From an optimization exercise on the open Yosys and OpenROAD flow, aimed at small area and a short achievable clock period; shortcuts taken in it are not production practice. In this exercise RTL edits were held to simulation tests only and were not proved equivalent to the original. The series may have gaps, and a smaller design here may also do less where the tests do not look.

`flow/design.v`:
```
module fpu_tree (input [23:0] xv, input [23:0] yv, input [25:0] ad, input cin, output [48:0] p);
    wire pp1;
    wire pp2;
    wire pp3;
    wire pp4;
    wire pp5;
    wire pp6;
    wire pp7;
    wire pp8;
    wire pp9;
    wire pp10;
    wire pp11;
    wire pp12;
    wire pp13;
    wire pp14;
    wire pp15;
    wire pp16;
    wire pp17;
    wire pp18;
    wire pp19;
    wire pp20;
    wire pp21;
    wire pp22;
    wire pp23;
    wire pp24;
    wire pp25;
    wire pp26;
    wire pp27;
    wire pp28;
    wire pp29;
    wire pp30;
    wire pp31;
    wire pp32;
    wire pp33;
    wire pp34;
    wire pp35;
    wire pp36;
    wire pp37;
    wire pp38;
    wire pp39;
    wire pp40;
    wire pp41;
    wire pp42;
    wire pp43;
    wire pp44;
    wire pp45;
    wire pp46;
    wire pp47;
    wire pp48;
    wire pp49;
    wire pp50;
    wire pp51;
    wire pp52;
    wire pp53;
    wire pp54;
    wire pp55;
    wire pp56;
    wire pp57;
    wire pp58;
    wire pp59;
    wire pp60;
    wire pp61;
    wire pp62;
    wire pp63;
    wire pp64;
    wire pp65;
    wire pp66;
    wire pp67;
    wire pp68;
    wire pp69;
    wire pp70;
    wire pp71;
    wire pp72;
    wire pp73;
    wire pp74;
    wire pp75;
    wire pp76;
    wire pp77;
    wire pp78;
    wire pp79;
    wire pp80;
    wire pp81;
    wire pp82;
    wire pp83;
    wire pp84;
    wire pp85;
    wire pp86;
    wire pp87;
    wire pp88;
    wire pp89;
    wire pp90;
    wire pp91;
    wire pp92;
    wire pp93;
    wire pp94;
    wire pp95;
    wire pp96;
    wire pp97;
    wire pp98;
    wire pp99;
    wire pp100;
    wire pp101;
    wire pp102;
    wire pp103;
    wire pp104;
    wire pp105;
    wire pp106;
    wire pp107;
    wire pp108;
    wire pp109;
    wire pp110;
    wire pp111;
    wire pp112;
    wire pp113;
    wire pp114;
    wire pp115;
    wire pp116;
    wire pp117;
    wire pp118;
    wire pp119;
    wire pp120;
    wire pp121;
    wire pp122;
    wire pp123;
    wire pp124;
    wire pp125;
    wire pp126;
    wire pp127;
    wire pp128;
    wire pp129;
    wire pp130;
    wire pp131;
    wire pp132;
    wire pp133;
    wire pp134;
    wire pp135;
    wire pp136;
    wire pp137;
    wire pp138;
    wire pp139;
    wire pp140;
    wire pp141;
    wire pp142;
    wire pp143;
    wire pp144;
    wire pp145;
    wire pp146;
    wire pp147;
    wire pp148;
    wire pp149;
    wire pp150;
    wire pp151;
    wire pp152;
    wire pp153;
    wire pp154;
    wire pp155;
    wire pp156;
    wire pp157;
    wire pp158;
    wire pp159;
    wire pp160;
    wire pp161;
    wire pp162;
    wire pp163;
    wire pp164;
    wire pp165;
    wire pp166;
    wire pp167;
    wire pp168;
    wire pp169;
    wire pp170;
    wire pp171;
    wire pp172;
    wire pp173;
    wire pp174;
    wire pp175;
    wire pp176;
    wire pp177;
    wire pp178;
    wire pp179;
    wire pp180;
    wire pp181;
    wire pp182;
    wire pp183;
    wire pp184;
    wire pp185;
    wire pp186;
    wire pp187;
    wire pp188;
    wire pp189;
    wire pp190;
    wire pp191;
    wire pp192;
    wire pp193;
    wire pp194;
    wire pp195;
    wire pp196;
    wire pp197;
    wire pp198;
    wire pp199;
    wire pp200;
    wire pp201;
    wire pp202;
    wire pp203;
    wire pp204;
    wire pp205;
    wire pp206;
    wire pp207;
    wire pp208;
    wire pp209;
    wire pp210;
    wire pp211;
    wire pp212;
    wire pp213;
    wire pp214;
    wire pp215;
    wire pp216;
    wire pp217;
    wire pp218;
    wire pp219;
    wire pp220;
    wire pp221;
    wire pp222;
    wire pp223;
    wire pp224;
    wire pp225;
    wire pp226;
    wire pp227;
    wire pp228;
    wire pp229;
    wire pp230;
    wire pp231;
    wire pp232;
    wire pp233;
    wire pp234;
    wire pp235;
    wire pp236;
    wire pp237;
    wire pp238;
    wire pp239;
    wire pp240;
    wire pp241;
    wire pp242;
    wire pp243;
    wire pp244;
    wire pp245;
    wire pp246;
    wire pp247;
    wire pp248;
    wire pp249;
    wire pp250;
    wire pp251;
    wire pp252;
    wire pp253;
    wire pp254;
    wire pp255;
    wire pp256;
    wire pp257;
    wire pp258;
    wire pp259;
    wire pp260;
    wire pp261;
    wire pp262;
    wire pp263;
    wire pp264;
    wire pp265;
    wire pp266;
    wire pp267;
    wire pp268;
    wire pp269;
    wire pp270;
    wire pp271;
    wire pp272;
    wire pp273;
    wire pp274;
    wire pp275;
    wire pp276;
    wire pp277;
    wire pp278;
    wire pp279;
    wire pp280;
    wire pp281;
    wire pp282;
    wire pp283;
    wire pp284;
    wire pp285;
    wire pp286;
    wire pp287;
    wire pp288;
    wire pp289;
    wire pp290;
    wire pp291;
    wire pp292;
    wire pp293;
    wire pp294;
    wire pp295;
    wire pp296;
    wire pp297;
    wire pp298;
    wire pp299;
    wire pp300;
    wire pp301;
    wire pp302;
    wire pp303;
    wire pp304;
    wire pp305;
    wire pp306;
    wire pp307;
    wire pp308;
    wire pp309;
    wire pp310;
    wire pp311;
    wire pp312;
    wire pp313;
    wire pp314;
    wire pp315;
    wire pp316;
    wire pp317;
    wire pp318;
    wire pp319;
    wire pp320;
    wire pp321;
    wire pp322;
    wire pp323;
    wire pp324;
    wire pp325;
    wire pp326;
    wire pp327;
    wire pp328;
    wire pp329;
    wire pp330;
    wire pp331;
    wire pp332;
    wire pp333;
    wire pp334;
    wire pp335;
    wire pp336;
    wire pp337;
    wire pp338;
    wire pp339;
    wire pp340;
    wire pp341;
    wire pp342;
    wire pp343;
    wire pp344;
    wire pp345;
    wire pp346;
    wire pp347;
    wire pp348;
    wire pp349;
    wire pp350;
    wire pp351;
    wire pp352;
    wire pp353;
    wire pp354;
    wire pp355;
    wire pp356;
    wire pp357;
    wire pp358;
    wire pp359;
    wire pp360;
    wire pp361;
    wire pp362;
    wire pp363;
    wire pp364;
    wire pp365;
    wire pp366;
    wire pp367;
    wire pp368;
    wire pp369;
    wire pp370;
    wire pp371;
    wire pp372;
    wire pp373;
    wire pp374;
    wire pp375;
    wire pp376;
    wire pp377;
    wire pp378;
    wire pp379;
    wire pp380;
    wire pp381;
    wire pp382;
    wire pp383;
    wire pp384;
    wire pp385;
    wire pp386;
    wire pp387;
    wire pp388;
    wire pp389;
    wire pp390;
    wire pp391;
    wire pp392;
    wire pp393;
    wire pp394;
    wire pp395;
    wire pp396;
    wire pp397;
    wire pp398;
    wire pp399;
    wire pp400;
    wire pp401;
    wire pp402;
    wire pp403;
    wire pp404;
    wire pp405;
    wire pp406;
    wire pp407;
    wire pp408;
    wire pp409;
    wire pp410;
    wire pp411;
    wire pp412;
    wire pp413;
    wire pp414;
    wire pp415;
    wire pp416;
    wire pp417;
    wire pp418;
    wire pp419;
    wire pp420;
    wire pp421;
    wire pp422;
    wire pp423;
    wire pp424;
    wire pp425;
    wire pp426;
    wire pp427;
    wire pp428;
    wire pp429;
    wire pp430;
    wire pp431;
    wire pp432;
    wire pp433;
    wire pp434;
    wire pp435;
    wire pp436;
    wire pp437;
    wire pp438;
    wire pp439;
    wire pp440;
    wire pp441;
    wire pp442;
    wire pp443;
    wire pp444;
    wire pp445;
    wire pp446;
    wire pp447;
    wire pp448;
    wire pp449;
    wire pp450;
    wire pp451;
    wire pp452;
    wire pp453;
    wire pp454;
    wire pp455;
    wire pp456;
    wire pp457;
    wire pp458;
    wire pp459;
    wire pp460;
    wire pp461;
    wire pp462;
    wire pp463;
    wire pp464;
    wire pp465;
    wire pp466;
    wire pp467;
    wire pp468;
    wire pp469;
    wire pp470;
    wire pp471;
    wire pp472;
    wire pp473;
    wire pp474;
    wire pp475;
    wire pp476;
    wire pp477;
    wire pp478;
    wire pp479;
    wire pp480;
    wire pp481;
    wire pp482;
    wire pp483;
    wire pp484;
    wire pp485;
    wire pp486;
    wire pp487;
    wire pp488;
    wire pp489;
    wire pp490;
    wire pp491;
    wire pp492;
    wire pp493;
    wire pp494;
    wire pp495;
    wire pp496;
    wire pp497;
    wire pp498;
    wire pp499;
    wire pp500;
    wire pp501;
    wire pp502;
    wire pp503;
    wire pp504;
    wire pp505;
    wire pp506;
    wire pp507;
    wire pp508;
    wire pp509;
    wire pp510;
    wire pp511;
    wire pp512;
    wire pp513;
    wire pp514;
    wire pp515;
    wire pp516;
    wire pp517;
    wire pp518;
    wire pp519;
    wire pp520;
    wire pp521;
    wire pp522;
    wire pp523;
    wire pp524;
    wire pp525;
    wire pp526;
    wire pp527;
    wire pp528;
    wire pp529;
    wire pp530;
    wire pp531;
    wire pp532;
    wire pp533;
    wire pp534;
    wire pp535;
    wire pp536;
    wire pp537;
    wire pp538;
    wire pp539;
    wire pp540;
    wire pp541;
    wire pp542;
    wire pp543;
    wire pp544;
    wire pp545;
    wire pp546;
    wire pp547;
    wire pp548;
    wire pp549;
    wire pp550;
    wire pp551;
    wire pp552;
    wire pp553;
    wire pp554;
    wire pp555;
    wire pp556;
    wire pp557;
    wire pp558;
    wire pp559;
    wire pp560;
    wire pp561;
    wire pp562;
    wire pp563;
    wire pp564;
    wire pp565;
    wire pp566;
    wire pp567;
    wire pp568;
    wire pp569;
    wire pp570;
    wire pp571;
    wire pp572;
    wire pp573;
    wire pp574;
    wire pp575;
    wire pp576;
    wire an577;
    wire an578;
    wire an579;
    wire an580;
    wire an581;
    wire an582;
    wire an583;
    wire an584;
    wire an585;
    wire an586;
    wire an587;
    wire an588;
    wire an589;
    wire an590;
    wire an591;
    wire an592;
    wire an593;
    wire an594;
    wire an595;
    wire an596;
    wire an597;
    wire an598;
    wire an599;
    wire an600;
    wire an601;
    wire an602;
    wire cn603;
    wire s604;
    wire c605;
    wire s606;
    wire c607;
    wire s608;
    wire c609;
    wire s610;
    wire c611;
    wire s612;
    wire c613;
    wire s614;
    wire c615;
    wire s616;
    wire c617;
    wire s618;
    wire c619;
    wire s620;
    wire c621;
    wire s622;
    wire c623;
    wire s624;
    wire c625;
    wire s626;
    wire c627;
    wire s628;
    wire c629;
    wire s630;
    wire c631;
    wire s632;
    wire c633;
    wire s634;
    wire c635;
    wire s636;
    wire c637;
    wire s638;
    wire c639;
    wire s640;
    wire c641;
    wire s642;
    wire c643;
    wire s644;
    wire c645;
    wire s646;
    wire c647;
    wire s648;
    wire c649;
    wire s650;
    wire c651;
    wire s652;
    wire c653;
    wire s654;
    wire c655;
    wire s656;
    wire c657;
    wire s658;
    wire c659;
    wire s660;
    wire c661;
    wire s662;
    wire c663;
    wire s664;
    wire c665;
    wire s666;
    wire c667;
    wire s668;
    wire c669;
    wire s670;
    wire c671;
    wire s672;
    wire c673;
    wire s674;
    wire c675;
    wire s676;
    wire c677;
    wire s678;
    wire c679;
    wire s680;
    wire c681;
    wire s682;
    wire c683;
    wire s684;
    wire c685;
    wire s686;
    wire c687;
    wire s688;
    wire c689;
    wire s690;
    wire c691;
    wire s692;
    wire c693;
    wire s694;
    wire c695;
    wire s696;
    wire c697;
    wire s698;
    wire c699;
    wire s700;
    wire c701;
    wire s702;
    wire c703;
    wire s704;
    wire c705;
    wire s706;
    wire c707;
    wire s708;
    wire c709;
    wire s710;
    wire c711;
    wire s712;
    wire c713;
    wire s714;
    wire c715;
    wire s716;
    wire c717;
    wire s718;
    wire c719;
    wire s720;
    wire c721;
    wire s722;
    wire c723;
    wire s724;
    wire c725;
    wire s726;
    wire c727;
    wire s728;
    wire c729;
    wire s730;
    wire c731;
    wire s732;
    wire c733;
    wire s734;
    wire c735;
    wire s736;
    wire c737;
    wire s738;
    wire c739;
    wire s740;
    wire c741;
    wire s742;
    wire c743;
    wire s744;
    wire c745;
    wire s746;
    wire c747;
    wire s748;
    wire c749;
    wire s750;
    wire c751;
    wire s752;
    wire c753;
    wire s754;
    wire c755;
    wire s756;
    wire c757;
    wire s758;
    wire c759;
    wire s760;
    wire c761;
    wire s762;
    wire c763;
    wire s764;
    wire c765;
    wire s766;
    wire c767;
    wire s768;
    wire c769;
    wire s770;
    wire c771;
    wire s772;
    wire c773;
    wire s774;
    wire c775;
    wire s776;
    wire c777;
    wire s778;
    wire c779;
    wire s780;
    wire c781;
    wire s782;
    wire c783;
    wire s784;
    wire c785;
    wire s786;
    wire c787;
    wire s788;
    wire c789;
    wire s790;
    wire c791;
    wire s792;
    wire c793;
    wire s794;
    wire c795;
    wire s796;
    wire c797;
    wire s798;
    wire c799;
    wire s800;
    wire c801;
    wire s802;
    wire c803;
    wire s804;
    wire c805;
    wire s806;
    wire c807;
    wire s808;
    wire c809;
    wire s810;
    wire c811;
    wire s812;
    wire c813;
    wire s814;
    wire c815;
    wire s816;
    wire c817;
    wire s818;
    wire c819;
    wire s820;
    wire c821;
    wire s822;
    wire c823;
    wire s824;
    wire c825;
    wire s826;
    wire c827;
    wire s828;
    wire c829;
    wire s830;
    wire c831;
    wire s832;
    wire c833;
    wire s834;
    wire c835;
    wire s836;
    wire c837;
    wire s838;
    wire c839;
    wire s840;
    wire c841;
    wire s842;
    wire c843;
    wire s844;
    wire c845;
    wire s846;
    wire c847;
    wire s848;
    wire c849;
    wire s850;
    wire c851;
    wire s852;
    wire c853;
    wire s854;
    wire c855;
    wire s856;
    wire c857;
    wire s858;
    wire c859;
    wire s860;
    wire c861;
    wire s862;
    wire c863;
    wire s864;
    wire c865;
    wire s866;
    wire c867;
    wire s868;
    wire c869;
    wire s870;
    wire c871;
    wire s872;
    wire c873;
    wire s874;
    wire c875;
    wire s876;
    wire c877;
    wire s878;
    wire c879;
    wire s880;
    wire c881;
    wire s882;
    wire c883;
    wire s884;
    wire c885;
    wire s886;
    wire c887;
    wire s888;
    wire c889;
    wire s890;
    wire c891;
    wire s892;
    wire c893;
    wire s894;
    wire c895;
    wire s896;
    wire c897;
    wire s898;
    wire c899;
    wire s900;
    wire c901;
    wire s902;
    wire c903;
    wire s904;
    wire c905;
    wire s906;
    wire c907;
    wire s908;
    wire c909;
    wire s910;
    wire c911;
    wire s912;
    wire c913;
    wire s914;
    wire c915;
    wire s916;
    wire c917;
    wire s918;
    wire c919;
    wire s920;
    wire c921;
    wire s922;
    wire c923;
    wire s924;
    wire c925;
    wire s926;
    wire c927;
    wire s928;
    wire c929;
    wire s930;
    wire c931;
    wire s932;
    wire c933;
    wire s934;
    wire c935;
    wire s936;
    wire c937;
    wire s938;
    wire c939;
    wire s940;
    wire c941;
    wire s942;
    wire c943;
    wire s944;
    wire c945;
    wire s946;
    wire c947;
    wire s948;
    wire c949;
    wire s950;
    wire c951;
    wire s952;
    wire c953;
    wire s954;
    wire c955;
    wire s956;
    wire c957;
    wire s958;
    wire c959;
    wire s960;
    wire c961;
    wire s962;
    wire c963;
    wire s964;
    wire c965;
    wire s966;
    wire c967;
    wire s968;
    wire c969;
    wire s970;
    wire c971;
    wire s972;
    wire c973;
    wire s974;
    wire c975;
    wire s976;
    wire c977;
    wire s978;
    wire c979;
    wire s980;
    wire c981;
    wire s982;
    wire c983;
    wire s984;
    wire c985;
    wire s986;
    wire c987;
    wire s988;
    wire c989;
    wire s990;
    wire c991;
    wire s992;
    wire c993;
    wire s994;
    wire c995;
    wire s996;
    wire c997;
    wire s998;
    wire c999;
    wire s1000;
    wire c1001;
    wire s1002;
    wire c1003;
    wire s1004;
    wire c1005;
    wire s1006;
    wire c1007;
    wire s1008;
    wire c1009;
    wire s1010;
    wire c1011;
    wire s1012;
    wire c1013;
    wire s1014;
    wire c1015;
    wire s1016;
    wire c1017;
    wire s1018;
    wire c1019;
    wire s1020;
    wire c1021;
    wire s1022;
    wire c1023;
    wire s1024;
    wire c1025;
    wire s1026;
    wire c1027;
    wire s1028;
    wire c1029;
    wire s1030;
    wire c1031;
    wire s1032;
    wire c1033;
    wire s1034;
    wire c1035;
    wire s1036;
    wire c1037;
    wire s1038;
    wire c1039;
    wire s1040;
    wire c1041;
    wire s1042;
    wire c1043;
    wire s1044;
    wire c1045;
    wire s1046;
    wire c1047;
    wire s1048;
    wire c1049;
    wire s1050;
    wire c1051;
    wire s1052;
    wire c1053;
    wire s1054;
    wire c1055;
    wire s1056;
    wire c1057;
    wire s1058;
    wire c1059;
    wire s1060;
    wire c1061;
    wire s1062;
    wire c1063;
    wire s1064;
    wire c1065;
    wire s1066;
    wire c1067;
    wire s1068;
    wire c1069;
    wire s1070;
    wire c1071;
    wire s1072;
    wire c1073;
    wire s1074;
    wire c1075;
    wire s1076;
    wire c1077;
    wire s1078;
    wire c1079;
    wire s1080;
    wire c1081;
    wire s1082;
    wire c1083;
    wire s1084;
    wire c1085;
    wire s1086;
    wire c1087;
    wire s1088;
    wire c1089;
    wire s1090;
    wire c1091;
    wire s1092;
    wire c1093;
    wire s1094;
    wire c1095;
    wire s1096;
    wire c1097;
    wire s1098;
    wire c1099;
    wire s1100;
    wire c1101;
    wire s1102;
    wire c1103;
    wire s1104;
    wire c1105;
    wire s1106;
    wire c1107;
    wire s1108;
    wire c1109;
    wire s1110;
    wire c1111;
    wire s1112;
    wire c1113;
    wire s1114;
    wire c1115;
    wire s1116;
    wire c1117;
    wire s1118;
    wire c1119;
    wire s1120;
    wire c1121;
    wire s1122;
    wire c1123;
    wire s1124;
    wire c1125;
    wire s1126;
    wire c1127;
    wire s1128;
    wire c1129;
    wire s1130;
    wire c1131;
    wire s1132;
    wire c1133;
    wire s1134;
    wire c1135;
    wire s1136;
    wire c1137;
    wire s1138;
    wire c1139;
    wire s1140;
    wire c1141;
    wire s1142;
    wire c1143;
    wire s1144;
    wire c1145;
    wire s1146;
    wire c1147;
    wire s1148;
    wire c1149;
    wire s1150;
    wire c1151;
    wire s1152;
    wire c1153;
    wire s1154;
    wire c1155;
    wire s1156;
    wire c1157;
    wire s1158;
    wire c1159;
    wire s1160;
    wire c1161;
    wire s1162;
    wire c1163;
    wire s1164;
    wire c1165;
    wire s1166;
    wire c1167;
    wire s1168;
    wire c1169;
    wire s1170;
    wire c1171;
    wire s1172;
    wire c1173;
    wire s1174;
    wire c1175;
    wire s1176;
    wire c1177;
    wire s1178;
    wire c1179;
    wire s1180;
    wire c1181;
    wire s1182;
    wire c1183;
    wire s1184;
    wire c1185;
    wire s1186;
    wire c1187;
    wire s1188;
    wire c1189;
    wire s1190;
    wire c1191;
    wire s1192;
    wire c1193;
    wire s1194;
    wire c1195;
    wire s1196;
    wire c1197;
    wire s1198;
    wire c1199;
    wire s1200;
    wire c1201;
    wire s1202;
    wire c1203;
    wire s1204;
    wire c1205;
    wire s1206;
    wire c1207;
    wire s1208;
    wire c1209;
    wire s1210;
    wire c1211;
    wire s1212;
    wire c1213;
    wire s1214;
    wire c1215;
    wire s1216;
    wire c1217;
    wire s1218;
    wire c1219;
    wire s1220;
    wire c1221;
    wire s1222;
    wire c1223;
    wire s1224;
    wire c1225;
    wire s1226;
    wire c1227;
    wire s1228;
    wire c1229;
    wire s1230;
    wire c1231;
    wire s1232;
    wire c1233;
    wire s1234;
    wire c1235;
    wire s1236;
    wire c1237;
    wire s1238;
    wire c1239;
    wire s1240;
    wire c1241;
    wire s1242;
    wire c1243;
    wire s1244;
    wire c1245;
    wire s1246;
    wire c1247;
    wire s1248;
    wire c1249;
    wire s1250;
    wire c1251;
    wire s1252;
    wire c1253;
    wire s1254;
    wire c1255;
    wire s1256;
    wire c1257;
    wire s1258;
    wire c1259;
    wire s1260;
    wire c1261;
    wire s1262;
    wire c1263;
    wire s1264;
    wire c1265;
    wire s1266;
    wire c1267;
    wire s1268;
    wire c1269;
    wire s1270;
    wire c1271;
    wire s1272;
    wire c1273;
    wire s1274;
    wire c1275;
    wire s1276;
    wire c1277;
    wire s1278;
    wire c1279;
    wire s1280;
    wire c1281;
    wire s1282;
    wire c1283;
    wire s1284;
    wire c1285;
    wire s1286;
    wire c1287;
    wire s1288;
    wire c1289;
    wire s1290;
    wire c1291;
    wire s1292;
    wire c1293;
    wire s1294;
    wire c1295;
    wire s1296;
    wire c1297;
    wire s1298;
    wire c1299;
    wire s1300;
    wire c1301;
    wire s1302;
    wire c1303;
    wire s1304;
    wire c1305;
    wire s1306;
    wire c1307;
    wire s1308;
    wire c1309;
    wire s1310;
    wire c1311;
    wire s1312;
    wire c1313;
    wire s1314;
    wire c1315;
    wire s1316;
    wire c1317;
    wire s1318;
    wire c1319;
    wire s1320;
    wire c1321;
    wire s1322;
    wire c1323;
    wire s1324;
    wire c1325;
    wire s1326;
    wire c1327;
    wire s1328;
    wire c1329;
    wire s1330;
    wire c1331;
    wire s1332;
    wire c1333;
    wire s1334;
    wire c1335;
    wire s1336;
    wire c1337;
    wire s1338;
    wire c1339;
    wire s1340;
    wire c1341;
    wire s1342;
    wire c1343;
    wire s1344;
    wire c1345;
    wire s1346;
    wire c1347;
    wire s1348;
    wire c1349;
    wire s1350;
    wire c1351;
    wire s1352;
    wire c1353;
    wire s1354;
    wire c1355;
    wire s1356;
    wire c1357;
    wire s1358;
    wire c1359;
    wire s1360;
    wire c1361;
    wire s1362;
    wire c1363;
    wire s1364;
    wire c1365;
    wire s1366;
    wire c1367;
    wire s1368;
    wire c1369;
    wire s1370;
    wire c1371;
    wire s1372;
    wire c1373;
    wire s1374;
    wire c1375;
    wire s1376;
    wire c1377;
    wire s1378;
    wire c1379;
    wire s1380;
    wire c1381;
    wire s1382;
    wire c1383;
    wire s1384;
    wire c1385;
    wire s1386;
    wire c1387;
    wire s1388;
    wire c1389;
    wire s1390;
    wire c1391;
    wire s1392;
    wire c1393;
    wire s1394;
    wire c1395;
    wire s1396;
    wire c1397;
    wire s1398;
    wire c1399;
    wire s1400;
    wire c1401;
    wire s1402;
    wire c1403;
    wire s1404;
    wire c1405;
    wire s1406;
    wire c1407;
    wire s1408;
    wire c1409;
    wire s1410;
    wire c1411;
    wire s1412;
    wire c1413;
    wire s1414;
    wire c1415;
    wire s1416;
    wire c1417;
    wire s1418;
    wire c1419;
    wire s1420;
    wire c1421;
    wire s1422;
    wire c1423;
    wire s1424;
    wire c1425;
    wire s1426;
    wire c1427;
    wire s1428;
    wire c1429;
    wire s1430;
    wire c1431;
    wire s1432;
    wire c1433;
    wire s1434;
    wire c1435;
    wire s1436;
    wire c1437;
    wire s1438;
    wire c1439;
    wire s1440;
    wire c1441;
    wire s1442;
    wire c1443;
    wire s1444;
    wire c1445;
    wire s1446;
    wire c1447;
    wire s1448;
    wire c1449;
    wire s1450;
    wire c1451;
    wire s1452;
    wire c1453;
    wire s1454;
    wire c1455;
    wire s1456;
    wire c1457;
    wire s1458;
    wire c1459;
    wire s1460;
    wire c1461;
    wire s1462;
    wire c1463;
    wire s1464;
    wire c1465;
    wire s1466;
    wire c1467;
    wire s1468;
    wire c1469;
    wire s1470;
    wire c1471;
    wire s1472;
    wire c1473;
    wire s1474;
    wire c1475;
    wire s1476;
    wire c1477;
    wire s1478;
    wire c1479;
    wire s1480;
    wire c1481;
    wire s1482;
    wire c1483;
    wire s1484;
    wire c1485;
    wire s1486;
    wire c1487;
    wire s1488;
    wire c1489;
    wire s1490;
    wire c1491;
    wire s1492;
    wire c1493;
    wire s1494;
    wire c1495;
    wire s1496;
    wire c1497;
    wire s1498;
    wire c1499;
    wire s1500;
    wire c1501;
    wire s1502;
    wire c1503;
    wire s1504;
    wire c1505;
    wire s1506;
    wire c1507;
    wire s1508;
    wire c1509;
    wire s1510;
    wire c1511;
    wire s1512;
    wire c1513;
    wire s1514;
    wire c1515;
    wire s1516;
    wire c1517;
    wire s1518;
    wire c1519;
    wire s1520;
    wire c1521;
    wire s1522;
    wire c1523;
    wire s1524;
    wire c1525;
    wire s1526;
    wire c1527;
    wire s1528;
    wire c1529;
    wire s1530;
    wire c1531;
    wire s1532;
    wire c1533;
    wire s1534;
    wire c1535;
    wire s1536;
    wire c1537;
    wire s1538;
    wire c1539;
    wire s1540;
    wire c1541;
    wire s1542;
    wire c1543;
    wire s1544;
    wire c1545;
    wire s1546;
    wire c1547;
    wire s1548;
    wire c1549;
    wire s1550;
    wire c1551;
    wire s1552;
    wire c1553;
    wire s1554;
    wire c1555;
    wire s1556;
    wire c1557;
    wire s1558;
    wire c1559;
    wire s1560;
    wire c1561;
    wire s1562;
    wire c1563;
    wire s1564;
    wire c1565;
    wire s1566;
    wire c1567;
    wire s1568;
    wire c1569;
    wire s1570;
    wire c1571;
    wire s1572;
    wire c1573;
    wire s1574;
    wire c1575;
    wire s1576;
    wire c1577;
    wire s1578;
    wire c1579;
    wire s1580;
    wire c1581;
    wire s1582;
    wire c1583;
    wire s1584;
    wire c1585;
    wire s1586;
    wire c1587;
    wire s1588;
    wire c1589;
    wire s1590;
    wire c1591;
    wire s1592;
    wire c1593;
    wire s1594;
    wire c1595;
    wire s1596;
    wire c1597;
    wire s1598;
    wire c1599;
    wire s1600;
    wire c1601;
    wire s1602;
    wire c1603;
    wire s1604;
    wire c1605;
    wire s1606;
    wire c1607;
    wire s1608;
    wire c1609;
    wire s1610;
    wire c1611;
    wire s1612;
    wire c1613;
    wire s1614;
    wire c1615;
    wire s1616;
    wire c1617;
    wire s1618;
    wire c1619;
    wire s1620;
    wire c1621;
    wire s1622;
    wire c1623;
    wire s1624;
    wire c1625;
    wire s1626;
    wire c1627;
    wire s1628;
    wire c1629;
    wire s1630;
    wire c1631;
    wire s1632;
    wire c1633;
    wire s1634;
    wire c1635;
    wire s1636;
    wire c1637;
    wire s1638;
    wire c1639;
    wire s1640;
    wire c1641;
    wire s1642;
    wire c1643;
    wire s1644;
    wire c1645;
    wire s1646;
    wire c1647;
    wire s1648;
    wire c1649;
    wire s1650;
    wire c1651;
    wire s1652;
    wire c1653;
    wire s1654;
    wire c1655;
    wire s1656;
    wire c1657;
    wire s1658;
    wire c1659;
    wire s1660;
    wire c1661;
    wire s1662;
    wire c1663;
    wire g1664;
    wire p1665;
    wire g1666;
    wire p1667;
    wire g1668;
    wire p1669;
    wire g1670;
    wire p1671;
    wire g1672;
    wire p1673;
    wire g1674;
    wire p1675;
    wire g1676;
    wire p1677;
    wire g1678;
    wire p1679;
    wire g1680;
    wire p1681;
    wire g1682;
    wire p1683;
    wire g1684;
    wire p1685;
    wire g1686;
    wire p1687;
    wire g1688;
    wire p1689;
    wire g1690;
    wire p1691;
    wire g1692;
    wire p1693;
    wire g1694;
    wire p1695;
    wire g1696;
    wire p1697;
    wire g1698;
    wire p1699;
    wire g1700;
    wire p1701;
    wire g1702;
    wire p1703;
    wire g1704;
    wire p1705;
    wire g1706;
    wire p1707;
    wire g1708;
    wire p1709;
    wire g1710;
    wire p1711;
    wire g1712;
    wire p1713;
    wire g1714;
    wire p1715;
    wire g1716;
    wire p1717;
    wire g1718;
    wire p1719;
    wire g1720;
    wire p1721;
    wire g1722;
    wire p1723;
    wire g1724;
    wire p1725;
    wire g1726;
    wire p1727;
    wire g1728;
    wire p1729;
    wire g1730;
    wire p1731;
    wire g1732;
    wire p1733;
    wire g1734;
    wire p1735;
    wire g1736;
    wire p1737;
    wire g1738;
    wire p1739;
    wire g1740;
    wire p1741;
    wire g1742;
    wire p1743;
    wire g1744;
    wire p1745;
    wire g1746;
    wire p1747;
    wire g1748;
    wire p1749;
    wire g1750;
    wire p1751;
    wire g1752;
    wire p1753;
    wire g1754;
    wire p1755;
    wire g1756;
    wire p1757;
    wire g1758;
    wire p1759;
    wire g1760;
    wire p1761;
    wire G1762;
    wire G1763;
    wire P1764;
    wire G1765;
    wire P1766;
    wire G1767;
    wire P1768;
    wire G1769;
    wire P1770;
    wire G1771;
    wire P1772;
    wire G1773;
    wire P1774;
    wire G1775;
    wire P1776;
    wire G1777;
    wire P1778;
    wire G1779;
    wire P1780;
    wire G1781;
    wire P1782;
    wire G1783;
    wire P1784;
    wire G1785;
    wire P1786;
    wire G1787;
    wire P1788;
    wire G1789;
    wire P1790;
    wire G1791;
    wire P1792;
    wire G1793;
    wire P1794;
    wire G1795;
    wire P1796;
    wire G1797;
    wire P1798;
    wire G1799;
    wire P1800;
    wire G1801;
    wire P1802;
    wire G1803;
    wire P1804;
    wire G1805;
    wire P1806;
    wire G1807;
    wire P1808;
    wire G1809;
    wire G1810;
    wire G1811;
    wire P1812;
    wire G1813;
    wire P1814;
    wire G1815;
    wire P1816;
    wire G1817;
    wire P1818;
    wire G1819;
    wire P1820;
    wire G1821;
    wire P1822;
    wire G1823;
    wire P1824;
    wire G1825;
    wire P1826;
    wire G1827;
    wire P1828;
    wire G1829;
    wire P1830;
    wire G1831;
    wire P1832;
    wire G1833;
    wire P1834;
    wire G1835;
    wire P1836;
    wire G1837;
    wire P1838;
    wire G1839;
    wire P1840;
    wire G1841;
    wire P1842;
    wire G1843;
    wire P1844;
    wire G1845;
    wire P1846;
    wire G1847;
    wire P1848;
    wire G1849;
    wire P1850;
    wire G1851;
    wire P1852;
    wire G1853;
    wire P1854;
    wire G1855;
    wire G1856;
    wire G1857;
    wire G1858;
    wire G1859;
    wire P1860;
    wire G1861;
    wire P1862;
    wire G1863;
    wire P1864;
    wire G1865;
    wire P1866;
    wire G1867;
    wire P1868;
    wire G1869;
    wire P1870;
    wire G1871;
    wire P1872;
    wire G1873;
    wire P1874;
    wire G1875;
    wire P1876;
    wire G1877;
    wire P1878;
    wire G1879;
    wire P1880;
    wire G1881;
    wire P1882;
    wire G1883;
    wire P1884;
    wire G1885;
    wire P1886;
    wire G1887;
    wire P1888;
    wire G1889;
    wire P1890;
    wire G1891;
    wire P1892;
    wire G1893;
    wire P1894;
    wire G1895;
    wire P1896;
    wire G1897;
    wire P1898;
    wire G1899;
    wire G1900;
    wire G1901;
    wire G1902;
    wire G1903;
    wire G1904;
    wire G1905;
    wire G1906;
    wire G1907;
    wire P1908;
    wire G1909;
    wire P1910;
    wire G1911;
    wire P1912;
    wire G1913;
    wire P1914;
    wire G1915;
    wire P1916;
    wire G1917;
    wire P1918;
    wire G1919;
    wire P1920;
    wire G1921;
    wire P1922;
    wire G1923;
    wire P1924;
    wire G1925;
    wire P1926;
    wire G1927;
    wire P1928;
    wire G1929;
    wire P1930;
    wire G1931;
    wire P1932;
    wire G1933;
    wire P1934;
    wire G1935;
    wire P1936;
    wire G1937;
    wire P1938;
    wire G1939;
    wire G1940;
    wire G1941;
    wire G1942;
    wire G1943;
    wire G1944;
    wire G1945;
    wire G1946;
    wire G1947;
    wire G1948;
    wire G1949;
    wire G1950;
    wire G1951;
    wire G1952;
    wire G1953;
    wire G1954;
    wire G1955;
    wire P1956;
    wire G1957;
    wire G1958;
    wire G1959;
    wire G1960;
    wire G1961;
    wire G1962;
    wire G1963;
    wire G1964;
    wire G1965;
    wire G1966;
    wire G1967;
    wire G1968;
    wire G1969;
    wire G1970;
    wire G1971;
    wire G1972;
    wire G1973;
    assign pp1 = ~(xv[0] & yv[0]);
    assign pp2 = ~(xv[1] & yv[0]);
    assign pp3 = ~(xv[2] & yv[0]);
    assign pp4 = ~(xv[3] & yv[0]);
    assign pp5 = ~(xv[4] & yv[0]);
    assign pp6 = ~(xv[5] & yv[0]);
    assign pp7 = ~(xv[6] & yv[0]);
    assign pp8 = ~(xv[7] & yv[0]);
    assign pp9 = ~(xv[8] & yv[0]);
    assign pp10 = ~(xv[9] & yv[0]);
    assign pp11 = ~(xv[10] & yv[0]);
    assign pp12 = ~(xv[11] & yv[0]);
    assign pp13 = ~(xv[12] & yv[0]);
    assign pp14 = ~(xv[13] & yv[0]);
    assign pp15 = ~(xv[14] & yv[0]);
    assign pp16 = ~(xv[15] & yv[0]);
    assign pp17 = ~(xv[16] & yv[0]);
    assign pp18 = ~(xv[17] & yv[0]);
    assign pp19 = ~(xv[18] & yv[0]);
    assign pp20 = ~(xv[19] & yv[0]);
    assign pp21 = ~(xv[20] & yv[0]);
    assign pp22 = ~(xv[21] & yv[0]);
    assign pp23 = ~(xv[22] & yv[0]);
    assign pp24 = ~(xv[23] & yv[0]);
    assign pp25 = ~(xv[0] & yv[1]);
    assign pp26 = ~(xv[1] & yv[1]);
    assign pp27 = ~(xv[2] & yv[1]);
    assign pp28 = ~(xv[3] & yv[1]);
    assign pp29 = ~(xv[4] & yv[1]);
    assign pp30 = ~(xv[5] & yv[1]);
    assign pp31 = ~(xv[6] & yv[1]);
    assign pp32 = ~(xv[7] & yv[1]);
    assign pp33 = ~(xv[8] & yv[1]);
    assign pp34 = ~(xv[9] & yv[1]);
    assign pp35 = ~(xv[10] & yv[1]);
    assign pp36 = ~(xv[11] & yv[1]);
    assign pp37 = ~(xv[12] & yv[1]);
    assign pp38 = ~(xv[13] & yv[1]);
    assign pp39 = ~(xv[14] & yv[1]);
    assign pp40 = ~(xv[15] & yv[1]);
    assign pp41 = ~(xv[16] & yv[1]);
    assign pp42 = ~(xv[17] & yv[1]);
    assign pp43 = ~(xv[18] & yv[1]);
    assign pp44 = ~(xv[19] & yv[1]);
    assign pp45 = ~(xv[20] & yv[1]);
    assign pp46 = ~(xv[21] & yv[1]);
    assign pp47 = ~(xv[22] & yv[1]);
    assign pp48 = ~(xv[23] & yv[1]);
    assign pp49 = ~(xv[0] & yv[2]);
    assign pp50 = ~(xv[1] & yv[2]);
    assign pp51 = ~(xv[2] & yv[2]);
    assign pp52 = ~(xv[3] & yv[2]);
    assign pp53 = ~(xv[4] & yv[2]);
    assign pp54 = ~(xv[5] & yv[2]);
    assign pp55 = ~(xv[6] & yv[2]);
    assign pp56 = ~(xv[7] & yv[2]);
    assign pp57 = ~(xv[8] & yv[2]);
    assign pp58 = ~(xv[9] & yv[2]);
    assign pp59 = ~(xv[10] & yv[2]);
    assign pp60 = ~(xv[11] & yv[2]);
    assign pp61 = ~(xv[12] & yv[2]);
    assign pp62 = ~(xv[13] & yv[2]);
    assign pp63 = ~(xv[14] & yv[2]);
    assign pp64 = ~(xv[15] & yv[2]);
    assign pp65 = ~(xv[16] & yv[2]);
    assign pp66 = ~(xv[17] & yv[2]);
    assign pp67 = ~(xv[18] & yv[2]);
    assign pp68 = ~(xv[19] & yv[2]);
    assign pp69 = ~(xv[20] & yv[2]);
    assign pp70 = ~(xv[21] & yv[2]);
    assign pp71 = ~(xv[22] & yv[2]);
    assign pp72 = ~(xv[23] & yv[2]);
    assign pp73 = ~(xv[0] & yv[3]);
    assign pp74 = ~(xv[1] & yv[3]);
    assign pp75 = ~(xv[2] & yv[3]);
    assign pp76 = ~(xv[3] & yv[3]);
    assign pp77 = ~(xv[4] & yv[3]);
    assign pp78 = ~(xv[5] & yv[3]);
    assign pp79 = ~(xv[6] & yv[3]);
    assign pp80 = ~(xv[7] & yv[3]);
    assign pp81 = ~(xv[8] & yv[3]);
    assign pp82 = ~(xv[9] & yv[3]);
    assign pp83 = ~(xv[10] & yv[3]);
    assign pp84 = ~(xv[11] & yv[3]);
    assign pp85 = ~(xv[12] & yv[3]);
    assign pp86 = ~(xv[13] & yv[3]);
    assign pp87 = ~(xv[14] & yv[3]);
    assign pp88 = ~(xv[15] & yv[3]);
    assign pp89 = ~(xv[16] & yv[3]);
    assign pp90 = ~(xv[17] & yv[3]);
    assign pp91 = ~(xv[18] & yv[3]);
    assign pp92 = ~(xv[19] & yv[3]);
    assign pp93 = ~(xv[20] & yv[3]);
    assign pp94 = ~(xv[21] & yv[3]);
    assign pp95 = ~(xv[22] & yv[3]);
    assign pp96 = ~(xv[23] & yv[3]);
    assign pp97 = ~(xv[0] & yv[4]);
    assign pp98 = ~(xv[1] & yv[4]);
    assign pp99 = ~(xv[2] & yv[4]);
    assign pp100 = ~(xv[3] & yv[4]);
    assign pp101 = ~(xv[4] & yv[4]);
    assign pp102 = ~(xv[5] & yv[4]);
    assign pp103 = ~(xv[6] & yv[4]);
    assign pp104 = ~(xv[7] & yv[4]);
    assign pp105 = ~(xv[8] & yv[4]);
    assign pp106 = ~(xv[9] & yv[4]);
    assign pp107 = ~(xv[10] & yv[4]);
    assign pp108 = ~(xv[11] & yv[4]);
    assign pp109 = ~(xv[12] & yv[4]);
    assign pp110 = ~(xv[13] & yv[4]);
    assign pp111 = ~(xv[14] & yv[4]);
    assign pp112 = ~(xv[15] & yv[4]);
    assign pp113 = ~(xv[16] & yv[4]);
    assign pp114 = ~(xv[17] & yv[4]);
    assign pp115 = ~(xv[18] & yv[4]);
    assign pp116 = ~(xv[19] & yv[4]);
    assign pp117 = ~(xv[20] & yv[4]);
    assign pp118 = ~(xv[21] & yv[4]);
    assign pp119 = ~(xv[22] & yv[4]);
    assign pp120 = ~(xv[23] & yv[4]);
    assign pp121 = ~(xv[0] & yv[5]);
    assign pp122 = ~(xv[1] & yv[5]);
    assign pp123 = ~(xv[2] & yv[5]);
    assign pp124 = ~(xv[3] & yv[5]);
    assign pp125 = ~(xv[4] & yv[5]);
    assign pp126 = ~(xv[5] & yv[5]);
    assign pp127 = ~(xv[6] & yv[5]);
    assign pp128 = ~(xv[7] & yv[5]);
    assign pp129 = ~(xv[8] & yv[5]);
    assign pp130 = ~(xv[9] & yv[5]);
    assign pp131 = ~(xv[10] & yv[5]);
    assign pp132 = ~(xv[11] & yv[5]);
    assign pp133 = ~(xv[12] & yv[5]);
    assign pp134 = ~(xv[13] & yv[5]);
    assign pp135 = ~(xv[14] & yv[5]);
    assign pp136 = ~(xv[15] & yv[5]);
    assign pp137 = ~(xv[16] & yv[5]);
    assign pp138 = ~(xv[17] & yv[5]);
    assign pp139 = ~(xv[18] & yv[5]);
    assign pp140 = ~(xv[19] & yv[5]);
    assign pp141 = ~(xv[20] & yv[5]);
    assign pp142 = ~(xv[21] & yv[5]);
    assign pp143 = ~(xv[22] & yv[5]);
    assign pp144 = ~(xv[23] & yv[5]);
    assign pp145 = ~(xv[0] & yv[6]);
    assign pp146 = ~(xv[1] & yv[6]);
    assign pp147 = ~(xv[2] & yv[6]);
    assign pp148 = ~(xv[3] & yv[6]);
    assign pp149 = ~(xv[4] & yv[6]);
    assign pp150 = ~(xv[5] & yv[6]);
    assign pp151 = ~(xv[6] & yv[6]);
    assign pp152 = ~(xv[7] & yv[6]);
    assign pp153 = ~(xv[8] & yv[6]);
    assign pp154 = ~(xv[9] & yv[6]);
    assign pp155 = ~(xv[10] & yv[6]);
    assign pp156 = ~(xv[11] & yv[6]);
    assign pp157 = ~(xv[12] & yv[6]);
    assign pp158 = ~(xv[13] & yv[6]);
    assign pp159 = ~(xv[14] & yv[6]);
    assign pp160 = ~(xv[15] & yv[6]);
    assign pp161 = ~(xv[16] & yv[6]);
    assign pp162 = ~(xv[17] & yv[6]);
    assign pp163 = ~(xv[18] & yv[6]);
    assign pp164 = ~(xv[19] & yv[6]);
    assign pp165 = ~(xv[20] & yv[6]);
    assign pp166 = ~(xv[21] & yv[6]);
    assign pp167 = ~(xv[22] & yv[6]);
    assign pp168 = ~(xv[23] & yv[6]);
    assign pp169 = ~(xv[0] & yv[7]);
    assign pp170 = ~(xv[1] & yv[7]);
    assign pp171 = ~(xv[2] & yv[7]);
    assign pp172 = ~(xv[3] & yv[7]);
    assign pp173 = ~(xv[4] & yv[7]);
    assign pp174 = ~(xv[5] & yv[7]);
    assign pp175 = ~(xv[6] & yv[7]);
    assign pp176 = ~(xv[7] & yv[7]);
    assign pp177 = ~(xv[8] & yv[7]);
    assign pp178 = ~(xv[9] & yv[7]);
    assign pp179 = ~(xv[10] & yv[7]);
    assign pp180 = ~(xv[11] & yv[7]);
    assign pp181 = ~(xv[12] & yv[7]);
    assign pp182 = ~(xv[13] & yv[7]);
    assign pp183 = ~(xv[14] & yv[7]);
    assign pp184 = ~(xv[15] & yv[7]);
    assign pp185 = ~(xv[16] & yv[7]);
    assign pp186 = ~(xv[17] & yv[7]);
    assign pp187 = ~(xv[18] & yv[7]);
    assign pp188 = ~(xv[19] & yv[7]);
    assign pp189 = ~(xv[20] & yv[7]);
    assign pp190 = ~(xv[21] & yv[7]);
    assign pp191 = ~(xv[22] & yv[7]);
    assign pp192 = ~(xv[23] & yv[7]);
    assign pp193 = ~(xv[0] & yv[8]);
    assign pp194 = ~(xv[1] & yv[8]);
    assign pp195 = ~(xv[2] & yv[8]);
    assign pp196 = ~(xv[3] & yv[8]);
    assign pp197 = ~(xv[4] & yv[8]);
    assign pp198 = ~(xv[5] & yv[8]);
    assign pp199 = ~(xv[6] & yv[8]);
    assign pp200 = ~(xv[7] & yv[8]);
    assign pp201 = ~(xv[8] & yv[8]);
    assign pp202 = ~(xv[9] & yv[8]);
    assign pp203 = ~(xv[10] & yv[8]);
    assign pp204 = ~(xv[11] & yv[8]);
    assign pp205 = ~(xv[12] & yv[8]);
    assign pp206 = ~(xv[13] & yv[8]);
    assign pp207 = ~(xv[14] & yv[8]);
    assign pp208 = ~(xv[15] & yv[8]);
    assign pp209 = ~(xv[16] & yv[8]);
    assign pp210 = ~(xv[17] & yv[8]);
    assign pp211 = ~(xv[18] & yv[8]);
    assign pp212 = ~(xv[19] & yv[8]);
    assign pp213 = ~(xv[20] & yv[8]);
    assign pp214 = ~(xv[21] & yv[8]);
    assign pp215 = ~(xv[22] & yv[8]);
    assign pp216 = ~(xv[23] & yv[8]);
    assign pp217 = ~(xv[0] & yv[9]);
    assign pp218 = ~(xv[1] & yv[9]);
    assign pp219 = ~(xv[2] & yv[9]);
    assign pp220 = ~(xv[3] & yv[9]);
    assign pp221 = ~(xv[4] & yv[9]);
    assign pp222 = ~(xv[5] & yv[9]);
    assign pp223 = ~(xv[6] & yv[9]);
    assign pp224 = ~(xv[7] & yv[9]);
    assign pp225 = ~(xv[8] & yv[9]);
    assign pp226 = ~(xv[9] & yv[9]);
    assign pp227 = ~(xv[10] & yv[9]);
    assign pp228 = ~(xv[11] & yv[9]);
    assign pp229 = ~(xv[12] & yv[9]);
    assign pp230 = ~(xv[13] & yv[9]);
    assign pp231 = ~(xv[14] & yv[9]);
    assign pp232 = ~(xv[15] & yv[9]);
    assign pp233 = ~(xv[16] & yv[9]);
    assign pp234 = ~(xv[17] & yv[9]);
    assign pp235 = ~(xv[18] & yv[9]);
    assign pp236 = ~(xv[19] & yv[9]);
    assign pp237 = ~(xv[20] & yv[9]);
    assign pp238 = ~(xv[21] & yv[9]);
    assign pp239 = ~(xv[22] & yv[9]);
    assign pp240 = ~(xv[23] & yv[9]);
    assign pp241 = ~(xv[0] & yv[10]);
    assign pp242 = ~(xv[1] & yv[10]);
    assign pp243 = ~(xv[2] & yv[10]);
    assign pp244 = ~(xv[3] & yv[10]);
    assign pp245 = ~(xv[4] & yv[10]);
    assign pp246 = ~(xv[5] & yv[10]);
    assign pp247 = ~(xv[6] & yv[10]);
    assign pp248 = ~(xv[7] & yv[10]);
    assign pp249 = ~(xv[8] & yv[10]);
    assign pp250 = ~(xv[9] & yv[10]);
    assign pp251 = ~(xv[10] & yv[10]);
    assign pp252 = ~(xv[11] & yv[10]);
    assign pp253 = ~(xv[12] & yv[10]);
    assign pp254 = ~(xv[13] & yv[10]);
    assign pp255 = ~(xv[14] & yv[10]);
    assign pp256 = ~(xv[15] & yv[10]);
    assign pp257 = ~(xv[16] & yv[10]);
    assign pp258 = ~(xv[17] & yv[10]);
    assign pp259 = ~(xv[18] & yv[10]);
    assign pp260 = ~(xv[19] & yv[10]);
    assign pp261 = ~(xv[20] & yv[10]);
    assign pp262 = ~(xv[21] & yv[10]);
    assign pp263 = ~(xv[22] & yv[10]);
    assign pp264 = ~(xv[23] & yv[10]);
    assign pp265 = ~(xv[0] & yv[11]);
    assign pp266 = ~(xv[1] & yv[11]);
    assign pp267 = ~(xv[2] & yv[11]);
    assign pp268 = ~(xv[3] & yv[11]);
    assign pp269 = ~(xv[4] & yv[11]);
    assign pp270 = ~(xv[5] & yv[11]);
    assign pp271 = ~(xv[6] & yv[11]);
    assign pp272 = ~(xv[7] & yv[11]);
    assign pp273 = ~(xv[8] & yv[11]);
    assign pp274 = ~(xv[9] & yv[11]);
    assign pp275 = ~(xv[10] & yv[11]);
    assign pp276 = ~(xv[11] & yv[11]);
    assign pp277 = ~(xv[12] & yv[11]);
    assign pp278 = ~(xv[13] & yv[11]);
    assign pp279 = ~(xv[14] & yv[11]);
    assign pp280 = ~(xv[15] & yv[11]);
    assign pp281 = ~(xv[16] & yv[11]);
    assign pp282 = ~(xv[17] & yv[11]);
    assign pp283 = ~(xv[18] & yv[11]);
    assign pp284 = ~(xv[19] & yv[11]);
    assign pp285 = ~(xv[20] & yv[11]);
    assign pp286 = ~(xv[21] & yv[11]);
    assign pp287 = ~(xv[22] & yv[11]);
    assign pp288 = ~(xv[23] & yv[11]);
    assign pp289 = ~(xv[0] & yv[12]);
    assign pp290 = ~(xv[1] & yv[12]);
    assign pp291 = ~(xv[2] & yv[12]);
    assign pp292 = ~(xv[3] & yv[12]);
    assign pp293 = ~(xv[4] & yv[12]);
    assign pp294 = ~(xv[5] & yv[12]);
    assign pp295 = ~(xv[6] & yv[12]);
    assign pp296 = ~(xv[7] & yv[12]);
    assign pp297 = ~(xv[8] & yv[12]);
    assign pp298 = ~(xv[9] & yv[12]);
    assign pp299 = ~(xv[10] & yv[12]);
    assign pp300 = ~(xv[11] & yv[12]);
    assign pp301 = ~(xv[12] & yv[12]);
    assign pp302 = ~(xv[13] & yv[12]);
    assign pp303 = ~(xv[14] & yv[12]);
    assign pp304 = ~(xv[15] & yv[12]);
    assign pp305 = ~(xv[16] & yv[12]);
    assign pp306 = ~(xv[17] & yv[12]);
    assign pp307 = ~(xv[18] & yv[12]);
    assign pp308 = ~(xv[19] & yv[12]);
    assign pp309 = ~(xv[20] & yv[12]);
    assign pp310 = ~(xv[21] & yv[12]);
    assign pp311 = ~(xv[22] & yv[12]);
    assign pp312 = ~(xv[23] & yv[12]);
    assign pp313 = ~(xv[0] & yv[13]);
    assign pp314 = ~(xv[1] & yv[13]);
    assign pp315 = ~(xv[2] & yv[13]);
    assign pp316 = ~(xv[3] & yv[13]);
    assign pp317 = ~(xv[4] & yv[13]);
    assign pp318 = ~(xv[5] & yv[13]);
    assign pp319 = ~(xv[6] & yv[13]);
    assign pp320 = ~(xv[7] & yv[13]);
    assign pp321 = ~(xv[8] & yv[13]);
    assign pp322 = ~(xv[9] & yv[13]);
    assign pp323 = ~(xv[10] & yv[13]);
    assign pp324 = ~(xv[11] & yv[13]);
    assign pp325 = ~(xv[12] & yv[13]);
    assign pp326 = ~(xv[13] & yv[13]);
    assign pp327 = ~(xv[14] & yv[13]);
    assign pp328 = ~(xv[15] & yv[13]);
    assign pp329 = ~(xv[16] & yv[13]);
    assign pp330 = ~(xv[17] & yv[13]);
    assign pp331 = ~(xv[18] & yv[13]);
    assign pp332 = ~(xv[19] & yv[13]);
    assign pp333 = ~(xv[20] & yv[13]);
    assign pp334 = ~(xv[21] & yv[13]);
    assign pp335 = ~(xv[22] & yv[13]);
    assign pp336 = ~(xv[23] & yv[13]);
    assign pp337 = ~(xv[0] & yv[14]);
    assign pp338 = ~(xv[1] & yv[14]);
    assign pp339 = ~(xv[2] & yv[14]);
    assign pp340 = ~(xv[3] & yv[14]);
    assign pp341 = ~(xv[4] & yv[14]);
    assign pp342 = ~(xv[5] & yv[14]);
    assign pp343 = ~(xv[6] & yv[14]);
    assign pp344 = ~(xv[7] & yv[14]);
    assign pp345 = ~(xv[8] & yv[14]);
    assign pp346 = ~(xv[9] & yv[14]);
    assign pp347 = ~(xv[10] & yv[14]);
    assign pp348 = ~(xv[11] & yv[14]);
    assign pp349 = ~(xv[12] & yv[14]);
    assign pp350 = ~(xv[13] & yv[14]);
    assign pp351 = ~(xv[14] & yv[14]);
    assign pp352 = ~(xv[15] & yv[14]);
    assign pp353 = ~(xv[16] & yv[14]);
    assign pp354 = ~(xv[17] & yv[14]);
    assign pp355 = ~(xv[18] & yv[14]);
    assign pp356 = ~(xv[19] & yv[14]);
    assign pp357 = ~(xv[20] & yv[14]);
    assign pp358 = ~(xv[21] & yv[14]);
    assign pp359 = ~(xv[22] & yv[14]);
    assign pp360 = ~(xv[23] & yv[14]);
    assign pp361 = ~(xv[0] & yv[15]);
    assign pp362 = ~(xv[1] & yv[15]);
    assign pp363 = ~(xv[2] & yv[15]);
    assign pp364 = ~(xv[3] & yv[15]);
    assign pp365 = ~(xv[4] & yv[15]);
    assign pp366 = ~(xv[5] & yv[15]);
    assign pp367 = ~(xv[6] & yv[15]);
    assign pp368 = ~(xv[7] & yv[15]);
    assign pp369 = ~(xv[8] & yv[15]);
    assign pp370 = ~(xv[9] & yv[15]);
    assign pp371 = ~(xv[10] & yv[15]);
    assign pp372 = ~(xv[11] & yv[15]);
    assign pp373 = ~(xv[12] & yv[15]);
    assign pp374 = ~(xv[13] & yv[15]);
    assign pp375 = ~(xv[14] & yv[15]);
    assign pp376 = ~(xv[15] & yv[15]);
    assign pp377 = ~(xv[16] & yv[15]);
    assign pp378 = ~(xv[17] & yv[15]);
    assign pp379 = ~(xv[18] & yv[15]);
    assign pp380 = ~(xv[19] & yv[15]);
    assign pp381 = ~(xv[20] & yv[15]);
    assign pp382 = ~(xv[21] & yv[15]);
    assign pp383 = ~(xv[22] & yv[15]);
    assign pp384 = ~(xv[23] & yv[15]);
    assign pp385 = ~(xv[0] & yv[16]);
    assign pp386 = ~(xv[1] & yv[16]);
    assign pp387 = ~(xv[2] & yv[16]);
    assign pp388 = ~(xv[3] & yv[16]);
    assign pp389 = ~(xv[4] & yv[16]);
    assign pp390 = ~(xv[5] & yv[16]);
    assign pp391 = ~(xv[6] & yv[16]);
    assign pp392 = ~(xv[7] & yv[16]);
    assign pp393 = ~(xv[8] & yv[16]);
    assign pp394 = ~(xv[9] & yv[16]);
    assign pp395 = ~(xv[10] & yv[16]);
    assign pp396 = ~(xv[11] & yv[16]);
    assign pp397 = ~(xv[12] & yv[16]);
    assign pp398 = ~(xv[13] & yv[16]);
    assign pp399 = ~(xv[14] & yv[16]);
    assign pp400 = ~(xv[15] & yv[16]);
    assign pp401 = ~(xv[16] & yv[16]);
    assign pp402 = ~(xv[17] & yv[16]);
    assign pp403 = ~(xv[18] & yv[16]);
    assign pp404 = ~(xv[19] & yv[16]);
    assign pp405 = ~(xv[20] & yv[16]);
    assign pp406 = ~(xv[21] & yv[16]);
    assign pp407 = ~(xv[22] & yv[16]);
    assign pp408 = ~(xv[23] & yv[16]);
    assign pp409 = ~(xv[0] & yv[17]);
    assign pp410 = ~(xv[1] & yv[17]);
    assign pp411 = ~(xv[2] & yv[17]);
    assign pp412 = ~(xv[3] & yv[17]);
    assign pp413 = ~(xv[4] & yv[17]);
    assign pp414 = ~(xv[5] & yv[17]);
    assign pp415 = ~(xv[6] & yv[17]);
    assign pp416 = ~(xv[7] & yv[17]);
    assign pp417 = ~(xv[8] & yv[17]);
    assign pp418 = ~(xv[9] & yv[17]);
    assign pp419 = ~(xv[10] & yv[17]);
    assign pp420 = ~(xv[11] & yv[17]);
    assign pp421 = ~(xv[12] & yv[17]);
    assign pp422 = ~(xv[13] & yv[17]);
    assign pp423 = ~(xv[14] & yv[17]);
    assign pp424 = ~(xv[15] & yv[17]);
    assign pp425 = ~(xv[16] & yv[17]);
    assign pp426 = ~(xv[17] & yv[17]);
    assign pp427 = ~(xv[18] & yv[17]);
    assign pp428 = ~(xv[19] & yv[17]);
    assign pp429 = ~(xv[20] & yv[17]);
    assign pp430 = ~(xv[21] & yv[17]);
    assign pp431 = ~(xv[22] & yv[17]);
    assign pp432 = ~(xv[23] & yv[17]);
    assign pp433 = ~(xv[0] & yv[18]);
    assign pp434 = ~(xv[1] & yv[18]);
    assign pp435 = ~(xv[2] & yv[18]);
    assign pp436 = ~(xv[3] & yv[18]);
    assign pp437 = ~(xv[4] & yv[18]);
    assign pp438 = ~(xv[5] & yv[18]);
    assign pp439 = ~(xv[6] & yv[18]);
    assign pp440 = ~(xv[7] & yv[18]);
    assign pp441 = ~(xv[8] & yv[18]);
    assign pp442 = ~(xv[9] & yv[18]);
    assign pp443 = ~(xv[10] & yv[18]);
    assign pp444 = ~(xv[11] & yv[18]);
    assign pp445 = ~(xv[12] & yv[18]);
    assign pp446 = ~(xv[13] & yv[18]);
    assign pp447 = ~(xv[14] & yv[18]);
    assign pp448 = ~(xv[15] & yv[18]);
    assign pp449 = ~(xv[16] & yv[18]);
    assign pp450 = ~(xv[17] & yv[18]);
    assign pp451 = ~(xv[18] & yv[18]);
    assign pp452 = ~(xv[19] & yv[18]);
    assign pp453 = ~(xv[20] & yv[18]);
    assign pp454 = ~(xv[21] & yv[18]);
    assign pp455 = ~(xv[22] & yv[18]);
    assign pp456 = ~(xv[23] & yv[18]);
    assign pp457 = ~(xv[0] & yv[19]);
    assign pp458 = ~(xv[1] & yv[19]);
    assign pp459 = ~(xv[2] & yv[19]);
    assign pp460 = ~(xv[3] & yv[19]);
    assign pp461 = ~(xv[4] & yv[19]);
    assign pp462 = ~(xv[5] & yv[19]);
    assign pp463 = ~(xv[6] & yv[19]);
    assign pp464 = ~(xv[7] & yv[19]);
    assign pp465 = ~(xv[8] & yv[19]);
    assign pp466 = ~(xv[9] & yv[19]);
    assign pp467 = ~(xv[10] & yv[19]);
    assign pp468 = ~(xv[11] & yv[19]);
    assign pp469 = ~(xv[12] & yv[19]);
    assign pp470 = ~(xv[13] & yv[19]);
    assign pp471 = ~(xv[14] & yv[19]);
    assign pp472 = ~(xv[15] & yv[19]);
    assign pp473 = ~(xv[16] & yv[19]);
    assign pp474 = ~(xv[17] & yv[19]);
    assign pp475 = ~(xv[18] & yv[19]);
    assign pp476 = ~(xv[19] & yv[19]);
    assign pp477 = ~(xv[20] & yv[19]);
    assign pp478 = ~(xv[21] & yv[19]);
    assign pp479 = ~(xv[22] & yv[19]);
    assign pp480 = ~(xv[23] & yv[19]);
    assign pp481 = ~(xv[0] & yv[20]);
    assign pp482 = ~(xv[1] & yv[20]);
    assign pp483 = ~(xv[2] & yv[20]);
    assign pp484 = ~(xv[3] & yv[20]);
    assign pp485 = ~(xv[4] & yv[20]);
    assign pp486 = ~(xv[5] & yv[20]);
    assign pp487 = ~(xv[6] & yv[20]);
    assign pp488 = ~(xv[7] & yv[20]);
    assign pp489 = ~(xv[8] & yv[20]);
    assign pp490 = ~(xv[9] & yv[20]);
    assign pp491 = ~(xv[10] & yv[20]);
    assign pp492 = ~(xv[11] & yv[20]);
    assign pp493 = ~(xv[12] & yv[20]);
    assign pp494 = ~(xv[13] & yv[20]);
    assign pp495 = ~(xv[14] & yv[20]);
    assign pp496 = ~(xv[15] & yv[20]);
    assign pp497 = ~(xv[16] & yv[20]);
    assign pp498 = ~(xv[17] & yv[20]);
    assign pp499 = ~(xv[18] & yv[20]);
    assign pp500 = ~(xv[19] & yv[20]);
    assign pp501 = ~(xv[20] & yv[20]);
    assign pp502 = ~(xv[21] & yv[20]);
    assign pp503 = ~(xv[22] & yv[20]);
    assign pp504 = ~(xv[23] & yv[20]);
    assign pp505 = ~(xv[0] & yv[21]);
    assign pp506 = ~(xv[1] & yv[21]);
    assign pp507 = ~(xv[2] & yv[21]);
    assign pp508 = ~(xv[3] & yv[21]);
    assign pp509 = ~(xv[4] & yv[21]);
    assign pp510 = ~(xv[5] & yv[21]);
    assign pp511 = ~(xv[6] & yv[21]);
    assign pp512 = ~(xv[7] & yv[21]);
    assign pp513 = ~(xv[8] & yv[21]);
    assign pp514 = ~(xv[9] & yv[21]);
    assign pp515 = ~(xv[10] & yv[21]);
    assign pp516 = ~(xv[11] & yv[21]);
    assign pp517 = ~(xv[12] & yv[21]);
    assign pp518 = ~(xv[13] & yv[21]);
    assign pp519 = ~(xv[14] & yv[21]);
    assign pp520 = ~(xv[15] & yv[21]);
    assign pp521 = ~(xv[16] & yv[21]);
    assign pp522 = ~(xv[17] & yv[21]);
    assign pp523 = ~(xv[18] & yv[21]);
    assign pp524 = ~(xv[19] & yv[21]);
    assign pp525 = ~(xv[20] & yv[21]);
    assign pp526 = ~(xv[21] & yv[21]);
    assign pp527 = ~(xv[22] & yv[21]);
    assign pp528 = ~(xv[23] & yv[21]);
    assign pp529 = ~(xv[0] & yv[22]);
    assign pp530 = ~(xv[1] & yv[22]);
    assign pp531 = ~(xv[2] & yv[22]);
    assign pp532 = ~(xv[3] & yv[22]);
    assign pp533 = ~(xv[4] & yv[22]);
    assign pp534 = ~(xv[5] & yv[22]);
    assign pp535 = ~(xv[6] & yv[22]);
    assign pp536 = ~(xv[7] & yv[22]);
    assign pp537 = ~(xv[8] & yv[22]);
    assign pp538 = ~(xv[9] & yv[22]);
    assign pp539 = ~(xv[10] & yv[22]);
    assign pp540 = ~(xv[11] & yv[22]);
    assign pp541 = ~(xv[12] & yv[22]);
    assign pp542 = ~(xv[13] & yv[22]);
    assign pp543 = ~(xv[14] & yv[22]);
    assign pp544 = ~(xv[15] & yv[22]);
    assign pp545 = ~(xv[16] & yv[22]);
    assign pp546 = ~(xv[17] & yv[22]);
    assign pp547 = ~(xv[18] & yv[22]);
    assign pp548 = ~(xv[19] & yv[22]);
    assign pp549 = ~(xv[20] & yv[22]);
    assign pp550 = ~(xv[21] & yv[22]);
    assign pp551 = ~(xv[22] & yv[22]);
    assign pp552 = ~(xv[23] & yv[22]);
    assign pp553 = ~(xv[0] & yv[23]);
    assign pp554 = ~(xv[1] & yv[23]);
    assign pp555 = ~(xv[2] & yv[23]);
    assign pp556 = ~(xv[3] & yv[23]);
    assign pp557 = ~(xv[4] & yv[23]);
    assign pp558 = ~(xv[5] & yv[23]);
    assign pp559 = ~(xv[6] & yv[23]);
    assign pp560 = ~(xv[7] & yv[23]);
    assign pp561 = ~(xv[8] & yv[23]);
    assign pp562 = ~(xv[9] & yv[23]);
    assign pp563 = ~(xv[10] & yv[23]);
    assign pp564 = ~(xv[11] & yv[23]);
    assign pp565 = ~(xv[12] & yv[23]);
    assign pp566 = ~(xv[13] & yv[23]);
    assign pp567 = ~(xv[14] & yv[23]);
    assign pp568 = ~(xv[15] & yv[23]);
    assign pp569 = ~(xv[16] & yv[23]);
    assign pp570 = ~(xv[17] & yv[23]);
    assign pp571 = ~(xv[18] & yv[23]);
    assign pp572 = ~(xv[19] & yv[23]);
    assign pp573 = ~(xv[20] & yv[23]);
    assign pp574 = ~(xv[21] & yv[23]);
    assign pp575 = ~(xv[22] & yv[23]);
    assign pp576 = ~(xv[23] & yv[23]);
    assign an577 = ~ad[0];
    assign an578 = ~ad[1];
    assign an579 = ~ad[2];
    assign an580 = ~ad[3];
    assign an581 = ~ad[4];
    assign an582 = ~ad[5];
    assign an583 = ~ad[6];
    assign an584 = ~ad[7];
    assign an585 = ~ad[8];
    assign an586 = ~ad[9];
    assign an587 = ~ad[10];
    assign an588 = ~ad[11];
    assign an589 = ~ad[12];
    assign an590 = ~ad[13];
    assign an591 = ~ad[14];
    assign an592 = ~ad[15];
    assign an593 = ~ad[16];
    assign an594 = ~ad[17];
    assign an595 = ~ad[18];
    assign an596 = ~ad[19];
    assign an597 = ~ad[20];
    assign an598 = ~ad[21];
    assign an599 = ~ad[22];
    assign an600 = ~ad[23];
    assign an601 = ~ad[24];
    assign an602 = ~ad[25];
    assign cn603 = ~cin;
    fpu_fa h1 (.a(pp26), .b(pp3), .ci(1'b1), .s(s604), .co(c605));
    fpu_fa f1 (.a(pp27), .b(pp4), .ci(pp50), .s(s606), .co(c607));
    fpu_fa h2 (.a(pp73), .b(c605), .ci(1'b1), .s(s608), .co(c609));
    fpu_fa f2 (.a(pp28), .b(pp5), .ci(pp51), .s(s610), .co(c611));
    fpu_fa f3 (.a(pp74), .b(pp97), .ci(c607), .s(s612), .co(c613));
    fpu_fa h3 (.a(s610), .b(c609), .ci(1'b1), .s(s614), .co(c615));
    fpu_fa f4 (.a(pp121), .b(pp29), .ci(pp52), .s(s616), .co(c617));
    fpu_fa f5 (.a(pp6), .b(pp75), .ci(pp98), .s(s618), .co(c619));
    fpu_fa f6 (.a(c611), .b(s616), .ci(s618), .s(s620), .co(c621));
    fpu_fa h4 (.a(c613), .b(s620), .ci(1'b1), .s(s622), .co(c623));
    fpu_fa f7 (.a(pp122), .b(pp145), .ci(pp30), .s(s624), .co(c625));
    fpu_fa f8 (.a(pp53), .b(pp7), .ci(pp76), .s(s626), .co(c627));
    fpu_fa f9 (.a(pp99), .b(c617), .ci(c619), .s(s628), .co(c629));
    fpu_fa f10 (.a(s624), .b(s626), .ci(c621), .s(s630), .co(c631));
    fpu_fa h5 (.a(s628), .b(s630), .ci(1'b1), .s(s632), .co(c633));
    fpu_fa f11 (.a(pp100), .b(pp123), .ci(pp146), .s(s634), .co(c635));
    fpu_fa f12 (.a(pp169), .b(pp31), .ci(pp54), .s(s636), .co(c637));
    fpu_fa f13 (.a(pp77), .b(pp8), .ci(c625), .s(s638), .co(c639));
    fpu_fa f14 (.a(c627), .b(s634), .ci(s636), .s(s640), .co(c641));
    fpu_fa f15 (.a(s638), .b(c629), .ci(s640), .s(s642), .co(c643));
    fpu_fa h6 (.a(c631), .b(s642), .ci(1'b1), .s(s644), .co(c645));
    fpu_fa f16 (.a(pp101), .b(pp124), .ci(pp147), .s(s646), .co(c647));
    fpu_fa f17 (.a(pp170), .b(pp193), .ci(pp32), .s(s648), .co(c649));
    fpu_fa f18 (.a(pp55), .b(pp78), .ci(pp9), .s(s650), .co(c651));
    fpu_fa f19 (.a(c635), .b(c637), .ci(s646), .s(s652), .co(c653));
    fpu_fa f20 (.a(s648), .b(s650), .ci(c639), .s(s654), .co(c655));
    fpu_fa f21 (.a(c641), .b(s652), .ci(s654), .s(s656), .co(c657));
    fpu_fa h7 (.a(c643), .b(s656), .ci(1'b1), .s(s658), .co(c659));
    fpu_fa f22 (.a(pp10), .b(pp102), .ci(pp125), .s(s660), .co(c661));
    fpu_fa f23 (.a(pp148), .b(pp171), .ci(pp194), .s(s662), .co(c663));
    fpu_fa f24 (.a(pp217), .b(pp33), .ci(pp56), .s(s664), .co(c665));
    fpu_fa f25 (.a(pp79), .b(c647), .ci(c649), .s(s666), .co(c667));
    fpu_fa f26 (.a(c651), .b(s660), .ci(s662), .s(s668), .co(c669));
    fpu_fa f27 (.a(s664), .b(c653), .ci(s666), .s(s670), .co(c671));
    fpu_fa f28 (.a(s668), .b(c655), .ci(s670), .s(s672), .co(c673));
    fpu_fa h8 (.a(c657), .b(s672), .ci(1'b1), .s(s674), .co(c675));
    fpu_fa f29 (.a(pp103), .b(pp11), .ci(pp126), .s(s676), .co(c677));
    fpu_fa f30 (.a(pp149), .b(pp172), .ci(pp195), .s(s678), .co(c679));
    fpu_fa f31 (.a(pp218), .b(pp241), .ci(pp34), .s(s680), .co(c681));
    fpu_fa f32 (.a(pp57), .b(pp80), .ci(c661), .s(s682), .co(c683));
    fpu_fa f33 (.a(c663), .b(c665), .ci(s676), .s(s684), .co(c685));
    fpu_fa f34 (.a(s678), .b(s680), .ci(s682), .s(s686), .co(c687));
    fpu_fa f35 (.a(c667), .b(c669), .ci(s684), .s(s688), .co(c689));
    fpu_fa f36 (.a(s686), .b(c671), .ci(s688), .s(s690), .co(c691));
    fpu_fa h9 (.a(c673), .b(s690), .ci(1'b1), .s(s692), .co(c693));
    fpu_fa f37 (.a(pp104), .b(pp12), .ci(pp127), .s(s694), .co(c695));
    fpu_fa f38 (.a(pp150), .b(pp173), .ci(pp196), .s(s696), .co(c697));
    fpu_fa f39 (.a(pp219), .b(pp242), .ci(pp265), .s(s698), .co(c699));
    fpu_fa f40 (.a(pp35), .b(pp58), .ci(pp81), .s(s700), .co(c701));
    fpu_fa f41 (.a(c677), .b(c679), .ci(c681), .s(s702), .co(c703));
    fpu_fa f42 (.a(s694), .b(s696), .ci(s698), .s(s704), .co(c705));
    fpu_fa f43 (.a(s700), .b(c683), .ci(c685), .s(s706), .co(c707));
    fpu_fa f44 (.a(s702), .b(s704), .ci(c687), .s(s708), .co(c709));
    fpu_fa f45 (.a(s706), .b(c689), .ci(s708), .s(s710), .co(c711));
    fpu_fa h10 (.a(c691), .b(s710), .ci(1'b1), .s(s712), .co(c713));
    fpu_fa f46 (.a(pp105), .b(pp128), .ci(pp13), .s(s714), .co(c715));
    fpu_fa f47 (.a(pp151), .b(pp174), .ci(pp197), .s(s716), .co(c717));
    fpu_fa f48 (.a(pp220), .b(pp243), .ci(pp266), .s(s718), .co(c719));
    fpu_fa f49 (.a(pp289), .b(pp36), .ci(pp59), .s(s720), .co(c721));
    fpu_fa f50 (.a(pp82), .b(c695), .ci(c697), .s(s722), .co(c723));
    fpu_fa f51 (.a(c699), .b(c701), .ci(s714), .s(s724), .co(c725));
    fpu_fa f52 (.a(s716), .b(s718), .ci(s720), .s(s726), .co(c727));
    fpu_fa f53 (.a(c703), .b(c705), .ci(s722), .s(s728), .co(c729));
    fpu_fa f54 (.a(s724), .b(s726), .ci(c707), .s(s730), .co(c731));
    fpu_fa f55 (.a(s728), .b(c709), .ci(s730), .s(s732), .co(c733));
    fpu_fa h11 (.a(c711), .b(s732), .ci(1'b1), .s(s734), .co(c735));
    fpu_fa f56 (.a(pp106), .b(pp129), .ci(pp14), .s(s736), .co(c737));
    fpu_fa f57 (.a(pp152), .b(pp175), .ci(pp198), .s(s738), .co(c739));
    fpu_fa f58 (.a(pp221), .b(pp244), .ci(pp267), .s(s740), .co(c741));
    fpu_fa f59 (.a(pp290), .b(pp313), .ci(pp37), .s(s742), .co(c743));
    fpu_fa f60 (.a(pp60), .b(pp83), .ci(c715), .s(s744), .co(c745));
    fpu_fa f61 (.a(c717), .b(c719), .ci(c721), .s(s746), .co(c747));
    fpu_fa f62 (.a(s736), .b(s738), .ci(s740), .s(s748), .co(c749));
    fpu_fa f63 (.a(s742), .b(s744), .ci(c723), .s(s750), .co(c751));
    fpu_fa f64 (.a(c725), .b(c727), .ci(s746), .s(s752), .co(c753));
    fpu_fa f65 (.a(s748), .b(s750), .ci(c729), .s(s754), .co(c755));
    fpu_fa f66 (.a(s752), .b(c731), .ci(s754), .s(s756), .co(c757));
    fpu_fa h12 (.a(c733), .b(s756), .ci(1'b1), .s(s758), .co(c759));
    fpu_fa f67 (.a(pp107), .b(pp130), .ci(pp15), .s(s760), .co(c761));
    fpu_fa f68 (.a(pp153), .b(pp176), .ci(pp199), .s(s762), .co(c763));
    fpu_fa f69 (.a(pp222), .b(pp245), .ci(pp268), .s(s764), .co(c765));
    fpu_fa f70 (.a(pp291), .b(pp314), .ci(pp337), .s(s766), .co(c767));
    fpu_fa f71 (.a(pp38), .b(pp61), .ci(pp84), .s(s768), .co(c769));
    fpu_fa f72 (.a(c737), .b(c739), .ci(c741), .s(s770), .co(c771));
    fpu_fa f73 (.a(c743), .b(s760), .ci(s762), .s(s772), .co(c773));
    fpu_fa f74 (.a(s764), .b(s766), .ci(s768), .s(s774), .co(c775));
    fpu_fa f75 (.a(c745), .b(c747), .ci(c749), .s(s776), .co(c777));
    fpu_fa f76 (.a(s770), .b(s772), .ci(s774), .s(s778), .co(c779));
    fpu_fa f77 (.a(c751), .b(s776), .ci(c753), .s(s780), .co(c781));
    fpu_fa f78 (.a(s778), .b(c755), .ci(s780), .s(s782), .co(c783));
    fpu_fa h13 (.a(c757), .b(s782), .ci(1'b1), .s(s784), .co(c785));
    fpu_fa f79 (.a(pp108), .b(pp131), .ci(pp154), .s(s786), .co(c787));
    fpu_fa f80 (.a(pp16), .b(pp177), .ci(pp200), .s(s788), .co(c789));
    fpu_fa f81 (.a(pp223), .b(pp246), .ci(pp269), .s(s790), .co(c791));
    fpu_fa f82 (.a(pp292), .b(pp315), .ci(pp338), .s(s792), .co(c793));
    fpu_fa f83 (.a(pp361), .b(pp39), .ci(pp62), .s(s794), .co(c795));
    fpu_fa f84 (.a(pp85), .b(c761), .ci(c763), .s(s796), .co(c797));
    fpu_fa f85 (.a(c765), .b(c767), .ci(c769), .s(s798), .co(c799));
    fpu_fa f86 (.a(s786), .b(s788), .ci(s790), .s(s800), .co(c801));
    fpu_fa f87 (.a(s792), .b(s794), .ci(c771), .s(s802), .co(c803));
    fpu_fa f88 (.a(c773), .b(c775), .ci(s796), .s(s804), .co(c805));
    fpu_fa f89 (.a(s798), .b(s800), .ci(s802), .s(s806), .co(c807));
    fpu_fa f90 (.a(c777), .b(c779), .ci(s804), .s(s808), .co(c809));
    fpu_fa f91 (.a(s806), .b(c781), .ci(s808), .s(s810), .co(c811));
    fpu_fa h14 (.a(c783), .b(s810), .ci(1'b1), .s(s812), .co(c813));
    fpu_fa f92 (.a(pp109), .b(pp132), .ci(pp155), .s(s814), .co(c815));
    fpu_fa f93 (.a(pp17), .b(pp178), .ci(pp201), .s(s816), .co(c817));
    fpu_fa f94 (.a(pp224), .b(pp247), .ci(pp270), .s(s818), .co(c819));
    fpu_fa f95 (.a(pp293), .b(pp316), .ci(pp339), .s(s820), .co(c821));
    fpu_fa f96 (.a(pp362), .b(pp385), .ci(pp40), .s(s822), .co(c823));
    fpu_fa f97 (.a(pp63), .b(pp86), .ci(c787), .s(s824), .co(c825));
    fpu_fa f98 (.a(c789), .b(c791), .ci(c793), .s(s826), .co(c827));
    fpu_fa f99 (.a(c795), .b(s814), .ci(s816), .s(s828), .co(c829));
    fpu_fa f100 (.a(s818), .b(s820), .ci(s822), .s(s830), .co(c831));
    fpu_fa f101 (.a(s824), .b(c797), .ci(c799), .s(s832), .co(c833));
    fpu_fa f102 (.a(c801), .b(s826), .ci(s828), .s(s834), .co(c835));
    fpu_fa f103 (.a(s830), .b(c803), .ci(s832), .s(s836), .co(c837));
    fpu_fa f104 (.a(c805), .b(s834), .ci(c807), .s(s838), .co(c839));
    fpu_fa f105 (.a(s836), .b(c809), .ci(s838), .s(s840), .co(c841));
    fpu_fa h15 (.a(c811), .b(s840), .ci(1'b1), .s(s842), .co(c843));
    fpu_fa f106 (.a(pp110), .b(pp133), .ci(pp156), .s(s844), .co(c845));
    fpu_fa f107 (.a(pp179), .b(pp18), .ci(pp202), .s(s846), .co(c847));
    fpu_fa f108 (.a(pp225), .b(pp248), .ci(pp271), .s(s848), .co(c849));
    fpu_fa f109 (.a(pp294), .b(pp317), .ci(pp340), .s(s850), .co(c851));
    fpu_fa f110 (.a(pp363), .b(pp386), .ci(pp409), .s(s852), .co(c853));
    fpu_fa f111 (.a(pp41), .b(pp64), .ci(pp87), .s(s854), .co(c855));
    fpu_fa f112 (.a(c815), .b(c817), .ci(c819), .s(s856), .co(c857));
    fpu_fa f113 (.a(c821), .b(c823), .ci(s844), .s(s858), .co(c859));
    fpu_fa f114 (.a(s846), .b(s848), .ci(s850), .s(s860), .co(c861));
    fpu_fa f115 (.a(s852), .b(s854), .ci(c825), .s(s862), .co(c863));
    fpu_fa f116 (.a(c827), .b(c829), .ci(c831), .s(s864), .co(c865));
    fpu_fa f117 (.a(s856), .b(s858), .ci(s860), .s(s866), .co(c867));
    fpu_fa f118 (.a(s862), .b(c833), .ci(c835), .s(s868), .co(c869));
    fpu_fa f119 (.a(s864), .b(s866), .ci(c837), .s(s870), .co(c871));
    fpu_fa f120 (.a(s868), .b(c839), .ci(s870), .s(s872), .co(c873));
    fpu_fa h16 (.a(c841), .b(s872), .ci(1'b1), .s(s874), .co(c875));
    fpu_fa f121 (.a(pp111), .b(pp134), .ci(pp157), .s(s876), .co(c877));
    fpu_fa f122 (.a(pp180), .b(pp19), .ci(pp203), .s(s878), .co(c879));
    fpu_fa f123 (.a(pp226), .b(pp249), .ci(pp272), .s(s880), .co(c881));
    fpu_fa f124 (.a(pp295), .b(pp318), .ci(pp341), .s(s882), .co(c883));
    fpu_fa f125 (.a(pp364), .b(pp387), .ci(pp410), .s(s884), .co(c885));
    fpu_fa f126 (.a(pp42), .b(pp433), .ci(pp65), .s(s886), .co(c887));
    fpu_fa f127 (.a(pp88), .b(c845), .ci(c847), .s(s888), .co(c889));
    fpu_fa f128 (.a(c849), .b(c851), .ci(c853), .s(s890), .co(c891));
    fpu_fa f129 (.a(c855), .b(s876), .ci(s878), .s(s892), .co(c893));
    fpu_fa f130 (.a(s880), .b(s882), .ci(s884), .s(s894), .co(c895));
    fpu_fa f131 (.a(s886), .b(c857), .ci(c859), .s(s896), .co(c897));
    fpu_fa f132 (.a(c861), .b(s888), .ci(s890), .s(s898), .co(c899));
    fpu_fa f133 (.a(s892), .b(s894), .ci(c863), .s(s900), .co(c901));
    fpu_fa f134 (.a(s896), .b(c865), .ci(c867), .s(s902), .co(c903));
    fpu_fa f135 (.a(s898), .b(s900), .ci(c869), .s(s904), .co(c905));
    fpu_fa f136 (.a(s902), .b(c871), .ci(s904), .s(s906), .co(c907));
    fpu_fa h17 (.a(c873), .b(s906), .ci(1'b1), .s(s908), .co(c909));
    fpu_fa f137 (.a(pp112), .b(pp135), .ci(pp158), .s(s910), .co(c911));
    fpu_fa f138 (.a(pp181), .b(pp20), .ci(pp204), .s(s912), .co(c913));
    fpu_fa f139 (.a(pp227), .b(pp250), .ci(pp273), .s(s914), .co(c915));
    fpu_fa f140 (.a(pp296), .b(pp319), .ci(pp342), .s(s916), .co(c917));
    fpu_fa f141 (.a(pp365), .b(pp388), .ci(pp411), .s(s918), .co(c919));
    fpu_fa f142 (.a(pp43), .b(pp434), .ci(pp457), .s(s920), .co(c921));
    fpu_fa f143 (.a(pp66), .b(pp89), .ci(c877), .s(s922), .co(c923));
    fpu_fa f144 (.a(c879), .b(c881), .ci(c883), .s(s924), .co(c925));
    fpu_fa f145 (.a(c885), .b(c887), .ci(s910), .s(s926), .co(c927));
    fpu_fa f146 (.a(s912), .b(s914), .ci(s916), .s(s928), .co(c929));
    fpu_fa f147 (.a(s918), .b(s920), .ci(s922), .s(s930), .co(c931));
    fpu_fa f148 (.a(c889), .b(c891), .ci(c893), .s(s932), .co(c933));
    fpu_fa f149 (.a(c895), .b(s924), .ci(s926), .s(s934), .co(c935));
    fpu_fa f150 (.a(s928), .b(s930), .ci(c897), .s(s936), .co(c937));
    fpu_fa f151 (.a(s932), .b(c899), .ci(s934), .s(s938), .co(c939));
    fpu_fa f152 (.a(c901), .b(s936), .ci(c903), .s(s940), .co(c941));
    fpu_fa f153 (.a(s938), .b(c905), .ci(s940), .s(s942), .co(c943));
    fpu_fa h18 (.a(c907), .b(s942), .ci(1'b1), .s(s944), .co(c945));
    fpu_fa f154 (.a(pp113), .b(pp136), .ci(pp159), .s(s946), .co(c947));
    fpu_fa f155 (.a(pp182), .b(pp205), .ci(pp21), .s(s948), .co(c949));
    fpu_fa f156 (.a(pp228), .b(pp251), .ci(pp274), .s(s950), .co(c951));
    fpu_fa f157 (.a(pp297), .b(pp320), .ci(pp343), .s(s952), .co(c953));
    fpu_fa f158 (.a(pp366), .b(pp389), .ci(pp412), .s(s954), .co(c955));
    fpu_fa f159 (.a(pp435), .b(pp44), .ci(pp458), .s(s956), .co(c957));
    fpu_fa f160 (.a(pp481), .b(pp67), .ci(pp90), .s(s958), .co(c959));
    fpu_fa f161 (.a(c911), .b(c913), .ci(c915), .s(s960), .co(c961));
    fpu_fa f162 (.a(c917), .b(c919), .ci(c921), .s(s962), .co(c963));
    fpu_fa f163 (.a(s946), .b(s948), .ci(s950), .s(s964), .co(c965));
    fpu_fa f164 (.a(s952), .b(s954), .ci(s956), .s(s966), .co(c967));
    fpu_fa f165 (.a(s958), .b(c923), .ci(c925), .s(s968), .co(c969));
    fpu_fa f166 (.a(c927), .b(c929), .ci(s960), .s(s970), .co(c971));
    fpu_fa f167 (.a(s962), .b(s964), .ci(s966), .s(s972), .co(c973));
    fpu_fa f168 (.a(c931), .b(s968), .ci(c933), .s(s974), .co(c975));
    fpu_fa f169 (.a(c935), .b(s970), .ci(s972), .s(s976), .co(c977));
    fpu_fa f170 (.a(c937), .b(s974), .ci(c939), .s(s978), .co(c979));
    fpu_fa f171 (.a(s976), .b(c941), .ci(s978), .s(s980), .co(c981));
    fpu_fa h19 (.a(c943), .b(s980), .ci(1'b1), .s(s982), .co(c983));
    fpu_fa f172 (.a(pp114), .b(pp137), .ci(pp160), .s(s984), .co(c985));
    fpu_fa f173 (.a(pp183), .b(pp206), .ci(pp22), .s(s986), .co(c987));
    fpu_fa f174 (.a(pp229), .b(pp252), .ci(pp275), .s(s988), .co(c989));
    fpu_fa f175 (.a(pp298), .b(pp321), .ci(pp344), .s(s990), .co(c991));
    fpu_fa f176 (.a(pp367), .b(pp390), .ci(pp413), .s(s992), .co(c993));
    fpu_fa f177 (.a(pp436), .b(pp45), .ci(pp459), .s(s994), .co(c995));
    fpu_fa f178 (.a(pp482), .b(pp505), .ci(pp68), .s(s996), .co(c997));
    fpu_fa f179 (.a(pp91), .b(c947), .ci(c949), .s(s998), .co(c999));
    fpu_fa f180 (.a(c951), .b(c953), .ci(c955), .s(s1000), .co(c1001));
    fpu_fa f181 (.a(c957), .b(c959), .ci(s984), .s(s1002), .co(c1003));
    fpu_fa f182 (.a(s986), .b(s988), .ci(s990), .s(s1004), .co(c1005));
    fpu_fa f183 (.a(s992), .b(s994), .ci(s996), .s(s1006), .co(c1007));
    fpu_fa f184 (.a(c961), .b(c963), .ci(c965), .s(s1008), .co(c1009));
    fpu_fa f185 (.a(c967), .b(s1000), .ci(s1002), .s(s1010), .co(c1011));
    fpu_fa f186 (.a(s998), .b(s1004), .ci(s1006), .s(s1012), .co(c1013));
    fpu_fa f187 (.a(c969), .b(s1008), .ci(c971), .s(s1014), .co(c1015));
    fpu_fa f188 (.a(c973), .b(s1010), .ci(s1012), .s(s1016), .co(c1017));
    fpu_fa f189 (.a(c975), .b(s1014), .ci(c977), .s(s1018), .co(c1019));
    fpu_fa f190 (.a(s1016), .b(c979), .ci(s1018), .s(s1020), .co(c1021));
    fpu_fa h20 (.a(c981), .b(s1020), .ci(1'b1), .s(s1022), .co(c1023));
    fpu_fa f191 (.a(pp115), .b(pp138), .ci(pp161), .s(s1024), .co(c1025));
    fpu_fa f192 (.a(pp184), .b(pp207), .ci(pp23), .s(s1026), .co(c1027));
    fpu_fa f193 (.a(pp230), .b(pp253), .ci(pp276), .s(s1028), .co(c1029));
    fpu_fa f194 (.a(pp299), .b(pp322), .ci(pp345), .s(s1030), .co(c1031));
    fpu_fa f195 (.a(pp368), .b(pp391), .ci(pp414), .s(s1032), .co(c1033));
    fpu_fa f196 (.a(pp437), .b(pp46), .ci(pp460), .s(s1034), .co(c1035));
    fpu_fa f197 (.a(pp483), .b(pp506), .ci(pp529), .s(s1036), .co(c1037));
    fpu_fa f198 (.a(pp69), .b(pp92), .ci(c985), .s(s1038), .co(c1039));
    fpu_fa f199 (.a(c987), .b(c989), .ci(c991), .s(s1040), .co(c1041));
    fpu_fa f200 (.a(c993), .b(c995), .ci(c997), .s(s1042), .co(c1043));
    fpu_fa f201 (.a(s1024), .b(s1026), .ci(s1028), .s(s1044), .co(c1045));
    fpu_fa f202 (.a(s1030), .b(s1032), .ci(s1034), .s(s1046), .co(c1047));
    fpu_fa f203 (.a(s1036), .b(s1038), .ci(c1001), .s(s1048), .co(c1049));
    fpu_fa f204 (.a(c1003), .b(c999), .ci(c1005), .s(s1050), .co(c1051));
    fpu_fa f205 (.a(c1007), .b(s1040), .ci(s1042), .s(s1052), .co(c1053));
    fpu_fa f206 (.a(s1044), .b(s1046), .ci(c1009), .s(s1054), .co(c1055));
    fpu_fa f207 (.a(s1048), .b(s1050), .ci(c1011), .s(s1056), .co(c1057));
    fpu_fa f208 (.a(c1013), .b(s1052), .ci(s1054), .s(s1058), .co(c1059));
    fpu_fa f209 (.a(c1015), .b(s1056), .ci(c1017), .s(s1060), .co(c1061));
    fpu_fa f210 (.a(s1058), .b(c1019), .ci(s1060), .s(s1062), .co(c1063));
    fpu_fa h21 (.a(c1021), .b(s1062), .ci(1'b1), .s(s1064), .co(c1065));
    fpu_fa f211 (.a(pp116), .b(pp139), .ci(pp162), .s(s1066), .co(c1067));
    fpu_fa f212 (.a(pp185), .b(pp208), .ci(pp231), .s(s1068), .co(c1069));
    fpu_fa f213 (.a(pp24), .b(pp254), .ci(pp277), .s(s1070), .co(c1071));
    fpu_fa f214 (.a(pp300), .b(pp323), .ci(pp346), .s(s1072), .co(c1073));
    fpu_fa f215 (.a(pp369), .b(pp392), .ci(pp415), .s(s1074), .co(c1075));
    fpu_fa f216 (.a(pp438), .b(pp461), .ci(pp47), .s(s1076), .co(c1077));
    fpu_fa f217 (.a(pp484), .b(pp507), .ci(pp530), .s(s1078), .co(c1079));
    fpu_fa f218 (.a(pp553), .b(pp70), .ci(pp93), .s(s1080), .co(c1081));
    fpu_fa f219 (.a(c1025), .b(c1027), .ci(c1029), .s(s1082), .co(c1083));
    fpu_fa f220 (.a(c1031), .b(c1033), .ci(c1035), .s(s1084), .co(c1085));
    fpu_fa f221 (.a(c1037), .b(s1066), .ci(s1068), .s(s1086), .co(c1087));
    fpu_fa f222 (.a(s1070), .b(s1072), .ci(s1074), .s(s1088), .co(c1089));
    fpu_fa f223 (.a(s1076), .b(s1078), .ci(s1080), .s(s1090), .co(c1091));
    fpu_fa f224 (.a(c1039), .b(c1041), .ci(c1043), .s(s1092), .co(c1093));
    fpu_fa f225 (.a(c1045), .b(c1047), .ci(s1082), .s(s1094), .co(c1095));
    fpu_fa f226 (.a(s1084), .b(s1086), .ci(s1088), .s(s1096), .co(c1097));
    fpu_fa f227 (.a(s1090), .b(an577), .ci(cn603), .s(s1098), .co(c1099));
    fpu_fa f228 (.a(c1049), .b(c1051), .ci(s1092), .s(s1100), .co(c1101));
    fpu_fa f229 (.a(c1053), .b(s1094), .ci(s1096), .s(s1102), .co(c1103));
    fpu_fa f230 (.a(s1098), .b(c1055), .ci(c1057), .s(s1104), .co(c1105));
    fpu_fa f231 (.a(s1100), .b(s1102), .ci(c1059), .s(s1106), .co(c1107));
    fpu_fa f232 (.a(s1104), .b(c1061), .ci(s1106), .s(s1108), .co(c1109));
    fpu_fa h22 (.a(c1063), .b(s1108), .ci(1'b1), .s(s1110), .co(c1111));
    fpu_fa f233 (.a(pp117), .b(pp140), .ci(pp163), .s(s1112), .co(c1113));
    fpu_fa f234 (.a(pp186), .b(pp209), .ci(pp232), .s(s1114), .co(c1115));
    fpu_fa f235 (.a(pp255), .b(pp278), .ci(pp301), .s(s1116), .co(c1117));
    fpu_fa f236 (.a(pp324), .b(pp347), .ci(pp370), .s(s1118), .co(c1119));
    fpu_fa f237 (.a(pp393), .b(pp416), .ci(pp439), .s(s1120), .co(c1121));
    fpu_fa f238 (.a(pp462), .b(pp48), .ci(pp485), .s(s1122), .co(c1123));
    fpu_fa f239 (.a(pp508), .b(pp531), .ci(pp554), .s(s1124), .co(c1125));
    fpu_fa f240 (.a(pp71), .b(pp94), .ci(c1067), .s(s1126), .co(c1127));
    fpu_fa f241 (.a(c1069), .b(c1071), .ci(c1073), .s(s1128), .co(c1129));
    fpu_fa f242 (.a(c1075), .b(c1077), .ci(c1079), .s(s1130), .co(c1131));
    fpu_fa f243 (.a(c1081), .b(s1112), .ci(s1114), .s(s1132), .co(c1133));
    fpu_fa f244 (.a(s1116), .b(s1118), .ci(s1120), .s(s1134), .co(c1135));
    fpu_fa f245 (.a(s1122), .b(s1124), .ci(s1126), .s(s1136), .co(c1137));
    fpu_fa f246 (.a(c1083), .b(c1085), .ci(c1087), .s(s1138), .co(c1139));
    fpu_fa f247 (.a(c1089), .b(c1091), .ci(s1128), .s(s1140), .co(c1141));
    fpu_fa f248 (.a(s1130), .b(s1132), .ci(s1134), .s(s1142), .co(c1143));
    fpu_fa f249 (.a(an578), .b(s1136), .ci(c1093), .s(s1144), .co(c1145));
    fpu_fa f250 (.a(s1138), .b(c1095), .ci(c1097), .s(s1146), .co(c1147));
    fpu_fa f251 (.a(s1140), .b(s1142), .ci(c1099), .s(s1148), .co(c1149));
    fpu_fa f252 (.a(c1101), .b(s1144), .ci(c1103), .s(s1150), .co(c1151));
    fpu_fa f253 (.a(s1146), .b(s1148), .ci(c1105), .s(s1152), .co(c1153));
    fpu_fa f254 (.a(s1150), .b(c1107), .ci(s1152), .s(s1154), .co(c1155));
    fpu_fa h23 (.a(c1109), .b(s1154), .ci(1'b1), .s(s1156), .co(c1157));
    fpu_fa f255 (.a(pp118), .b(pp141), .ci(pp164), .s(s1158), .co(c1159));
    fpu_fa f256 (.a(pp187), .b(pp210), .ci(pp233), .s(s1160), .co(c1161));
    fpu_fa f257 (.a(pp256), .b(pp279), .ci(pp302), .s(s1162), .co(c1163));
    fpu_fa f258 (.a(pp325), .b(pp348), .ci(pp371), .s(s1164), .co(c1165));
    fpu_fa f259 (.a(pp394), .b(pp417), .ci(pp440), .s(s1166), .co(c1167));
    fpu_fa f260 (.a(pp463), .b(pp486), .ci(pp509), .s(s1168), .co(c1169));
    fpu_fa f261 (.a(pp532), .b(pp555), .ci(pp72), .s(s1170), .co(c1171));
    fpu_fa f262 (.a(pp95), .b(c1113), .ci(c1115), .s(s1172), .co(c1173));
    fpu_fa f263 (.a(c1117), .b(c1119), .ci(c1121), .s(s1174), .co(c1175));
    fpu_fa f264 (.a(c1123), .b(c1125), .ci(s1158), .s(s1176), .co(c1177));
    fpu_fa f265 (.a(s1160), .b(s1162), .ci(s1164), .s(s1178), .co(c1179));
    fpu_fa f266 (.a(s1166), .b(s1168), .ci(s1170), .s(s1180), .co(c1181));
    fpu_fa f267 (.a(c1127), .b(c1129), .ci(c1131), .s(s1182), .co(c1183));
    fpu_fa f268 (.a(c1133), .b(c1135), .ci(s1172), .s(s1184), .co(c1185));
    fpu_fa f269 (.a(s1174), .b(s1176), .ci(s1178), .s(s1186), .co(c1187));
    fpu_fa f270 (.a(s1180), .b(an579), .ci(c1137), .s(s1188), .co(c1189));
    fpu_fa f271 (.a(c1139), .b(s1182), .ci(c1141), .s(s1190), .co(c1191));
    fpu_fa f272 (.a(c1143), .b(s1184), .ci(s1186), .s(s1192), .co(c1193));
    fpu_fa f273 (.a(s1188), .b(c1145), .ci(c1147), .s(s1194), .co(c1195));
    fpu_fa f274 (.a(s1190), .b(c1149), .ci(s1192), .s(s1196), .co(c1197));
    fpu_fa f275 (.a(c1151), .b(s1194), .ci(s1196), .s(s1198), .co(c1199));
    fpu_fa f276 (.a(c1153), .b(s1198), .ci(c1155), .s(s1200), .co(c1201));
    fpu_fa f277 (.a(pp119), .b(pp142), .ci(pp165), .s(s1202), .co(c1203));
    fpu_fa f278 (.a(pp188), .b(pp211), .ci(pp234), .s(s1204), .co(c1205));
    fpu_fa f279 (.a(pp257), .b(pp280), .ci(pp303), .s(s1206), .co(c1207));
    fpu_fa f280 (.a(pp326), .b(pp349), .ci(pp372), .s(s1208), .co(c1209));
    fpu_fa f281 (.a(pp395), .b(pp418), .ci(pp441), .s(s1210), .co(c1211));
    fpu_fa f282 (.a(pp464), .b(pp487), .ci(pp510), .s(s1212), .co(c1213));
    fpu_fa f283 (.a(pp533), .b(pp556), .ci(pp96), .s(s1214), .co(c1215));
    fpu_fa f284 (.a(c1159), .b(c1161), .ci(c1163), .s(s1216), .co(c1217));
    fpu_fa f285 (.a(c1165), .b(c1167), .ci(c1169), .s(s1218), .co(c1219));
    fpu_fa f286 (.a(c1171), .b(s1202), .ci(s1204), .s(s1220), .co(c1221));
    fpu_fa f287 (.a(s1206), .b(s1208), .ci(s1210), .s(s1222), .co(c1223));
    fpu_fa f288 (.a(s1212), .b(s1214), .ci(c1173), .s(s1224), .co(c1225));
    fpu_fa f289 (.a(c1175), .b(c1177), .ci(c1179), .s(s1226), .co(c1227));
    fpu_fa f290 (.a(c1181), .b(s1216), .ci(s1218), .s(s1228), .co(c1229));
    fpu_fa f291 (.a(s1220), .b(s1222), .ci(an580), .s(s1230), .co(c1231));
    fpu_fa f292 (.a(s1224), .b(c1183), .ci(s1226), .s(s1232), .co(c1233));
    fpu_fa f293 (.a(c1185), .b(c1187), .ci(s1228), .s(s1234), .co(c1235));
    fpu_fa f294 (.a(s1230), .b(c1189), .ci(c1191), .s(s1236), .co(c1237));
    fpu_fa f295 (.a(s1232), .b(c1193), .ci(s1234), .s(s1238), .co(c1239));
    fpu_fa f296 (.a(c1195), .b(s1236), .ci(c1197), .s(s1240), .co(c1241));
    fpu_fa f297 (.a(s1238), .b(c1199), .ci(s1240), .s(s1242), .co(c1243));
    fpu_fa f298 (.a(pp120), .b(pp143), .ci(pp166), .s(s1244), .co(c1245));
    fpu_fa f299 (.a(pp189), .b(pp212), .ci(pp235), .s(s1246), .co(c1247));
    fpu_fa f300 (.a(pp258), .b(pp281), .ci(pp304), .s(s1248), .co(c1249));
    fpu_fa f301 (.a(pp327), .b(pp350), .ci(pp373), .s(s1250), .co(c1251));
    fpu_fa f302 (.a(pp396), .b(pp419), .ci(pp442), .s(s1252), .co(c1253));
    fpu_fa f303 (.a(pp465), .b(pp488), .ci(pp511), .s(s1254), .co(c1255));
    fpu_fa f304 (.a(pp534), .b(pp557), .ci(c1203), .s(s1256), .co(c1257));
    fpu_fa f305 (.a(c1205), .b(c1207), .ci(c1209), .s(s1258), .co(c1259));
    fpu_fa f306 (.a(c1211), .b(c1213), .ci(c1215), .s(s1260), .co(c1261));
    fpu_fa f307 (.a(s1244), .b(s1246), .ci(s1248), .s(s1262), .co(c1263));
    fpu_fa f308 (.a(s1250), .b(s1252), .ci(s1254), .s(s1264), .co(c1265));
    fpu_fa f309 (.a(s1256), .b(c1217), .ci(c1219), .s(s1266), .co(c1267));
    fpu_fa f310 (.a(c1221), .b(c1223), .ci(s1258), .s(s1268), .co(c1269));
    fpu_fa f311 (.a(s1260), .b(s1262), .ci(s1264), .s(s1270), .co(c1271));
    fpu_fa f312 (.a(an581), .b(c1225), .ci(c1227), .s(s1272), .co(c1273));
    fpu_fa f313 (.a(s1266), .b(c1229), .ci(c1231), .s(s1274), .co(c1275));
    fpu_fa f314 (.a(s1268), .b(s1270), .ci(s1272), .s(s1276), .co(c1277));
    fpu_fa f315 (.a(c1233), .b(c1235), .ci(s1274), .s(s1278), .co(c1279));
    fpu_fa f316 (.a(s1276), .b(c1237), .ci(c1239), .s(s1280), .co(c1281));
    fpu_fa f317 (.a(s1278), .b(s1280), .ci(c1241), .s(s1282), .co(c1283));
    fpu_fa f318 (.a(pp144), .b(pp167), .ci(pp190), .s(s1284), .co(c1285));
    fpu_fa f319 (.a(pp213), .b(pp236), .ci(pp259), .s(s1286), .co(c1287));
    fpu_fa f320 (.a(pp282), .b(pp305), .ci(pp328), .s(s1288), .co(c1289));
    fpu_fa f321 (.a(pp351), .b(pp374), .ci(pp397), .s(s1290), .co(c1291));
    fpu_fa f322 (.a(pp420), .b(pp443), .ci(pp466), .s(s1292), .co(c1293));
    fpu_fa f323 (.a(pp489), .b(pp512), .ci(pp535), .s(s1294), .co(c1295));
    fpu_fa f324 (.a(pp558), .b(c1245), .ci(c1247), .s(s1296), .co(c1297));
    fpu_fa f325 (.a(c1249), .b(c1251), .ci(c1253), .s(s1298), .co(c1299));
    fpu_fa f326 (.a(c1255), .b(s1284), .ci(s1286), .s(s1300), .co(c1301));
    fpu_fa f327 (.a(s1288), .b(s1290), .ci(s1292), .s(s1302), .co(c1303));
    fpu_fa f328 (.a(s1294), .b(c1257), .ci(c1259), .s(s1304), .co(c1305));
    fpu_fa f329 (.a(c1261), .b(c1263), .ci(c1265), .s(s1306), .co(c1307));
    fpu_fa f330 (.a(s1296), .b(s1298), .ci(s1300), .s(s1308), .co(c1309));
    fpu_fa f331 (.a(s1302), .b(an582), .ci(s1304), .s(s1310), .co(c1311));
    fpu_fa f332 (.a(c1267), .b(c1269), .ci(c1271), .s(s1312), .co(c1313));
    fpu_fa f333 (.a(s1306), .b(s1308), .ci(c1273), .s(s1314), .co(c1315));
    fpu_fa f334 (.a(s1310), .b(c1275), .ci(s1312), .s(s1316), .co(c1317));
    fpu_fa f335 (.a(s1314), .b(c1277), .ci(c1279), .s(s1318), .co(c1319));
    fpu_fa f336 (.a(s1316), .b(c1281), .ci(s1318), .s(s1320), .co(c1321));
    fpu_fa f337 (.a(pp168), .b(pp191), .ci(pp214), .s(s1322), .co(c1323));
    fpu_fa f338 (.a(pp237), .b(pp260), .ci(pp283), .s(s1324), .co(c1325));
    fpu_fa f339 (.a(pp306), .b(pp329), .ci(pp352), .s(s1326), .co(c1327));
    fpu_fa f340 (.a(pp375), .b(pp398), .ci(pp421), .s(s1328), .co(c1329));
    fpu_fa f341 (.a(pp444), .b(pp467), .ci(pp490), .s(s1330), .co(c1331));
    fpu_fa f342 (.a(pp513), .b(pp536), .ci(pp559), .s(s1332), .co(c1333));
    fpu_fa f343 (.a(c1285), .b(c1287), .ci(c1289), .s(s1334), .co(c1335));
    fpu_fa f344 (.a(c1291), .b(c1293), .ci(c1295), .s(s1336), .co(c1337));
    fpu_fa f345 (.a(s1322), .b(s1324), .ci(s1326), .s(s1338), .co(c1339));
    fpu_fa f346 (.a(s1328), .b(s1330), .ci(s1332), .s(s1340), .co(c1341));
    fpu_fa f347 (.a(c1297), .b(c1299), .ci(c1301), .s(s1342), .co(c1343));
    fpu_fa f348 (.a(c1303), .b(s1334), .ci(s1336), .s(s1344), .co(c1345));
    fpu_fa f349 (.a(s1338), .b(s1340), .ci(an583), .s(s1346), .co(c1347));
    fpu_fa f350 (.a(c1305), .b(s1342), .ci(c1307), .s(s1348), .co(c1349));
    fpu_fa f351 (.a(c1309), .b(s1344), .ci(s1346), .s(s1350), .co(c1351));
    fpu_fa f352 (.a(c1311), .b(c1313), .ci(s1348), .s(s1352), .co(c1353));
    fpu_fa f353 (.a(s1350), .b(c1315), .ci(c1317), .s(s1354), .co(c1355));
    fpu_fa f354 (.a(s1352), .b(c1319), .ci(s1354), .s(s1356), .co(c1357));
    fpu_fa f355 (.a(pp192), .b(pp215), .ci(pp238), .s(s1358), .co(c1359));
    fpu_fa f356 (.a(pp261), .b(pp284), .ci(pp307), .s(s1360), .co(c1361));
    fpu_fa f357 (.a(pp330), .b(pp353), .ci(pp376), .s(s1362), .co(c1363));
    fpu_fa f358 (.a(pp399), .b(pp422), .ci(pp445), .s(s1364), .co(c1365));
    fpu_fa f359 (.a(pp468), .b(pp491), .ci(pp514), .s(s1366), .co(c1367));
    fpu_fa f360 (.a(pp537), .b(pp560), .ci(c1323), .s(s1368), .co(c1369));
    fpu_fa f361 (.a(c1325), .b(c1327), .ci(c1329), .s(s1370), .co(c1371));
    fpu_fa f362 (.a(c1331), .b(c1333), .ci(s1358), .s(s1372), .co(c1373));
    fpu_fa f363 (.a(s1360), .b(s1362), .ci(s1364), .s(s1374), .co(c1375));
    fpu_fa f364 (.a(s1366), .b(s1368), .ci(c1335), .s(s1376), .co(c1377));
    fpu_fa f365 (.a(c1337), .b(c1339), .ci(c1341), .s(s1378), .co(c1379));
    fpu_fa f366 (.a(s1370), .b(s1372), .ci(s1374), .s(s1380), .co(c1381));
    fpu_fa f367 (.a(an584), .b(c1343), .ci(s1376), .s(s1382), .co(c1383));
    fpu_fa f368 (.a(c1345), .b(c1347), .ci(s1378), .s(s1384), .co(c1385));
    fpu_fa f369 (.a(s1380), .b(c1349), .ci(s1382), .s(s1386), .co(c1387));
    fpu_fa f370 (.a(c1351), .b(s1384), .ci(c1353), .s(s1388), .co(c1389));
    fpu_fa f371 (.a(s1386), .b(c1355), .ci(s1388), .s(s1390), .co(c1391));
    fpu_fa f372 (.a(pp216), .b(pp239), .ci(pp262), .s(s1392), .co(c1393));
    fpu_fa f373 (.a(pp285), .b(pp308), .ci(pp331), .s(s1394), .co(c1395));
    fpu_fa f374 (.a(pp354), .b(pp377), .ci(pp400), .s(s1396), .co(c1397));
    fpu_fa f375 (.a(pp423), .b(pp446), .ci(pp469), .s(s1398), .co(c1399));
    fpu_fa f376 (.a(pp492), .b(pp515), .ci(pp538), .s(s1400), .co(c1401));
    fpu_fa f377 (.a(pp561), .b(c1359), .ci(c1361), .s(s1402), .co(c1403));
    fpu_fa f378 (.a(c1363), .b(c1365), .ci(c1367), .s(s1404), .co(c1405));
    fpu_fa f379 (.a(s1392), .b(s1394), .ci(s1396), .s(s1406), .co(c1407));
    fpu_fa f380 (.a(s1398), .b(s1400), .ci(c1369), .s(s1408), .co(c1409));
    fpu_fa f381 (.a(c1371), .b(c1373), .ci(c1375), .s(s1410), .co(c1411));
    fpu_fa f382 (.a(s1402), .b(s1404), .ci(s1406), .s(s1412), .co(c1413));
    fpu_fa f383 (.a(an585), .b(s1408), .ci(c1377), .s(s1414), .co(c1415));
    fpu_fa f384 (.a(s1410), .b(c1379), .ci(c1381), .s(s1416), .co(c1417));
    fpu_fa f385 (.a(s1412), .b(s1414), .ci(c1383), .s(s1418), .co(c1419));
    fpu_fa f386 (.a(c1385), .b(s1416), .ci(s1418), .s(s1420), .co(c1421));
    fpu_fa f387 (.a(c1387), .b(c1389), .ci(s1420), .s(s1422), .co(c1423));
    fpu_fa f388 (.a(pp240), .b(pp263), .ci(pp286), .s(s1424), .co(c1425));
    fpu_fa f389 (.a(pp309), .b(pp332), .ci(pp355), .s(s1426), .co(c1427));
    fpu_fa f390 (.a(pp378), .b(pp401), .ci(pp424), .s(s1428), .co(c1429));
    fpu_fa f391 (.a(pp447), .b(pp470), .ci(pp493), .s(s1430), .co(c1431));
    fpu_fa f392 (.a(pp516), .b(pp539), .ci(pp562), .s(s1432), .co(c1433));
    fpu_fa f393 (.a(c1393), .b(c1395), .ci(c1397), .s(s1434), .co(c1435));
    fpu_fa f394 (.a(c1399), .b(c1401), .ci(s1424), .s(s1436), .co(c1437));
    fpu_fa f395 (.a(s1426), .b(s1428), .ci(s1430), .s(s1438), .co(c1439));
    fpu_fa f396 (.a(s1432), .b(c1403), .ci(c1405), .s(s1440), .co(c1441));
    fpu_fa f397 (.a(c1407), .b(s1434), .ci(s1436), .s(s1442), .co(c1443));
    fpu_fa f398 (.a(s1438), .b(an586), .ci(c1409), .s(s1444), .co(c1445));
    fpu_fa f399 (.a(c1411), .b(s1440), .ci(c1413), .s(s1446), .co(c1447));
    fpu_fa f400 (.a(s1442), .b(s1444), .ci(c1415), .s(s1448), .co(c1449));
    fpu_fa f401 (.a(c1417), .b(s1446), .ci(s1448), .s(s1450), .co(c1451));
    fpu_fa f402 (.a(c1419), .b(s1450), .ci(c1421), .s(s1452), .co(c1453));
    fpu_fa f403 (.a(pp264), .b(pp287), .ci(pp310), .s(s1454), .co(c1455));
    fpu_fa f404 (.a(pp333), .b(pp356), .ci(pp379), .s(s1456), .co(c1457));
    fpu_fa f405 (.a(pp402), .b(pp425), .ci(pp448), .s(s1458), .co(c1459));
    fpu_fa f406 (.a(pp471), .b(pp494), .ci(pp517), .s(s1460), .co(c1461));
    fpu_fa f407 (.a(pp540), .b(pp563), .ci(c1425), .s(s1462), .co(c1463));
    fpu_fa f408 (.a(c1427), .b(c1429), .ci(c1431), .s(s1464), .co(c1465));
    fpu_fa f409 (.a(c1433), .b(s1454), .ci(s1456), .s(s1466), .co(c1467));
    fpu_fa f410 (.a(s1458), .b(s1460), .ci(s1462), .s(s1468), .co(c1469));
    fpu_fa f411 (.a(c1435), .b(c1437), .ci(c1439), .s(s1470), .co(c1471));
    fpu_fa f412 (.a(s1464), .b(s1466), .ci(an587), .s(s1472), .co(c1473));
    fpu_fa f413 (.a(s1468), .b(c1441), .ci(s1470), .s(s1474), .co(c1475));
    fpu_fa f414 (.a(c1443), .b(s1472), .ci(c1445), .s(s1476), .co(c1477));
    fpu_fa f415 (.a(c1447), .b(s1474), .ci(s1476), .s(s1478), .co(c1479));
    fpu_fa f416 (.a(c1449), .b(s1478), .ci(c1451), .s(s1480), .co(c1481));
    fpu_fa f417 (.a(pp288), .b(pp311), .ci(pp334), .s(s1482), .co(c1483));
    fpu_fa f418 (.a(pp357), .b(pp380), .ci(pp403), .s(s1484), .co(c1485));
    fpu_fa f419 (.a(pp426), .b(pp449), .ci(pp472), .s(s1486), .co(c1487));
    fpu_fa f420 (.a(pp495), .b(pp518), .ci(pp541), .s(s1488), .co(c1489));
    fpu_fa f421 (.a(pp564), .b(c1455), .ci(c1457), .s(s1490), .co(c1491));
    fpu_fa f422 (.a(c1459), .b(c1461), .ci(s1482), .s(s1492), .co(c1493));
    fpu_fa f423 (.a(s1484), .b(s1486), .ci(s1488), .s(s1494), .co(c1495));
    fpu_fa f424 (.a(c1463), .b(c1465), .ci(c1467), .s(s1496), .co(c1497));
    fpu_fa f425 (.a(s1490), .b(s1492), .ci(s1494), .s(s1498), .co(c1499));
    fpu_fa f426 (.a(an588), .b(c1469), .ci(c1471), .s(s1500), .co(c1501));
    fpu_fa f427 (.a(s1496), .b(c1473), .ci(s1498), .s(s1502), .co(c1503));
    fpu_fa f428 (.a(s1500), .b(c1475), .ci(c1477), .s(s1504), .co(c1505));
    fpu_fa f429 (.a(s1502), .b(c1479), .ci(s1504), .s(s1506), .co(c1507));
    fpu_fa f430 (.a(pp312), .b(pp335), .ci(pp358), .s(s1508), .co(c1509));
    fpu_fa f431 (.a(pp381), .b(pp404), .ci(pp427), .s(s1510), .co(c1511));
    fpu_fa f432 (.a(pp450), .b(pp473), .ci(pp496), .s(s1512), .co(c1513));
    fpu_fa f433 (.a(pp519), .b(pp542), .ci(pp565), .s(s1514), .co(c1515));
    fpu_fa f434 (.a(c1483), .b(c1485), .ci(c1487), .s(s1516), .co(c1517));
    fpu_fa f435 (.a(c1489), .b(s1508), .ci(s1510), .s(s1518), .co(c1519));
    fpu_fa f436 (.a(s1512), .b(s1514), .ci(c1491), .s(s1520), .co(c1521));
    fpu_fa f437 (.a(c1493), .b(c1495), .ci(s1516), .s(s1522), .co(c1523));
    fpu_fa f438 (.a(s1518), .b(an589), .ci(s1520), .s(s1524), .co(c1525));
    fpu_fa f439 (.a(c1497), .b(c1499), .ci(s1522), .s(s1526), .co(c1527));
    fpu_fa f440 (.a(c1501), .b(s1524), .ci(c1503), .s(s1528), .co(c1529));
    fpu_fa f441 (.a(s1526), .b(s1528), .ci(c1505), .s(s1530), .co(c1531));
    fpu_fa f442 (.a(pp336), .b(pp359), .ci(pp382), .s(s1532), .co(c1533));
    fpu_fa f443 (.a(pp405), .b(pp428), .ci(pp451), .s(s1534), .co(c1535));
    fpu_fa f444 (.a(pp474), .b(pp497), .ci(pp520), .s(s1536), .co(c1537));
    fpu_fa f445 (.a(pp543), .b(pp566), .ci(c1509), .s(s1538), .co(c1539));
    fpu_fa f446 (.a(c1511), .b(c1513), .ci(c1515), .s(s1540), .co(c1541));
    fpu_fa f447 (.a(s1532), .b(s1534), .ci(s1536), .s(s1542), .co(c1543));
    fpu_fa f448 (.a(s1538), .b(c1517), .ci(c1519), .s(s1544), .co(c1545));
    fpu_fa f449 (.a(s1540), .b(s1542), .ci(an590), .s(s1546), .co(c1547));
    fpu_fa f450 (.a(c1521), .b(s1544), .ci(c1523), .s(s1548), .co(c1549));
    fpu_fa f451 (.a(s1546), .b(c1525), .ci(c1527), .s(s1550), .co(c1551));
    fpu_fa f452 (.a(s1548), .b(c1529), .ci(s1550), .s(s1552), .co(c1553));
    fpu_fa f453 (.a(pp360), .b(pp383), .ci(pp406), .s(s1554), .co(c1555));
    fpu_fa f454 (.a(pp429), .b(pp452), .ci(pp475), .s(s1556), .co(c1557));
    fpu_fa f455 (.a(pp498), .b(pp521), .ci(pp544), .s(s1558), .co(c1559));
    fpu_fa f456 (.a(pp567), .b(c1533), .ci(c1535), .s(s1560), .co(c1561));
    fpu_fa f457 (.a(c1537), .b(s1554), .ci(s1556), .s(s1562), .co(c1563));
    fpu_fa f458 (.a(s1558), .b(c1539), .ci(c1541), .s(s1564), .co(c1565));
    fpu_fa f459 (.a(c1543), .b(s1560), .ci(s1562), .s(s1566), .co(c1567));
    fpu_fa f460 (.a(an591), .b(s1564), .ci(c1545), .s(s1568), .co(c1569));
    fpu_fa f461 (.a(c1547), .b(s1566), .ci(s1568), .s(s1570), .co(c1571));
    fpu_fa f462 (.a(c1549), .b(c1551), .ci(s1570), .s(s1572), .co(c1573));
    fpu_fa f463 (.a(pp384), .b(pp407), .ci(pp430), .s(s1574), .co(c1575));
    fpu_fa f464 (.a(pp453), .b(pp476), .ci(pp499), .s(s1576), .co(c1577));
    fpu_fa f465 (.a(pp522), .b(pp545), .ci(pp568), .s(s1578), .co(c1579));
    fpu_fa f466 (.a(c1555), .b(c1557), .ci(c1559), .s(s1580), .co(c1581));
    fpu_fa f467 (.a(s1574), .b(s1576), .ci(s1578), .s(s1582), .co(c1583));
    fpu_fa f468 (.a(c1561), .b(c1563), .ci(s1580), .s(s1584), .co(c1585));
    fpu_fa f469 (.a(s1582), .b(an592), .ci(c1565), .s(s1586), .co(c1587));
    fpu_fa f470 (.a(c1567), .b(s1584), .ci(s1586), .s(s1588), .co(c1589));
    fpu_fa f471 (.a(c1569), .b(s1588), .ci(c1571), .s(s1590), .co(c1591));
    fpu_fa f472 (.a(pp408), .b(pp431), .ci(pp454), .s(s1592), .co(c1593));
    fpu_fa f473 (.a(pp477), .b(pp500), .ci(pp523), .s(s1594), .co(c1595));
    fpu_fa f474 (.a(pp546), .b(pp569), .ci(c1575), .s(s1596), .co(c1597));
    fpu_fa f475 (.a(c1577), .b(c1579), .ci(s1592), .s(s1598), .co(c1599));
    fpu_fa f476 (.a(s1594), .b(s1596), .ci(c1581), .s(s1600), .co(c1601));
    fpu_fa f477 (.a(c1583), .b(s1598), .ci(an593), .s(s1602), .co(c1603));
    fpu_fa f478 (.a(s1600), .b(c1585), .ci(s1602), .s(s1604), .co(c1605));
    fpu_fa f479 (.a(c1587), .b(s1604), .ci(c1589), .s(s1606), .co(c1607));
    fpu_fa f480 (.a(pp432), .b(pp455), .ci(pp478), .s(s1608), .co(c1609));
    fpu_fa f481 (.a(pp501), .b(pp524), .ci(pp547), .s(s1610), .co(c1611));
    fpu_fa f482 (.a(pp570), .b(c1593), .ci(c1595), .s(s1612), .co(c1613));
    fpu_fa f483 (.a(s1608), .b(s1610), .ci(c1597), .s(s1614), .co(c1615));
    fpu_fa f484 (.a(c1599), .b(s1612), .ci(an594), .s(s1616), .co(c1617));
    fpu_fa f485 (.a(s1614), .b(c1601), .ci(c1603), .s(s1618), .co(c1619));
    fpu_fa f486 (.a(s1616), .b(c1605), .ci(s1618), .s(s1620), .co(c1621));
    fpu_fa f487 (.a(pp456), .b(pp479), .ci(pp502), .s(s1622), .co(c1623));
    fpu_fa f488 (.a(pp525), .b(pp548), .ci(pp571), .s(s1624), .co(c1625));
    fpu_fa f489 (.a(c1609), .b(c1611), .ci(s1622), .s(s1626), .co(c1627));
    fpu_fa f490 (.a(s1624), .b(c1613), .ci(s1626), .s(s1628), .co(c1629));
    fpu_fa f491 (.a(an595), .b(c1615), .ci(s1628), .s(s1630), .co(c1631));
    fpu_fa f492 (.a(c1617), .b(c1619), .ci(s1630), .s(s1632), .co(c1633));
    fpu_fa f493 (.a(pp480), .b(pp503), .ci(pp526), .s(s1634), .co(c1635));
    fpu_fa f494 (.a(pp549), .b(pp572), .ci(c1623), .s(s1636), .co(c1637));
    fpu_fa f495 (.a(c1625), .b(s1634), .ci(s1636), .s(s1638), .co(c1639));
    fpu_fa f496 (.a(c1627), .b(an596), .ci(s1638), .s(s1640), .co(c1641));
    fpu_fa f497 (.a(c1629), .b(s1640), .ci(c1631), .s(s1642), .co(c1643));
    fpu_fa f498 (.a(pp504), .b(pp527), .ci(pp550), .s(s1644), .co(c1645));
    fpu_fa f499 (.a(pp573), .b(c1635), .ci(s1644), .s(s1646), .co(c1647));
    fpu_fa f500 (.a(c1637), .b(s1646), .ci(an597), .s(s1648), .co(c1649));
    fpu_fa f501 (.a(c1639), .b(s1648), .ci(c1641), .s(s1650), .co(c1651));
    fpu_fa f502 (.a(pp528), .b(pp551), .ci(pp574), .s(s1652), .co(c1653));
    fpu_fa f503 (.a(c1645), .b(s1652), .ci(c1647), .s(s1654), .co(c1655));
    fpu_fa f504 (.a(an598), .b(s1654), .ci(c1649), .s(s1656), .co(c1657));
    fpu_fa f505 (.a(pp552), .b(pp575), .ci(c1653), .s(s1658), .co(c1659));
    fpu_fa f506 (.a(s1658), .b(an599), .ci(c1655), .s(s1660), .co(c1661));
    fpu_fa f507 (.a(pp576), .b(c1659), .ci(an600), .s(s1662), .co(c1663));
    fpu_nor2 n0 (.a(pp1), .b(1'b1), .y(g1664));
    fpu_xor2 x0 (.a(pp1), .b(1'b1), .y(p1665));
    fpu_nor2 n1 (.a(pp2), .b(pp25), .y(g1666));
    fpu_xor2 x1 (.a(pp2), .b(pp25), .y(p1667));
    fpu_nor2 n2 (.a(pp49), .b(s604), .y(g1668));
    fpu_xor2 x2 (.a(pp49), .b(s604), .y(p1669));
    fpu_nor2 n3 (.a(s606), .b(s608), .y(g1670));
    fpu_xor2 x3 (.a(s606), .b(s608), .y(p1671));
    fpu_nor2 n4 (.a(s612), .b(s614), .y(g1672));
    fpu_xor2 x4 (.a(s612), .b(s614), .y(p1673));
    fpu_nor2 n5 (.a(c615), .b(s622), .y(g1674));
    fpu_xor2 x5 (.a(c615), .b(s622), .y(p1675));
    fpu_nor2 n6 (.a(c623), .b(s632), .y(g1676));
    fpu_xor2 x6 (.a(c623), .b(s632), .y(p1677));
    fpu_nor2 n7 (.a(c633), .b(s644), .y(g1678));
    fpu_xor2 x7 (.a(c633), .b(s644), .y(p1679));
    fpu_nor2 n8 (.a(c645), .b(s658), .y(g1680));
    fpu_xor2 x8 (.a(c645), .b(s658), .y(p1681));
    fpu_nor2 n9 (.a(c659), .b(s674), .y(g1682));
    fpu_xor2 x9 (.a(c659), .b(s674), .y(p1683));
    fpu_nor2 n10 (.a(c675), .b(s692), .y(g1684));
    fpu_xor2 x10 (.a(c675), .b(s692), .y(p1685));
    fpu_nor2 n11 (.a(c693), .b(s712), .y(g1686));
    fpu_xor2 x11 (.a(c693), .b(s712), .y(p1687));
    fpu_nor2 n12 (.a(c713), .b(s734), .y(g1688));
    fpu_xor2 x12 (.a(c713), .b(s734), .y(p1689));
    fpu_nor2 n13 (.a(c735), .b(s758), .y(g1690));
    fpu_xor2 x13 (.a(c735), .b(s758), .y(p1691));
    fpu_nor2 n14 (.a(c759), .b(s784), .y(g1692));
    fpu_xor2 x14 (.a(c759), .b(s784), .y(p1693));
    fpu_nor2 n15 (.a(c785), .b(s812), .y(g1694));
    fpu_xor2 x15 (.a(c785), .b(s812), .y(p1695));
    fpu_nor2 n16 (.a(c813), .b(s842), .y(g1696));
    fpu_xor2 x16 (.a(c813), .b(s842), .y(p1697));
    fpu_nor2 n17 (.a(c843), .b(s874), .y(g1698));
    fpu_xor2 x17 (.a(c843), .b(s874), .y(p1699));
    fpu_nor2 n18 (.a(c875), .b(s908), .y(g1700));
    fpu_xor2 x18 (.a(c875), .b(s908), .y(p1701));
    fpu_nor2 n19 (.a(c909), .b(s944), .y(g1702));
    fpu_xor2 x19 (.a(c909), .b(s944), .y(p1703));
    fpu_nor2 n20 (.a(c945), .b(s982), .y(g1704));
    fpu_xor2 x20 (.a(c945), .b(s982), .y(p1705));
    fpu_nor2 n21 (.a(c983), .b(s1022), .y(g1706));
    fpu_xor2 x21 (.a(c983), .b(s1022), .y(p1707));
    fpu_nor2 n22 (.a(c1023), .b(s1064), .y(g1708));
    fpu_xor2 x22 (.a(c1023), .b(s1064), .y(p1709));
    fpu_nor2 n23 (.a(c1065), .b(s1110), .y(g1710));
    fpu_xor2 x23 (.a(c1065), .b(s1110), .y(p1711));
    fpu_nor2 n24 (.a(c1111), .b(s1156), .y(g1712));
    fpu_xor2 x24 (.a(c1111), .b(s1156), .y(p1713));
    fpu_nor2 n25 (.a(s1200), .b(c1157), .y(g1714));
    fpu_xor2 x25 (.a(s1200), .b(c1157), .y(p1715));
    fpu_nor2 n26 (.a(s1242), .b(c1201), .y(g1716));
    fpu_xor2 x26 (.a(s1242), .b(c1201), .y(p1717));
    fpu_nor2 n27 (.a(s1282), .b(c1243), .y(g1718));
    fpu_xor2 x27 (.a(s1282), .b(c1243), .y(p1719));
    fpu_nor2 n28 (.a(c1283), .b(s1320), .y(g1720));
    fpu_xor2 x28 (.a(c1283), .b(s1320), .y(p1721));
    fpu_nor2 n29 (.a(c1321), .b(s1356), .y(g1722));
    fpu_xor2 x29 (.a(c1321), .b(s1356), .y(p1723));
    fpu_nor2 n30 (.a(c1357), .b(s1390), .y(g1724));
    fpu_xor2 x30 (.a(c1357), .b(s1390), .y(p1725));
    fpu_nor2 n31 (.a(c1391), .b(s1422), .y(g1726));
    fpu_xor2 x31 (.a(c1391), .b(s1422), .y(p1727));
    fpu_nor2 n32 (.a(s1452), .b(c1423), .y(g1728));
    fpu_xor2 x32 (.a(s1452), .b(c1423), .y(p1729));
    fpu_nor2 n33 (.a(s1480), .b(c1453), .y(g1730));
    fpu_xor2 x33 (.a(s1480), .b(c1453), .y(p1731));
    fpu_nor2 n34 (.a(c1481), .b(s1506), .y(g1732));
    fpu_xor2 x34 (.a(c1481), .b(s1506), .y(p1733));
    fpu_nor2 n35 (.a(s1530), .b(c1507), .y(g1734));
    fpu_xor2 x35 (.a(s1530), .b(c1507), .y(p1735));
    fpu_nor2 n36 (.a(c1531), .b(s1552), .y(g1736));
    fpu_xor2 x36 (.a(c1531), .b(s1552), .y(p1737));
    fpu_nor2 n37 (.a(c1553), .b(s1572), .y(g1738));
    fpu_xor2 x37 (.a(c1553), .b(s1572), .y(p1739));
    fpu_nor2 n38 (.a(s1590), .b(c1573), .y(g1740));
    fpu_xor2 x38 (.a(s1590), .b(c1573), .y(p1741));
    fpu_nor2 n39 (.a(s1606), .b(c1591), .y(g1742));
    fpu_xor2 x39 (.a(s1606), .b(c1591), .y(p1743));
    fpu_nor2 n40 (.a(s1620), .b(c1607), .y(g1744));
    fpu_xor2 x40 (.a(s1620), .b(c1607), .y(p1745));
    fpu_nor2 n41 (.a(c1621), .b(s1632), .y(g1746));
    fpu_xor2 x41 (.a(c1621), .b(s1632), .y(p1747));
    fpu_nor2 n42 (.a(s1642), .b(c1633), .y(g1748));
    fpu_xor2 x42 (.a(s1642), .b(c1633), .y(p1749));
    fpu_nor2 n43 (.a(s1650), .b(c1643), .y(g1750));
    fpu_xor2 x43 (.a(s1650), .b(c1643), .y(p1751));
    fpu_nor2 n44 (.a(s1656), .b(c1651), .y(g1752));
    fpu_xor2 x44 (.a(s1656), .b(c1651), .y(p1753));
    fpu_nor2 n45 (.a(s1660), .b(c1657), .y(g1754));
    fpu_xor2 x45 (.a(s1660), .b(c1657), .y(p1755));
    fpu_nor2 n46 (.a(s1662), .b(c1661), .y(g1756));
    fpu_xor2 x46 (.a(s1662), .b(c1661), .y(p1757));
    fpu_nor2 n47 (.a(an601), .b(c1663), .y(g1758));
    fpu_xor2 x47 (.a(an601), .b(c1663), .y(p1759));
    fpu_nor2 n48 (.a(an602), .b(1'b1), .y(g1760));
    fpu_xor2 x48 (.a(an602), .b(1'b1), .y(p1761));
    fpu_g k1 (.gh(g1666), .ph(p1667), .gl(g1664), .g(G1762));
    fpu_gp k2 (.gh(g1670), .ph(p1671), .gl(g1668), .pl(p1669), .g(G1763), .p(P1764));
    fpu_gp k3 (.gh(g1674), .ph(p1675), .gl(g1672), .pl(p1673), .g(G1765), .p(P1766));
    fpu_gp k4 (.gh(g1678), .ph(p1679), .gl(g1676), .pl(p1677), .g(G1767), .p(P1768));
    fpu_gp k5 (.gh(g1682), .ph(p1683), .gl(g1680), .pl(p1681), .g(G1769), .p(P1770));
    fpu_gp k6 (.gh(g1686), .ph(p1687), .gl(g1684), .pl(p1685), .g(G1771), .p(P1772));
    fpu_gp k7 (.gh(g1690), .ph(p1691), .gl(g1688), .pl(p1689), .g(G1773), .p(P1774));
    fpu_gp k8 (.gh(g1694), .ph(p1695), .gl(g1692), .pl(p1693), .g(G1775), .p(P1776));
    fpu_gp k9 (.gh(g1698), .ph(p1699), .gl(g1696), .pl(p1697), .g(G1777), .p(P1778));
    fpu_gp k10 (.gh(g1702), .ph(p1703), .gl(g1700), .pl(p1701), .g(G1779), .p(P1780));
    fpu_gp k11 (.gh(g1706), .ph(p1707), .gl(g1704), .pl(p1705), .g(G1781), .p(P1782));
    fpu_gp k12 (.gh(g1710), .ph(p1711), .gl(g1708), .pl(p1709), .g(G1783), .p(P1784));
    fpu_gp k13 (.gh(g1714), .ph(p1715), .gl(g1712), .pl(p1713), .g(G1785), .p(P1786));
    fpu_gp k14 (.gh(g1718), .ph(p1719), .gl(g1716), .pl(p1717), .g(G1787), .p(P1788));
    fpu_gp k15 (.gh(g1722), .ph(p1723), .gl(g1720), .pl(p1721), .g(G1789), .p(P1790));
    fpu_gp k16 (.gh(g1726), .ph(p1727), .gl(g1724), .pl(p1725), .g(G1791), .p(P1792));
    fpu_gp k17 (.gh(g1730), .ph(p1731), .gl(g1728), .pl(p1729), .g(G1793), .p(P1794));
    fpu_gp k18 (.gh(g1734), .ph(p1735), .gl(g1732), .pl(p1733), .g(G1795), .p(P1796));
    fpu_gp k19 (.gh(g1738), .ph(p1739), .gl(g1736), .pl(p1737), .g(G1797), .p(P1798));
    fpu_gp k20 (.gh(g1742), .ph(p1743), .gl(g1740), .pl(p1741), .g(G1799), .p(P1800));
    fpu_gp k21 (.gh(g1746), .ph(p1747), .gl(g1744), .pl(p1745), .g(G1801), .p(P1802));
    fpu_gp k22 (.gh(g1750), .ph(p1751), .gl(g1748), .pl(p1749), .g(G1803), .p(P1804));
    fpu_gp k23 (.gh(g1754), .ph(p1755), .gl(g1752), .pl(p1753), .g(G1805), .p(P1806));
    fpu_gp k24 (.gh(g1758), .ph(p1759), .gl(g1756), .pl(p1757), .g(G1807), .p(P1808));
    fpu_g k25 (.gh(g1668), .ph(p1669), .gl(G1762), .g(G1809));
    fpu_g k26 (.gh(G1763), .ph(P1764), .gl(G1762), .g(G1810));
    fpu_gp k27 (.gh(g1676), .ph(p1677), .gl(G1765), .pl(P1766), .g(G1811), .p(P1812));
    fpu_gp k28 (.gh(G1767), .ph(P1768), .gl(G1765), .pl(P1766), .g(G1813), .p(P1814));
    fpu_gp k29 (.gh(g1684), .ph(p1685), .gl(G1769), .pl(P1770), .g(G1815), .p(P1816));
    fpu_gp k30 (.gh(G1771), .ph(P1772), .gl(G1769), .pl(P1770), .g(G1817), .p(P1818));
    fpu_gp k31 (.gh(g1692), .ph(p1693), .gl(G1773), .pl(P1774), .g(G1819), .p(P1820));
    fpu_gp k32 (.gh(G1775), .ph(P1776), .gl(G1773), .pl(P1774), .g(G1821), .p(P1822));
    fpu_gp k33 (.gh(g1700), .ph(p1701), .gl(G1777), .pl(P1778), .g(G1823), .p(P1824));
    fpu_gp k34 (.gh(G1779), .ph(P1780), .gl(G1777), .pl(P1778), .g(G1825), .p(P1826));
    fpu_gp k35 (.gh(g1708), .ph(p1709), .gl(G1781), .pl(P1782), .g(G1827), .p(P1828));
    fpu_gp k36 (.gh(G1783), .ph(P1784), .gl(G1781), .pl(P1782), .g(G1829), .p(P1830));
    fpu_gp k37 (.gh(g1716), .ph(p1717), .gl(G1785), .pl(P1786), .g(G1831), .p(P1832));
    fpu_gp k38 (.gh(G1787), .ph(P1788), .gl(G1785), .pl(P1786), .g(G1833), .p(P1834));
    fpu_gp k39 (.gh(g1724), .ph(p1725), .gl(G1789), .pl(P1790), .g(G1835), .p(P1836));
    fpu_gp k40 (.gh(G1791), .ph(P1792), .gl(G1789), .pl(P1790), .g(G1837), .p(P1838));
    fpu_gp k41 (.gh(g1732), .ph(p1733), .gl(G1793), .pl(P1794), .g(G1839), .p(P1840));
    fpu_gp k42 (.gh(G1795), .ph(P1796), .gl(G1793), .pl(P1794), .g(G1841), .p(P1842));
    fpu_gp k43 (.gh(g1740), .ph(p1741), .gl(G1797), .pl(P1798), .g(G1843), .p(P1844));
    fpu_gp k44 (.gh(G1799), .ph(P1800), .gl(G1797), .pl(P1798), .g(G1845), .p(P1846));
    fpu_gp k45 (.gh(g1748), .ph(p1749), .gl(G1801), .pl(P1802), .g(G1847), .p(P1848));
    fpu_gp k46 (.gh(G1803), .ph(P1804), .gl(G1801), .pl(P1802), .g(G1849), .p(P1850));
    fpu_gp k47 (.gh(g1756), .ph(p1757), .gl(G1805), .pl(P1806), .g(G1851), .p(P1852));
    fpu_gp k48 (.gh(G1807), .ph(P1808), .gl(G1805), .pl(P1806), .g(G1853), .p(P1854));
    fpu_g k49 (.gh(g1672), .ph(p1673), .gl(G1810), .g(G1855));
    fpu_g k50 (.gh(G1765), .ph(P1766), .gl(G1810), .g(G1856));
    fpu_g k51 (.gh(G1811), .ph(P1812), .gl(G1810), .g(G1857));
    fpu_g k52 (.gh(G1813), .ph(P1814), .gl(G1810), .g(G1858));
    fpu_gp k53 (.gh(g1688), .ph(p1689), .gl(G1817), .pl(P1818), .g(G1859), .p(P1860));
    fpu_gp k54 (.gh(G1773), .ph(P1774), .gl(G1817), .pl(P1818), .g(G1861), .p(P1862));
    fpu_gp k55 (.gh(G1819), .ph(P1820), .gl(G1817), .pl(P1818), .g(G1863), .p(P1864));
    fpu_gp k56 (.gh(G1821), .ph(P1822), .gl(G1817), .pl(P1818), .g(G1865), .p(P1866));
    fpu_gp k57 (.gh(g1704), .ph(p1705), .gl(G1825), .pl(P1826), .g(G1867), .p(P1868));
    fpu_gp k58 (.gh(G1781), .ph(P1782), .gl(G1825), .pl(P1826), .g(G1869), .p(P1870));
    fpu_gp k59 (.gh(G1827), .ph(P1828), .gl(G1825), .pl(P1826), .g(G1871), .p(P1872));
    fpu_gp k60 (.gh(G1829), .ph(P1830), .gl(G1825), .pl(P1826), .g(G1873), .p(P1874));
    fpu_gp k61 (.gh(g1720), .ph(p1721), .gl(G1833), .pl(P1834), .g(G1875), .p(P1876));
    fpu_gp k62 (.gh(G1789), .ph(P1790), .gl(G1833), .pl(P1834), .g(G1877), .p(P1878));
    fpu_gp k63 (.gh(G1835), .ph(P1836), .gl(G1833), .pl(P1834), .g(G1879), .p(P1880));
    fpu_gp k64 (.gh(G1837), .ph(P1838), .gl(G1833), .pl(P1834), .g(G1881), .p(P1882));
    fpu_gp k65 (.gh(g1736), .ph(p1737), .gl(G1841), .pl(P1842), .g(G1883), .p(P1884));
    fpu_gp k66 (.gh(G1797), .ph(P1798), .gl(G1841), .pl(P1842), .g(G1885), .p(P1886));
    fpu_gp k67 (.gh(G1843), .ph(P1844), .gl(G1841), .pl(P1842), .g(G1887), .p(P1888));
    fpu_gp k68 (.gh(G1845), .ph(P1846), .gl(G1841), .pl(P1842), .g(G1889), .p(P1890));
    fpu_gp k69 (.gh(g1752), .ph(p1753), .gl(G1849), .pl(P1850), .g(G1891), .p(P1892));
    fpu_gp k70 (.gh(G1805), .ph(P1806), .gl(G1849), .pl(P1850), .g(G1893), .p(P1894));
    fpu_gp k71 (.gh(G1851), .ph(P1852), .gl(G1849), .pl(P1850), .g(G1895), .p(P1896));
    fpu_gp k72 (.gh(G1853), .ph(P1854), .gl(G1849), .pl(P1850), .g(G1897), .p(P1898));
    fpu_g k73 (.gh(g1680), .ph(p1681), .gl(G1858), .g(G1899));
    fpu_g k74 (.gh(G1769), .ph(P1770), .gl(G1858), .g(G1900));
    fpu_g k75 (.gh(G1815), .ph(P1816), .gl(G1858), .g(G1901));
    fpu_g k76 (.gh(G1817), .ph(P1818), .gl(G1858), .g(G1902));
    fpu_g k77 (.gh(G1859), .ph(P1860), .gl(G1858), .g(G1903));
    fpu_g k78 (.gh(G1861), .ph(P1862), .gl(G1858), .g(G1904));
    fpu_g k79 (.gh(G1863), .ph(P1864), .gl(G1858), .g(G1905));
    fpu_g k80 (.gh(G1865), .ph(P1866), .gl(G1858), .g(G1906));
    fpu_gp k81 (.gh(g1712), .ph(p1713), .gl(G1873), .pl(P1874), .g(G1907), .p(P1908));
    fpu_gp k82 (.gh(G1785), .ph(P1786), .gl(G1873), .pl(P1874), .g(G1909), .p(P1910));
    fpu_gp k83 (.gh(G1831), .ph(P1832), .gl(G1873), .pl(P1874), .g(G1911), .p(P1912));
    fpu_gp k84 (.gh(G1833), .ph(P1834), .gl(G1873), .pl(P1874), .g(G1913), .p(P1914));
    fpu_gp k85 (.gh(G1875), .ph(P1876), .gl(G1873), .pl(P1874), .g(G1915), .p(P1916));
    fpu_gp k86 (.gh(G1877), .ph(P1878), .gl(G1873), .pl(P1874), .g(G1917), .p(P1918));
    fpu_gp k87 (.gh(G1879), .ph(P1880), .gl(G1873), .pl(P1874), .g(G1919), .p(P1920));
    fpu_gp k88 (.gh(G1881), .ph(P1882), .gl(G1873), .pl(P1874), .g(G1921), .p(P1922));
    fpu_gp k89 (.gh(g1744), .ph(p1745), .gl(G1889), .pl(P1890), .g(G1923), .p(P1924));
    fpu_gp k90 (.gh(G1801), .ph(P1802), .gl(G1889), .pl(P1890), .g(G1925), .p(P1926));
    fpu_gp k91 (.gh(G1847), .ph(P1848), .gl(G1889), .pl(P1890), .g(G1927), .p(P1928));
    fpu_gp k92 (.gh(G1849), .ph(P1850), .gl(G1889), .pl(P1890), .g(G1929), .p(P1930));
    fpu_gp k93 (.gh(G1891), .ph(P1892), .gl(G1889), .pl(P1890), .g(G1931), .p(P1932));
    fpu_gp k94 (.gh(G1893), .ph(P1894), .gl(G1889), .pl(P1890), .g(G1933), .p(P1934));
    fpu_gp k95 (.gh(G1895), .ph(P1896), .gl(G1889), .pl(P1890), .g(G1935), .p(P1936));
    fpu_gp k96 (.gh(G1897), .ph(P1898), .gl(G1889), .pl(P1890), .g(G1937), .p(P1938));
    fpu_g k97 (.gh(g1696), .ph(p1697), .gl(G1906), .g(G1939));
    fpu_g k98 (.gh(G1777), .ph(P1778), .gl(G1906), .g(G1940));
    fpu_g k99 (.gh(G1823), .ph(P1824), .gl(G1906), .g(G1941));
    fpu_g k100 (.gh(G1825), .ph(P1826), .gl(G1906), .g(G1942));
    fpu_g k101 (.gh(G1867), .ph(P1868), .gl(G1906), .g(G1943));
    fpu_g k102 (.gh(G1869), .ph(P1870), .gl(G1906), .g(G1944));
    fpu_g k103 (.gh(G1871), .ph(P1872), .gl(G1906), .g(G1945));
    fpu_g k104 (.gh(G1873), .ph(P1874), .gl(G1906), .g(G1946));
    fpu_g k105 (.gh(G1907), .ph(P1908), .gl(G1906), .g(G1947));
    fpu_g k106 (.gh(G1909), .ph(P1910), .gl(G1906), .g(G1948));
    fpu_g k107 (.gh(G1911), .ph(P1912), .gl(G1906), .g(G1949));
    fpu_g k108 (.gh(G1913), .ph(P1914), .gl(G1906), .g(G1950));
    fpu_g k109 (.gh(G1915), .ph(P1916), .gl(G1906), .g(G1951));
    fpu_g k110 (.gh(G1917), .ph(P1918), .gl(G1906), .g(G1952));
    fpu_g k111 (.gh(G1919), .ph(P1920), .gl(G1906), .g(G1953));
    fpu_g k112 (.gh(G1921), .ph(P1922), .gl(G1906), .g(G1954));
    fpu_gp k113 (.gh(g1760), .ph(p1761), .gl(G1937), .pl(P1938), .g(G1955), .p(P1956));
    fpu_g k114 (.gh(g1728), .ph(p1729), .gl(G1954), .g(G1957));
    fpu_g k115 (.gh(G1793), .ph(P1794), .gl(G1954), .g(G1958));
    fpu_g k116 (.gh(G1839), .ph(P1840), .gl(G1954), .g(G1959));
    fpu_g k117 (.gh(G1841), .ph(P1842), .gl(G1954), .g(G1960));
    fpu_g k118 (.gh(G1883), .ph(P1884), .gl(G1954), .g(G1961));
    fpu_g k119 (.gh(G1885), .ph(P1886), .gl(G1954), .g(G1962));
    fpu_g k120 (.gh(G1887), .ph(P1888), .gl(G1954), .g(G1963));
    fpu_g k121 (.gh(G1889), .ph(P1890), .gl(G1954), .g(G1964));
    fpu_g k122 (.gh(G1923), .ph(P1924), .gl(G1954), .g(G1965));
    fpu_g k123 (.gh(G1925), .ph(P1926), .gl(G1954), .g(G1966));
    fpu_g k124 (.gh(G1927), .ph(P1928), .gl(G1954), .g(G1967));
    fpu_g k125 (.gh(G1929), .ph(P1930), .gl(G1954), .g(G1968));
    fpu_g k126 (.gh(G1931), .ph(P1932), .gl(G1954), .g(G1969));
    fpu_g k127 (.gh(G1933), .ph(P1934), .gl(G1954), .g(G1970));
    fpu_g k128 (.gh(G1935), .ph(P1936), .gl(G1954), .g(G1971));
    fpu_g k129 (.gh(G1937), .ph(P1938), .gl(G1954), .g(G1972));
    fpu_g k130 (.gh(G1955), .ph(P1956), .gl(G1954), .g(G1973));
    assign p[0] = p1665;
    assign p[1] = p1667 ^ g1664;
    assign p[2] = p1669 ^ G1762;
    assign p[3] = p1671 ^ G1809;
    assign p[4] = p1673 ^ G1810;
    assign p[5] = p1675 ^ G1855;
    assign p[6] = p1677 ^ G1856;
    assign p[7] = p1679 ^ G1857;
    assign p[8] = p1681 ^ G1858;
    assign p[9] = p1683 ^ G1899;
    assign p[10] = p1685 ^ G1900;
    assign p[11] = p1687 ^ G1901;
    assign p[12] = p1689 ^ G1902;
    assign p[13] = p1691 ^ G1903;
    assign p[14] = p1693 ^ G1904;
    assign p[15] = p1695 ^ G1905;
    assign p[16] = p1697 ^ G1906;
    assign p[17] = p1699 ^ G1939;
    assign p[18] = p1701 ^ G1940;
    assign p[19] = p1703 ^ G1941;
    assign p[20] = p1705 ^ G1942;
    assign p[21] = p1707 ^ G1943;
    assign p[22] = p1709 ^ G1944;
    assign p[23] = p1711 ^ G1945;
    assign p[24] = p1713 ^ G1946;
    assign p[25] = p1715 ^ G1947;
    assign p[26] = p1717 ^ G1948;
    assign p[27] = p1719 ^ G1949;
    assign p[28] = p1721 ^ G1950;
    assign p[29] = p1723 ^ G1951;
    assign p[30] = p1725 ^ G1952;
    assign p[31] = p1727 ^ G1953;
    assign p[32] = p1729 ^ G1954;
    assign p[33] = p1731 ^ G1957;
    assign p[34] = p1733 ^ G1958;
    assign p[35] = p1735 ^ G1959;
    assign p[36] = p1737 ^ G1960;
    assign p[37] = p1739 ^ G1961;
    assign p[38] = p1741 ^ G1962;
    assign p[39] = p1743 ^ G1963;
    assign p[40] = p1745 ^ G1964;
    assign p[41] = p1747 ^ G1965;
    assign p[42] = p1749 ^ G1966;
    assign p[43] = p1751 ^ G1967;
    assign p[44] = p1753 ^ G1968;
    assign p[45] = p1755 ^ G1969;
    assign p[46] = p1757 ^ G1970;
    assign p[47] = p1759 ^ G1971;
    assign p[48] = p1761 ^ G1972;
endmodule
module fpu_fa (input a, input b, input ci, output s, output co);
    assign s = a ^ b ^ ci;
    assign co = (a & b) | (a & ci) | (b & ci);
endmodule
module fpu_nor2 (input a, input b, output y);
    assign y = ~(a | b);
endmodule
module fpu_xor2 (input a, input b, output y);
    assign y = a ^ b;
endmodule
module fpu_g (input gh, input ph, input gl, output g);
    assign g = gh | (ph & gl);
endmodule
module fpu_gp (input gh, input ph, input gl, input pl, output g, output p);
    assign g = gh | (ph & gl);
    assign p = ph & pl;
endmodule
module FPU_Main (
    input clk,
    input [31:0] A,
    input [31:0] B,
    input [1:0] S,
    output [31:0] O
);
    localparam [1:0] OP_ADD = 2'd0, OP_SQRT = 2'd1, OP_MUL = 2'd2, OP_DIV = 2'd3;
    localparam [31:0] C_GUESS_M = 32'h3ff0f0f1;   
    localparam [31:0] C_GUESS_A = 32'h4034b4b5;   
    localparam [31:0] C_TWO     = 32'h40000000;
    localparam [31:0] C_X0      = 32'h3f5a827a;   
    localparam [31:0] C_R0      = 32'h3f95f61a;   
    localparam [31:0] C_SQ2     = 32'h3fb504f3;
    reg [31:0] A_r, B_r, t, y;      
    reg [1:0]  S_r;
    reg [4:0]  step;
    reg [1:0]  chg;                 
    reg        nn;                  
    reg [4:0]  sa;                  
    reg        sv;                  
    assign O = t;
    wire sq = (S_r == OP_SQRT);
    wire restart = |chg;
    wire [7:0] Exponent = A_r[30:23];
    wire pos = (Exponent >= 8'd127) ? 1'b1 : 1'b0;
    wire [7:0] Exp_2 = pos ? (Exponent - 8'd127) / 2 : (Exponent - 8'd127 - 1) / 2;
    wire sq_rem = (Exponent - 8'd127) % 2;
    wire [8:0] dab = {1'b0, A_r[30:23]} - {1'b0, B_r[30:23]};
    wire [8:0] dba = {1'b0, B_r[30:23]} - {1'b0, A_r[30:23]};
    wire       abig = ~dab[8];                       
    wire [7:0] de = abig ? dab[7:0] : dba[7:0];
    wire       de0 = (de == 8'd0);
    wire       sub0 = A_r[31] ^ B_r[31];
    reg  [4:0] lz;                                   
    integer k;
    always @* begin
        lz = 5'd24;
        for (k = 0; k < 23; k = k + 1)
            if (t[k]) lz = 5'd23 - k[4:0];
    end
    wire [4:0] nstep = restart ? 5'd0 : (step == 5'd31) ? 5'd31 : step + 5'd1;
    localparam [4:0] O_NONE = 5'd0,
        O_DP_C1 = 5'd1,    
        O_C2_T  = 5'd2,    
        O_DP_Y  = 5'd3,    
        O_TWO_T = 5'd4,    
        O_T_Y_Y = 5'd5,    
        O_T_Y_T = 5'd6,    
        O_RC_N  = 5'd7,    
        O_R0_AP = 5'd8,    
        O_X0_T  = 5'd9,    
        O_X_T   = 5'd10,   
        O_X_C3E = 5'd11,   
        O_T_C3  = 5'd12,   
        O_B_A   = 5'd13,   
        O_ALN   = 5'd15,   
        O_ADD   = 5'd16,   
        O_SHN   = 5'd17,   
        O_NRM   = 5'd18;   
    reg [3:0] j;
    reg       inner;
    reg [4:0] op;
    always @* begin
        inner = 1'b0; j = 4'd0;
        if (S_r == OP_DIV) begin
            inner = (nstep < 5'd12); j = nstep[3:0];
        end else if (nstep >= 5'd2 && nstep < 5'd14) begin
            inner = 1'b1; j = nstep[3:0] - 4'd2;
        end else if (nstep >= 5'd15 && nstep < 5'd27) begin
            inner = 1'b1; j = nstep[3:0] - 4'd15;
        end
        op = O_NONE;
        if ((S_r == OP_DIV || S_r == OP_SQRT) && inner) begin
            case (j)
                4'd0: op = O_DP_C1;
                4'd1: op = O_C2_T;
                4'd2, 4'd5, 4'd8: op = O_DP_Y;
                4'd3, 4'd6, 4'd9: op = O_TWO_T;
                4'd4, 4'd7: op = O_T_Y_Y;
                4'd10: op = O_T_Y_T;
                4'd11: op = O_RC_N;
                default: ;
            endcase
        end else if (S_r == OP_SQRT) begin
            case (nstep)
                5'd0: op = O_R0_AP;
                5'd1: op = O_X0_T;
                5'd14, 5'd27: op = O_X_T;
                5'd28: op = O_X_C3E;
                5'd29: op = sq_rem ? O_T_C3 : O_NONE;
                default: ;
            endcase
        end else if (S_r == OP_ADD) begin
            case (nstep)
                5'd0: op = O_ALN;
                5'd1: op = O_ADD;
                5'd2: op = O_SHN;
                5'd3: op = O_NRM;
                default: ;
            endcase
        end else begin
            if (nstep == 5'd0) op = O_B_A;
        end
    end
    wire n_x_br = (op == O_X_T) || (op == O_X_C3E) || (op == O_B_A) ||
                  ((op == O_ALN) && abig) || ((op == O_ADD) && !abig);
    wire n_x_ar = ((op == O_ALN) && !abig) || ((op == O_ADD) && abig);
    wire n_x_dp = (op == O_DP_C1) || (op == O_DP_Y);
    wire n_x_t  = (op == O_T_Y_Y) || (op == O_T_Y_T) || (op == O_T_C3);
    wire n_x_rc = (op == O_RC_N);
    wire n_x_tr = (op == O_NRM);
    wire n_x_r0 = (op == O_R0_AP);
    wire n_x_c2 = (op == O_C2_T);
    wire n_x_two = (op == O_TWO_T);
    wire n_x_x0 = (op == O_X0_T);
    wire n_y_c1 = (op == O_DP_C1);
    wire n_y_y  = (op == O_DP_Y) || (op == O_T_Y_Y) || (op == O_T_Y_T);
    wire n_y_a  = ((op == O_RC_N) && !sq) || (op == O_B_A);
    wire n_y_ap = ((op == O_RC_N) && sq) || (op == O_R0_AP);
    wire n_y_c3e = (op == O_X_C3E);
    wire n_y_c3 = (op == O_T_C3);
    wire n_y_one = (op == O_C2_T) || (op == O_TWO_T) || (op == O_ADD);
    wire n_y_half = (op == O_X0_T) || (op == O_X_T);
    wire n_y_sh = (op == O_ALN) || (op == O_NRM);
    reg x_br, x_dp, x_t, x_rc, x_ar, x_tr, x_r0, x_c2, x_two, x_x0;
    reg y_c1, y_y, y_a, y_ap, y_c3e, y_c3, y_one, y_half;
    reg sxb, sxt, sxa, syy, sya, shen, hy_r, hx_r;
    reg kx_a, kx_b, kx_c, kx_d, kx_e, kx_f, kx_g;    
    reg ky_p, ky_q, ky_r;                            
    reg a_dv, a_sq, a_s0, a_ref_x;
    reg w_mul, w_sqa, w_dva, w_s0a, w_raw, w_nrm;
    reg we_t, we_y, we_x, c_nn;
    reg        c_shn;                                 
    wire [4:0] n_sa = (op == O_ALN) ? 5'd23 - de[4:0] : c_shn ? lz : sa;
    wire       n_sv = (op == O_ALN) ? (de < 8'd24) : c_shn ? 1'b1 : sv;
    always @(posedge clk) begin
        step <= nstep;
        x_br <= n_x_br; x_ar <= n_x_ar; x_dp <= n_x_dp; x_t <= n_x_t; x_rc <= n_x_rc; x_tr <= n_x_tr;
        x_r0 <= n_x_r0; x_c2 <= n_x_c2; x_two <= n_x_two; x_x0 <= n_x_x0;
        y_c1 <= n_y_c1; y_y <= n_y_y; y_a <= n_y_a; y_ap <= n_y_ap; y_c3e <= n_y_c3e; y_c3 <= n_y_c3;
        y_one <= n_y_one; y_half <= n_y_half;
        sxb <= n_x_br | n_x_dp;
        sxt <= n_x_t | n_x_rc | n_x_tr;
        sxa <= n_x_ar;
        syy <= n_y_y;
        sya <= n_y_a | n_y_ap;
        hx_r <= ~n_x_tr;
        sa <= n_sa;
        sv <= n_sv;
        c_shn <= (op == O_SHN);
        shen <= n_y_sh & n_sv;
        hy_r <= ~n_y_sh | ((n_sa == 5'd23) & n_sv);
        kx_a <= n_x_c2;
        kx_b <= n_x_r0 | n_x_x0;
        kx_c <= n_x_r0 | n_x_c2 | n_x_x0;
        kx_d <= n_x_c2 | n_x_x0;
        kx_e <= n_x_x0;
        kx_f <= n_x_r0 | n_x_c2;
        kx_g <= n_x_r0;
        ky_p <= n_y_c1 | n_y_c3e | n_y_c3;
        ky_q <= n_y_c3e | n_y_c3;
        ky_r <= n_y_c1;
        a_dv  <= (op == O_C2_T) || (op == O_TWO_T);
        a_sq  <= (op == O_X0_T) || (op == O_X_T);
        a_ref_x <= (op == O_X_T);
        a_s0  <= (op == O_ADD);
        w_sqa <= (op == O_X0_T) || (op == O_X_T);
        w_dva <= (op == O_C2_T) || (op == O_TWO_T);
        w_s0a <= (op == O_ADD);
        w_raw <= (op == O_ALN);
        w_nrm <= (op == O_NRM);
        w_mul <= (op == O_DP_C1) || (op == O_DP_Y) || (op == O_T_Y_Y) || (op == O_T_Y_T) ||
                 (op == O_RC_N) || (op == O_R0_AP) || (op == O_X_C3E) || (op == O_T_C3) || (op == O_B_A);
        we_t  <= (op == O_DP_C1) || (op == O_DP_Y) || (op == O_TWO_T) || (op == O_T_Y_T) ||
                 (op == O_RC_N) || (op == O_R0_AP) || (op == O_X_C3E) || (op == O_T_C3) ||
                 (op == O_B_A) || (op == O_ALN) || (op == O_ADD) || (op == O_NRM);
        we_y  <= (op == O_C2_T) || (op == O_T_Y_Y);
        we_x  <= (op == O_X0_T) || (op == O_X_T);
        c_nn  <= (op == O_NRM);
    end
    wire kx0 = 1'b0;
    wire [22:0] kxv = {kx_e, kx_a, kx_c, kx_e, kx_f, kx_e, kx_g, kx_c, kx_g, kx_f, kx_f, kx0,
                       kx_f, kx_b, kx0, kx_a, kx_e, kx_d, kx_c, kx_b, kx_a, kx_b, kx_a};
    wire [22:0] kyv = {ky_r, ky_p, ky_p, kx0, ky_q, kx0, ky_q, ky_r, ky_r, ky_r, ky_r, kx0,
                       ky_q, kx0, kx0, ky_p, ky_p, ky_p, ky_p, kx0, kx0, ky_q, ky_p};
    reg  [22:0] oh;                                   
    always @* begin
        for (k = 0; k < 23; k = k + 1)
            oh[k] = shen & (sa == k[4:0]);
    end
    wire [22:0] xm = ({23{sxb}} & B_r[22:0]) | ({23{sxt}} & t[22:0]) | ({23{sxa}} & A_r[22:0]) | kxv;
    wire        hx = hx_r;
    wire [7:0]  xe = ({8{x_br}} & B_r[30:23]) | ({8{x_dp}} & 8'd126) | ({8{x_t | x_tr}} & t[30:23])
                   | ({8{x_rc}} & (t[30:23] + 8'd126 - B_r[30:23])) | ({8{x_ar}} & A_r[30:23])
                   | ({8{x_r0}} & C_R0[30:23]) | ({8{x_c2}} & C_GUESS_A[30:23])
                   | ({8{x_two}} & C_TWO[30:23]) | ({8{x_x0}} & C_X0[30:23]);
    wire        xs = ((x_br | x_rc) & B_r[31]) | ((x_t | x_tr) & t[31]) | (x_ar & A_r[31]);
    wire [22:0] ym = ({23{syy}} & y[22:0]) | ({23{sya}} & A_r[22:0]) | kyv | oh;
    wire        hy = hy_r;
    wire [7:0]  ye = ({8{y_y}} & y[30:23]) | ({8{y_a}} & A_r[30:23]) | ({8{y_ap | y_half}} & 8'd126)
                   | ({8{y_c1 | y_c3 | y_one}} & 8'd127) | ({8{y_c3e}} & (8'd127 + Exp_2))
                   | ({8{w_nrm}} & (8'd127 - {3'd0, sa}));
    wire        ys = (y_y & y[31]) | (y_a & A_r[31]);
    wire [1:0]  ref2 = a_ref_x ? B_r[24:23] : C_X0[24:23];
    wire [1:0]  dq = t[24:23] - ref2;                
    wire        sh_p1 = a_sq & (dq == 2'd1);
    wire        sh_m1 = (a_sq & (dq == 2'd3)) | (a_dv & t[23]);
    wire        sh_m2 = a_dv & ~t[23];
    wire        sh_0  = (a_sq & (dq == 2'd0)) | a_s0;
    wire [23:0] av = {a_s0 ? de0 : 1'b1, t[22:0]};
    wire [25:0] aal = ({26{sh_p1}} & {1'b0, av, 1'b0}) | ({26{sh_0}} & {2'b00, av})
                    | ({26{sh_m1}} & {3'b000, av[23:1]}) | ({26{sh_m2}} & {4'b0000, av[23:2]});
    wire        asub = a_dv | (a_s0 & sub0);
    wire [25:0] ad = aal ^ {26{asub}};
    wire [48:0] p;
    fpu_tree u_tree (.xv({hx, xm}), .yv({hy, ym}), .ad(ad), .cin(asub), .p(p));
    wire [7:0]  e0 = xe + ye - 8'd127;
    wire        h = ((w_mul | w_s0a) & p[47]) | (w_sqa & (p[48] | p[47])) | (w_dva & p[45]);
    wire        hs48 = w_sqa & p[48];
    wire        hs47 = (w_mul | w_s0a) | (w_sqa & ~p[48]);
    wire        ls46 = w_mul | w_sqa | w_raw | w_s0a;
    wire [22:0] hi_m = ({23{hs48}} & p[47:25]) | ({23{hs47}} & p[46:24]) | ({23{w_dva}} & p[44:22]);
    wire [22:0] lo_m = ({23{ls46}} & p[45:23]) | ({23{w_dva}} & p[43:21]) | ({23{w_nrm}} & p[22:0]);
    wire [7:0]  hi_e = ({8{hs48}} & (e0 + 8'd2)) | ({8{hs47}} & (e0 + 8'd1)) | ({8{w_dva}} & (e0 - 8'd1));
    wire [7:0]  lo_e = ({8{ls46 | w_nrm}} & e0) | ({8{w_dva}} & (e0 - 8'd2));
    wire        rs = xs ^ ys;
    wire [31:0] res, b_in;
    wire [31:0] b_lo = sq ? {rs, lo_e, lo_m} : B;
    wire        hb = h & sq;
    wire [31:0] r_hi = {rs, hi_e, hi_m};
    wire [31:0] r_lo = {rs, lo_e, lo_m};
    assign res[31] = rs;
    assign b_in[31] = b_lo[31];
    genvar gi;
    generate
        for (gi = 0; gi < 31; gi = gi + 1) begin : g_res
            fpu_mux2 u_r (.s(h), .a(r_hi[gi]), .b(r_lo[gi]), .y(res[gi]));
            fpu_mux2 u_b (.s(hb), .a(r_hi[gi]), .b(b_lo[gi]), .y(b_in[gi]));
        end
    endgenerate
    wire go = ~c_nn | nn;
    always @(posedge clk) begin
        A_r <= A;
        S_r <= S;
        chg <= {(S != S_r) || (A != A_r), (B != B_r) && !sq};
        if (!sq || we_x)
            B_r <= b_in;
        if (we_t && go) t <= res;
        if (we_y) y <= res;
        if (w_s0a) nn <= ~(p[47] | p[46]);
    end
endmodule
module fpu_mux2 (input s, input a, input b, output y);
    assign y = s ? a : b;
endmodule
```
`flow/flow/run.sh`:
```
#!/bin/bash
set -euo pipefail
bash standard.sh synth > synth.log 2>&1
bash standard.sh SETUP_SLACK_MARGIN=17 finish > layout.log 2>&1
```
`flow/standard.sh`:
```
#!/bin/bash
# synth_recipe.tcl (not shown) runs the flow's synth.tcl, then flattens the netlist and writes it again
# the make line also repeats each setting of config.mk as NAME=value (left out here)
make -C /OpenROAD-flow-scripts/flow DESIGN_CONFIG=/design/flow/config.mk WORK_HOME=/design/flow/orfs CLKGATE_MAP_FILE= SYNTH_SCRIPT=/design/flow/synth_recipe.tcl "${@:-finish}"
```
`flow/config.mk`:
```
export PLATFORM = sky130hd
export DESIGN_NAME = FPU_Main
export DESIGN_NICKNAME = FPU_Main
export VERILOG_FILES = /design/flow/design.v
export SDC_FILE = /design/flow/constraint.sdc
export NUM_CORES = 8
export LEC_CHECK = 0
export ABC_AREA = 1
export CAP_MARGIN = 20
export CORE_MARGIN = 2
export CORE_UTILIZATION = 40
export SLEW_MARGIN = 20
export SYNTH_HIERARCHICAL = 1
export SYNTH_MINIMUM_KEEP_SIZE = 0
```
`flow/constraint.sdc`:
```
create_clock -name core_clock -period 25.0 [get_ports {clk}]
set_input_delay 5.0000 -clock core_clock [delete_from_list [all_inputs] [get_ports {clk}]]
set_output_delay 5.0000 -clock core_clock [all_outputs]
set_load 0.01 [all_outputs]
```
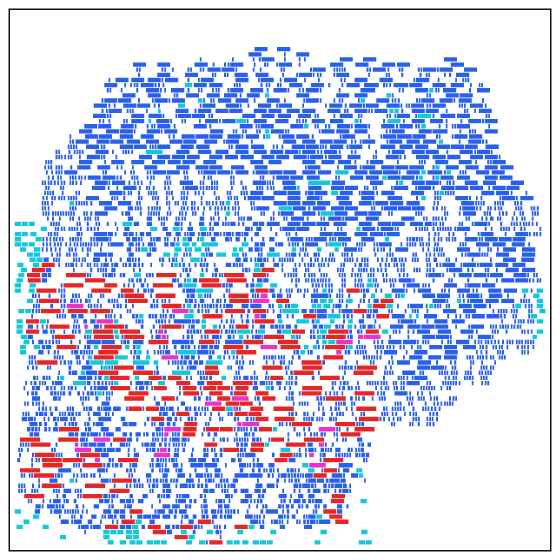
Figure 1: run 1, cell classes on the final placement.
other buffers and delay cells: shown in cyan, cells 264. combinational and other logic: shown in blue, cells 3975. clock drivers and dummy loads: shown in magenta, cells 32. flops: shown in red, cells 182.

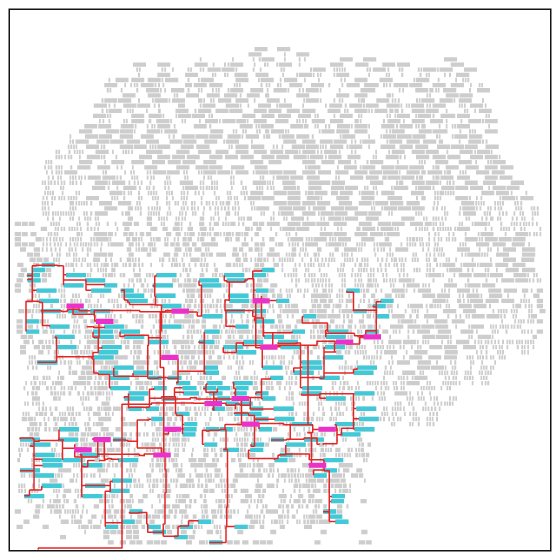
Figure 2: run 1, routed clock nets over the placement.
flip-flops: shown in cyan, count 182. clock drivers: shown in magenta, count 17. clock wires: shown in red, length 2590 um.
There are 18 routed clock nets.

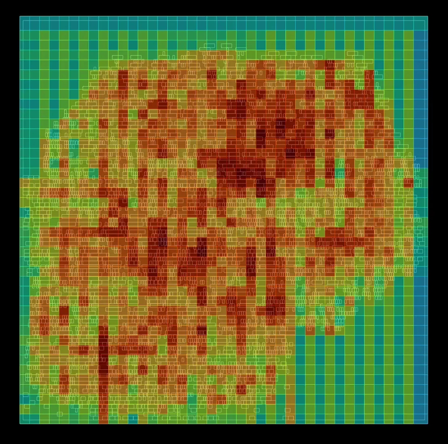
Figure 3: run 1, congestion heat map.
met2 usage in global routing: 44.14%
GRT Max-Usage Layer: met2
routed length per instance: 20.95 um

==> notes.md, run 1 <==
* Status: finished clean
* Starting Density at 40.31%
* Met3 Track Usage GR at 6.483%
* Compound-Gate Fraction of Synth Area at 5.757%
* Cell area after layout at 0.03560 mm^2
* Fraction of post-synthesis cell area in the top cell type by area at 33.62%
* Max Buffers Root-to-Sink at 2
* DP Worst Slack at 15.18 ns
* Initial drt markers at 2851
* Slew headroom at 30.74%
* EDFF count, synth at 97
* Commonest non-fill, non-tap cell in the layout: nand2_1
* Worst setup path end: B_r[1]$_DFFE_PP_
* Clk slew on worst S/H paths at 0.08 ns
* Largest family of logic cells by synthesized area: adder cells
* Avg Inst Size Synth at 7.434 um^2
* Critical path class: reg2reg
* Global-route wire length before repair at 171200 um
* Routed Antenna Nets at 0
* Sum Neg Setup Slack at 0 ns
* F_max at 129.5 MHz
* Clk latency of the worst-skew pair at 0.46 ns
* Most frequent cells in the layout: nand2_1 (1847), inv_1 (683), fa_1 (522)
* Worst path depth at 40
* Final hold violations at 0
* Worst Hold End: sv$_DFF_P_
* Register area share after synthesis at 14.51%
* CTS tree: yes
* CP required at 25.22 ns
* Grt met1 use at 36.77%
* Synth warnings at 7
* Simple-Gate Fraction of Synth Area at 28.24%
* Die span in x at 285.9 um
* Slew @ Worst Pin at 1.039 ns
* Final setup violation count at 0
* Min Tclk post-route at 7.721 ns
* Tcrit/Tclk final at 30.88%
* 1st-pass router iterations at 6
* Cells after Synth at 4277
* Fin cells at 5503
* RSZ-0062 raised after global routing: false
* Share of cells above drive strength 1 at 7.725%
* Final net count at 5101
* Fraction of area in multi-input gates at 66.50%
* Area leader, netlist: fa_1
* Register-to-register setup slack at 17.28 ns
* Synth Area in Adders at 35.98%
* Core Region at 0.07887 mm^2
* Signal buffers at 264
* Final Util at 45.14%
* Most common library cells after synthesis: nand2_1 (1863), inv_1 (694), fa_1 (534)
* Yosys reg bits at 182
* Antenna Cells at 0
* Critical path buffers and inverters at 11
* Total CTS buffers at 17
* WL met3 at 11980 um
* Sequential cell area share at 13.03%
* FFs & Latches at 182
* PnR worst setup slack at 17.28 ns
* Vias in the first global route at 28460
* Multi-input comb cells at 3264
* Top class by area: multi-input gates
* Initial antenna violation count at 3
* Post-CTS setup buffer count at 40
* Root Buffer: clkbuf_16
* Multi-input gate area at 0.02368 mm^2
* Area after DPL at 0.03354 mm^2
* Non-clk buf share at 7.686%
* IO Count at 99
* Die ar. at 0.08176 mm^2
* Final GP Congestion at 0.9670
* Fillers at 7978
* CTS resizes at 68
* M1 WL at 45820 um
* DP HPWL at 81430 um
* Die Y at 285.9 um
* Yosys cell types at 67
* Vias/cell at 5.301
* H-tree levels at 4
* CP dominant cell by count: nand2_1
* Max Fanout on Critical Path at 14
* Sequential Area at 0.004638 mm^2
* Port Buffers at 98
* Largest net degree at the start of global routing at 49
* Fin Clk Skew at 0.009395 ns
* Tap Cells at 1050
* Total number of vias at 29172
* Top-count cell post-synth: nand2_1
* Crit. End Element: register
* Length of routed met2 wiring at 52300 um
* CP arrival at 7.94 ns
* Hold buffer count at cts at 0
* CP max stage cell: fa_1
* Overflow after GRT at 0
* Terminus of the critical flop-to-flop path: B_r[1]$_DFFE_PP_
* Startpoint types: register
* Async SR Flop Fraction at 0%
* Top cells by area, synth: fa_1 (34%), nand2_1 (22%), edfxtp_1 (9.2%), inv_1 (8.2%), dfxtp_1 (5.4%)
* Area Growth Syn to Fin at 11.98%
* WL final at 115300 um
* Worst Reg-to-Reg Cells at 40
* Inst Count DP at 5370
* CP top delay family: adder cells
* Fin Hold WS at 0.5092 ns
* Mux cell area share after synthesis at 0.03148%
* Sink Count at 182
* MaxCap Viol Count at 0
* # DRC at 0
* Inverters, non-clock at 711
* Top sig layer: met5
* Clkbuf count at 18
* Setup crit start: sa[1]$_DFF_P_
* Layout clock area frac at 1.536%
* Slew Limit Fails at 0
* Std cell rows at 103
* Hold Path Origin: sv$_DFF_P_
* Critical Path Max Stage Delay at 0.56 ns
* Global Route Usage Sum at 27.79%
* Most common flop cell mapped by yosys: edfxtp_1
* XOR/XNOR share of the synthesized area at 3.030%
* Worst reg2reg startpoint: sa[1]$_DFF_P_
* Hold Crit Class: reg2reg
* Worst hold path depth at 2
* Post-Syn Area at 0.03180 mm^2
Figure 4. M2 wires (run 1).
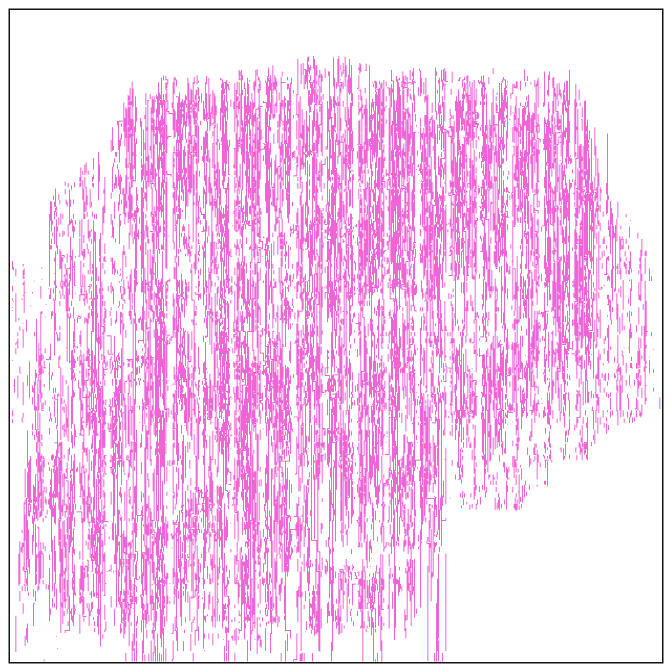

--- run 2: outline of the changes from run 1 ---
flow/design.v: 3658 -> 3685 lines; modules unchanged: 6
  fpu_tree: edited, 3385 -> 3408 lines
  fpu_xnor2: new, 3 lines
  fpu_or2: new, 3 lines
  FPU_Main: edited, 253 -> 251 lines
==> module fpu_xnor2 as of run 2 <==
module fpu_xnor2 (input a, input b, output y);
    assign y = ~(a ^ b);
endmodule
==> module FPU_Main as of run 2 <==
module FPU_Main (
    input clk,
    input [31:0] A,
    input [31:0] B,
    input [1:0] S,
    output [31:0] O
);
    localparam [1:0] OP_ADD = 2'd0, OP_SQRT = 2'd1, OP_MUL = 2'd2, OP_DIV = 2'd3;
    localparam [31:0] C_GUESS_M = 32'h3ff0f0f1;   
    localparam [31:0] C_GUESS_A = 32'h4034b4b5;   
    localparam [31:0] C_TWO     = 32'h40000000;
    localparam [31:0] C_X0      = 32'h3f5a827a;   
    localparam [31:0] C_R0      = 32'h3f95f61a;   
    localparam [31:0] C_SQ2     = 32'h3fb504f3;
    reg [31:0] A_r, B_r, t, y;      
    reg [1:0]  S_r;
    reg [4:0]  step;
    reg [1:0]  chg;                 
    reg        nn;                  
    reg [4:0]  sa;                  
    reg        sv;                  
    assign O = t;
    wire sq = (S_r == OP_SQRT);
    wire restart = |chg;
    wire [7:0] Exponent = A_r[30:23];
    wire pos = (Exponent >= 8'd127) ? 1'b1 : 1'b0;
    wire [7:0] Exp_2 = pos ? (Exponent - 8'd127) / 2 : (Exponent - 8'd127 - 1) / 2;
    wire sq_rem = (Exponent - 8'd127) % 2;
    wire [8:0] dab = {1'b0, A_r[30:23]} - {1'b0, B_r[30:23]};
    wire [8:0] dba = {1'b0, B_r[30:23]} - {1'b0, A_r[30:23]};
    wire       abig = ~dab[8];                       
    wire [7:0] de = abig ? dab[7:0] : dba[7:0];
    wire       de0 = (de == 8'd0);
    wire       sub0 = A_r[31] ^ B_r[31];
    reg  [4:0] lz;                                   
    integer k;
    always @* begin
        lz = 5'd24;
        for (k = 0; k < 23; k = k + 1)
            if (t[k]) lz = 5'd23 - k[4:0];
    end
    wire [4:0] nstep = restart ? 5'd0 : (step == 5'd31) ? 5'd31 : step + 5'd1;
    localparam [4:0] O_NONE = 5'd0,
        O_DP_C1 = 5'd1,    
        O_C2_T  = 5'd2,    
        O_DP_Y  = 5'd3,    
        O_TWO_T = 5'd4,    
        O_T_Y_Y = 5'd5,    
        O_T_Y_T = 5'd6,    
        O_RC_N  = 5'd7,    
        O_R0_AP = 5'd8,    
        O_X0_T  = 5'd9,    
        O_X_T   = 5'd10,   
        O_X_C3E = 5'd11,   
        O_T_C3  = 5'd12,   
        O_B_A   = 5'd13,   
        O_ALN   = 5'd15,   
        O_ADD   = 5'd16,   
        O_SHN   = 5'd17,   
        O_NRM   = 5'd18,   
        O_IDT   = 5'd19;   
    reg [3:0] j;
    reg       inner;
    reg [4:0] op;
    always @* begin
        inner = 1'b0; j = 4'd0;
        if (S_r == OP_DIV) begin
            inner = (nstep < 5'd12); j = nstep[3:0];
        end else if (nstep >= 5'd2 && nstep < 5'd14) begin
            inner = 1'b1; j = nstep[3:0] - 4'd2;
        end else if (nstep >= 5'd15 && nstep < 5'd27) begin
            inner = 1'b1; j = nstep[3:0] - 4'd15;
        end
        op = O_IDT;
        if ((S_r == OP_DIV || S_r == OP_SQRT) && inner) begin
            case (j)
                4'd0: op = O_DP_C1;
                4'd1: op = O_C2_T;
                4'd2, 4'd5, 4'd8: op = O_DP_Y;
                4'd3, 4'd6, 4'd9: op = O_TWO_T;
                4'd4, 4'd7: op = O_T_Y_Y;
                4'd10: op = O_T_Y_T;
                4'd11: op = O_RC_N;
                default: ;
            endcase
        end else if (S_r == OP_SQRT) begin
            case (nstep)
                5'd0: op = O_R0_AP;
                5'd1: op = O_X0_T;
                5'd14, 5'd27: op = O_X_T;
                5'd28: op = O_X_C3E;
                5'd29: op = sq_rem ? O_T_C3 : O_IDT;
                default: ;
            endcase
        end else if (S_r == OP_ADD) begin
            case (nstep)
                5'd0: op = O_ALN;
                5'd1: op = O_ADD;
                5'd2: op = O_SHN;
                5'd3: op = nn ? O_NRM : O_IDT;
                default: ;
            endcase
        end else begin
            if (nstep == 5'd0) op = O_B_A;
        end
    end
    wire n_x_br = (op == O_X_T) || (op == O_X_C3E) || (op == O_B_A) ||
                  ((op == O_ALN) && abig) || ((op == O_ADD) && !abig);
    wire n_x_ar = ((op == O_ALN) && !abig) || ((op == O_ADD) && abig);
    wire n_x_dp = (op == O_DP_C1) || (op == O_DP_Y);
    wire n_x_t  = (op == O_T_Y_Y) || (op == O_T_Y_T) || (op == O_T_C3) || (op == O_IDT);
    wire n_x_rc = (op == O_RC_N);
    wire n_x_tr = (op == O_NRM) || (op == O_SHN);
    wire n_x_r0 = (op == O_R0_AP);
    wire n_x_c2 = (op == O_C2_T);
    wire n_x_two = (op == O_TWO_T);
    wire n_x_x0 = (op == O_X0_T);
    wire n_y_c1 = (op == O_DP_C1);
    wire n_y_y  = (op == O_DP_Y) || (op == O_T_Y_Y) || (op == O_T_Y_T);
    wire n_y_a  = ((op == O_RC_N) && !sq) || (op == O_B_A);
    wire n_y_ap = ((op == O_RC_N) && sq) || (op == O_R0_AP);
    wire n_y_c3e = (op == O_X_C3E);
    wire n_y_c3 = (op == O_T_C3);
    wire n_y_one = (op == O_ADD) || (op == O_SHN) || (op == O_IDT);
    wire n_y_qtr = (op == O_C2_T) || (op == O_TWO_T);
    wire n_y_half = (op == O_X0_T) || (op == O_X_T);
    wire n_y_sh = (op == O_ALN) || (op == O_NRM);
    reg x_br, x_dp, x_t, x_rc, x_ar, x_tr, x_r0, x_c2, x_two, x_x0;
    reg y_c1, y_y, y_a, y_ap, y_c3e, y_c3, y_one, y_half, y_qtr;
    reg sxb, sxt, sxa, syy, sya, shen, hy_r, hx_r;
    reg kx_a, kx_b, kx_c, kx_d, kx_e, kx_f, kx_g;    
    reg ky_p, ky_q, ky_r;                            
    reg a_dv, a_sq, a_s0, a_ref_x;
    reg w_mul, w_sqa, w_dva, w_s0a, w_raw, w_nrm;
    reg we_y, we_x;
    reg        c_shn;                                 
    wire [4:0] n_sa = (op == O_ALN) ? 5'd23 - de[4:0] : c_shn ? lz : sa;
    wire       n_sv = (op == O_ALN) ? (de < 8'd24) : c_shn ? 1'b1 : sv;
    always @(posedge clk) begin
        step <= nstep;
        x_br <= n_x_br; x_ar <= n_x_ar; x_dp <= n_x_dp; x_t <= n_x_t; x_rc <= n_x_rc; x_tr <= n_x_tr;
        x_r0 <= n_x_r0; x_c2 <= n_x_c2; x_two <= n_x_two; x_x0 <= n_x_x0;
        y_c1 <= n_y_c1; y_y <= n_y_y; y_a <= n_y_a; y_ap <= n_y_ap; y_c3e <= n_y_c3e; y_c3 <= n_y_c3;
        y_one <= n_y_one; y_half <= n_y_half; y_qtr <= n_y_qtr;
        sxb <= n_x_br | n_x_dp;
        sxt <= n_x_t | n_x_rc | n_x_tr;
        sxa <= n_x_ar;
        syy <= n_y_y;
        sya <= n_y_a | n_y_ap;
        hx_r <= ~n_x_tr;
        sa <= n_sa;
        sv <= n_sv;
        c_shn <= (op == O_SHN);
        shen <= n_y_sh & n_sv;
        hy_r <= ~n_y_sh | ((n_sa == 5'd23) & n_sv);
        kx_a <= n_x_c2;
        kx_b <= n_x_r0 | n_x_x0;
        kx_c <= n_x_r0 | n_x_c2 | n_x_x0;
        kx_d <= n_x_c2 | n_x_x0;
        kx_e <= n_x_x0;
        kx_f <= n_x_r0 | n_x_c2;
        kx_g <= n_x_r0;
        ky_p <= n_y_c1 | n_y_c3e | n_y_c3;
        ky_q <= n_y_c3e | n_y_c3;
        ky_r <= n_y_c1;
        a_dv  <= (op == O_C2_T) || (op == O_TWO_T);
        a_sq  <= (op == O_X0_T) || (op == O_X_T);
        a_ref_x <= (op == O_X_T);
        a_s0  <= (op == O_ADD);
        w_sqa <= (op == O_X0_T) || (op == O_X_T);
        w_dva <= (op == O_C2_T) || (op == O_TWO_T);
        w_s0a <= (op == O_ADD);
        w_raw <= (op == O_ALN) || (op == O_SHN);
        w_nrm <= (op == O_NRM);
        w_mul <= (op == O_DP_C1) || (op == O_DP_Y) || (op == O_T_Y_Y) || (op == O_T_Y_T) ||
                 (op == O_RC_N) || (op == O_R0_AP) || (op == O_X_C3E) || (op == O_T_C3) || (op == O_B_A) ||
                 (op == O_IDT);
        we_y  <= (op == O_C2_T) || (op == O_T_Y_Y);
        we_x  <= (op == O_X0_T) || (op == O_X_T);
    end
    wire kx0 = 1'b0;
    wire [22:0] kxv = {kx_e, kx_a, kx_c, kx_e, kx_f, kx_e, kx_g, kx_c, kx_g, kx_f, kx_f, kx0,
                       kx_f, kx_b, kx0, kx_a, kx_e, kx_d, kx_c, kx_b, kx_a, kx_b, kx_a};
    wire [22:0] kyv = {ky_r, ky_p, ky_p, kx0, ky_q, kx0, ky_q, ky_r, ky_r, ky_r, ky_r, kx0,
                       ky_q, kx0, kx0, ky_p, ky_p, ky_p, ky_p, kx0, kx0, ky_q, ky_p};
    reg  [22:0] oh;                                   
    always @* begin
        for (k = 0; k < 23; k = k + 1)
            oh[k] = shen & (sa == k[4:0]);
    end
    wire [22:0] xm = ({23{sxb}} & B_r[22:0]) | ({23{sxt}} & t[22:0]) | ({23{sxa}} & A_r[22:0]) | kxv;
    wire        hx = hx_r;
    wire [7:0]  xe = ({8{x_br}} & B_r[30:23]) | ({8{x_dp}} & 8'd126) | ({8{x_t | x_tr}} & t[30:23])
                   | ({8{x_rc}} & (t[30:23] + 8'd126 - B_r[30:23])) | ({8{x_ar}} & A_r[30:23])
                   | ({8{x_r0}} & C_R0[30:23]) | ({8{x_c2}} & C_GUESS_A[30:23])
                   | ({8{x_two}} & C_TWO[30:23]) | ({8{x_x0}} & C_X0[30:23]);
    wire        xs = ((x_br | x_rc) & B_r[31]) | ((x_t | x_tr) & t[31]) | (x_ar & A_r[31]);
    wire [22:0] ym = ({23{syy}} & y[22:0]) | ({23{sya}} & A_r[22:0]) | kyv | oh;
    wire        hy = hy_r;
    wire [7:0]  ye = ({8{y_y}} & y[30:23]) | ({8{y_a}} & A_r[30:23]) | ({8{y_ap | y_half}} & 8'd126)
                   | ({8{y_c1 | y_c3 | y_one}} & 8'd127) | ({8{y_qtr}} & 8'd125) | ({8{y_c3e}} & (8'd127 + Exp_2))
                   | ({8{w_nrm}} & (8'd127 - {3'd0, sa}));
    wire        ys = (y_y & y[31]) | (y_a & A_r[31]);
    wire [1:0]  ref2 = a_ref_x ? B_r[24:23] : C_X0[24:23];
    wire [1:0]  dq = t[24:23] - ref2;                
    wire        sh_p1 = a_sq & (dq == 2'd1);
    wire        sh_m1 = (a_sq & (dq == 2'd3)) | (a_dv & t[23]);
    wire        sh_m2 = a_dv & ~t[23];
    wire        sh_0  = (a_sq & (dq == 2'd0)) | a_s0;
    wire [23:0] av = {a_s0 ? de0 : 1'b1, t[22:0]};
    wire [25:0] aal = ({26{sh_p1}} & {1'b0, av, 1'b0}) | ({26{sh_0}} & {2'b00, av})
                    | ({26{sh_m1}} & {3'b000, av[23:1]}) | ({26{sh_m2}} & {4'b0000, av[23:2]});
    wire        asub = a_dv | (a_s0 & sub0);
    wire [25:0] ad = aal ^ {26{asub}};
    wire [48:0] p;
    fpu_tree u_tree (.xv({hx, xm}), .yv({hy, ym}), .ad(ad), .cin(asub), .p(p));
    wire [7:0]  e0 = xe + ye - 8'd127;
    wire        h = ((w_mul | w_s0a) & p[47]) | (w_sqa & (p[48] | p[47])) | (w_dva & p[45]);
    wire        hs48 = w_sqa & p[48];
    wire        hs47 = (w_mul | w_s0a) | (w_sqa & ~p[48]);
    wire        ls46 = w_mul | w_sqa | w_raw | w_s0a;
    wire [22:0] hi_m = ({23{hs48}} & p[47:25]) | ({23{hs47}} & p[46:24]) | ({23{w_dva}} & p[44:22]);
    wire [22:0] lo_m = ({23{ls46}} & p[45:23]) | ({23{w_dva}} & p[43:21]) | ({23{w_nrm}} & p[22:0]);
    wire [7:0]  hi_e = hs48 ? (e0 + 8'd2) : (e0 + 8'd1);
    wire [7:0]  lo_e = e0;
    wire        rs = xs ^ ys;
    wire [31:0] res, b_in;
    wire [31:0] b_lo = sq ? {rs, lo_e, lo_m} : B;
    wire        hb = h & sq;
    wire [31:0] r_hi = {rs, hi_e, hi_m};
    wire [31:0] r_lo = {rs, lo_e, lo_m};
    assign res[31] = rs;
    assign b_in[31] = b_lo[31];
    genvar gi;
    generate
        for (gi = 0; gi < 31; gi = gi + 1) begin : g_res
            fpu_mux2 u_r (.s(h), .a(r_hi[gi]), .b(r_lo[gi]), .y(res[gi]));
            fpu_mux2 u_b (.s(hb), .a(r_hi[gi]), .b(b_lo[gi]), .y(b_in[gi]));
        end
    endgenerate
    always @(posedge clk) begin
        A_r <= A;
        S_r <= S;
        chg <= {(S != S_r) || (A != A_r), (B != B_r) && !sq};
        if (!sq || we_x)
            B_r <= b_in;
        t <= res;
        if (we_y) y <= res;
        if (w_s0a) nn <= ~(p[47] | p[46]);
    end
endmodule
==> module fpu_or2 as of run 2 <==
module fpu_or2 (input a, input b, output y);
    assign y = a | b;
endmodule
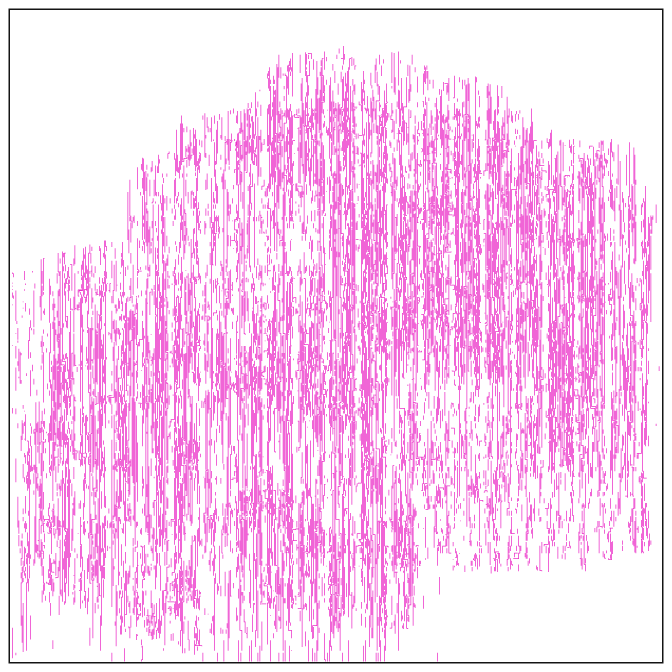
Figure 5: run 2, M2 wires.
The layer carries 51.4 mm of wire. 4035 nets have wire on it.

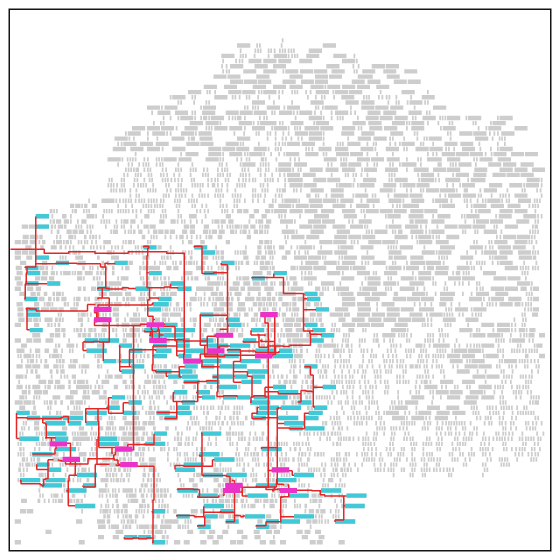
Figure 6: run 2, routed clock nets over the placement.
flip-flops: shown in cyan, count 182. clock wires: shown in red, length 2560 um. clock drivers: shown in magenta, count 17.
There are 18 routed clock nets.
clk latency of the worst-skew pair: 0.46 ns
Fin Clk Skew: 0.01937 ns

==> notes.md, run 2 <==
* # DRC at 0 (unchanged)
* Register area share after synthesis at 13.70% (was 14.51%)
* Synth warnings at 7 (unchanged)
* Critical path buffers and inverters at 11 (unchanged)
* Largest net degree at the start of global routing at 63 (was 49)
* Tcrit/Tclk final at 30.91% (was 30.88%)
* Routed length per instance at 20.13 um (was 20.95 um)
* Root Buffer: clkbuf_16 (unchanged)
* Signal buffers at 209 (was 264)
* DP Worst Slack at 15.21 ns (was 15.18 ns)
* Grt met1 use at 33.91% (was 36.77%)
* Area Growth Syn to Fin at 10.23% (was 11.98%)
* H-tree levels at 4 (unchanged)
* Antenna Cells at 2 (was 0)
* CP arrival at 7.89 ns (was 7.94 ns)
* Fraction of post-synthesis cell area in the top cell type by area at 32.65% (was 33.62%)
* WL final at 111400 um (was 115300 um)
* Slew Limit Fails at 0 (unchanged)
* Tap Cells at 1040 (was 1050)
* Overflow after GRT at 0 (unchanged)
* Slew headroom at 30.33% (was 30.74%)
* Std cell rows at 102 (was 103)
* Global-route wire length before repair at 164200 um (was 171200 um)
* Most frequent cells in the layout: nand2_1 (1945), inv_1 (774), fa_1 (486) (was nand2_1 (1847), inv_1 (683), fa_1 (522))
* Die Y at 283.9 um (was 285.9 um)
* Top-count cell post-synth: nand2_1 (unchanged)
* Startpoint types: register (unchanged)
* Vias/cell at 5.202 (was 5.301)
* Hold Crit Class: reg2reg (unchanged)
* Starting Density at 40.45% (was 40.31%)
* Fin Hold WS at 0.5014 ns (was 0.5092 ns)
* Port Buffers at 98 (unchanged)
* Top class by area: multi-input gates (unchanged)
* MaxCap Viol Count at 0 (unchanged)
* Final setup violation count at 0 (unchanged)
* Initial antenna violation count at 3 (unchanged)
* Inverters, non-clock at 806 (was 711)
* Final hold violations at 0 (unchanged)
* Clk slew on worst S/H paths at 0.08 ns (about the same)
* Non-clk buf share at 6.249% (was 7.686%)
* XOR/XNOR share of the synthesized area at 3.075% (was 3.030%)
* Vias in the first global route at 27868 (was 28460)
* Layout clock area frac at 1.641% (was 1.536%)
* Length of routed met2 wiring at 51440 um (was 52300 um)
* Worst setup path end: y[8]$_DFFE_PP_ (was B_r[1]$_DFFE_PP_)
* DP HPWL at 81890 um (was 81430 um)
* Min Tclk post-route at 7.728 ns (was 7.721 ns)
* Multi-input gate area at 0.02313 mm^2 (was 0.02368 mm^2)
* PnR worst setup slack at 17.27 ns (was 17.28 ns)
* Post-Syn Area at 0.03133 mm^2 (was 0.03180 mm^2)
* 1st-pass router iterations at 6 (unchanged)
* Area leader, netlist: fa_1 (unchanged)
* Final Util at 44.58% (was 45.14%)
* Critical Path Max Stage Delay at 0.66 ns (was 0.56 ns)
* Share of cells above drive strength 1 at 6.613% (was 7.725%)
* Core Region at 0.07747 mm^2 (was 0.07887 mm^2)
* Routed Antenna Nets at 0 (unchanged)
* Sequential Area at 0.004320 mm^2 (was 0.004638 mm^2)
* CP dominant cell by count: nand2_1 (unchanged)
* Top sig layer: met5 (unchanged)
* Top cells by area, synth: fa_1 (33%), nand2_1 (23%), inv_1 (9.4%), dfxtp_1 (7.5%), edfxtp_1 (6.2%) (was fa_1 (34%), nand2_1 (22%), edfxtp_1 (9.2%), inv_1 (8.2%), dfxtp_1 (5.4%))
* Final net count at 5112 (was 5101)
* Most common flop cell mapped by yosys: dfxtp_1 (was edfxtp_1)
* CP max stage cell: fa_2 (was fa_1)
* Fillers at 8007 (was 7978)
* Critical path class: reg2reg (unchanged)
* Multi-input comb cells at 3262 (was 3264)
* Global Route Usage Sum at 26.84% (was 27.79%)
* F_max at 129.4 MHz (was 129.5 MHz)
* Worst Reg-to-Reg Cells at 38 (was 40)
* Hold buffer count at cts at 0 (unchanged)
* CTS tree: yes (unchanged)
* WL met3 at 10100 um (was 11980 um)
* Slew @ Worst Pin at 1.036 ns (was 1.039 ns)
* Async SR Flop Fraction at 0% (unchanged)
* Largest family of logic cells by synthesized area: adder cells (unchanged)
* Worst reg2reg startpoint: sa[0]$_DFF_P_ (was sa[1]$_DFF_P_)
* Synth Area in Adders at 34.89% (was 35.98%)
* Crit. End Element: register (unchanged)
* Max Buffers Root-to-Sink at 2 (unchanged)
* CP required at 25.16 ns (was 25.22 ns)
* Simple-Gate Fraction of Synth Area at 29.57% (was 28.24%)
* Final GP Congestion at 0.9480 (was 0.9670)
* Die span in x at 283.9 um (was 285.9 um)
* RSZ-0062 raised after global routing: true (was false)
* M1 WL at 43300 um (was 45820 um)
* Yosys reg bits at 182 (unchanged)
* FFs & Latches at 182 (unchanged)
* Cells after Synth at 4389 (was 4277)
* Yosys cell types at 65 (was 67)
* Cell area after layout at 0.03454 mm^2 (was 0.03560 mm^2)
* Worst Hold End: sv$_DFF_P_ (unchanged)
* CTS resizes at 31 (was 68)
* Total CTS buffers at 17 (unchanged)
* Status: finished clean (unchanged)
* Sum Neg Setup Slack at 0 ns (unchanged)
* Fin cells at 5533 (was 5503)
* EDFF count, synth at 65 (was 97)
* Max Fanout on Critical Path at 62 (was 14)
* Fraction of area in multi-input gates at 66.98% (was 66.50%)
* Initial drt markers at 2837 (was 2851)
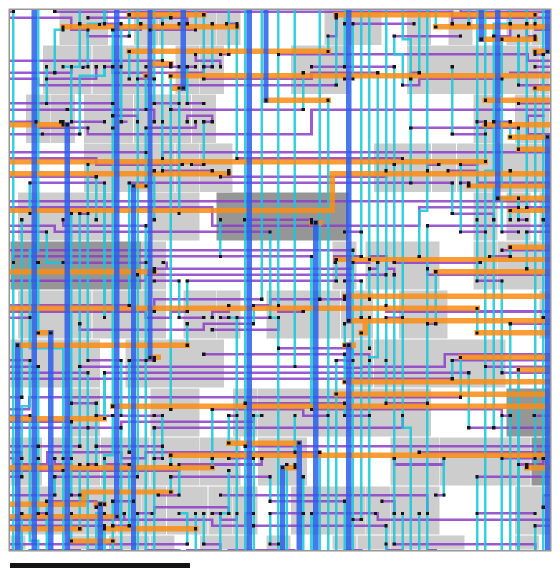
Figure 7: run 2, layout detail.
Scale bar: 10 um. Region (127, 127) to (157, 157) um. Cells in grey, sequential cells in the stronger grey; small squares are vias.
metal 1: shown in purple. metal 2: shown in cyan. metal 3: shown in orange. metal 4: shown in blue.
Netlist names of flops here include t (2). Sequential cells in the window: 2. 70 logic cells have their middle in the window. Most frequent: nand2_1 (16), inv_1 (11), buf_4 (7).

==> run 3, diff against run 2 <==
--- a/flow/design.v
+++ b/flow/design.v
@@ -3478,3 +3478,3 @@
         O_TWO_T = 5'd4,    
-        O_T_Y_Y = 5'd5,    
+        O_DPT_C1 = 5'd5,   
         O_T_Y_T = 5'd6,    
@@ -3507,3 +3507,3 @@
             case (j)
-                4'd0: op = O_DP_C1;
+                4'd0: op = sq ? O_DPT_C1 : O_DP_C1;
                 4'd1: op = O_C2_T;
@@ -3511,4 +3511,3 @@
                 4'd3, 4'd6, 4'd9: op = O_TWO_T;
-                4'd4, 4'd7: op = O_T_Y_Y;
-                4'd10: op = O_T_Y_T;
+                4'd4, 4'd7, 4'd10: op = O_T_Y_T;
                 4'd11: op = O_RC_N;
@@ -3537,3 +3536,3 @@
     end
-    wire n_x_br = (op == O_X_T) || (op == O_X_C3E) || (op == O_B_A) ||
+    wire n_x_br = (op == O_X_T) || (op == O_B_A) ||
                   ((op == O_ALN) && abig) || ((op == O_ADD) && !abig);
@@ -3541,3 +3540,4 @@
     wire n_x_dp = (op == O_DP_C1) || (op == O_DP_Y);
-    wire n_x_t  = (op == O_T_Y_Y) || (op == O_T_Y_T) || (op == O_T_C3) || (op == O_IDT);
+    wire n_x_t  = (op == O_T_Y_T) || (op == O_T_C3) || (op == O_IDT) || (op == O_X_C3E);
+    wire n_x_dpt = (op == O_DPT_C1);
     wire n_x_rc = (op == O_RC_N);
@@ -3548,4 +3548,5 @@
     wire n_x_x0 = (op == O_X0_T);
-    wire n_y_c1 = (op == O_DP_C1);
-    wire n_y_y  = (op == O_DP_Y) || (op == O_T_Y_Y) || (op == O_T_Y_T);
+    wire n_y_c1 = (op == O_DP_C1) || (op == O_DPT_C1);
+    wire n_y_y  = (op == O_T_Y_T);
+    wire n_y_t  = (op == O_DP_Y);
     wire n_y_a  = ((op == O_RC_N) && !sq) || (op == O_B_A);
@@ -3565,3 +3566,3 @@
     reg w_mul, w_sqa, w_dva, w_s0a, w_raw, w_nrm;
-    reg we_y, we_x;
+    reg we_y, we_x, x_dpt, y_t, syt;
     reg        c_shn;                                 
@@ -3576,3 +3577,6 @@
         sxb <= n_x_br | n_x_dp;
-        sxt <= n_x_t | n_x_rc | n_x_tr;
+        sxt <= n_x_t | n_x_rc | n_x_tr | n_x_dpt;
+        x_dpt <= n_x_dpt;
+        y_t <= n_y_t;
+        syt <= n_y_t;
         sxa <= n_x_ar;
@@ -3605,7 +3609,7 @@
         w_nrm <= (op == O_NRM);
-        w_mul <= (op == O_DP_C1) || (op == O_DP_Y) || (op == O_T_Y_Y) || (op == O_T_Y_T) ||
+        w_mul <= (op == O_DP_C1) || (op == O_DP_Y) || (op == O_DPT_C1) || (op == O_T_Y_T) ||
                  (op == O_RC_N) || (op == O_R0_AP) || (op == O_X_C3E) || (op == O_T_C3) || (op == O_B_A) ||
                  (op == O_IDT);
-        we_y  <= (op == O_C2_T) || (op == O_T_Y_Y);
-        we_x  <= (op == O_X0_T) || (op == O_X_T);
+        we_y  <= (op == O_DP_Y);
+        we_x  <= (op == O_DPT_C1);
     end
@@ -3623,3 +3627,3 @@
     wire        hx = hx_r;
-    wire [7:0]  xe = ({8{x_br}} & B_r[30:23]) | ({8{x_dp}} & 8'd126) | ({8{x_t | x_tr}} & t[30:23])
+    wire [7:0]  xe = ({8{x_br}} & B_r[30:23]) | ({8{x_dp | x_dpt}} & 8'd126) | ({8{x_t | x_tr}} & t[30:23])
                    | ({8{x_rc}} & (t[30:23] + 8'd126 - B_r[30:23])) | ({8{x_ar}} & A_r[30:23])
@@ -3628,8 +3632,8 @@
     wire        xs = ((x_br | x_rc) & B_r[31]) | ((x_t | x_tr) & t[31]) | (x_ar & A_r[31]);
-    wire [22:0] ym = ({23{syy}} & y[22:0]) | ({23{sya}} & A_r[22:0]) | kyv | oh;
+    wire [22:0] ym = ({23{syy}} & y[22:0]) | ({23{syt}} & t[22:0]) | ({23{sya}} & A_r[22:0]) | kyv | oh;
     wire        hy = hy_r;
-    wire [7:0]  ye = ({8{y_y}} & y[30:23]) | ({8{y_a}} & A_r[30:23]) | ({8{y_ap | y_half}} & 8'd126)
+    wire [7:0]  ye = ({8{y_y}} & y[30:23]) | ({8{y_t}} & t[30:23]) | ({8{y_a}} & A_r[30:23]) | ({8{y_ap | y_half}} & 8'd126)
                    | ({8{y_c1 | y_c3 | y_one}} & 8'd127) | ({8{y_qtr}} & 8'd125) | ({8{y_c3e}} & (8'd127 + Exp_2))
                    | ({8{w_nrm}} & (8'd127 - {3'd0, sa}));
-    wire        ys = (y_y & y[31]) | (y_a & A_r[31]);
+    wire        ys = (y_y & y[31]) | (y_t & t[31]) | (y_a & A_r[31]);
     wire [1:0]  ref2 = a_ref_x ? B_r[24:23] : C_X0[24:23];
@@ -3654,8 +3658,14 @@
     wire [22:0] lo_m = ({23{ls46}} & p[45:23]) | ({23{w_dva}} & p[43:21]) | ({23{w_nrm}} & p[22:0]);
-    wire [7:0]  hi_e = hs48 ? (e0 + 8'd2) : (e0 + 8'd1);
+    wire [7:0]  e1 = e0 + 8'd1;
+    wire [7:0]  e2 = e0 + 8'd2;
+    wire [7:0]  hi_e;
+    genvar ge;
+    generate
+        for (ge = 0; ge < 8; ge = ge + 1) begin : g_hie
+            fpu_mux2 u_e (.s(hs48), .a(e2[ge]), .b(e1[ge]), .y(hi_e[ge]));
+        end
+    endgenerate
     wire [7:0]  lo_e = e0;
     wire        rs = xs ^ ys;
-    wire [31:0] res, b_in;
-    wire [31:0] b_lo = sq ? {rs, lo_e, lo_m} : B;
-    wire        hb = h & sq;
+    wire [31:0] res;
     wire [31:0] r_hi = {rs, hi_e, hi_m};
@@ -3663,3 +3673,2 @@
     assign res[31] = rs;
-    assign b_in[31] = b_lo[31];
     genvar gi;
@@ -3668,3 +3677,2 @@
             fpu_mux2 u_r (.s(h), .a(r_hi[gi]), .b(r_lo[gi]), .y(res[gi]));
-            fpu_mux2 u_b (.s(hb), .a(r_hi[gi]), .b(b_lo[gi]), .y(b_in[gi]));
         end
@@ -3675,6 +3683,8 @@
         chg <= {(S != S_r) || (A != A_r), (B != B_r) && !sq};
-        if (!sq || we_x)
-            B_r <= b_in;
+        if (!sq)
+            B_r <= B;
+        else if (we_x)
+            B_r <= t;
         t <= res;
-        if (we_y) y <= res;
+        if (we_y) y <= t;
         if (w_s0a) nn <= ~(p[47] | p[46]);
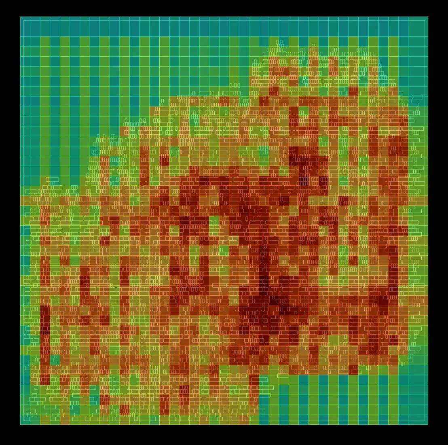
Figure 8: run 3, congestion heat map.
grt met1 use: 35.35%
Final Util: 43.99%
met2 usage in global routing: 46.69%
met3 Track Usage GR: 6.792%

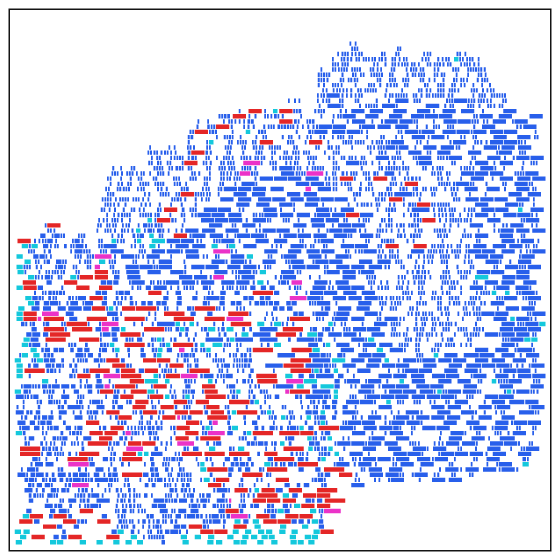
Figure 9: run 3, cell classes on the final placement.
clock drivers and dummy loads: shown in magenta, cells 32. flops: shown in red, cells 183. combinational and other logic: shown in blue, cells 3990. other buffers and delay cells: shown in cyan, cells 183.

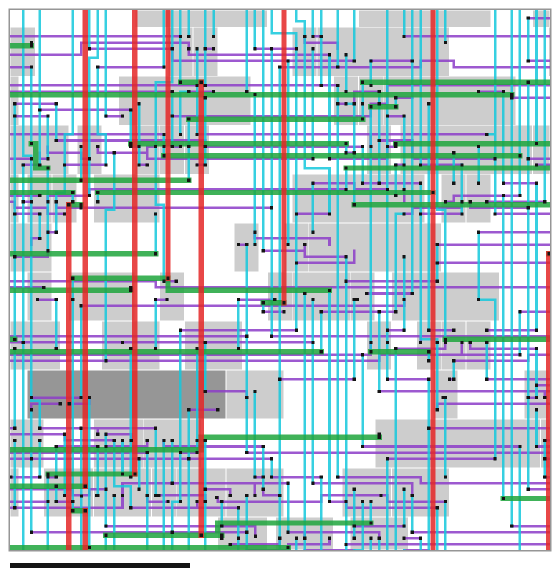
Figure 10: run 3, layout detail.
Scale bar: 10 um. Region (126, 126) to (156, 156) um. Cells in grey, sequential cells in the stronger grey; small squares are vias.
metal 2: shown in cyan. metal 3: shown in green. metal 1: shown in purple. metal 4: shown in red.
Most frequent: nand2_1 (21). Netlist names of flops here include y (1). 55 logic cells have their middle in the window. Sequential cells in the window: 1.

==> notes.md, run 3 <==
* Status: finished clean (unchanged)
* Initial antenna violation count at 1 (was 3)
* Tcrit/Tclk final at 31.30% (was 30.91%)
* Area after DPL at 0.03288 mm^2 (was 0.03293 mm^2)
* H-tree levels at 4 (unchanged)
* CP dominant cell by count: nand2_1 (unchanged)
* CP arrival at 8.22 ns (was 7.89 ns)
* Register-to-register setup slack at 17.18 ns (was 17.27 ns)
* Routed length per instance at 20.51 um (was 20.13 um)
* Post-Syn Area at 0.03109 mm^2 (was 0.03133 mm^2)
* Total CTS buffers at 17 (unchanged)
* Max Fanout on Critical Path at 46 (was 62)
* Slew Limit Fails at 0 (unchanged)
* F_max at 127.8 MHz (was 129.4 MHz)
* 1st-pass router iterations at 6 (unchanged)
* Global Route Usage Sum at 28.65% (was 26.84%)
* Global-route wire length before repair at 170500 um (was 164200 um)
* Hold buffer count at cts at 0 (unchanged)
* Sink Count at 183 (was 182)
* CP max stage cell: dfxtp_1 (was fa_2)
* Worst setup path end: t[0]$_DFF_P_ (was y[8]$_DFFE_PP_)
* FFs & Latches at 183 (was 182)
* Critical Path Max Stage Delay at 0.70 ns (was 0.66 ns)
* Register area share after synthesis at 13.88% (was 13.70%)
* # DRC at 0 (unchanged)
* M1 WL at 43500 um (was 43300 um)
* Sequential cell area share at 12.73% (was 12.51%)
* Inst Count DP at 5366 (was 5446)
* XOR/XNOR share of the synthesized area at 3.380% (was 3.075%)
* Worst reg2reg startpoint: t[4]$_DFF_P_ (was sa[0]$_DFF_P_)
* Die ar. at 0.07997 mm^2 (was 0.08059 mm^2)
* Core Region at 0.07721 mm^2 (was 0.07747 mm^2)
* Worst hold path depth at 0 (was 2)
* Clk slew on worst S/H paths at 0.08 ns (about the same)
* Worst path depth at 37 (was 38)
* Min Tclk post-route at 7.825 ns (was 7.728 ns)
* Critical path class: reg2reg (unchanged)
* Sequential Area at 0.004325 mm^2 (was 0.004320 mm^2)
* Post-CTS setup buffer count at 5 (was 3)
* Port Buffers at 98 (unchanged)
* Max Buffers Root-to-Sink at 2 (unchanged)
* Slew headroom at 35.43% (was 30.33%)
* Worst Reg-to-Reg Cells at 37 (was 38)
* Multi-input comb cells at 3223 (was 3262)
* Largest net degree at the start of global routing at 57 (was 63)
* GRT Max-Usage Layer: met2 (unchanged)
* DP HPWL at 78490 um (was 81890 um)
* DP Worst Slack at 16.55 ns (was 15.21 ns)
* Most common library cells after synthesis: nand2_1 (1876), inv_1 (751), fa_1 (511) (was nand2_1 (1960), inv_1 (781), fa_1 (511))
* CP required at 25.39 ns (was 25.16 ns)
* CP top delay family: adder cells (unchanged)
* CTS tree: yes (unchanged)
* WL final at 111400 um (about the same)
* Most common flop cell mapped by yosys: dfxtp_1 (unchanged)
* Fraction of area in multi-input gates at 68.03% (was 66.98%)
* Synth warnings at 7 (unchanged)
* Overflow after GRT at 0 (unchanged)
* Compound-Gate Fraction of Synth Area at 5.465% (was 5.004%)
* Fin Hold WS at 0.5284 ns (was 0.5014 ns)
* RSZ-0062 raised after global routing: false (was true)
* Share of cells above drive strength 1 at 5.287% (was 6.613%)
* Clkbuf count at 17 (was 19)
* Final GP Congestion at 0.9478 (was 0.9480)
* Layout clock area frac at 1.735% (was 1.641%)
* Starting Density at 40.27% (was 40.45%)
==> run 4, diff against run 3 <==
--- a/flow/design.v
+++ b/flow/design.v
@@ -3487,2 +3487,3 @@
         O_B_A   = 5'd13,   
+        O_FIX   = 5'd14,   
         O_ALN   = 5'd15,   
@@ -3524,2 +3525,4 @@
             endcase
+        end else if (S_r == OP_DIV) begin
+            if (nstep == 5'd12) op = O_FIX;
         end else if (S_r == OP_ADD) begin
@@ -3540,3 +3543,3 @@
     wire n_x_dp = (op == O_DP_C1) || (op == O_DP_Y);
-    wire n_x_t  = (op == O_T_Y_T) || (op == O_T_C3) || (op == O_IDT) || (op == O_X_C3E);
+    wire n_x_t  = (op == O_T_Y_T) || (op == O_T_C3) || (op == O_IDT) || (op == O_X_C3E) || (op == O_FIX);
     wire n_x_dpt = (op == O_DPT_C1);
@@ -3551,4 +3554,4 @@
     wire n_y_t  = (op == O_DP_Y);
-    wire n_y_a  = ((op == O_RC_N) && !sq) || (op == O_B_A);
-    wire n_y_ap = ((op == O_RC_N) && sq) || (op == O_R0_AP);
+    wire n_y_a  = (op == O_B_A);
+    wire n_y_ap = (op == O_RC_N) || (op == O_R0_AP);
     wire n_y_c3e = (op == O_X_C3E);
@@ -3559,4 +3562,5 @@
     wire n_y_sh = (op == O_ALN) || (op == O_NRM);
-    reg x_br, x_dp, x_t, x_rc, x_ar, x_tr, x_r0, x_c2, x_two, x_x0;
-    reg y_c1, y_y, y_a, y_ap, y_c3e, y_c3, y_one, y_half, y_qtr;
+    reg e1t, e1b, e2y, e2nb, e2a, e2x, e2s;
+    reg [7:0] kr;
+    reg xst, xsb, xsa, yss, yst, ysa;
     reg sxb, sxt, sxa, syy, sya, shen, hy_r, hx_r;
@@ -3566,3 +3570,3 @@
     reg w_mul, w_sqa, w_dva, w_s0a, w_raw, w_nrm;
-    reg we_y, we_x, x_dpt, y_t, syt;
+    reg we_y, we_x, syt;
     reg        c_shn;                                 
@@ -3572,10 +3576,28 @@
         step <= nstep;
-        x_br <= n_x_br; x_ar <= n_x_ar; x_dp <= n_x_dp; x_t <= n_x_t; x_rc <= n_x_rc; x_tr <= n_x_tr;
-        x_r0 <= n_x_r0; x_c2 <= n_x_c2; x_two <= n_x_two; x_x0 <= n_x_x0;
-        y_c1 <= n_y_c1; y_y <= n_y_y; y_a <= n_y_a; y_ap <= n_y_ap; y_c3e <= n_y_c3e; y_c3 <= n_y_c3;
-        y_one <= n_y_one; y_half <= n_y_half; y_qtr <= n_y_qtr;
+        e1t <= (op == O_DP_Y) || (op == O_T_Y_T) || (op == O_RC_N) || (op == O_X_C3E) || (op == O_T_C3) ||
+               (op == O_SHN) || (op == O_NRM) || (op == O_IDT) || (op == O_FIX);
+        e1b <= (op == O_X_T) || (op == O_B_A) || ((op == O_ADD) && !abig);
+        e2y <= (op == O_T_Y_T);
+        e2nb <= (op == O_RC_N);
+        e2a <= (op == O_B_A) || (op == O_FIX) || ((op == O_ADD) && abig);
+        e2x <= (op == O_X_C3E);
+        e2s <= (op == O_NRM);
+        case (op)
+            O_DP_C1, O_DPT_C1, O_C2_T, O_TWO_T, O_R0_AP, O_RC_N: kr <= 8'd126;
+            O_DP_Y, O_X_T: kr <= 8'd255;
+            O_T_Y_T, O_B_A: kr <= 8'd129;
+            O_X0_T:         kr <= 8'd125;
+            O_FIX:          kr <= 8'd130;
+            O_NRM:          kr <= 8'd1;
+            default:        kr <= 8'd0;
+        endcase
+        xst <= (op == O_T_Y_T) || (op == O_X_C3E) || (op == O_T_C3) || (op == O_SHN) || (op == O_NRM) ||
+               (op == O_IDT) || (op == O_FIX);
+        xsb <= (op == O_RC_N) || (op == O_X_T) || (op == O_B_A) || ((op == O_ADD) && !abig);
+        xsa <= (op == O_ADD) && abig;
+        yss <= (op == O_T_Y_T);
+        yst <= (op == O_DP_Y);
+        ysa <= (op == O_B_A) || (op == O_FIX);
         sxb <= n_x_br | n_x_dp;
         sxt <= n_x_t | n_x_rc | n_x_tr | n_x_dpt;
-        x_dpt <= n_x_dpt;
-        y_t <= n_y_t;
         syt <= n_y_t;
@@ -3611,3 +3633,3 @@
                  (op == O_RC_N) || (op == O_R0_AP) || (op == O_X_C3E) || (op == O_T_C3) || (op == O_B_A) ||
-                 (op == O_IDT);
+                 (op == O_IDT) || (op == O_FIX);
         we_y  <= (op == O_DP_Y);
@@ -3627,13 +3649,4 @@
     wire        hx = hx_r;
-    wire [7:0]  xe = ({8{x_br}} & B_r[30:23]) | ({8{x_dp | x_dpt}} & 8'd126) | ({8{x_t | x_tr}} & t[30:23])
-                   | ({8{x_rc}} & (t[30:23] + 8'd126 - B_r[30:23])) | ({8{x_ar}} & A_r[30:23])
-                   | ({8{x_r0}} & C_R0[30:23]) | ({8{x_c2}} & C_GUESS_A[30:23])
-                   | ({8{x_two}} & C_TWO[30:23]) | ({8{x_x0}} & C_X0[30:23]);
-    wire        xs = ((x_br | x_rc) & B_r[31]) | ((x_t | x_tr) & t[31]) | (x_ar & A_r[31]);
     wire [22:0] ym = ({23{syy}} & y[22:0]) | ({23{syt}} & t[22:0]) | ({23{sya}} & A_r[22:0]) | kyv | oh;
     wire        hy = hy_r;
-    wire [7:0]  ye = ({8{y_y}} & y[30:23]) | ({8{y_t}} & t[30:23]) | ({8{y_a}} & A_r[30:23]) | ({8{y_ap | y_half}} & 8'd126)
-                   | ({8{y_c1 | y_c3 | y_one}} & 8'd127) | ({8{y_qtr}} & 8'd125) | ({8{y_c3e}} & (8'd127 + Exp_2))
-                   | ({8{w_nrm}} & (8'd127 - {3'd0, sa}));
-    wire        ys = (y_y & y[31]) | (y_t & t[31]) | (y_a & A_r[31]);
     wire [1:0]  ref2 = a_ref_x ? B_r[24:23] : C_X0[24:23];
@@ -3651,3 +3664,8 @@
     fpu_tree u_tree (.xv({hx, xm}), .yv({hy, ym}), .ad(ad), .cin(asub), .p(p));
-    wire [7:0]  e0 = xe + ye - 8'd127;
+    wire [7:0]  ex1 = ({8{e1t}} & t[30:23]) | ({8{e1b}} & B_r[30:23]);
+    wire [7:0]  ex2 = ({8{e2y}} & y[30:23]) | ({8{e2nb}} & ~B_r[30:23]) | ({8{e2a}} & A_r[30:23])
+                    | ({8{e2x}} & Exp_2) | ({8{e2s}} & {3'b111, ~sa});
+    wire [7:0]  e0 = ex1 + ex2 + kr;
+    wire        xs = (xst & t[31]) | (xsb & B_r[31]) | (xsa & A_r[31]);
+    wire        ys = (yss & y[31]) | (yst & t[31]) | (ysa & A_r[31]);
     wire        h = ((w_mul | w_s0a) & p[47]) | (w_sqa & (p[48] | p[47])) | (w_dva & p[45]);
==> notes.md, run 4 <==
* Area after DPL at 0.03267 mm^2 (was 0.03288 mm^2)
* Most frequent cells in the layout: nand2_1 (1856), inv_1 (754), fa_1 (505) (was nand2_1 (1867), inv_1 (745), fa_1 (503))
* Simple-Gate Fraction of Synth Area at 28.69% (was 28.74%)
* Terminus of the critical flop-to-flop path: t[20]$_DFF_P_ (was t[0]$_DFF_P_)
* Synth warnings at 7 (unchanged)
* Post-CTS setup buffer count at 4 (was 5)
* Min Tclk post-route at 7.628 ns (was 7.825 ns)
* Commonest non-fill, non-tap cell in the layout: nand2_1 (unchanged)
* Grt met1 use at 34.22% (was 35.35%)
* Routed Antenna Nets at 0 (unchanged)
* DP Worst Slack at 16.72 ns (was 16.55 ns)
* Yosys cell types at 59 (was 57)
* MaxCap Viol Count at 0 (unchanged)
* Fraction of post-synthesis cell area in the top cell type by area at 33.53% (was 32.90%)
* Top cells by area, synth: fa_1 (34%), nand2_1 (23%), inv_1 (9.3%), dfxtp_1 (7.8%), edfxtp_1 (6.3%) (was fa_1 (33%), nand2_1 (23%), inv_1 (9.1%), dfxtp_1 (7.6%), edfxtp_1 (6.3%))
* CP top delay family: adder cells (unchanged)
* CTS resizes at 12 (was 11)
* Sink Count at 185 (was 183)
* Top-count cell post-synth: nand2_1 (unchanged)
* Worst reg2reg startpoint: t[1]$_DFF_P_ (was t[4]$_DFF_P_)
* Root Buffer: clkbuf_16 (unchanged)
* Critical Path Max Stage Delay at 0.74 ns (was 0.70 ns)
* Met2 usage in global routing at 45.71% (was 46.69%)
* Non-clk buf share at 5.210% (was 5.142%)
* Port Buffers at 98 (unchanged)
* Crit. End Element: register (unchanged)
* XOR/XNOR share of the synthesized area at 3.036% (was 3.380%)
* Register area share after synthesis at 14.11% (was 13.88%)
* Mux cell area share after synthesis at 0% (unchanged)
* Fraction of area in multi-input gates at 67.72% (was 68.03%)
* Cell area after layout at 0.03393 mm^2 (was 0.03397 mm^2)
* Fin Hold WS at 0.4690 ns (was 0.5284 ns)
* Met3 Track Usage GR at 5.013% (was 6.792%)
* Worst setup path end: t[20]$_DFF_P_ (was t[0]$_DFF_P_)
* Worst path depth at 36 (was 37)
* CP arrival at 8.05 ns (was 8.22 ns)
* Std cell rows at 101 (was 102)
* Multi-input comb cells at 3157 (was 3223)
* Inverters, non-clock at 772 (was 767)
* Critical path buffers and inverters at 10 (was 9)
* WL final at 108400 um (was 111400 um)
* Tcrit/Tclk final at 30.51% (was 31.30%)
* Largest family of logic cells by synthesized area: adder cells (unchanged)
* Compound-Gate Fraction of Synth Area at 5.530% (was 5.465%)
* Avg Inst Size Synth at 7.257 um^2 (was 7.202 um^2)
* Tap Cells at 1030 (was 1040)
* Max Fanout on Critical Path at 23 (was 46)
* Status: finished clean (unchanged)
* Setup crit start: t[1]$_DFF_P_ (was t[4]$_DFF_P_)
* Fin Clk Skew at 0.01787 ns (was 0.01459 ns)
* Global Route Usage Sum at 27.67% (was 28.65%)
* CP dominant cell by count: nand2_1 (unchanged)
* Hold Crit Class: reg2reg (unchanged)
* Hold Path Origin: sv$_DFF_P_ (was t[28]$_DFF_P_)
* GRT Max-Usage Layer: met2 (unchanged)
* Post-Syn Area at 0.03086 mm^2 (was 0.03109 mm^2)
* Area Growth Syn to Fin at 9.944% (was 9.252%)
* Starting Density at 40.50% (was 40.27%)
* Top class by area: multi-input gates (unchanged)
* Total number of vias at 27813 (was 28389)
* Async SR Flop Fraction at 0% (unchanged)
* Final GP Congestion at 0.9245 (was 0.9478)
* Cells after Synth at 4253 (was 4317)
* 1st-pass router iterations at 7 (was 6)
* Initial antenna violation count at 3 (was 1)
* Max Buffers Root-to-Sink at 2 (unchanged)
* Final setup violation count at 0 (unchanged)
* Sequential Area at 0.004370 mm^2 (was 0.004325 mm^2)
* Worst Hold End: sv$_DFF_P_ (was y[28]$_DFFE_PP_)
* Slew Limit Fails at 0 (unchanged)
* Register-to-register setup slack at 17.37 ns (was 17.18 ns)
* Clk latency of the worst-skew pair at 0.48 ns (was 0.50 ns)
* IO Count at 99 (unchanged)
* Largest net degree at the start of global routing at 47 (was 57)
* Inst Count DP at 5291 (was 5366)
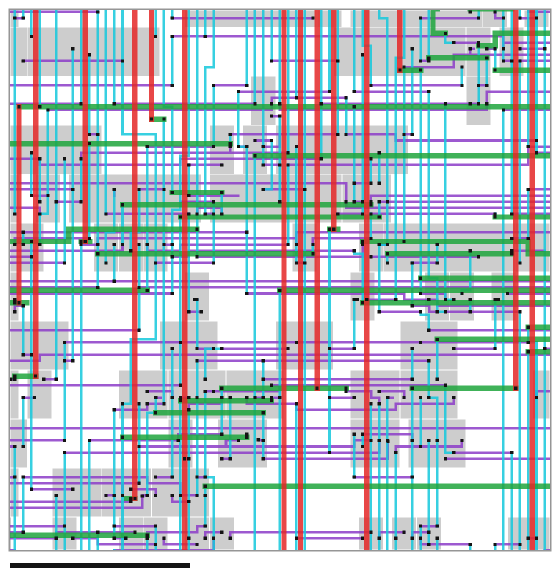
Figure 11: run 4, layout detail.
Scale bar: 10 um. Region (126, 126) to (156, 156) um. Cells in grey, sequential cells in the stronger grey; small squares are vias.
metal 1: shown in purple. metal 4: shown in red. metal 2: shown in cyan. metal 3: shown in green.
Sequential cells in the window: 0. 53 logic cells have their middle in the window. Most frequent: nand2_1 (25), fa_1 (7), inv_1 (6).

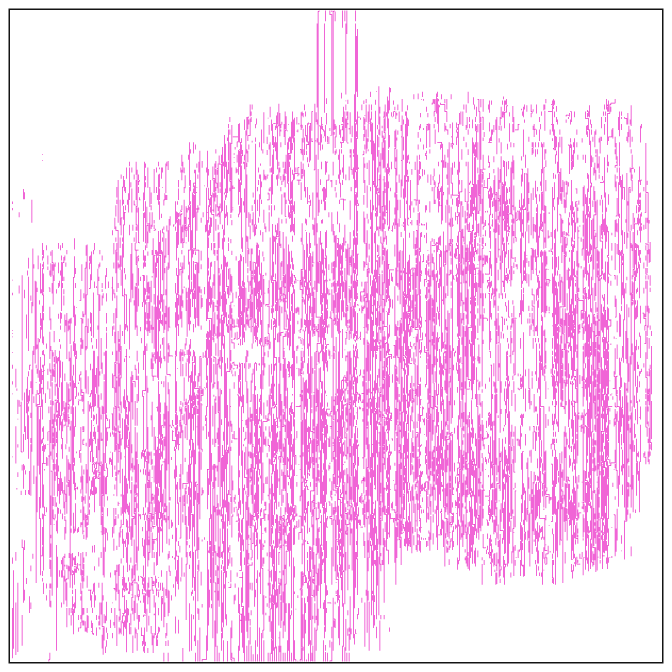
Figure 12: run 4, M2 wires.
3838 nets have wire on it. The layer carries 49.9 mm of wire. The longest straight run is 97.7 um.

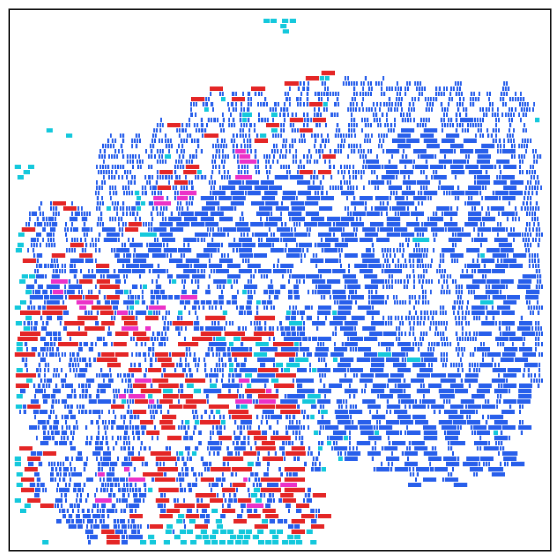
Figure 13: run 4, cell classes on the final placement.
other buffers and delay cells: shown in cyan, cells 174. clock drivers and dummy loads: shown in magenta, cells 32. flops: shown in red, cells 185. combinational and other logic: shown in blue, cells 3929.

==> run 5: too many edits to list; what changed since run 4 <==
flow/design.v: 3713 -> 3787 lines; modules unchanged: 5
  fpu_tree: edited, 3408 -> 2824 lines
  fpu_cpa: new, 671 lines
  removed: fpu_nor2, fpu_xor2, fpu_g, fpu_gp
==> notes.md, run 5 <==
* WL met3 at 8789 um (was 9729 um)
* Global Route Usage Sum at 26.79% (was 27.67%)
* Area leader, netlist: fa_1 (unchanged)
* Final net count at 4442 (was 4928)
* Cell area after layout at 0.03244 mm^2 (was 0.03393 mm^2)
* Antenna Cells at 0 (unchanged)
* CP arrival at 8.13 ns (was 8.05 ns)
* Worst Reg-to-Reg Cells at 32 (was 36)
* Synth warnings at 7 (unchanged)
* GRT Max-Usage Layer: met2 (unchanged)
* Hold Path Origin: t[28]$_DFF_P_ (was sv$_DFF_P_)
* Inverters, non-clock at 549 (was 772)
* Post-CTS setup buffer count at 4 (unchanged)
* Min Tclk post-route at 7.756 ns (was 7.628 ns)
* 1st-pass router iterations at 6 (was 7)
* Sequential cell area share at 13.45% (was 12.88%)
* Total CTS buffers at 17 (unchanged)
* Grt met1 use at 33.84% (was 34.22%)
* Std cell rows at 100 (was 101)
* Critical path buffers and inverters at 8 (was 10)
* Vias/cell at 5.348 (was 5.199)
* Synth Area in Adders at 38.70% (was 35.03%)
* Inst Count DP at 4706 (was 5291)
* Final setup violation count at 0 (unchanged)
* CP top delay family: adder cells (unchanged)
* EDFF count, synth at 65 (unchanged)
* Worst reg2reg startpoint: t[4]$_DFF_P_ (was t[1]$_DFF_P_)
* Length of routed met2 wiring at 47020 um (was 49950 um)
* Mux cell area share after synthesis at 0.03363% (was 0%)
* Cells after Synth at 3729 (was 4253)
* Hold Crit Class: reg2reg (unchanged)
* Avg Inst Size Synth at 7.983 um^2 (was 7.257 um^2)
* Non-clk buf share at 4.848% (was 5.210%)
* Multi-input comb cells at 2854 (was 3157)
* Fraction of area in multi-input gates at 69.72% (was 67.72%)
* Port Buffers at 98 (unchanged)
* Most common library cells after synthesis: nand2_1 (1406), inv_1 (530), fa_1 (523) (was nand2_1 (1865), inv_1 (761), fa_1 (517))
* Register-to-register setup slack at 17.24 ns (was 17.37 ns)
* Global-route wire length before repair at 156100 um (was 164500 um)
* Final hold violations at 0 (unchanged)
* Fin cells at 4750 (was 5350)
* Fin Hold WS at 0.5022 ns (was 0.4690 ns)
* XOR/XNOR share of the synthesized area at 3.796% (was 3.036%)
* Initial antenna violation count at 1 (was 3)
* Top-count cell post-synth: nand2_1 (unchanged)
* CTS resizes at 7 (was 12)
* Sum Neg Setup Slack at 0 ns (unchanged)
* M1 WL at 39710 um (was 41750 um)
* Terminus of the critical flop-to-flop path: t[0]$_DFF_P_ (was t[20]$_DFF_P_)
* Status: finished clean (unchanged)
* FFs & Latches at 185 (unchanged)
* Fraction of post-synthesis cell area in the top cell type by area at 35.17% (was 33.53%)
* Yosys reg bits at 185 (unchanged)
* Root Buffer: clkbuf_16 (unchanged)
* Routed Antenna Nets at 0 (unchanged)
* Slew @ Worst Pin at 0.9969 ns (was 0.9614 ns)
* Top cells by area, synth: fa_1 (35%), nand2_1 (18%), dfxtp_1 (8.1%), inv_1 (6.7%), edfxtp_1 (6.6%) (was fa_1 (34%), nand2_1 (23%), inv_1 (9.3%), dfxtp_1 (7.8%), edfxtp_1 (6.3%))
* Fillers at 7429 (was 7748)
* Worst setup path end: t[0]$_DFF_P_ (was t[20]$_DFF_P_)
* Slew headroom at 32.93% (was 35.82%)
* CP max stage cell: dfxtp_1 (unchanged)
* Die ar. at 0.07662 mm^2 (was 0.07940 mm^2)
* Vias in the first global route at 26273 (was 27932)
* Area after DPL at 0.03150 mm^2 (was 0.03267 mm^2)
* Initial drt markers at 2374 (was 2869)
* H-tree levels at 4 (unchanged)
* Signal buffers at 161 (was 174)
* CTS tree: yes (unchanged)
* Clk slew on worst S/H paths at 0.09 ns (was 0.08 ns)
* Register area share after synthesis at 14.63% (was 14.11%)
* Die Y at 276.8 um (was 281.8 um)
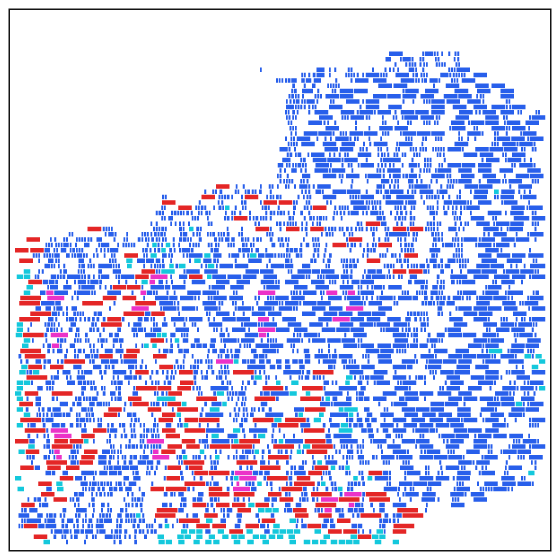
Figure 14: run 5, cell classes on the final placement.
flops: shown in red, cells 185. other buffers and delay cells: shown in cyan, cells 161. combinational and other logic: shown in blue, cells 3403. clock drivers and dummy loads: shown in magenta, cells 32.

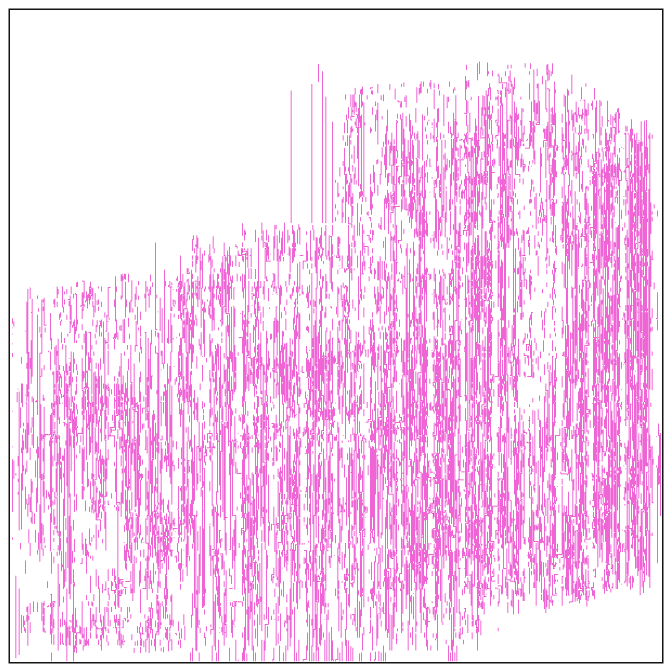
Figure 15: run 5, M2 wires.
The layer holds 46% of the routed length. The wires run mostly vertical.
met2 usage in global routing: 43.98%
total number of vias: 25401
WL final: 101100 um

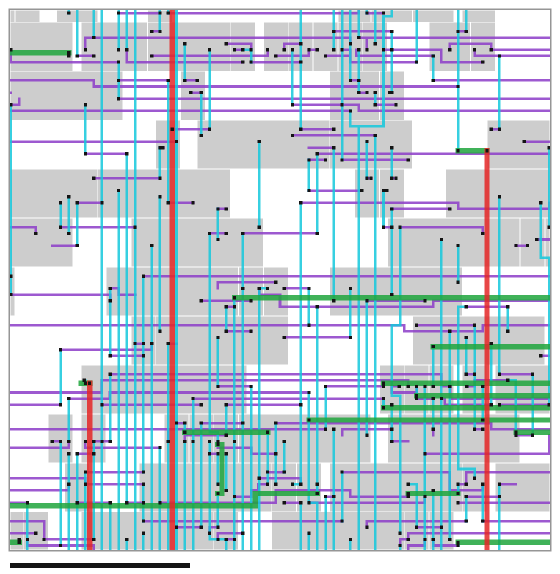
Figure 16: run 5, layout detail.
Scale bar: 10 um. Region (123, 123) to (153, 153) um. Cells in grey, sequential cells in the stronger grey; small squares are vias.
metal 2: shown in cyan. metal 3: shown in green. metal 1: shown in purple. metal 4: shown in red.
58 logic cells have their middle in the window. Sequential cells in the window: 0. Most frequent: nand2_1 (23), fa_1 (17), inv_1 (6).


==> gallery <==
Routed clock nets over the placement.
(a)
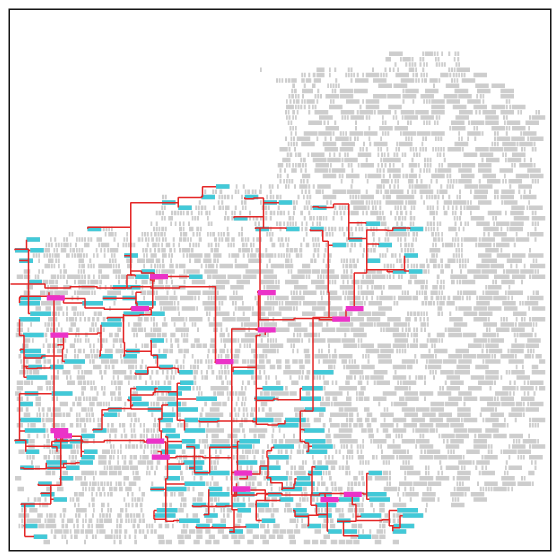
(b)
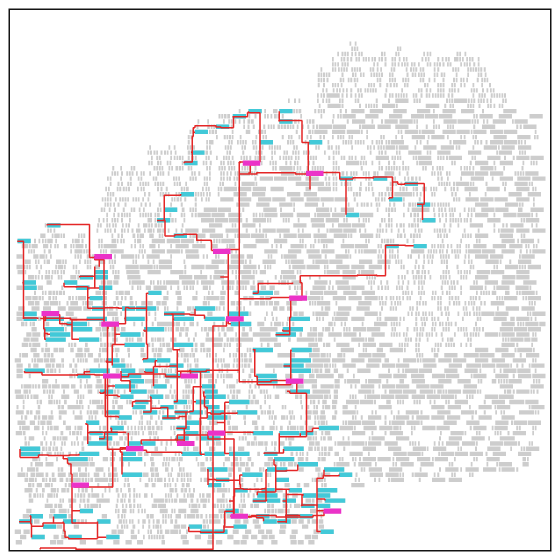
(c)
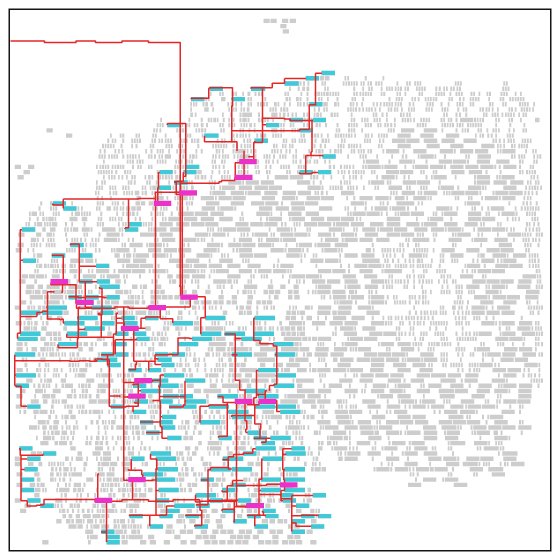
Run 5 is (a).
Run 3 is (b).
Run 4 is (c).

re-timing with driven ports:
In the flow no input, the clock included, has a driving cell. The finished layouts below were timed again as built, in two steps. Step 1 (the two cells are an assumption about what drives the block):
set clk [get_ports {clk}]
set_driving_cell -lib_cell sky130_fd_sc_hd__clkbuf_16 $clk
set_driving_cell -lib_cell sky130_fd_sc_hd__buf_2 [delete_from_list [all_inputs] $clk]
Step 2 also shifts input and output timing later by t, the mid clock arrival at the registers, as if the neighbouring blocks saw the same clock. Three values: no drivers, after step 1, after step 2; two values: the first two.
run	shift t [ns]	setup WS [ns]	worst hold slack (ns)
run 1	0.506	17.279 / 17.279 / 17.279	0.509 / 0.509 / 0.509
run 2	0.502	17.272 / 17.272 / 17.134	0.501 / 0.501 / 0.501
run 3	0.544	17.176 / 17.176 / 17.176	0.528 / 0.528 / 0.528
run 4	0.524	17.372 / 17.372 / 17.372	0.469 / 0.469 / 0.469
run 5	0.511	17.244 / 17.244 / 17.244	0.502 / 0.502 / 0.502
After both steps setup and hold are still met in every run listed. The setup slack of run 2, which loses most, moves by 0.000 ns with the drivers and by -0.138 ns with both steps.
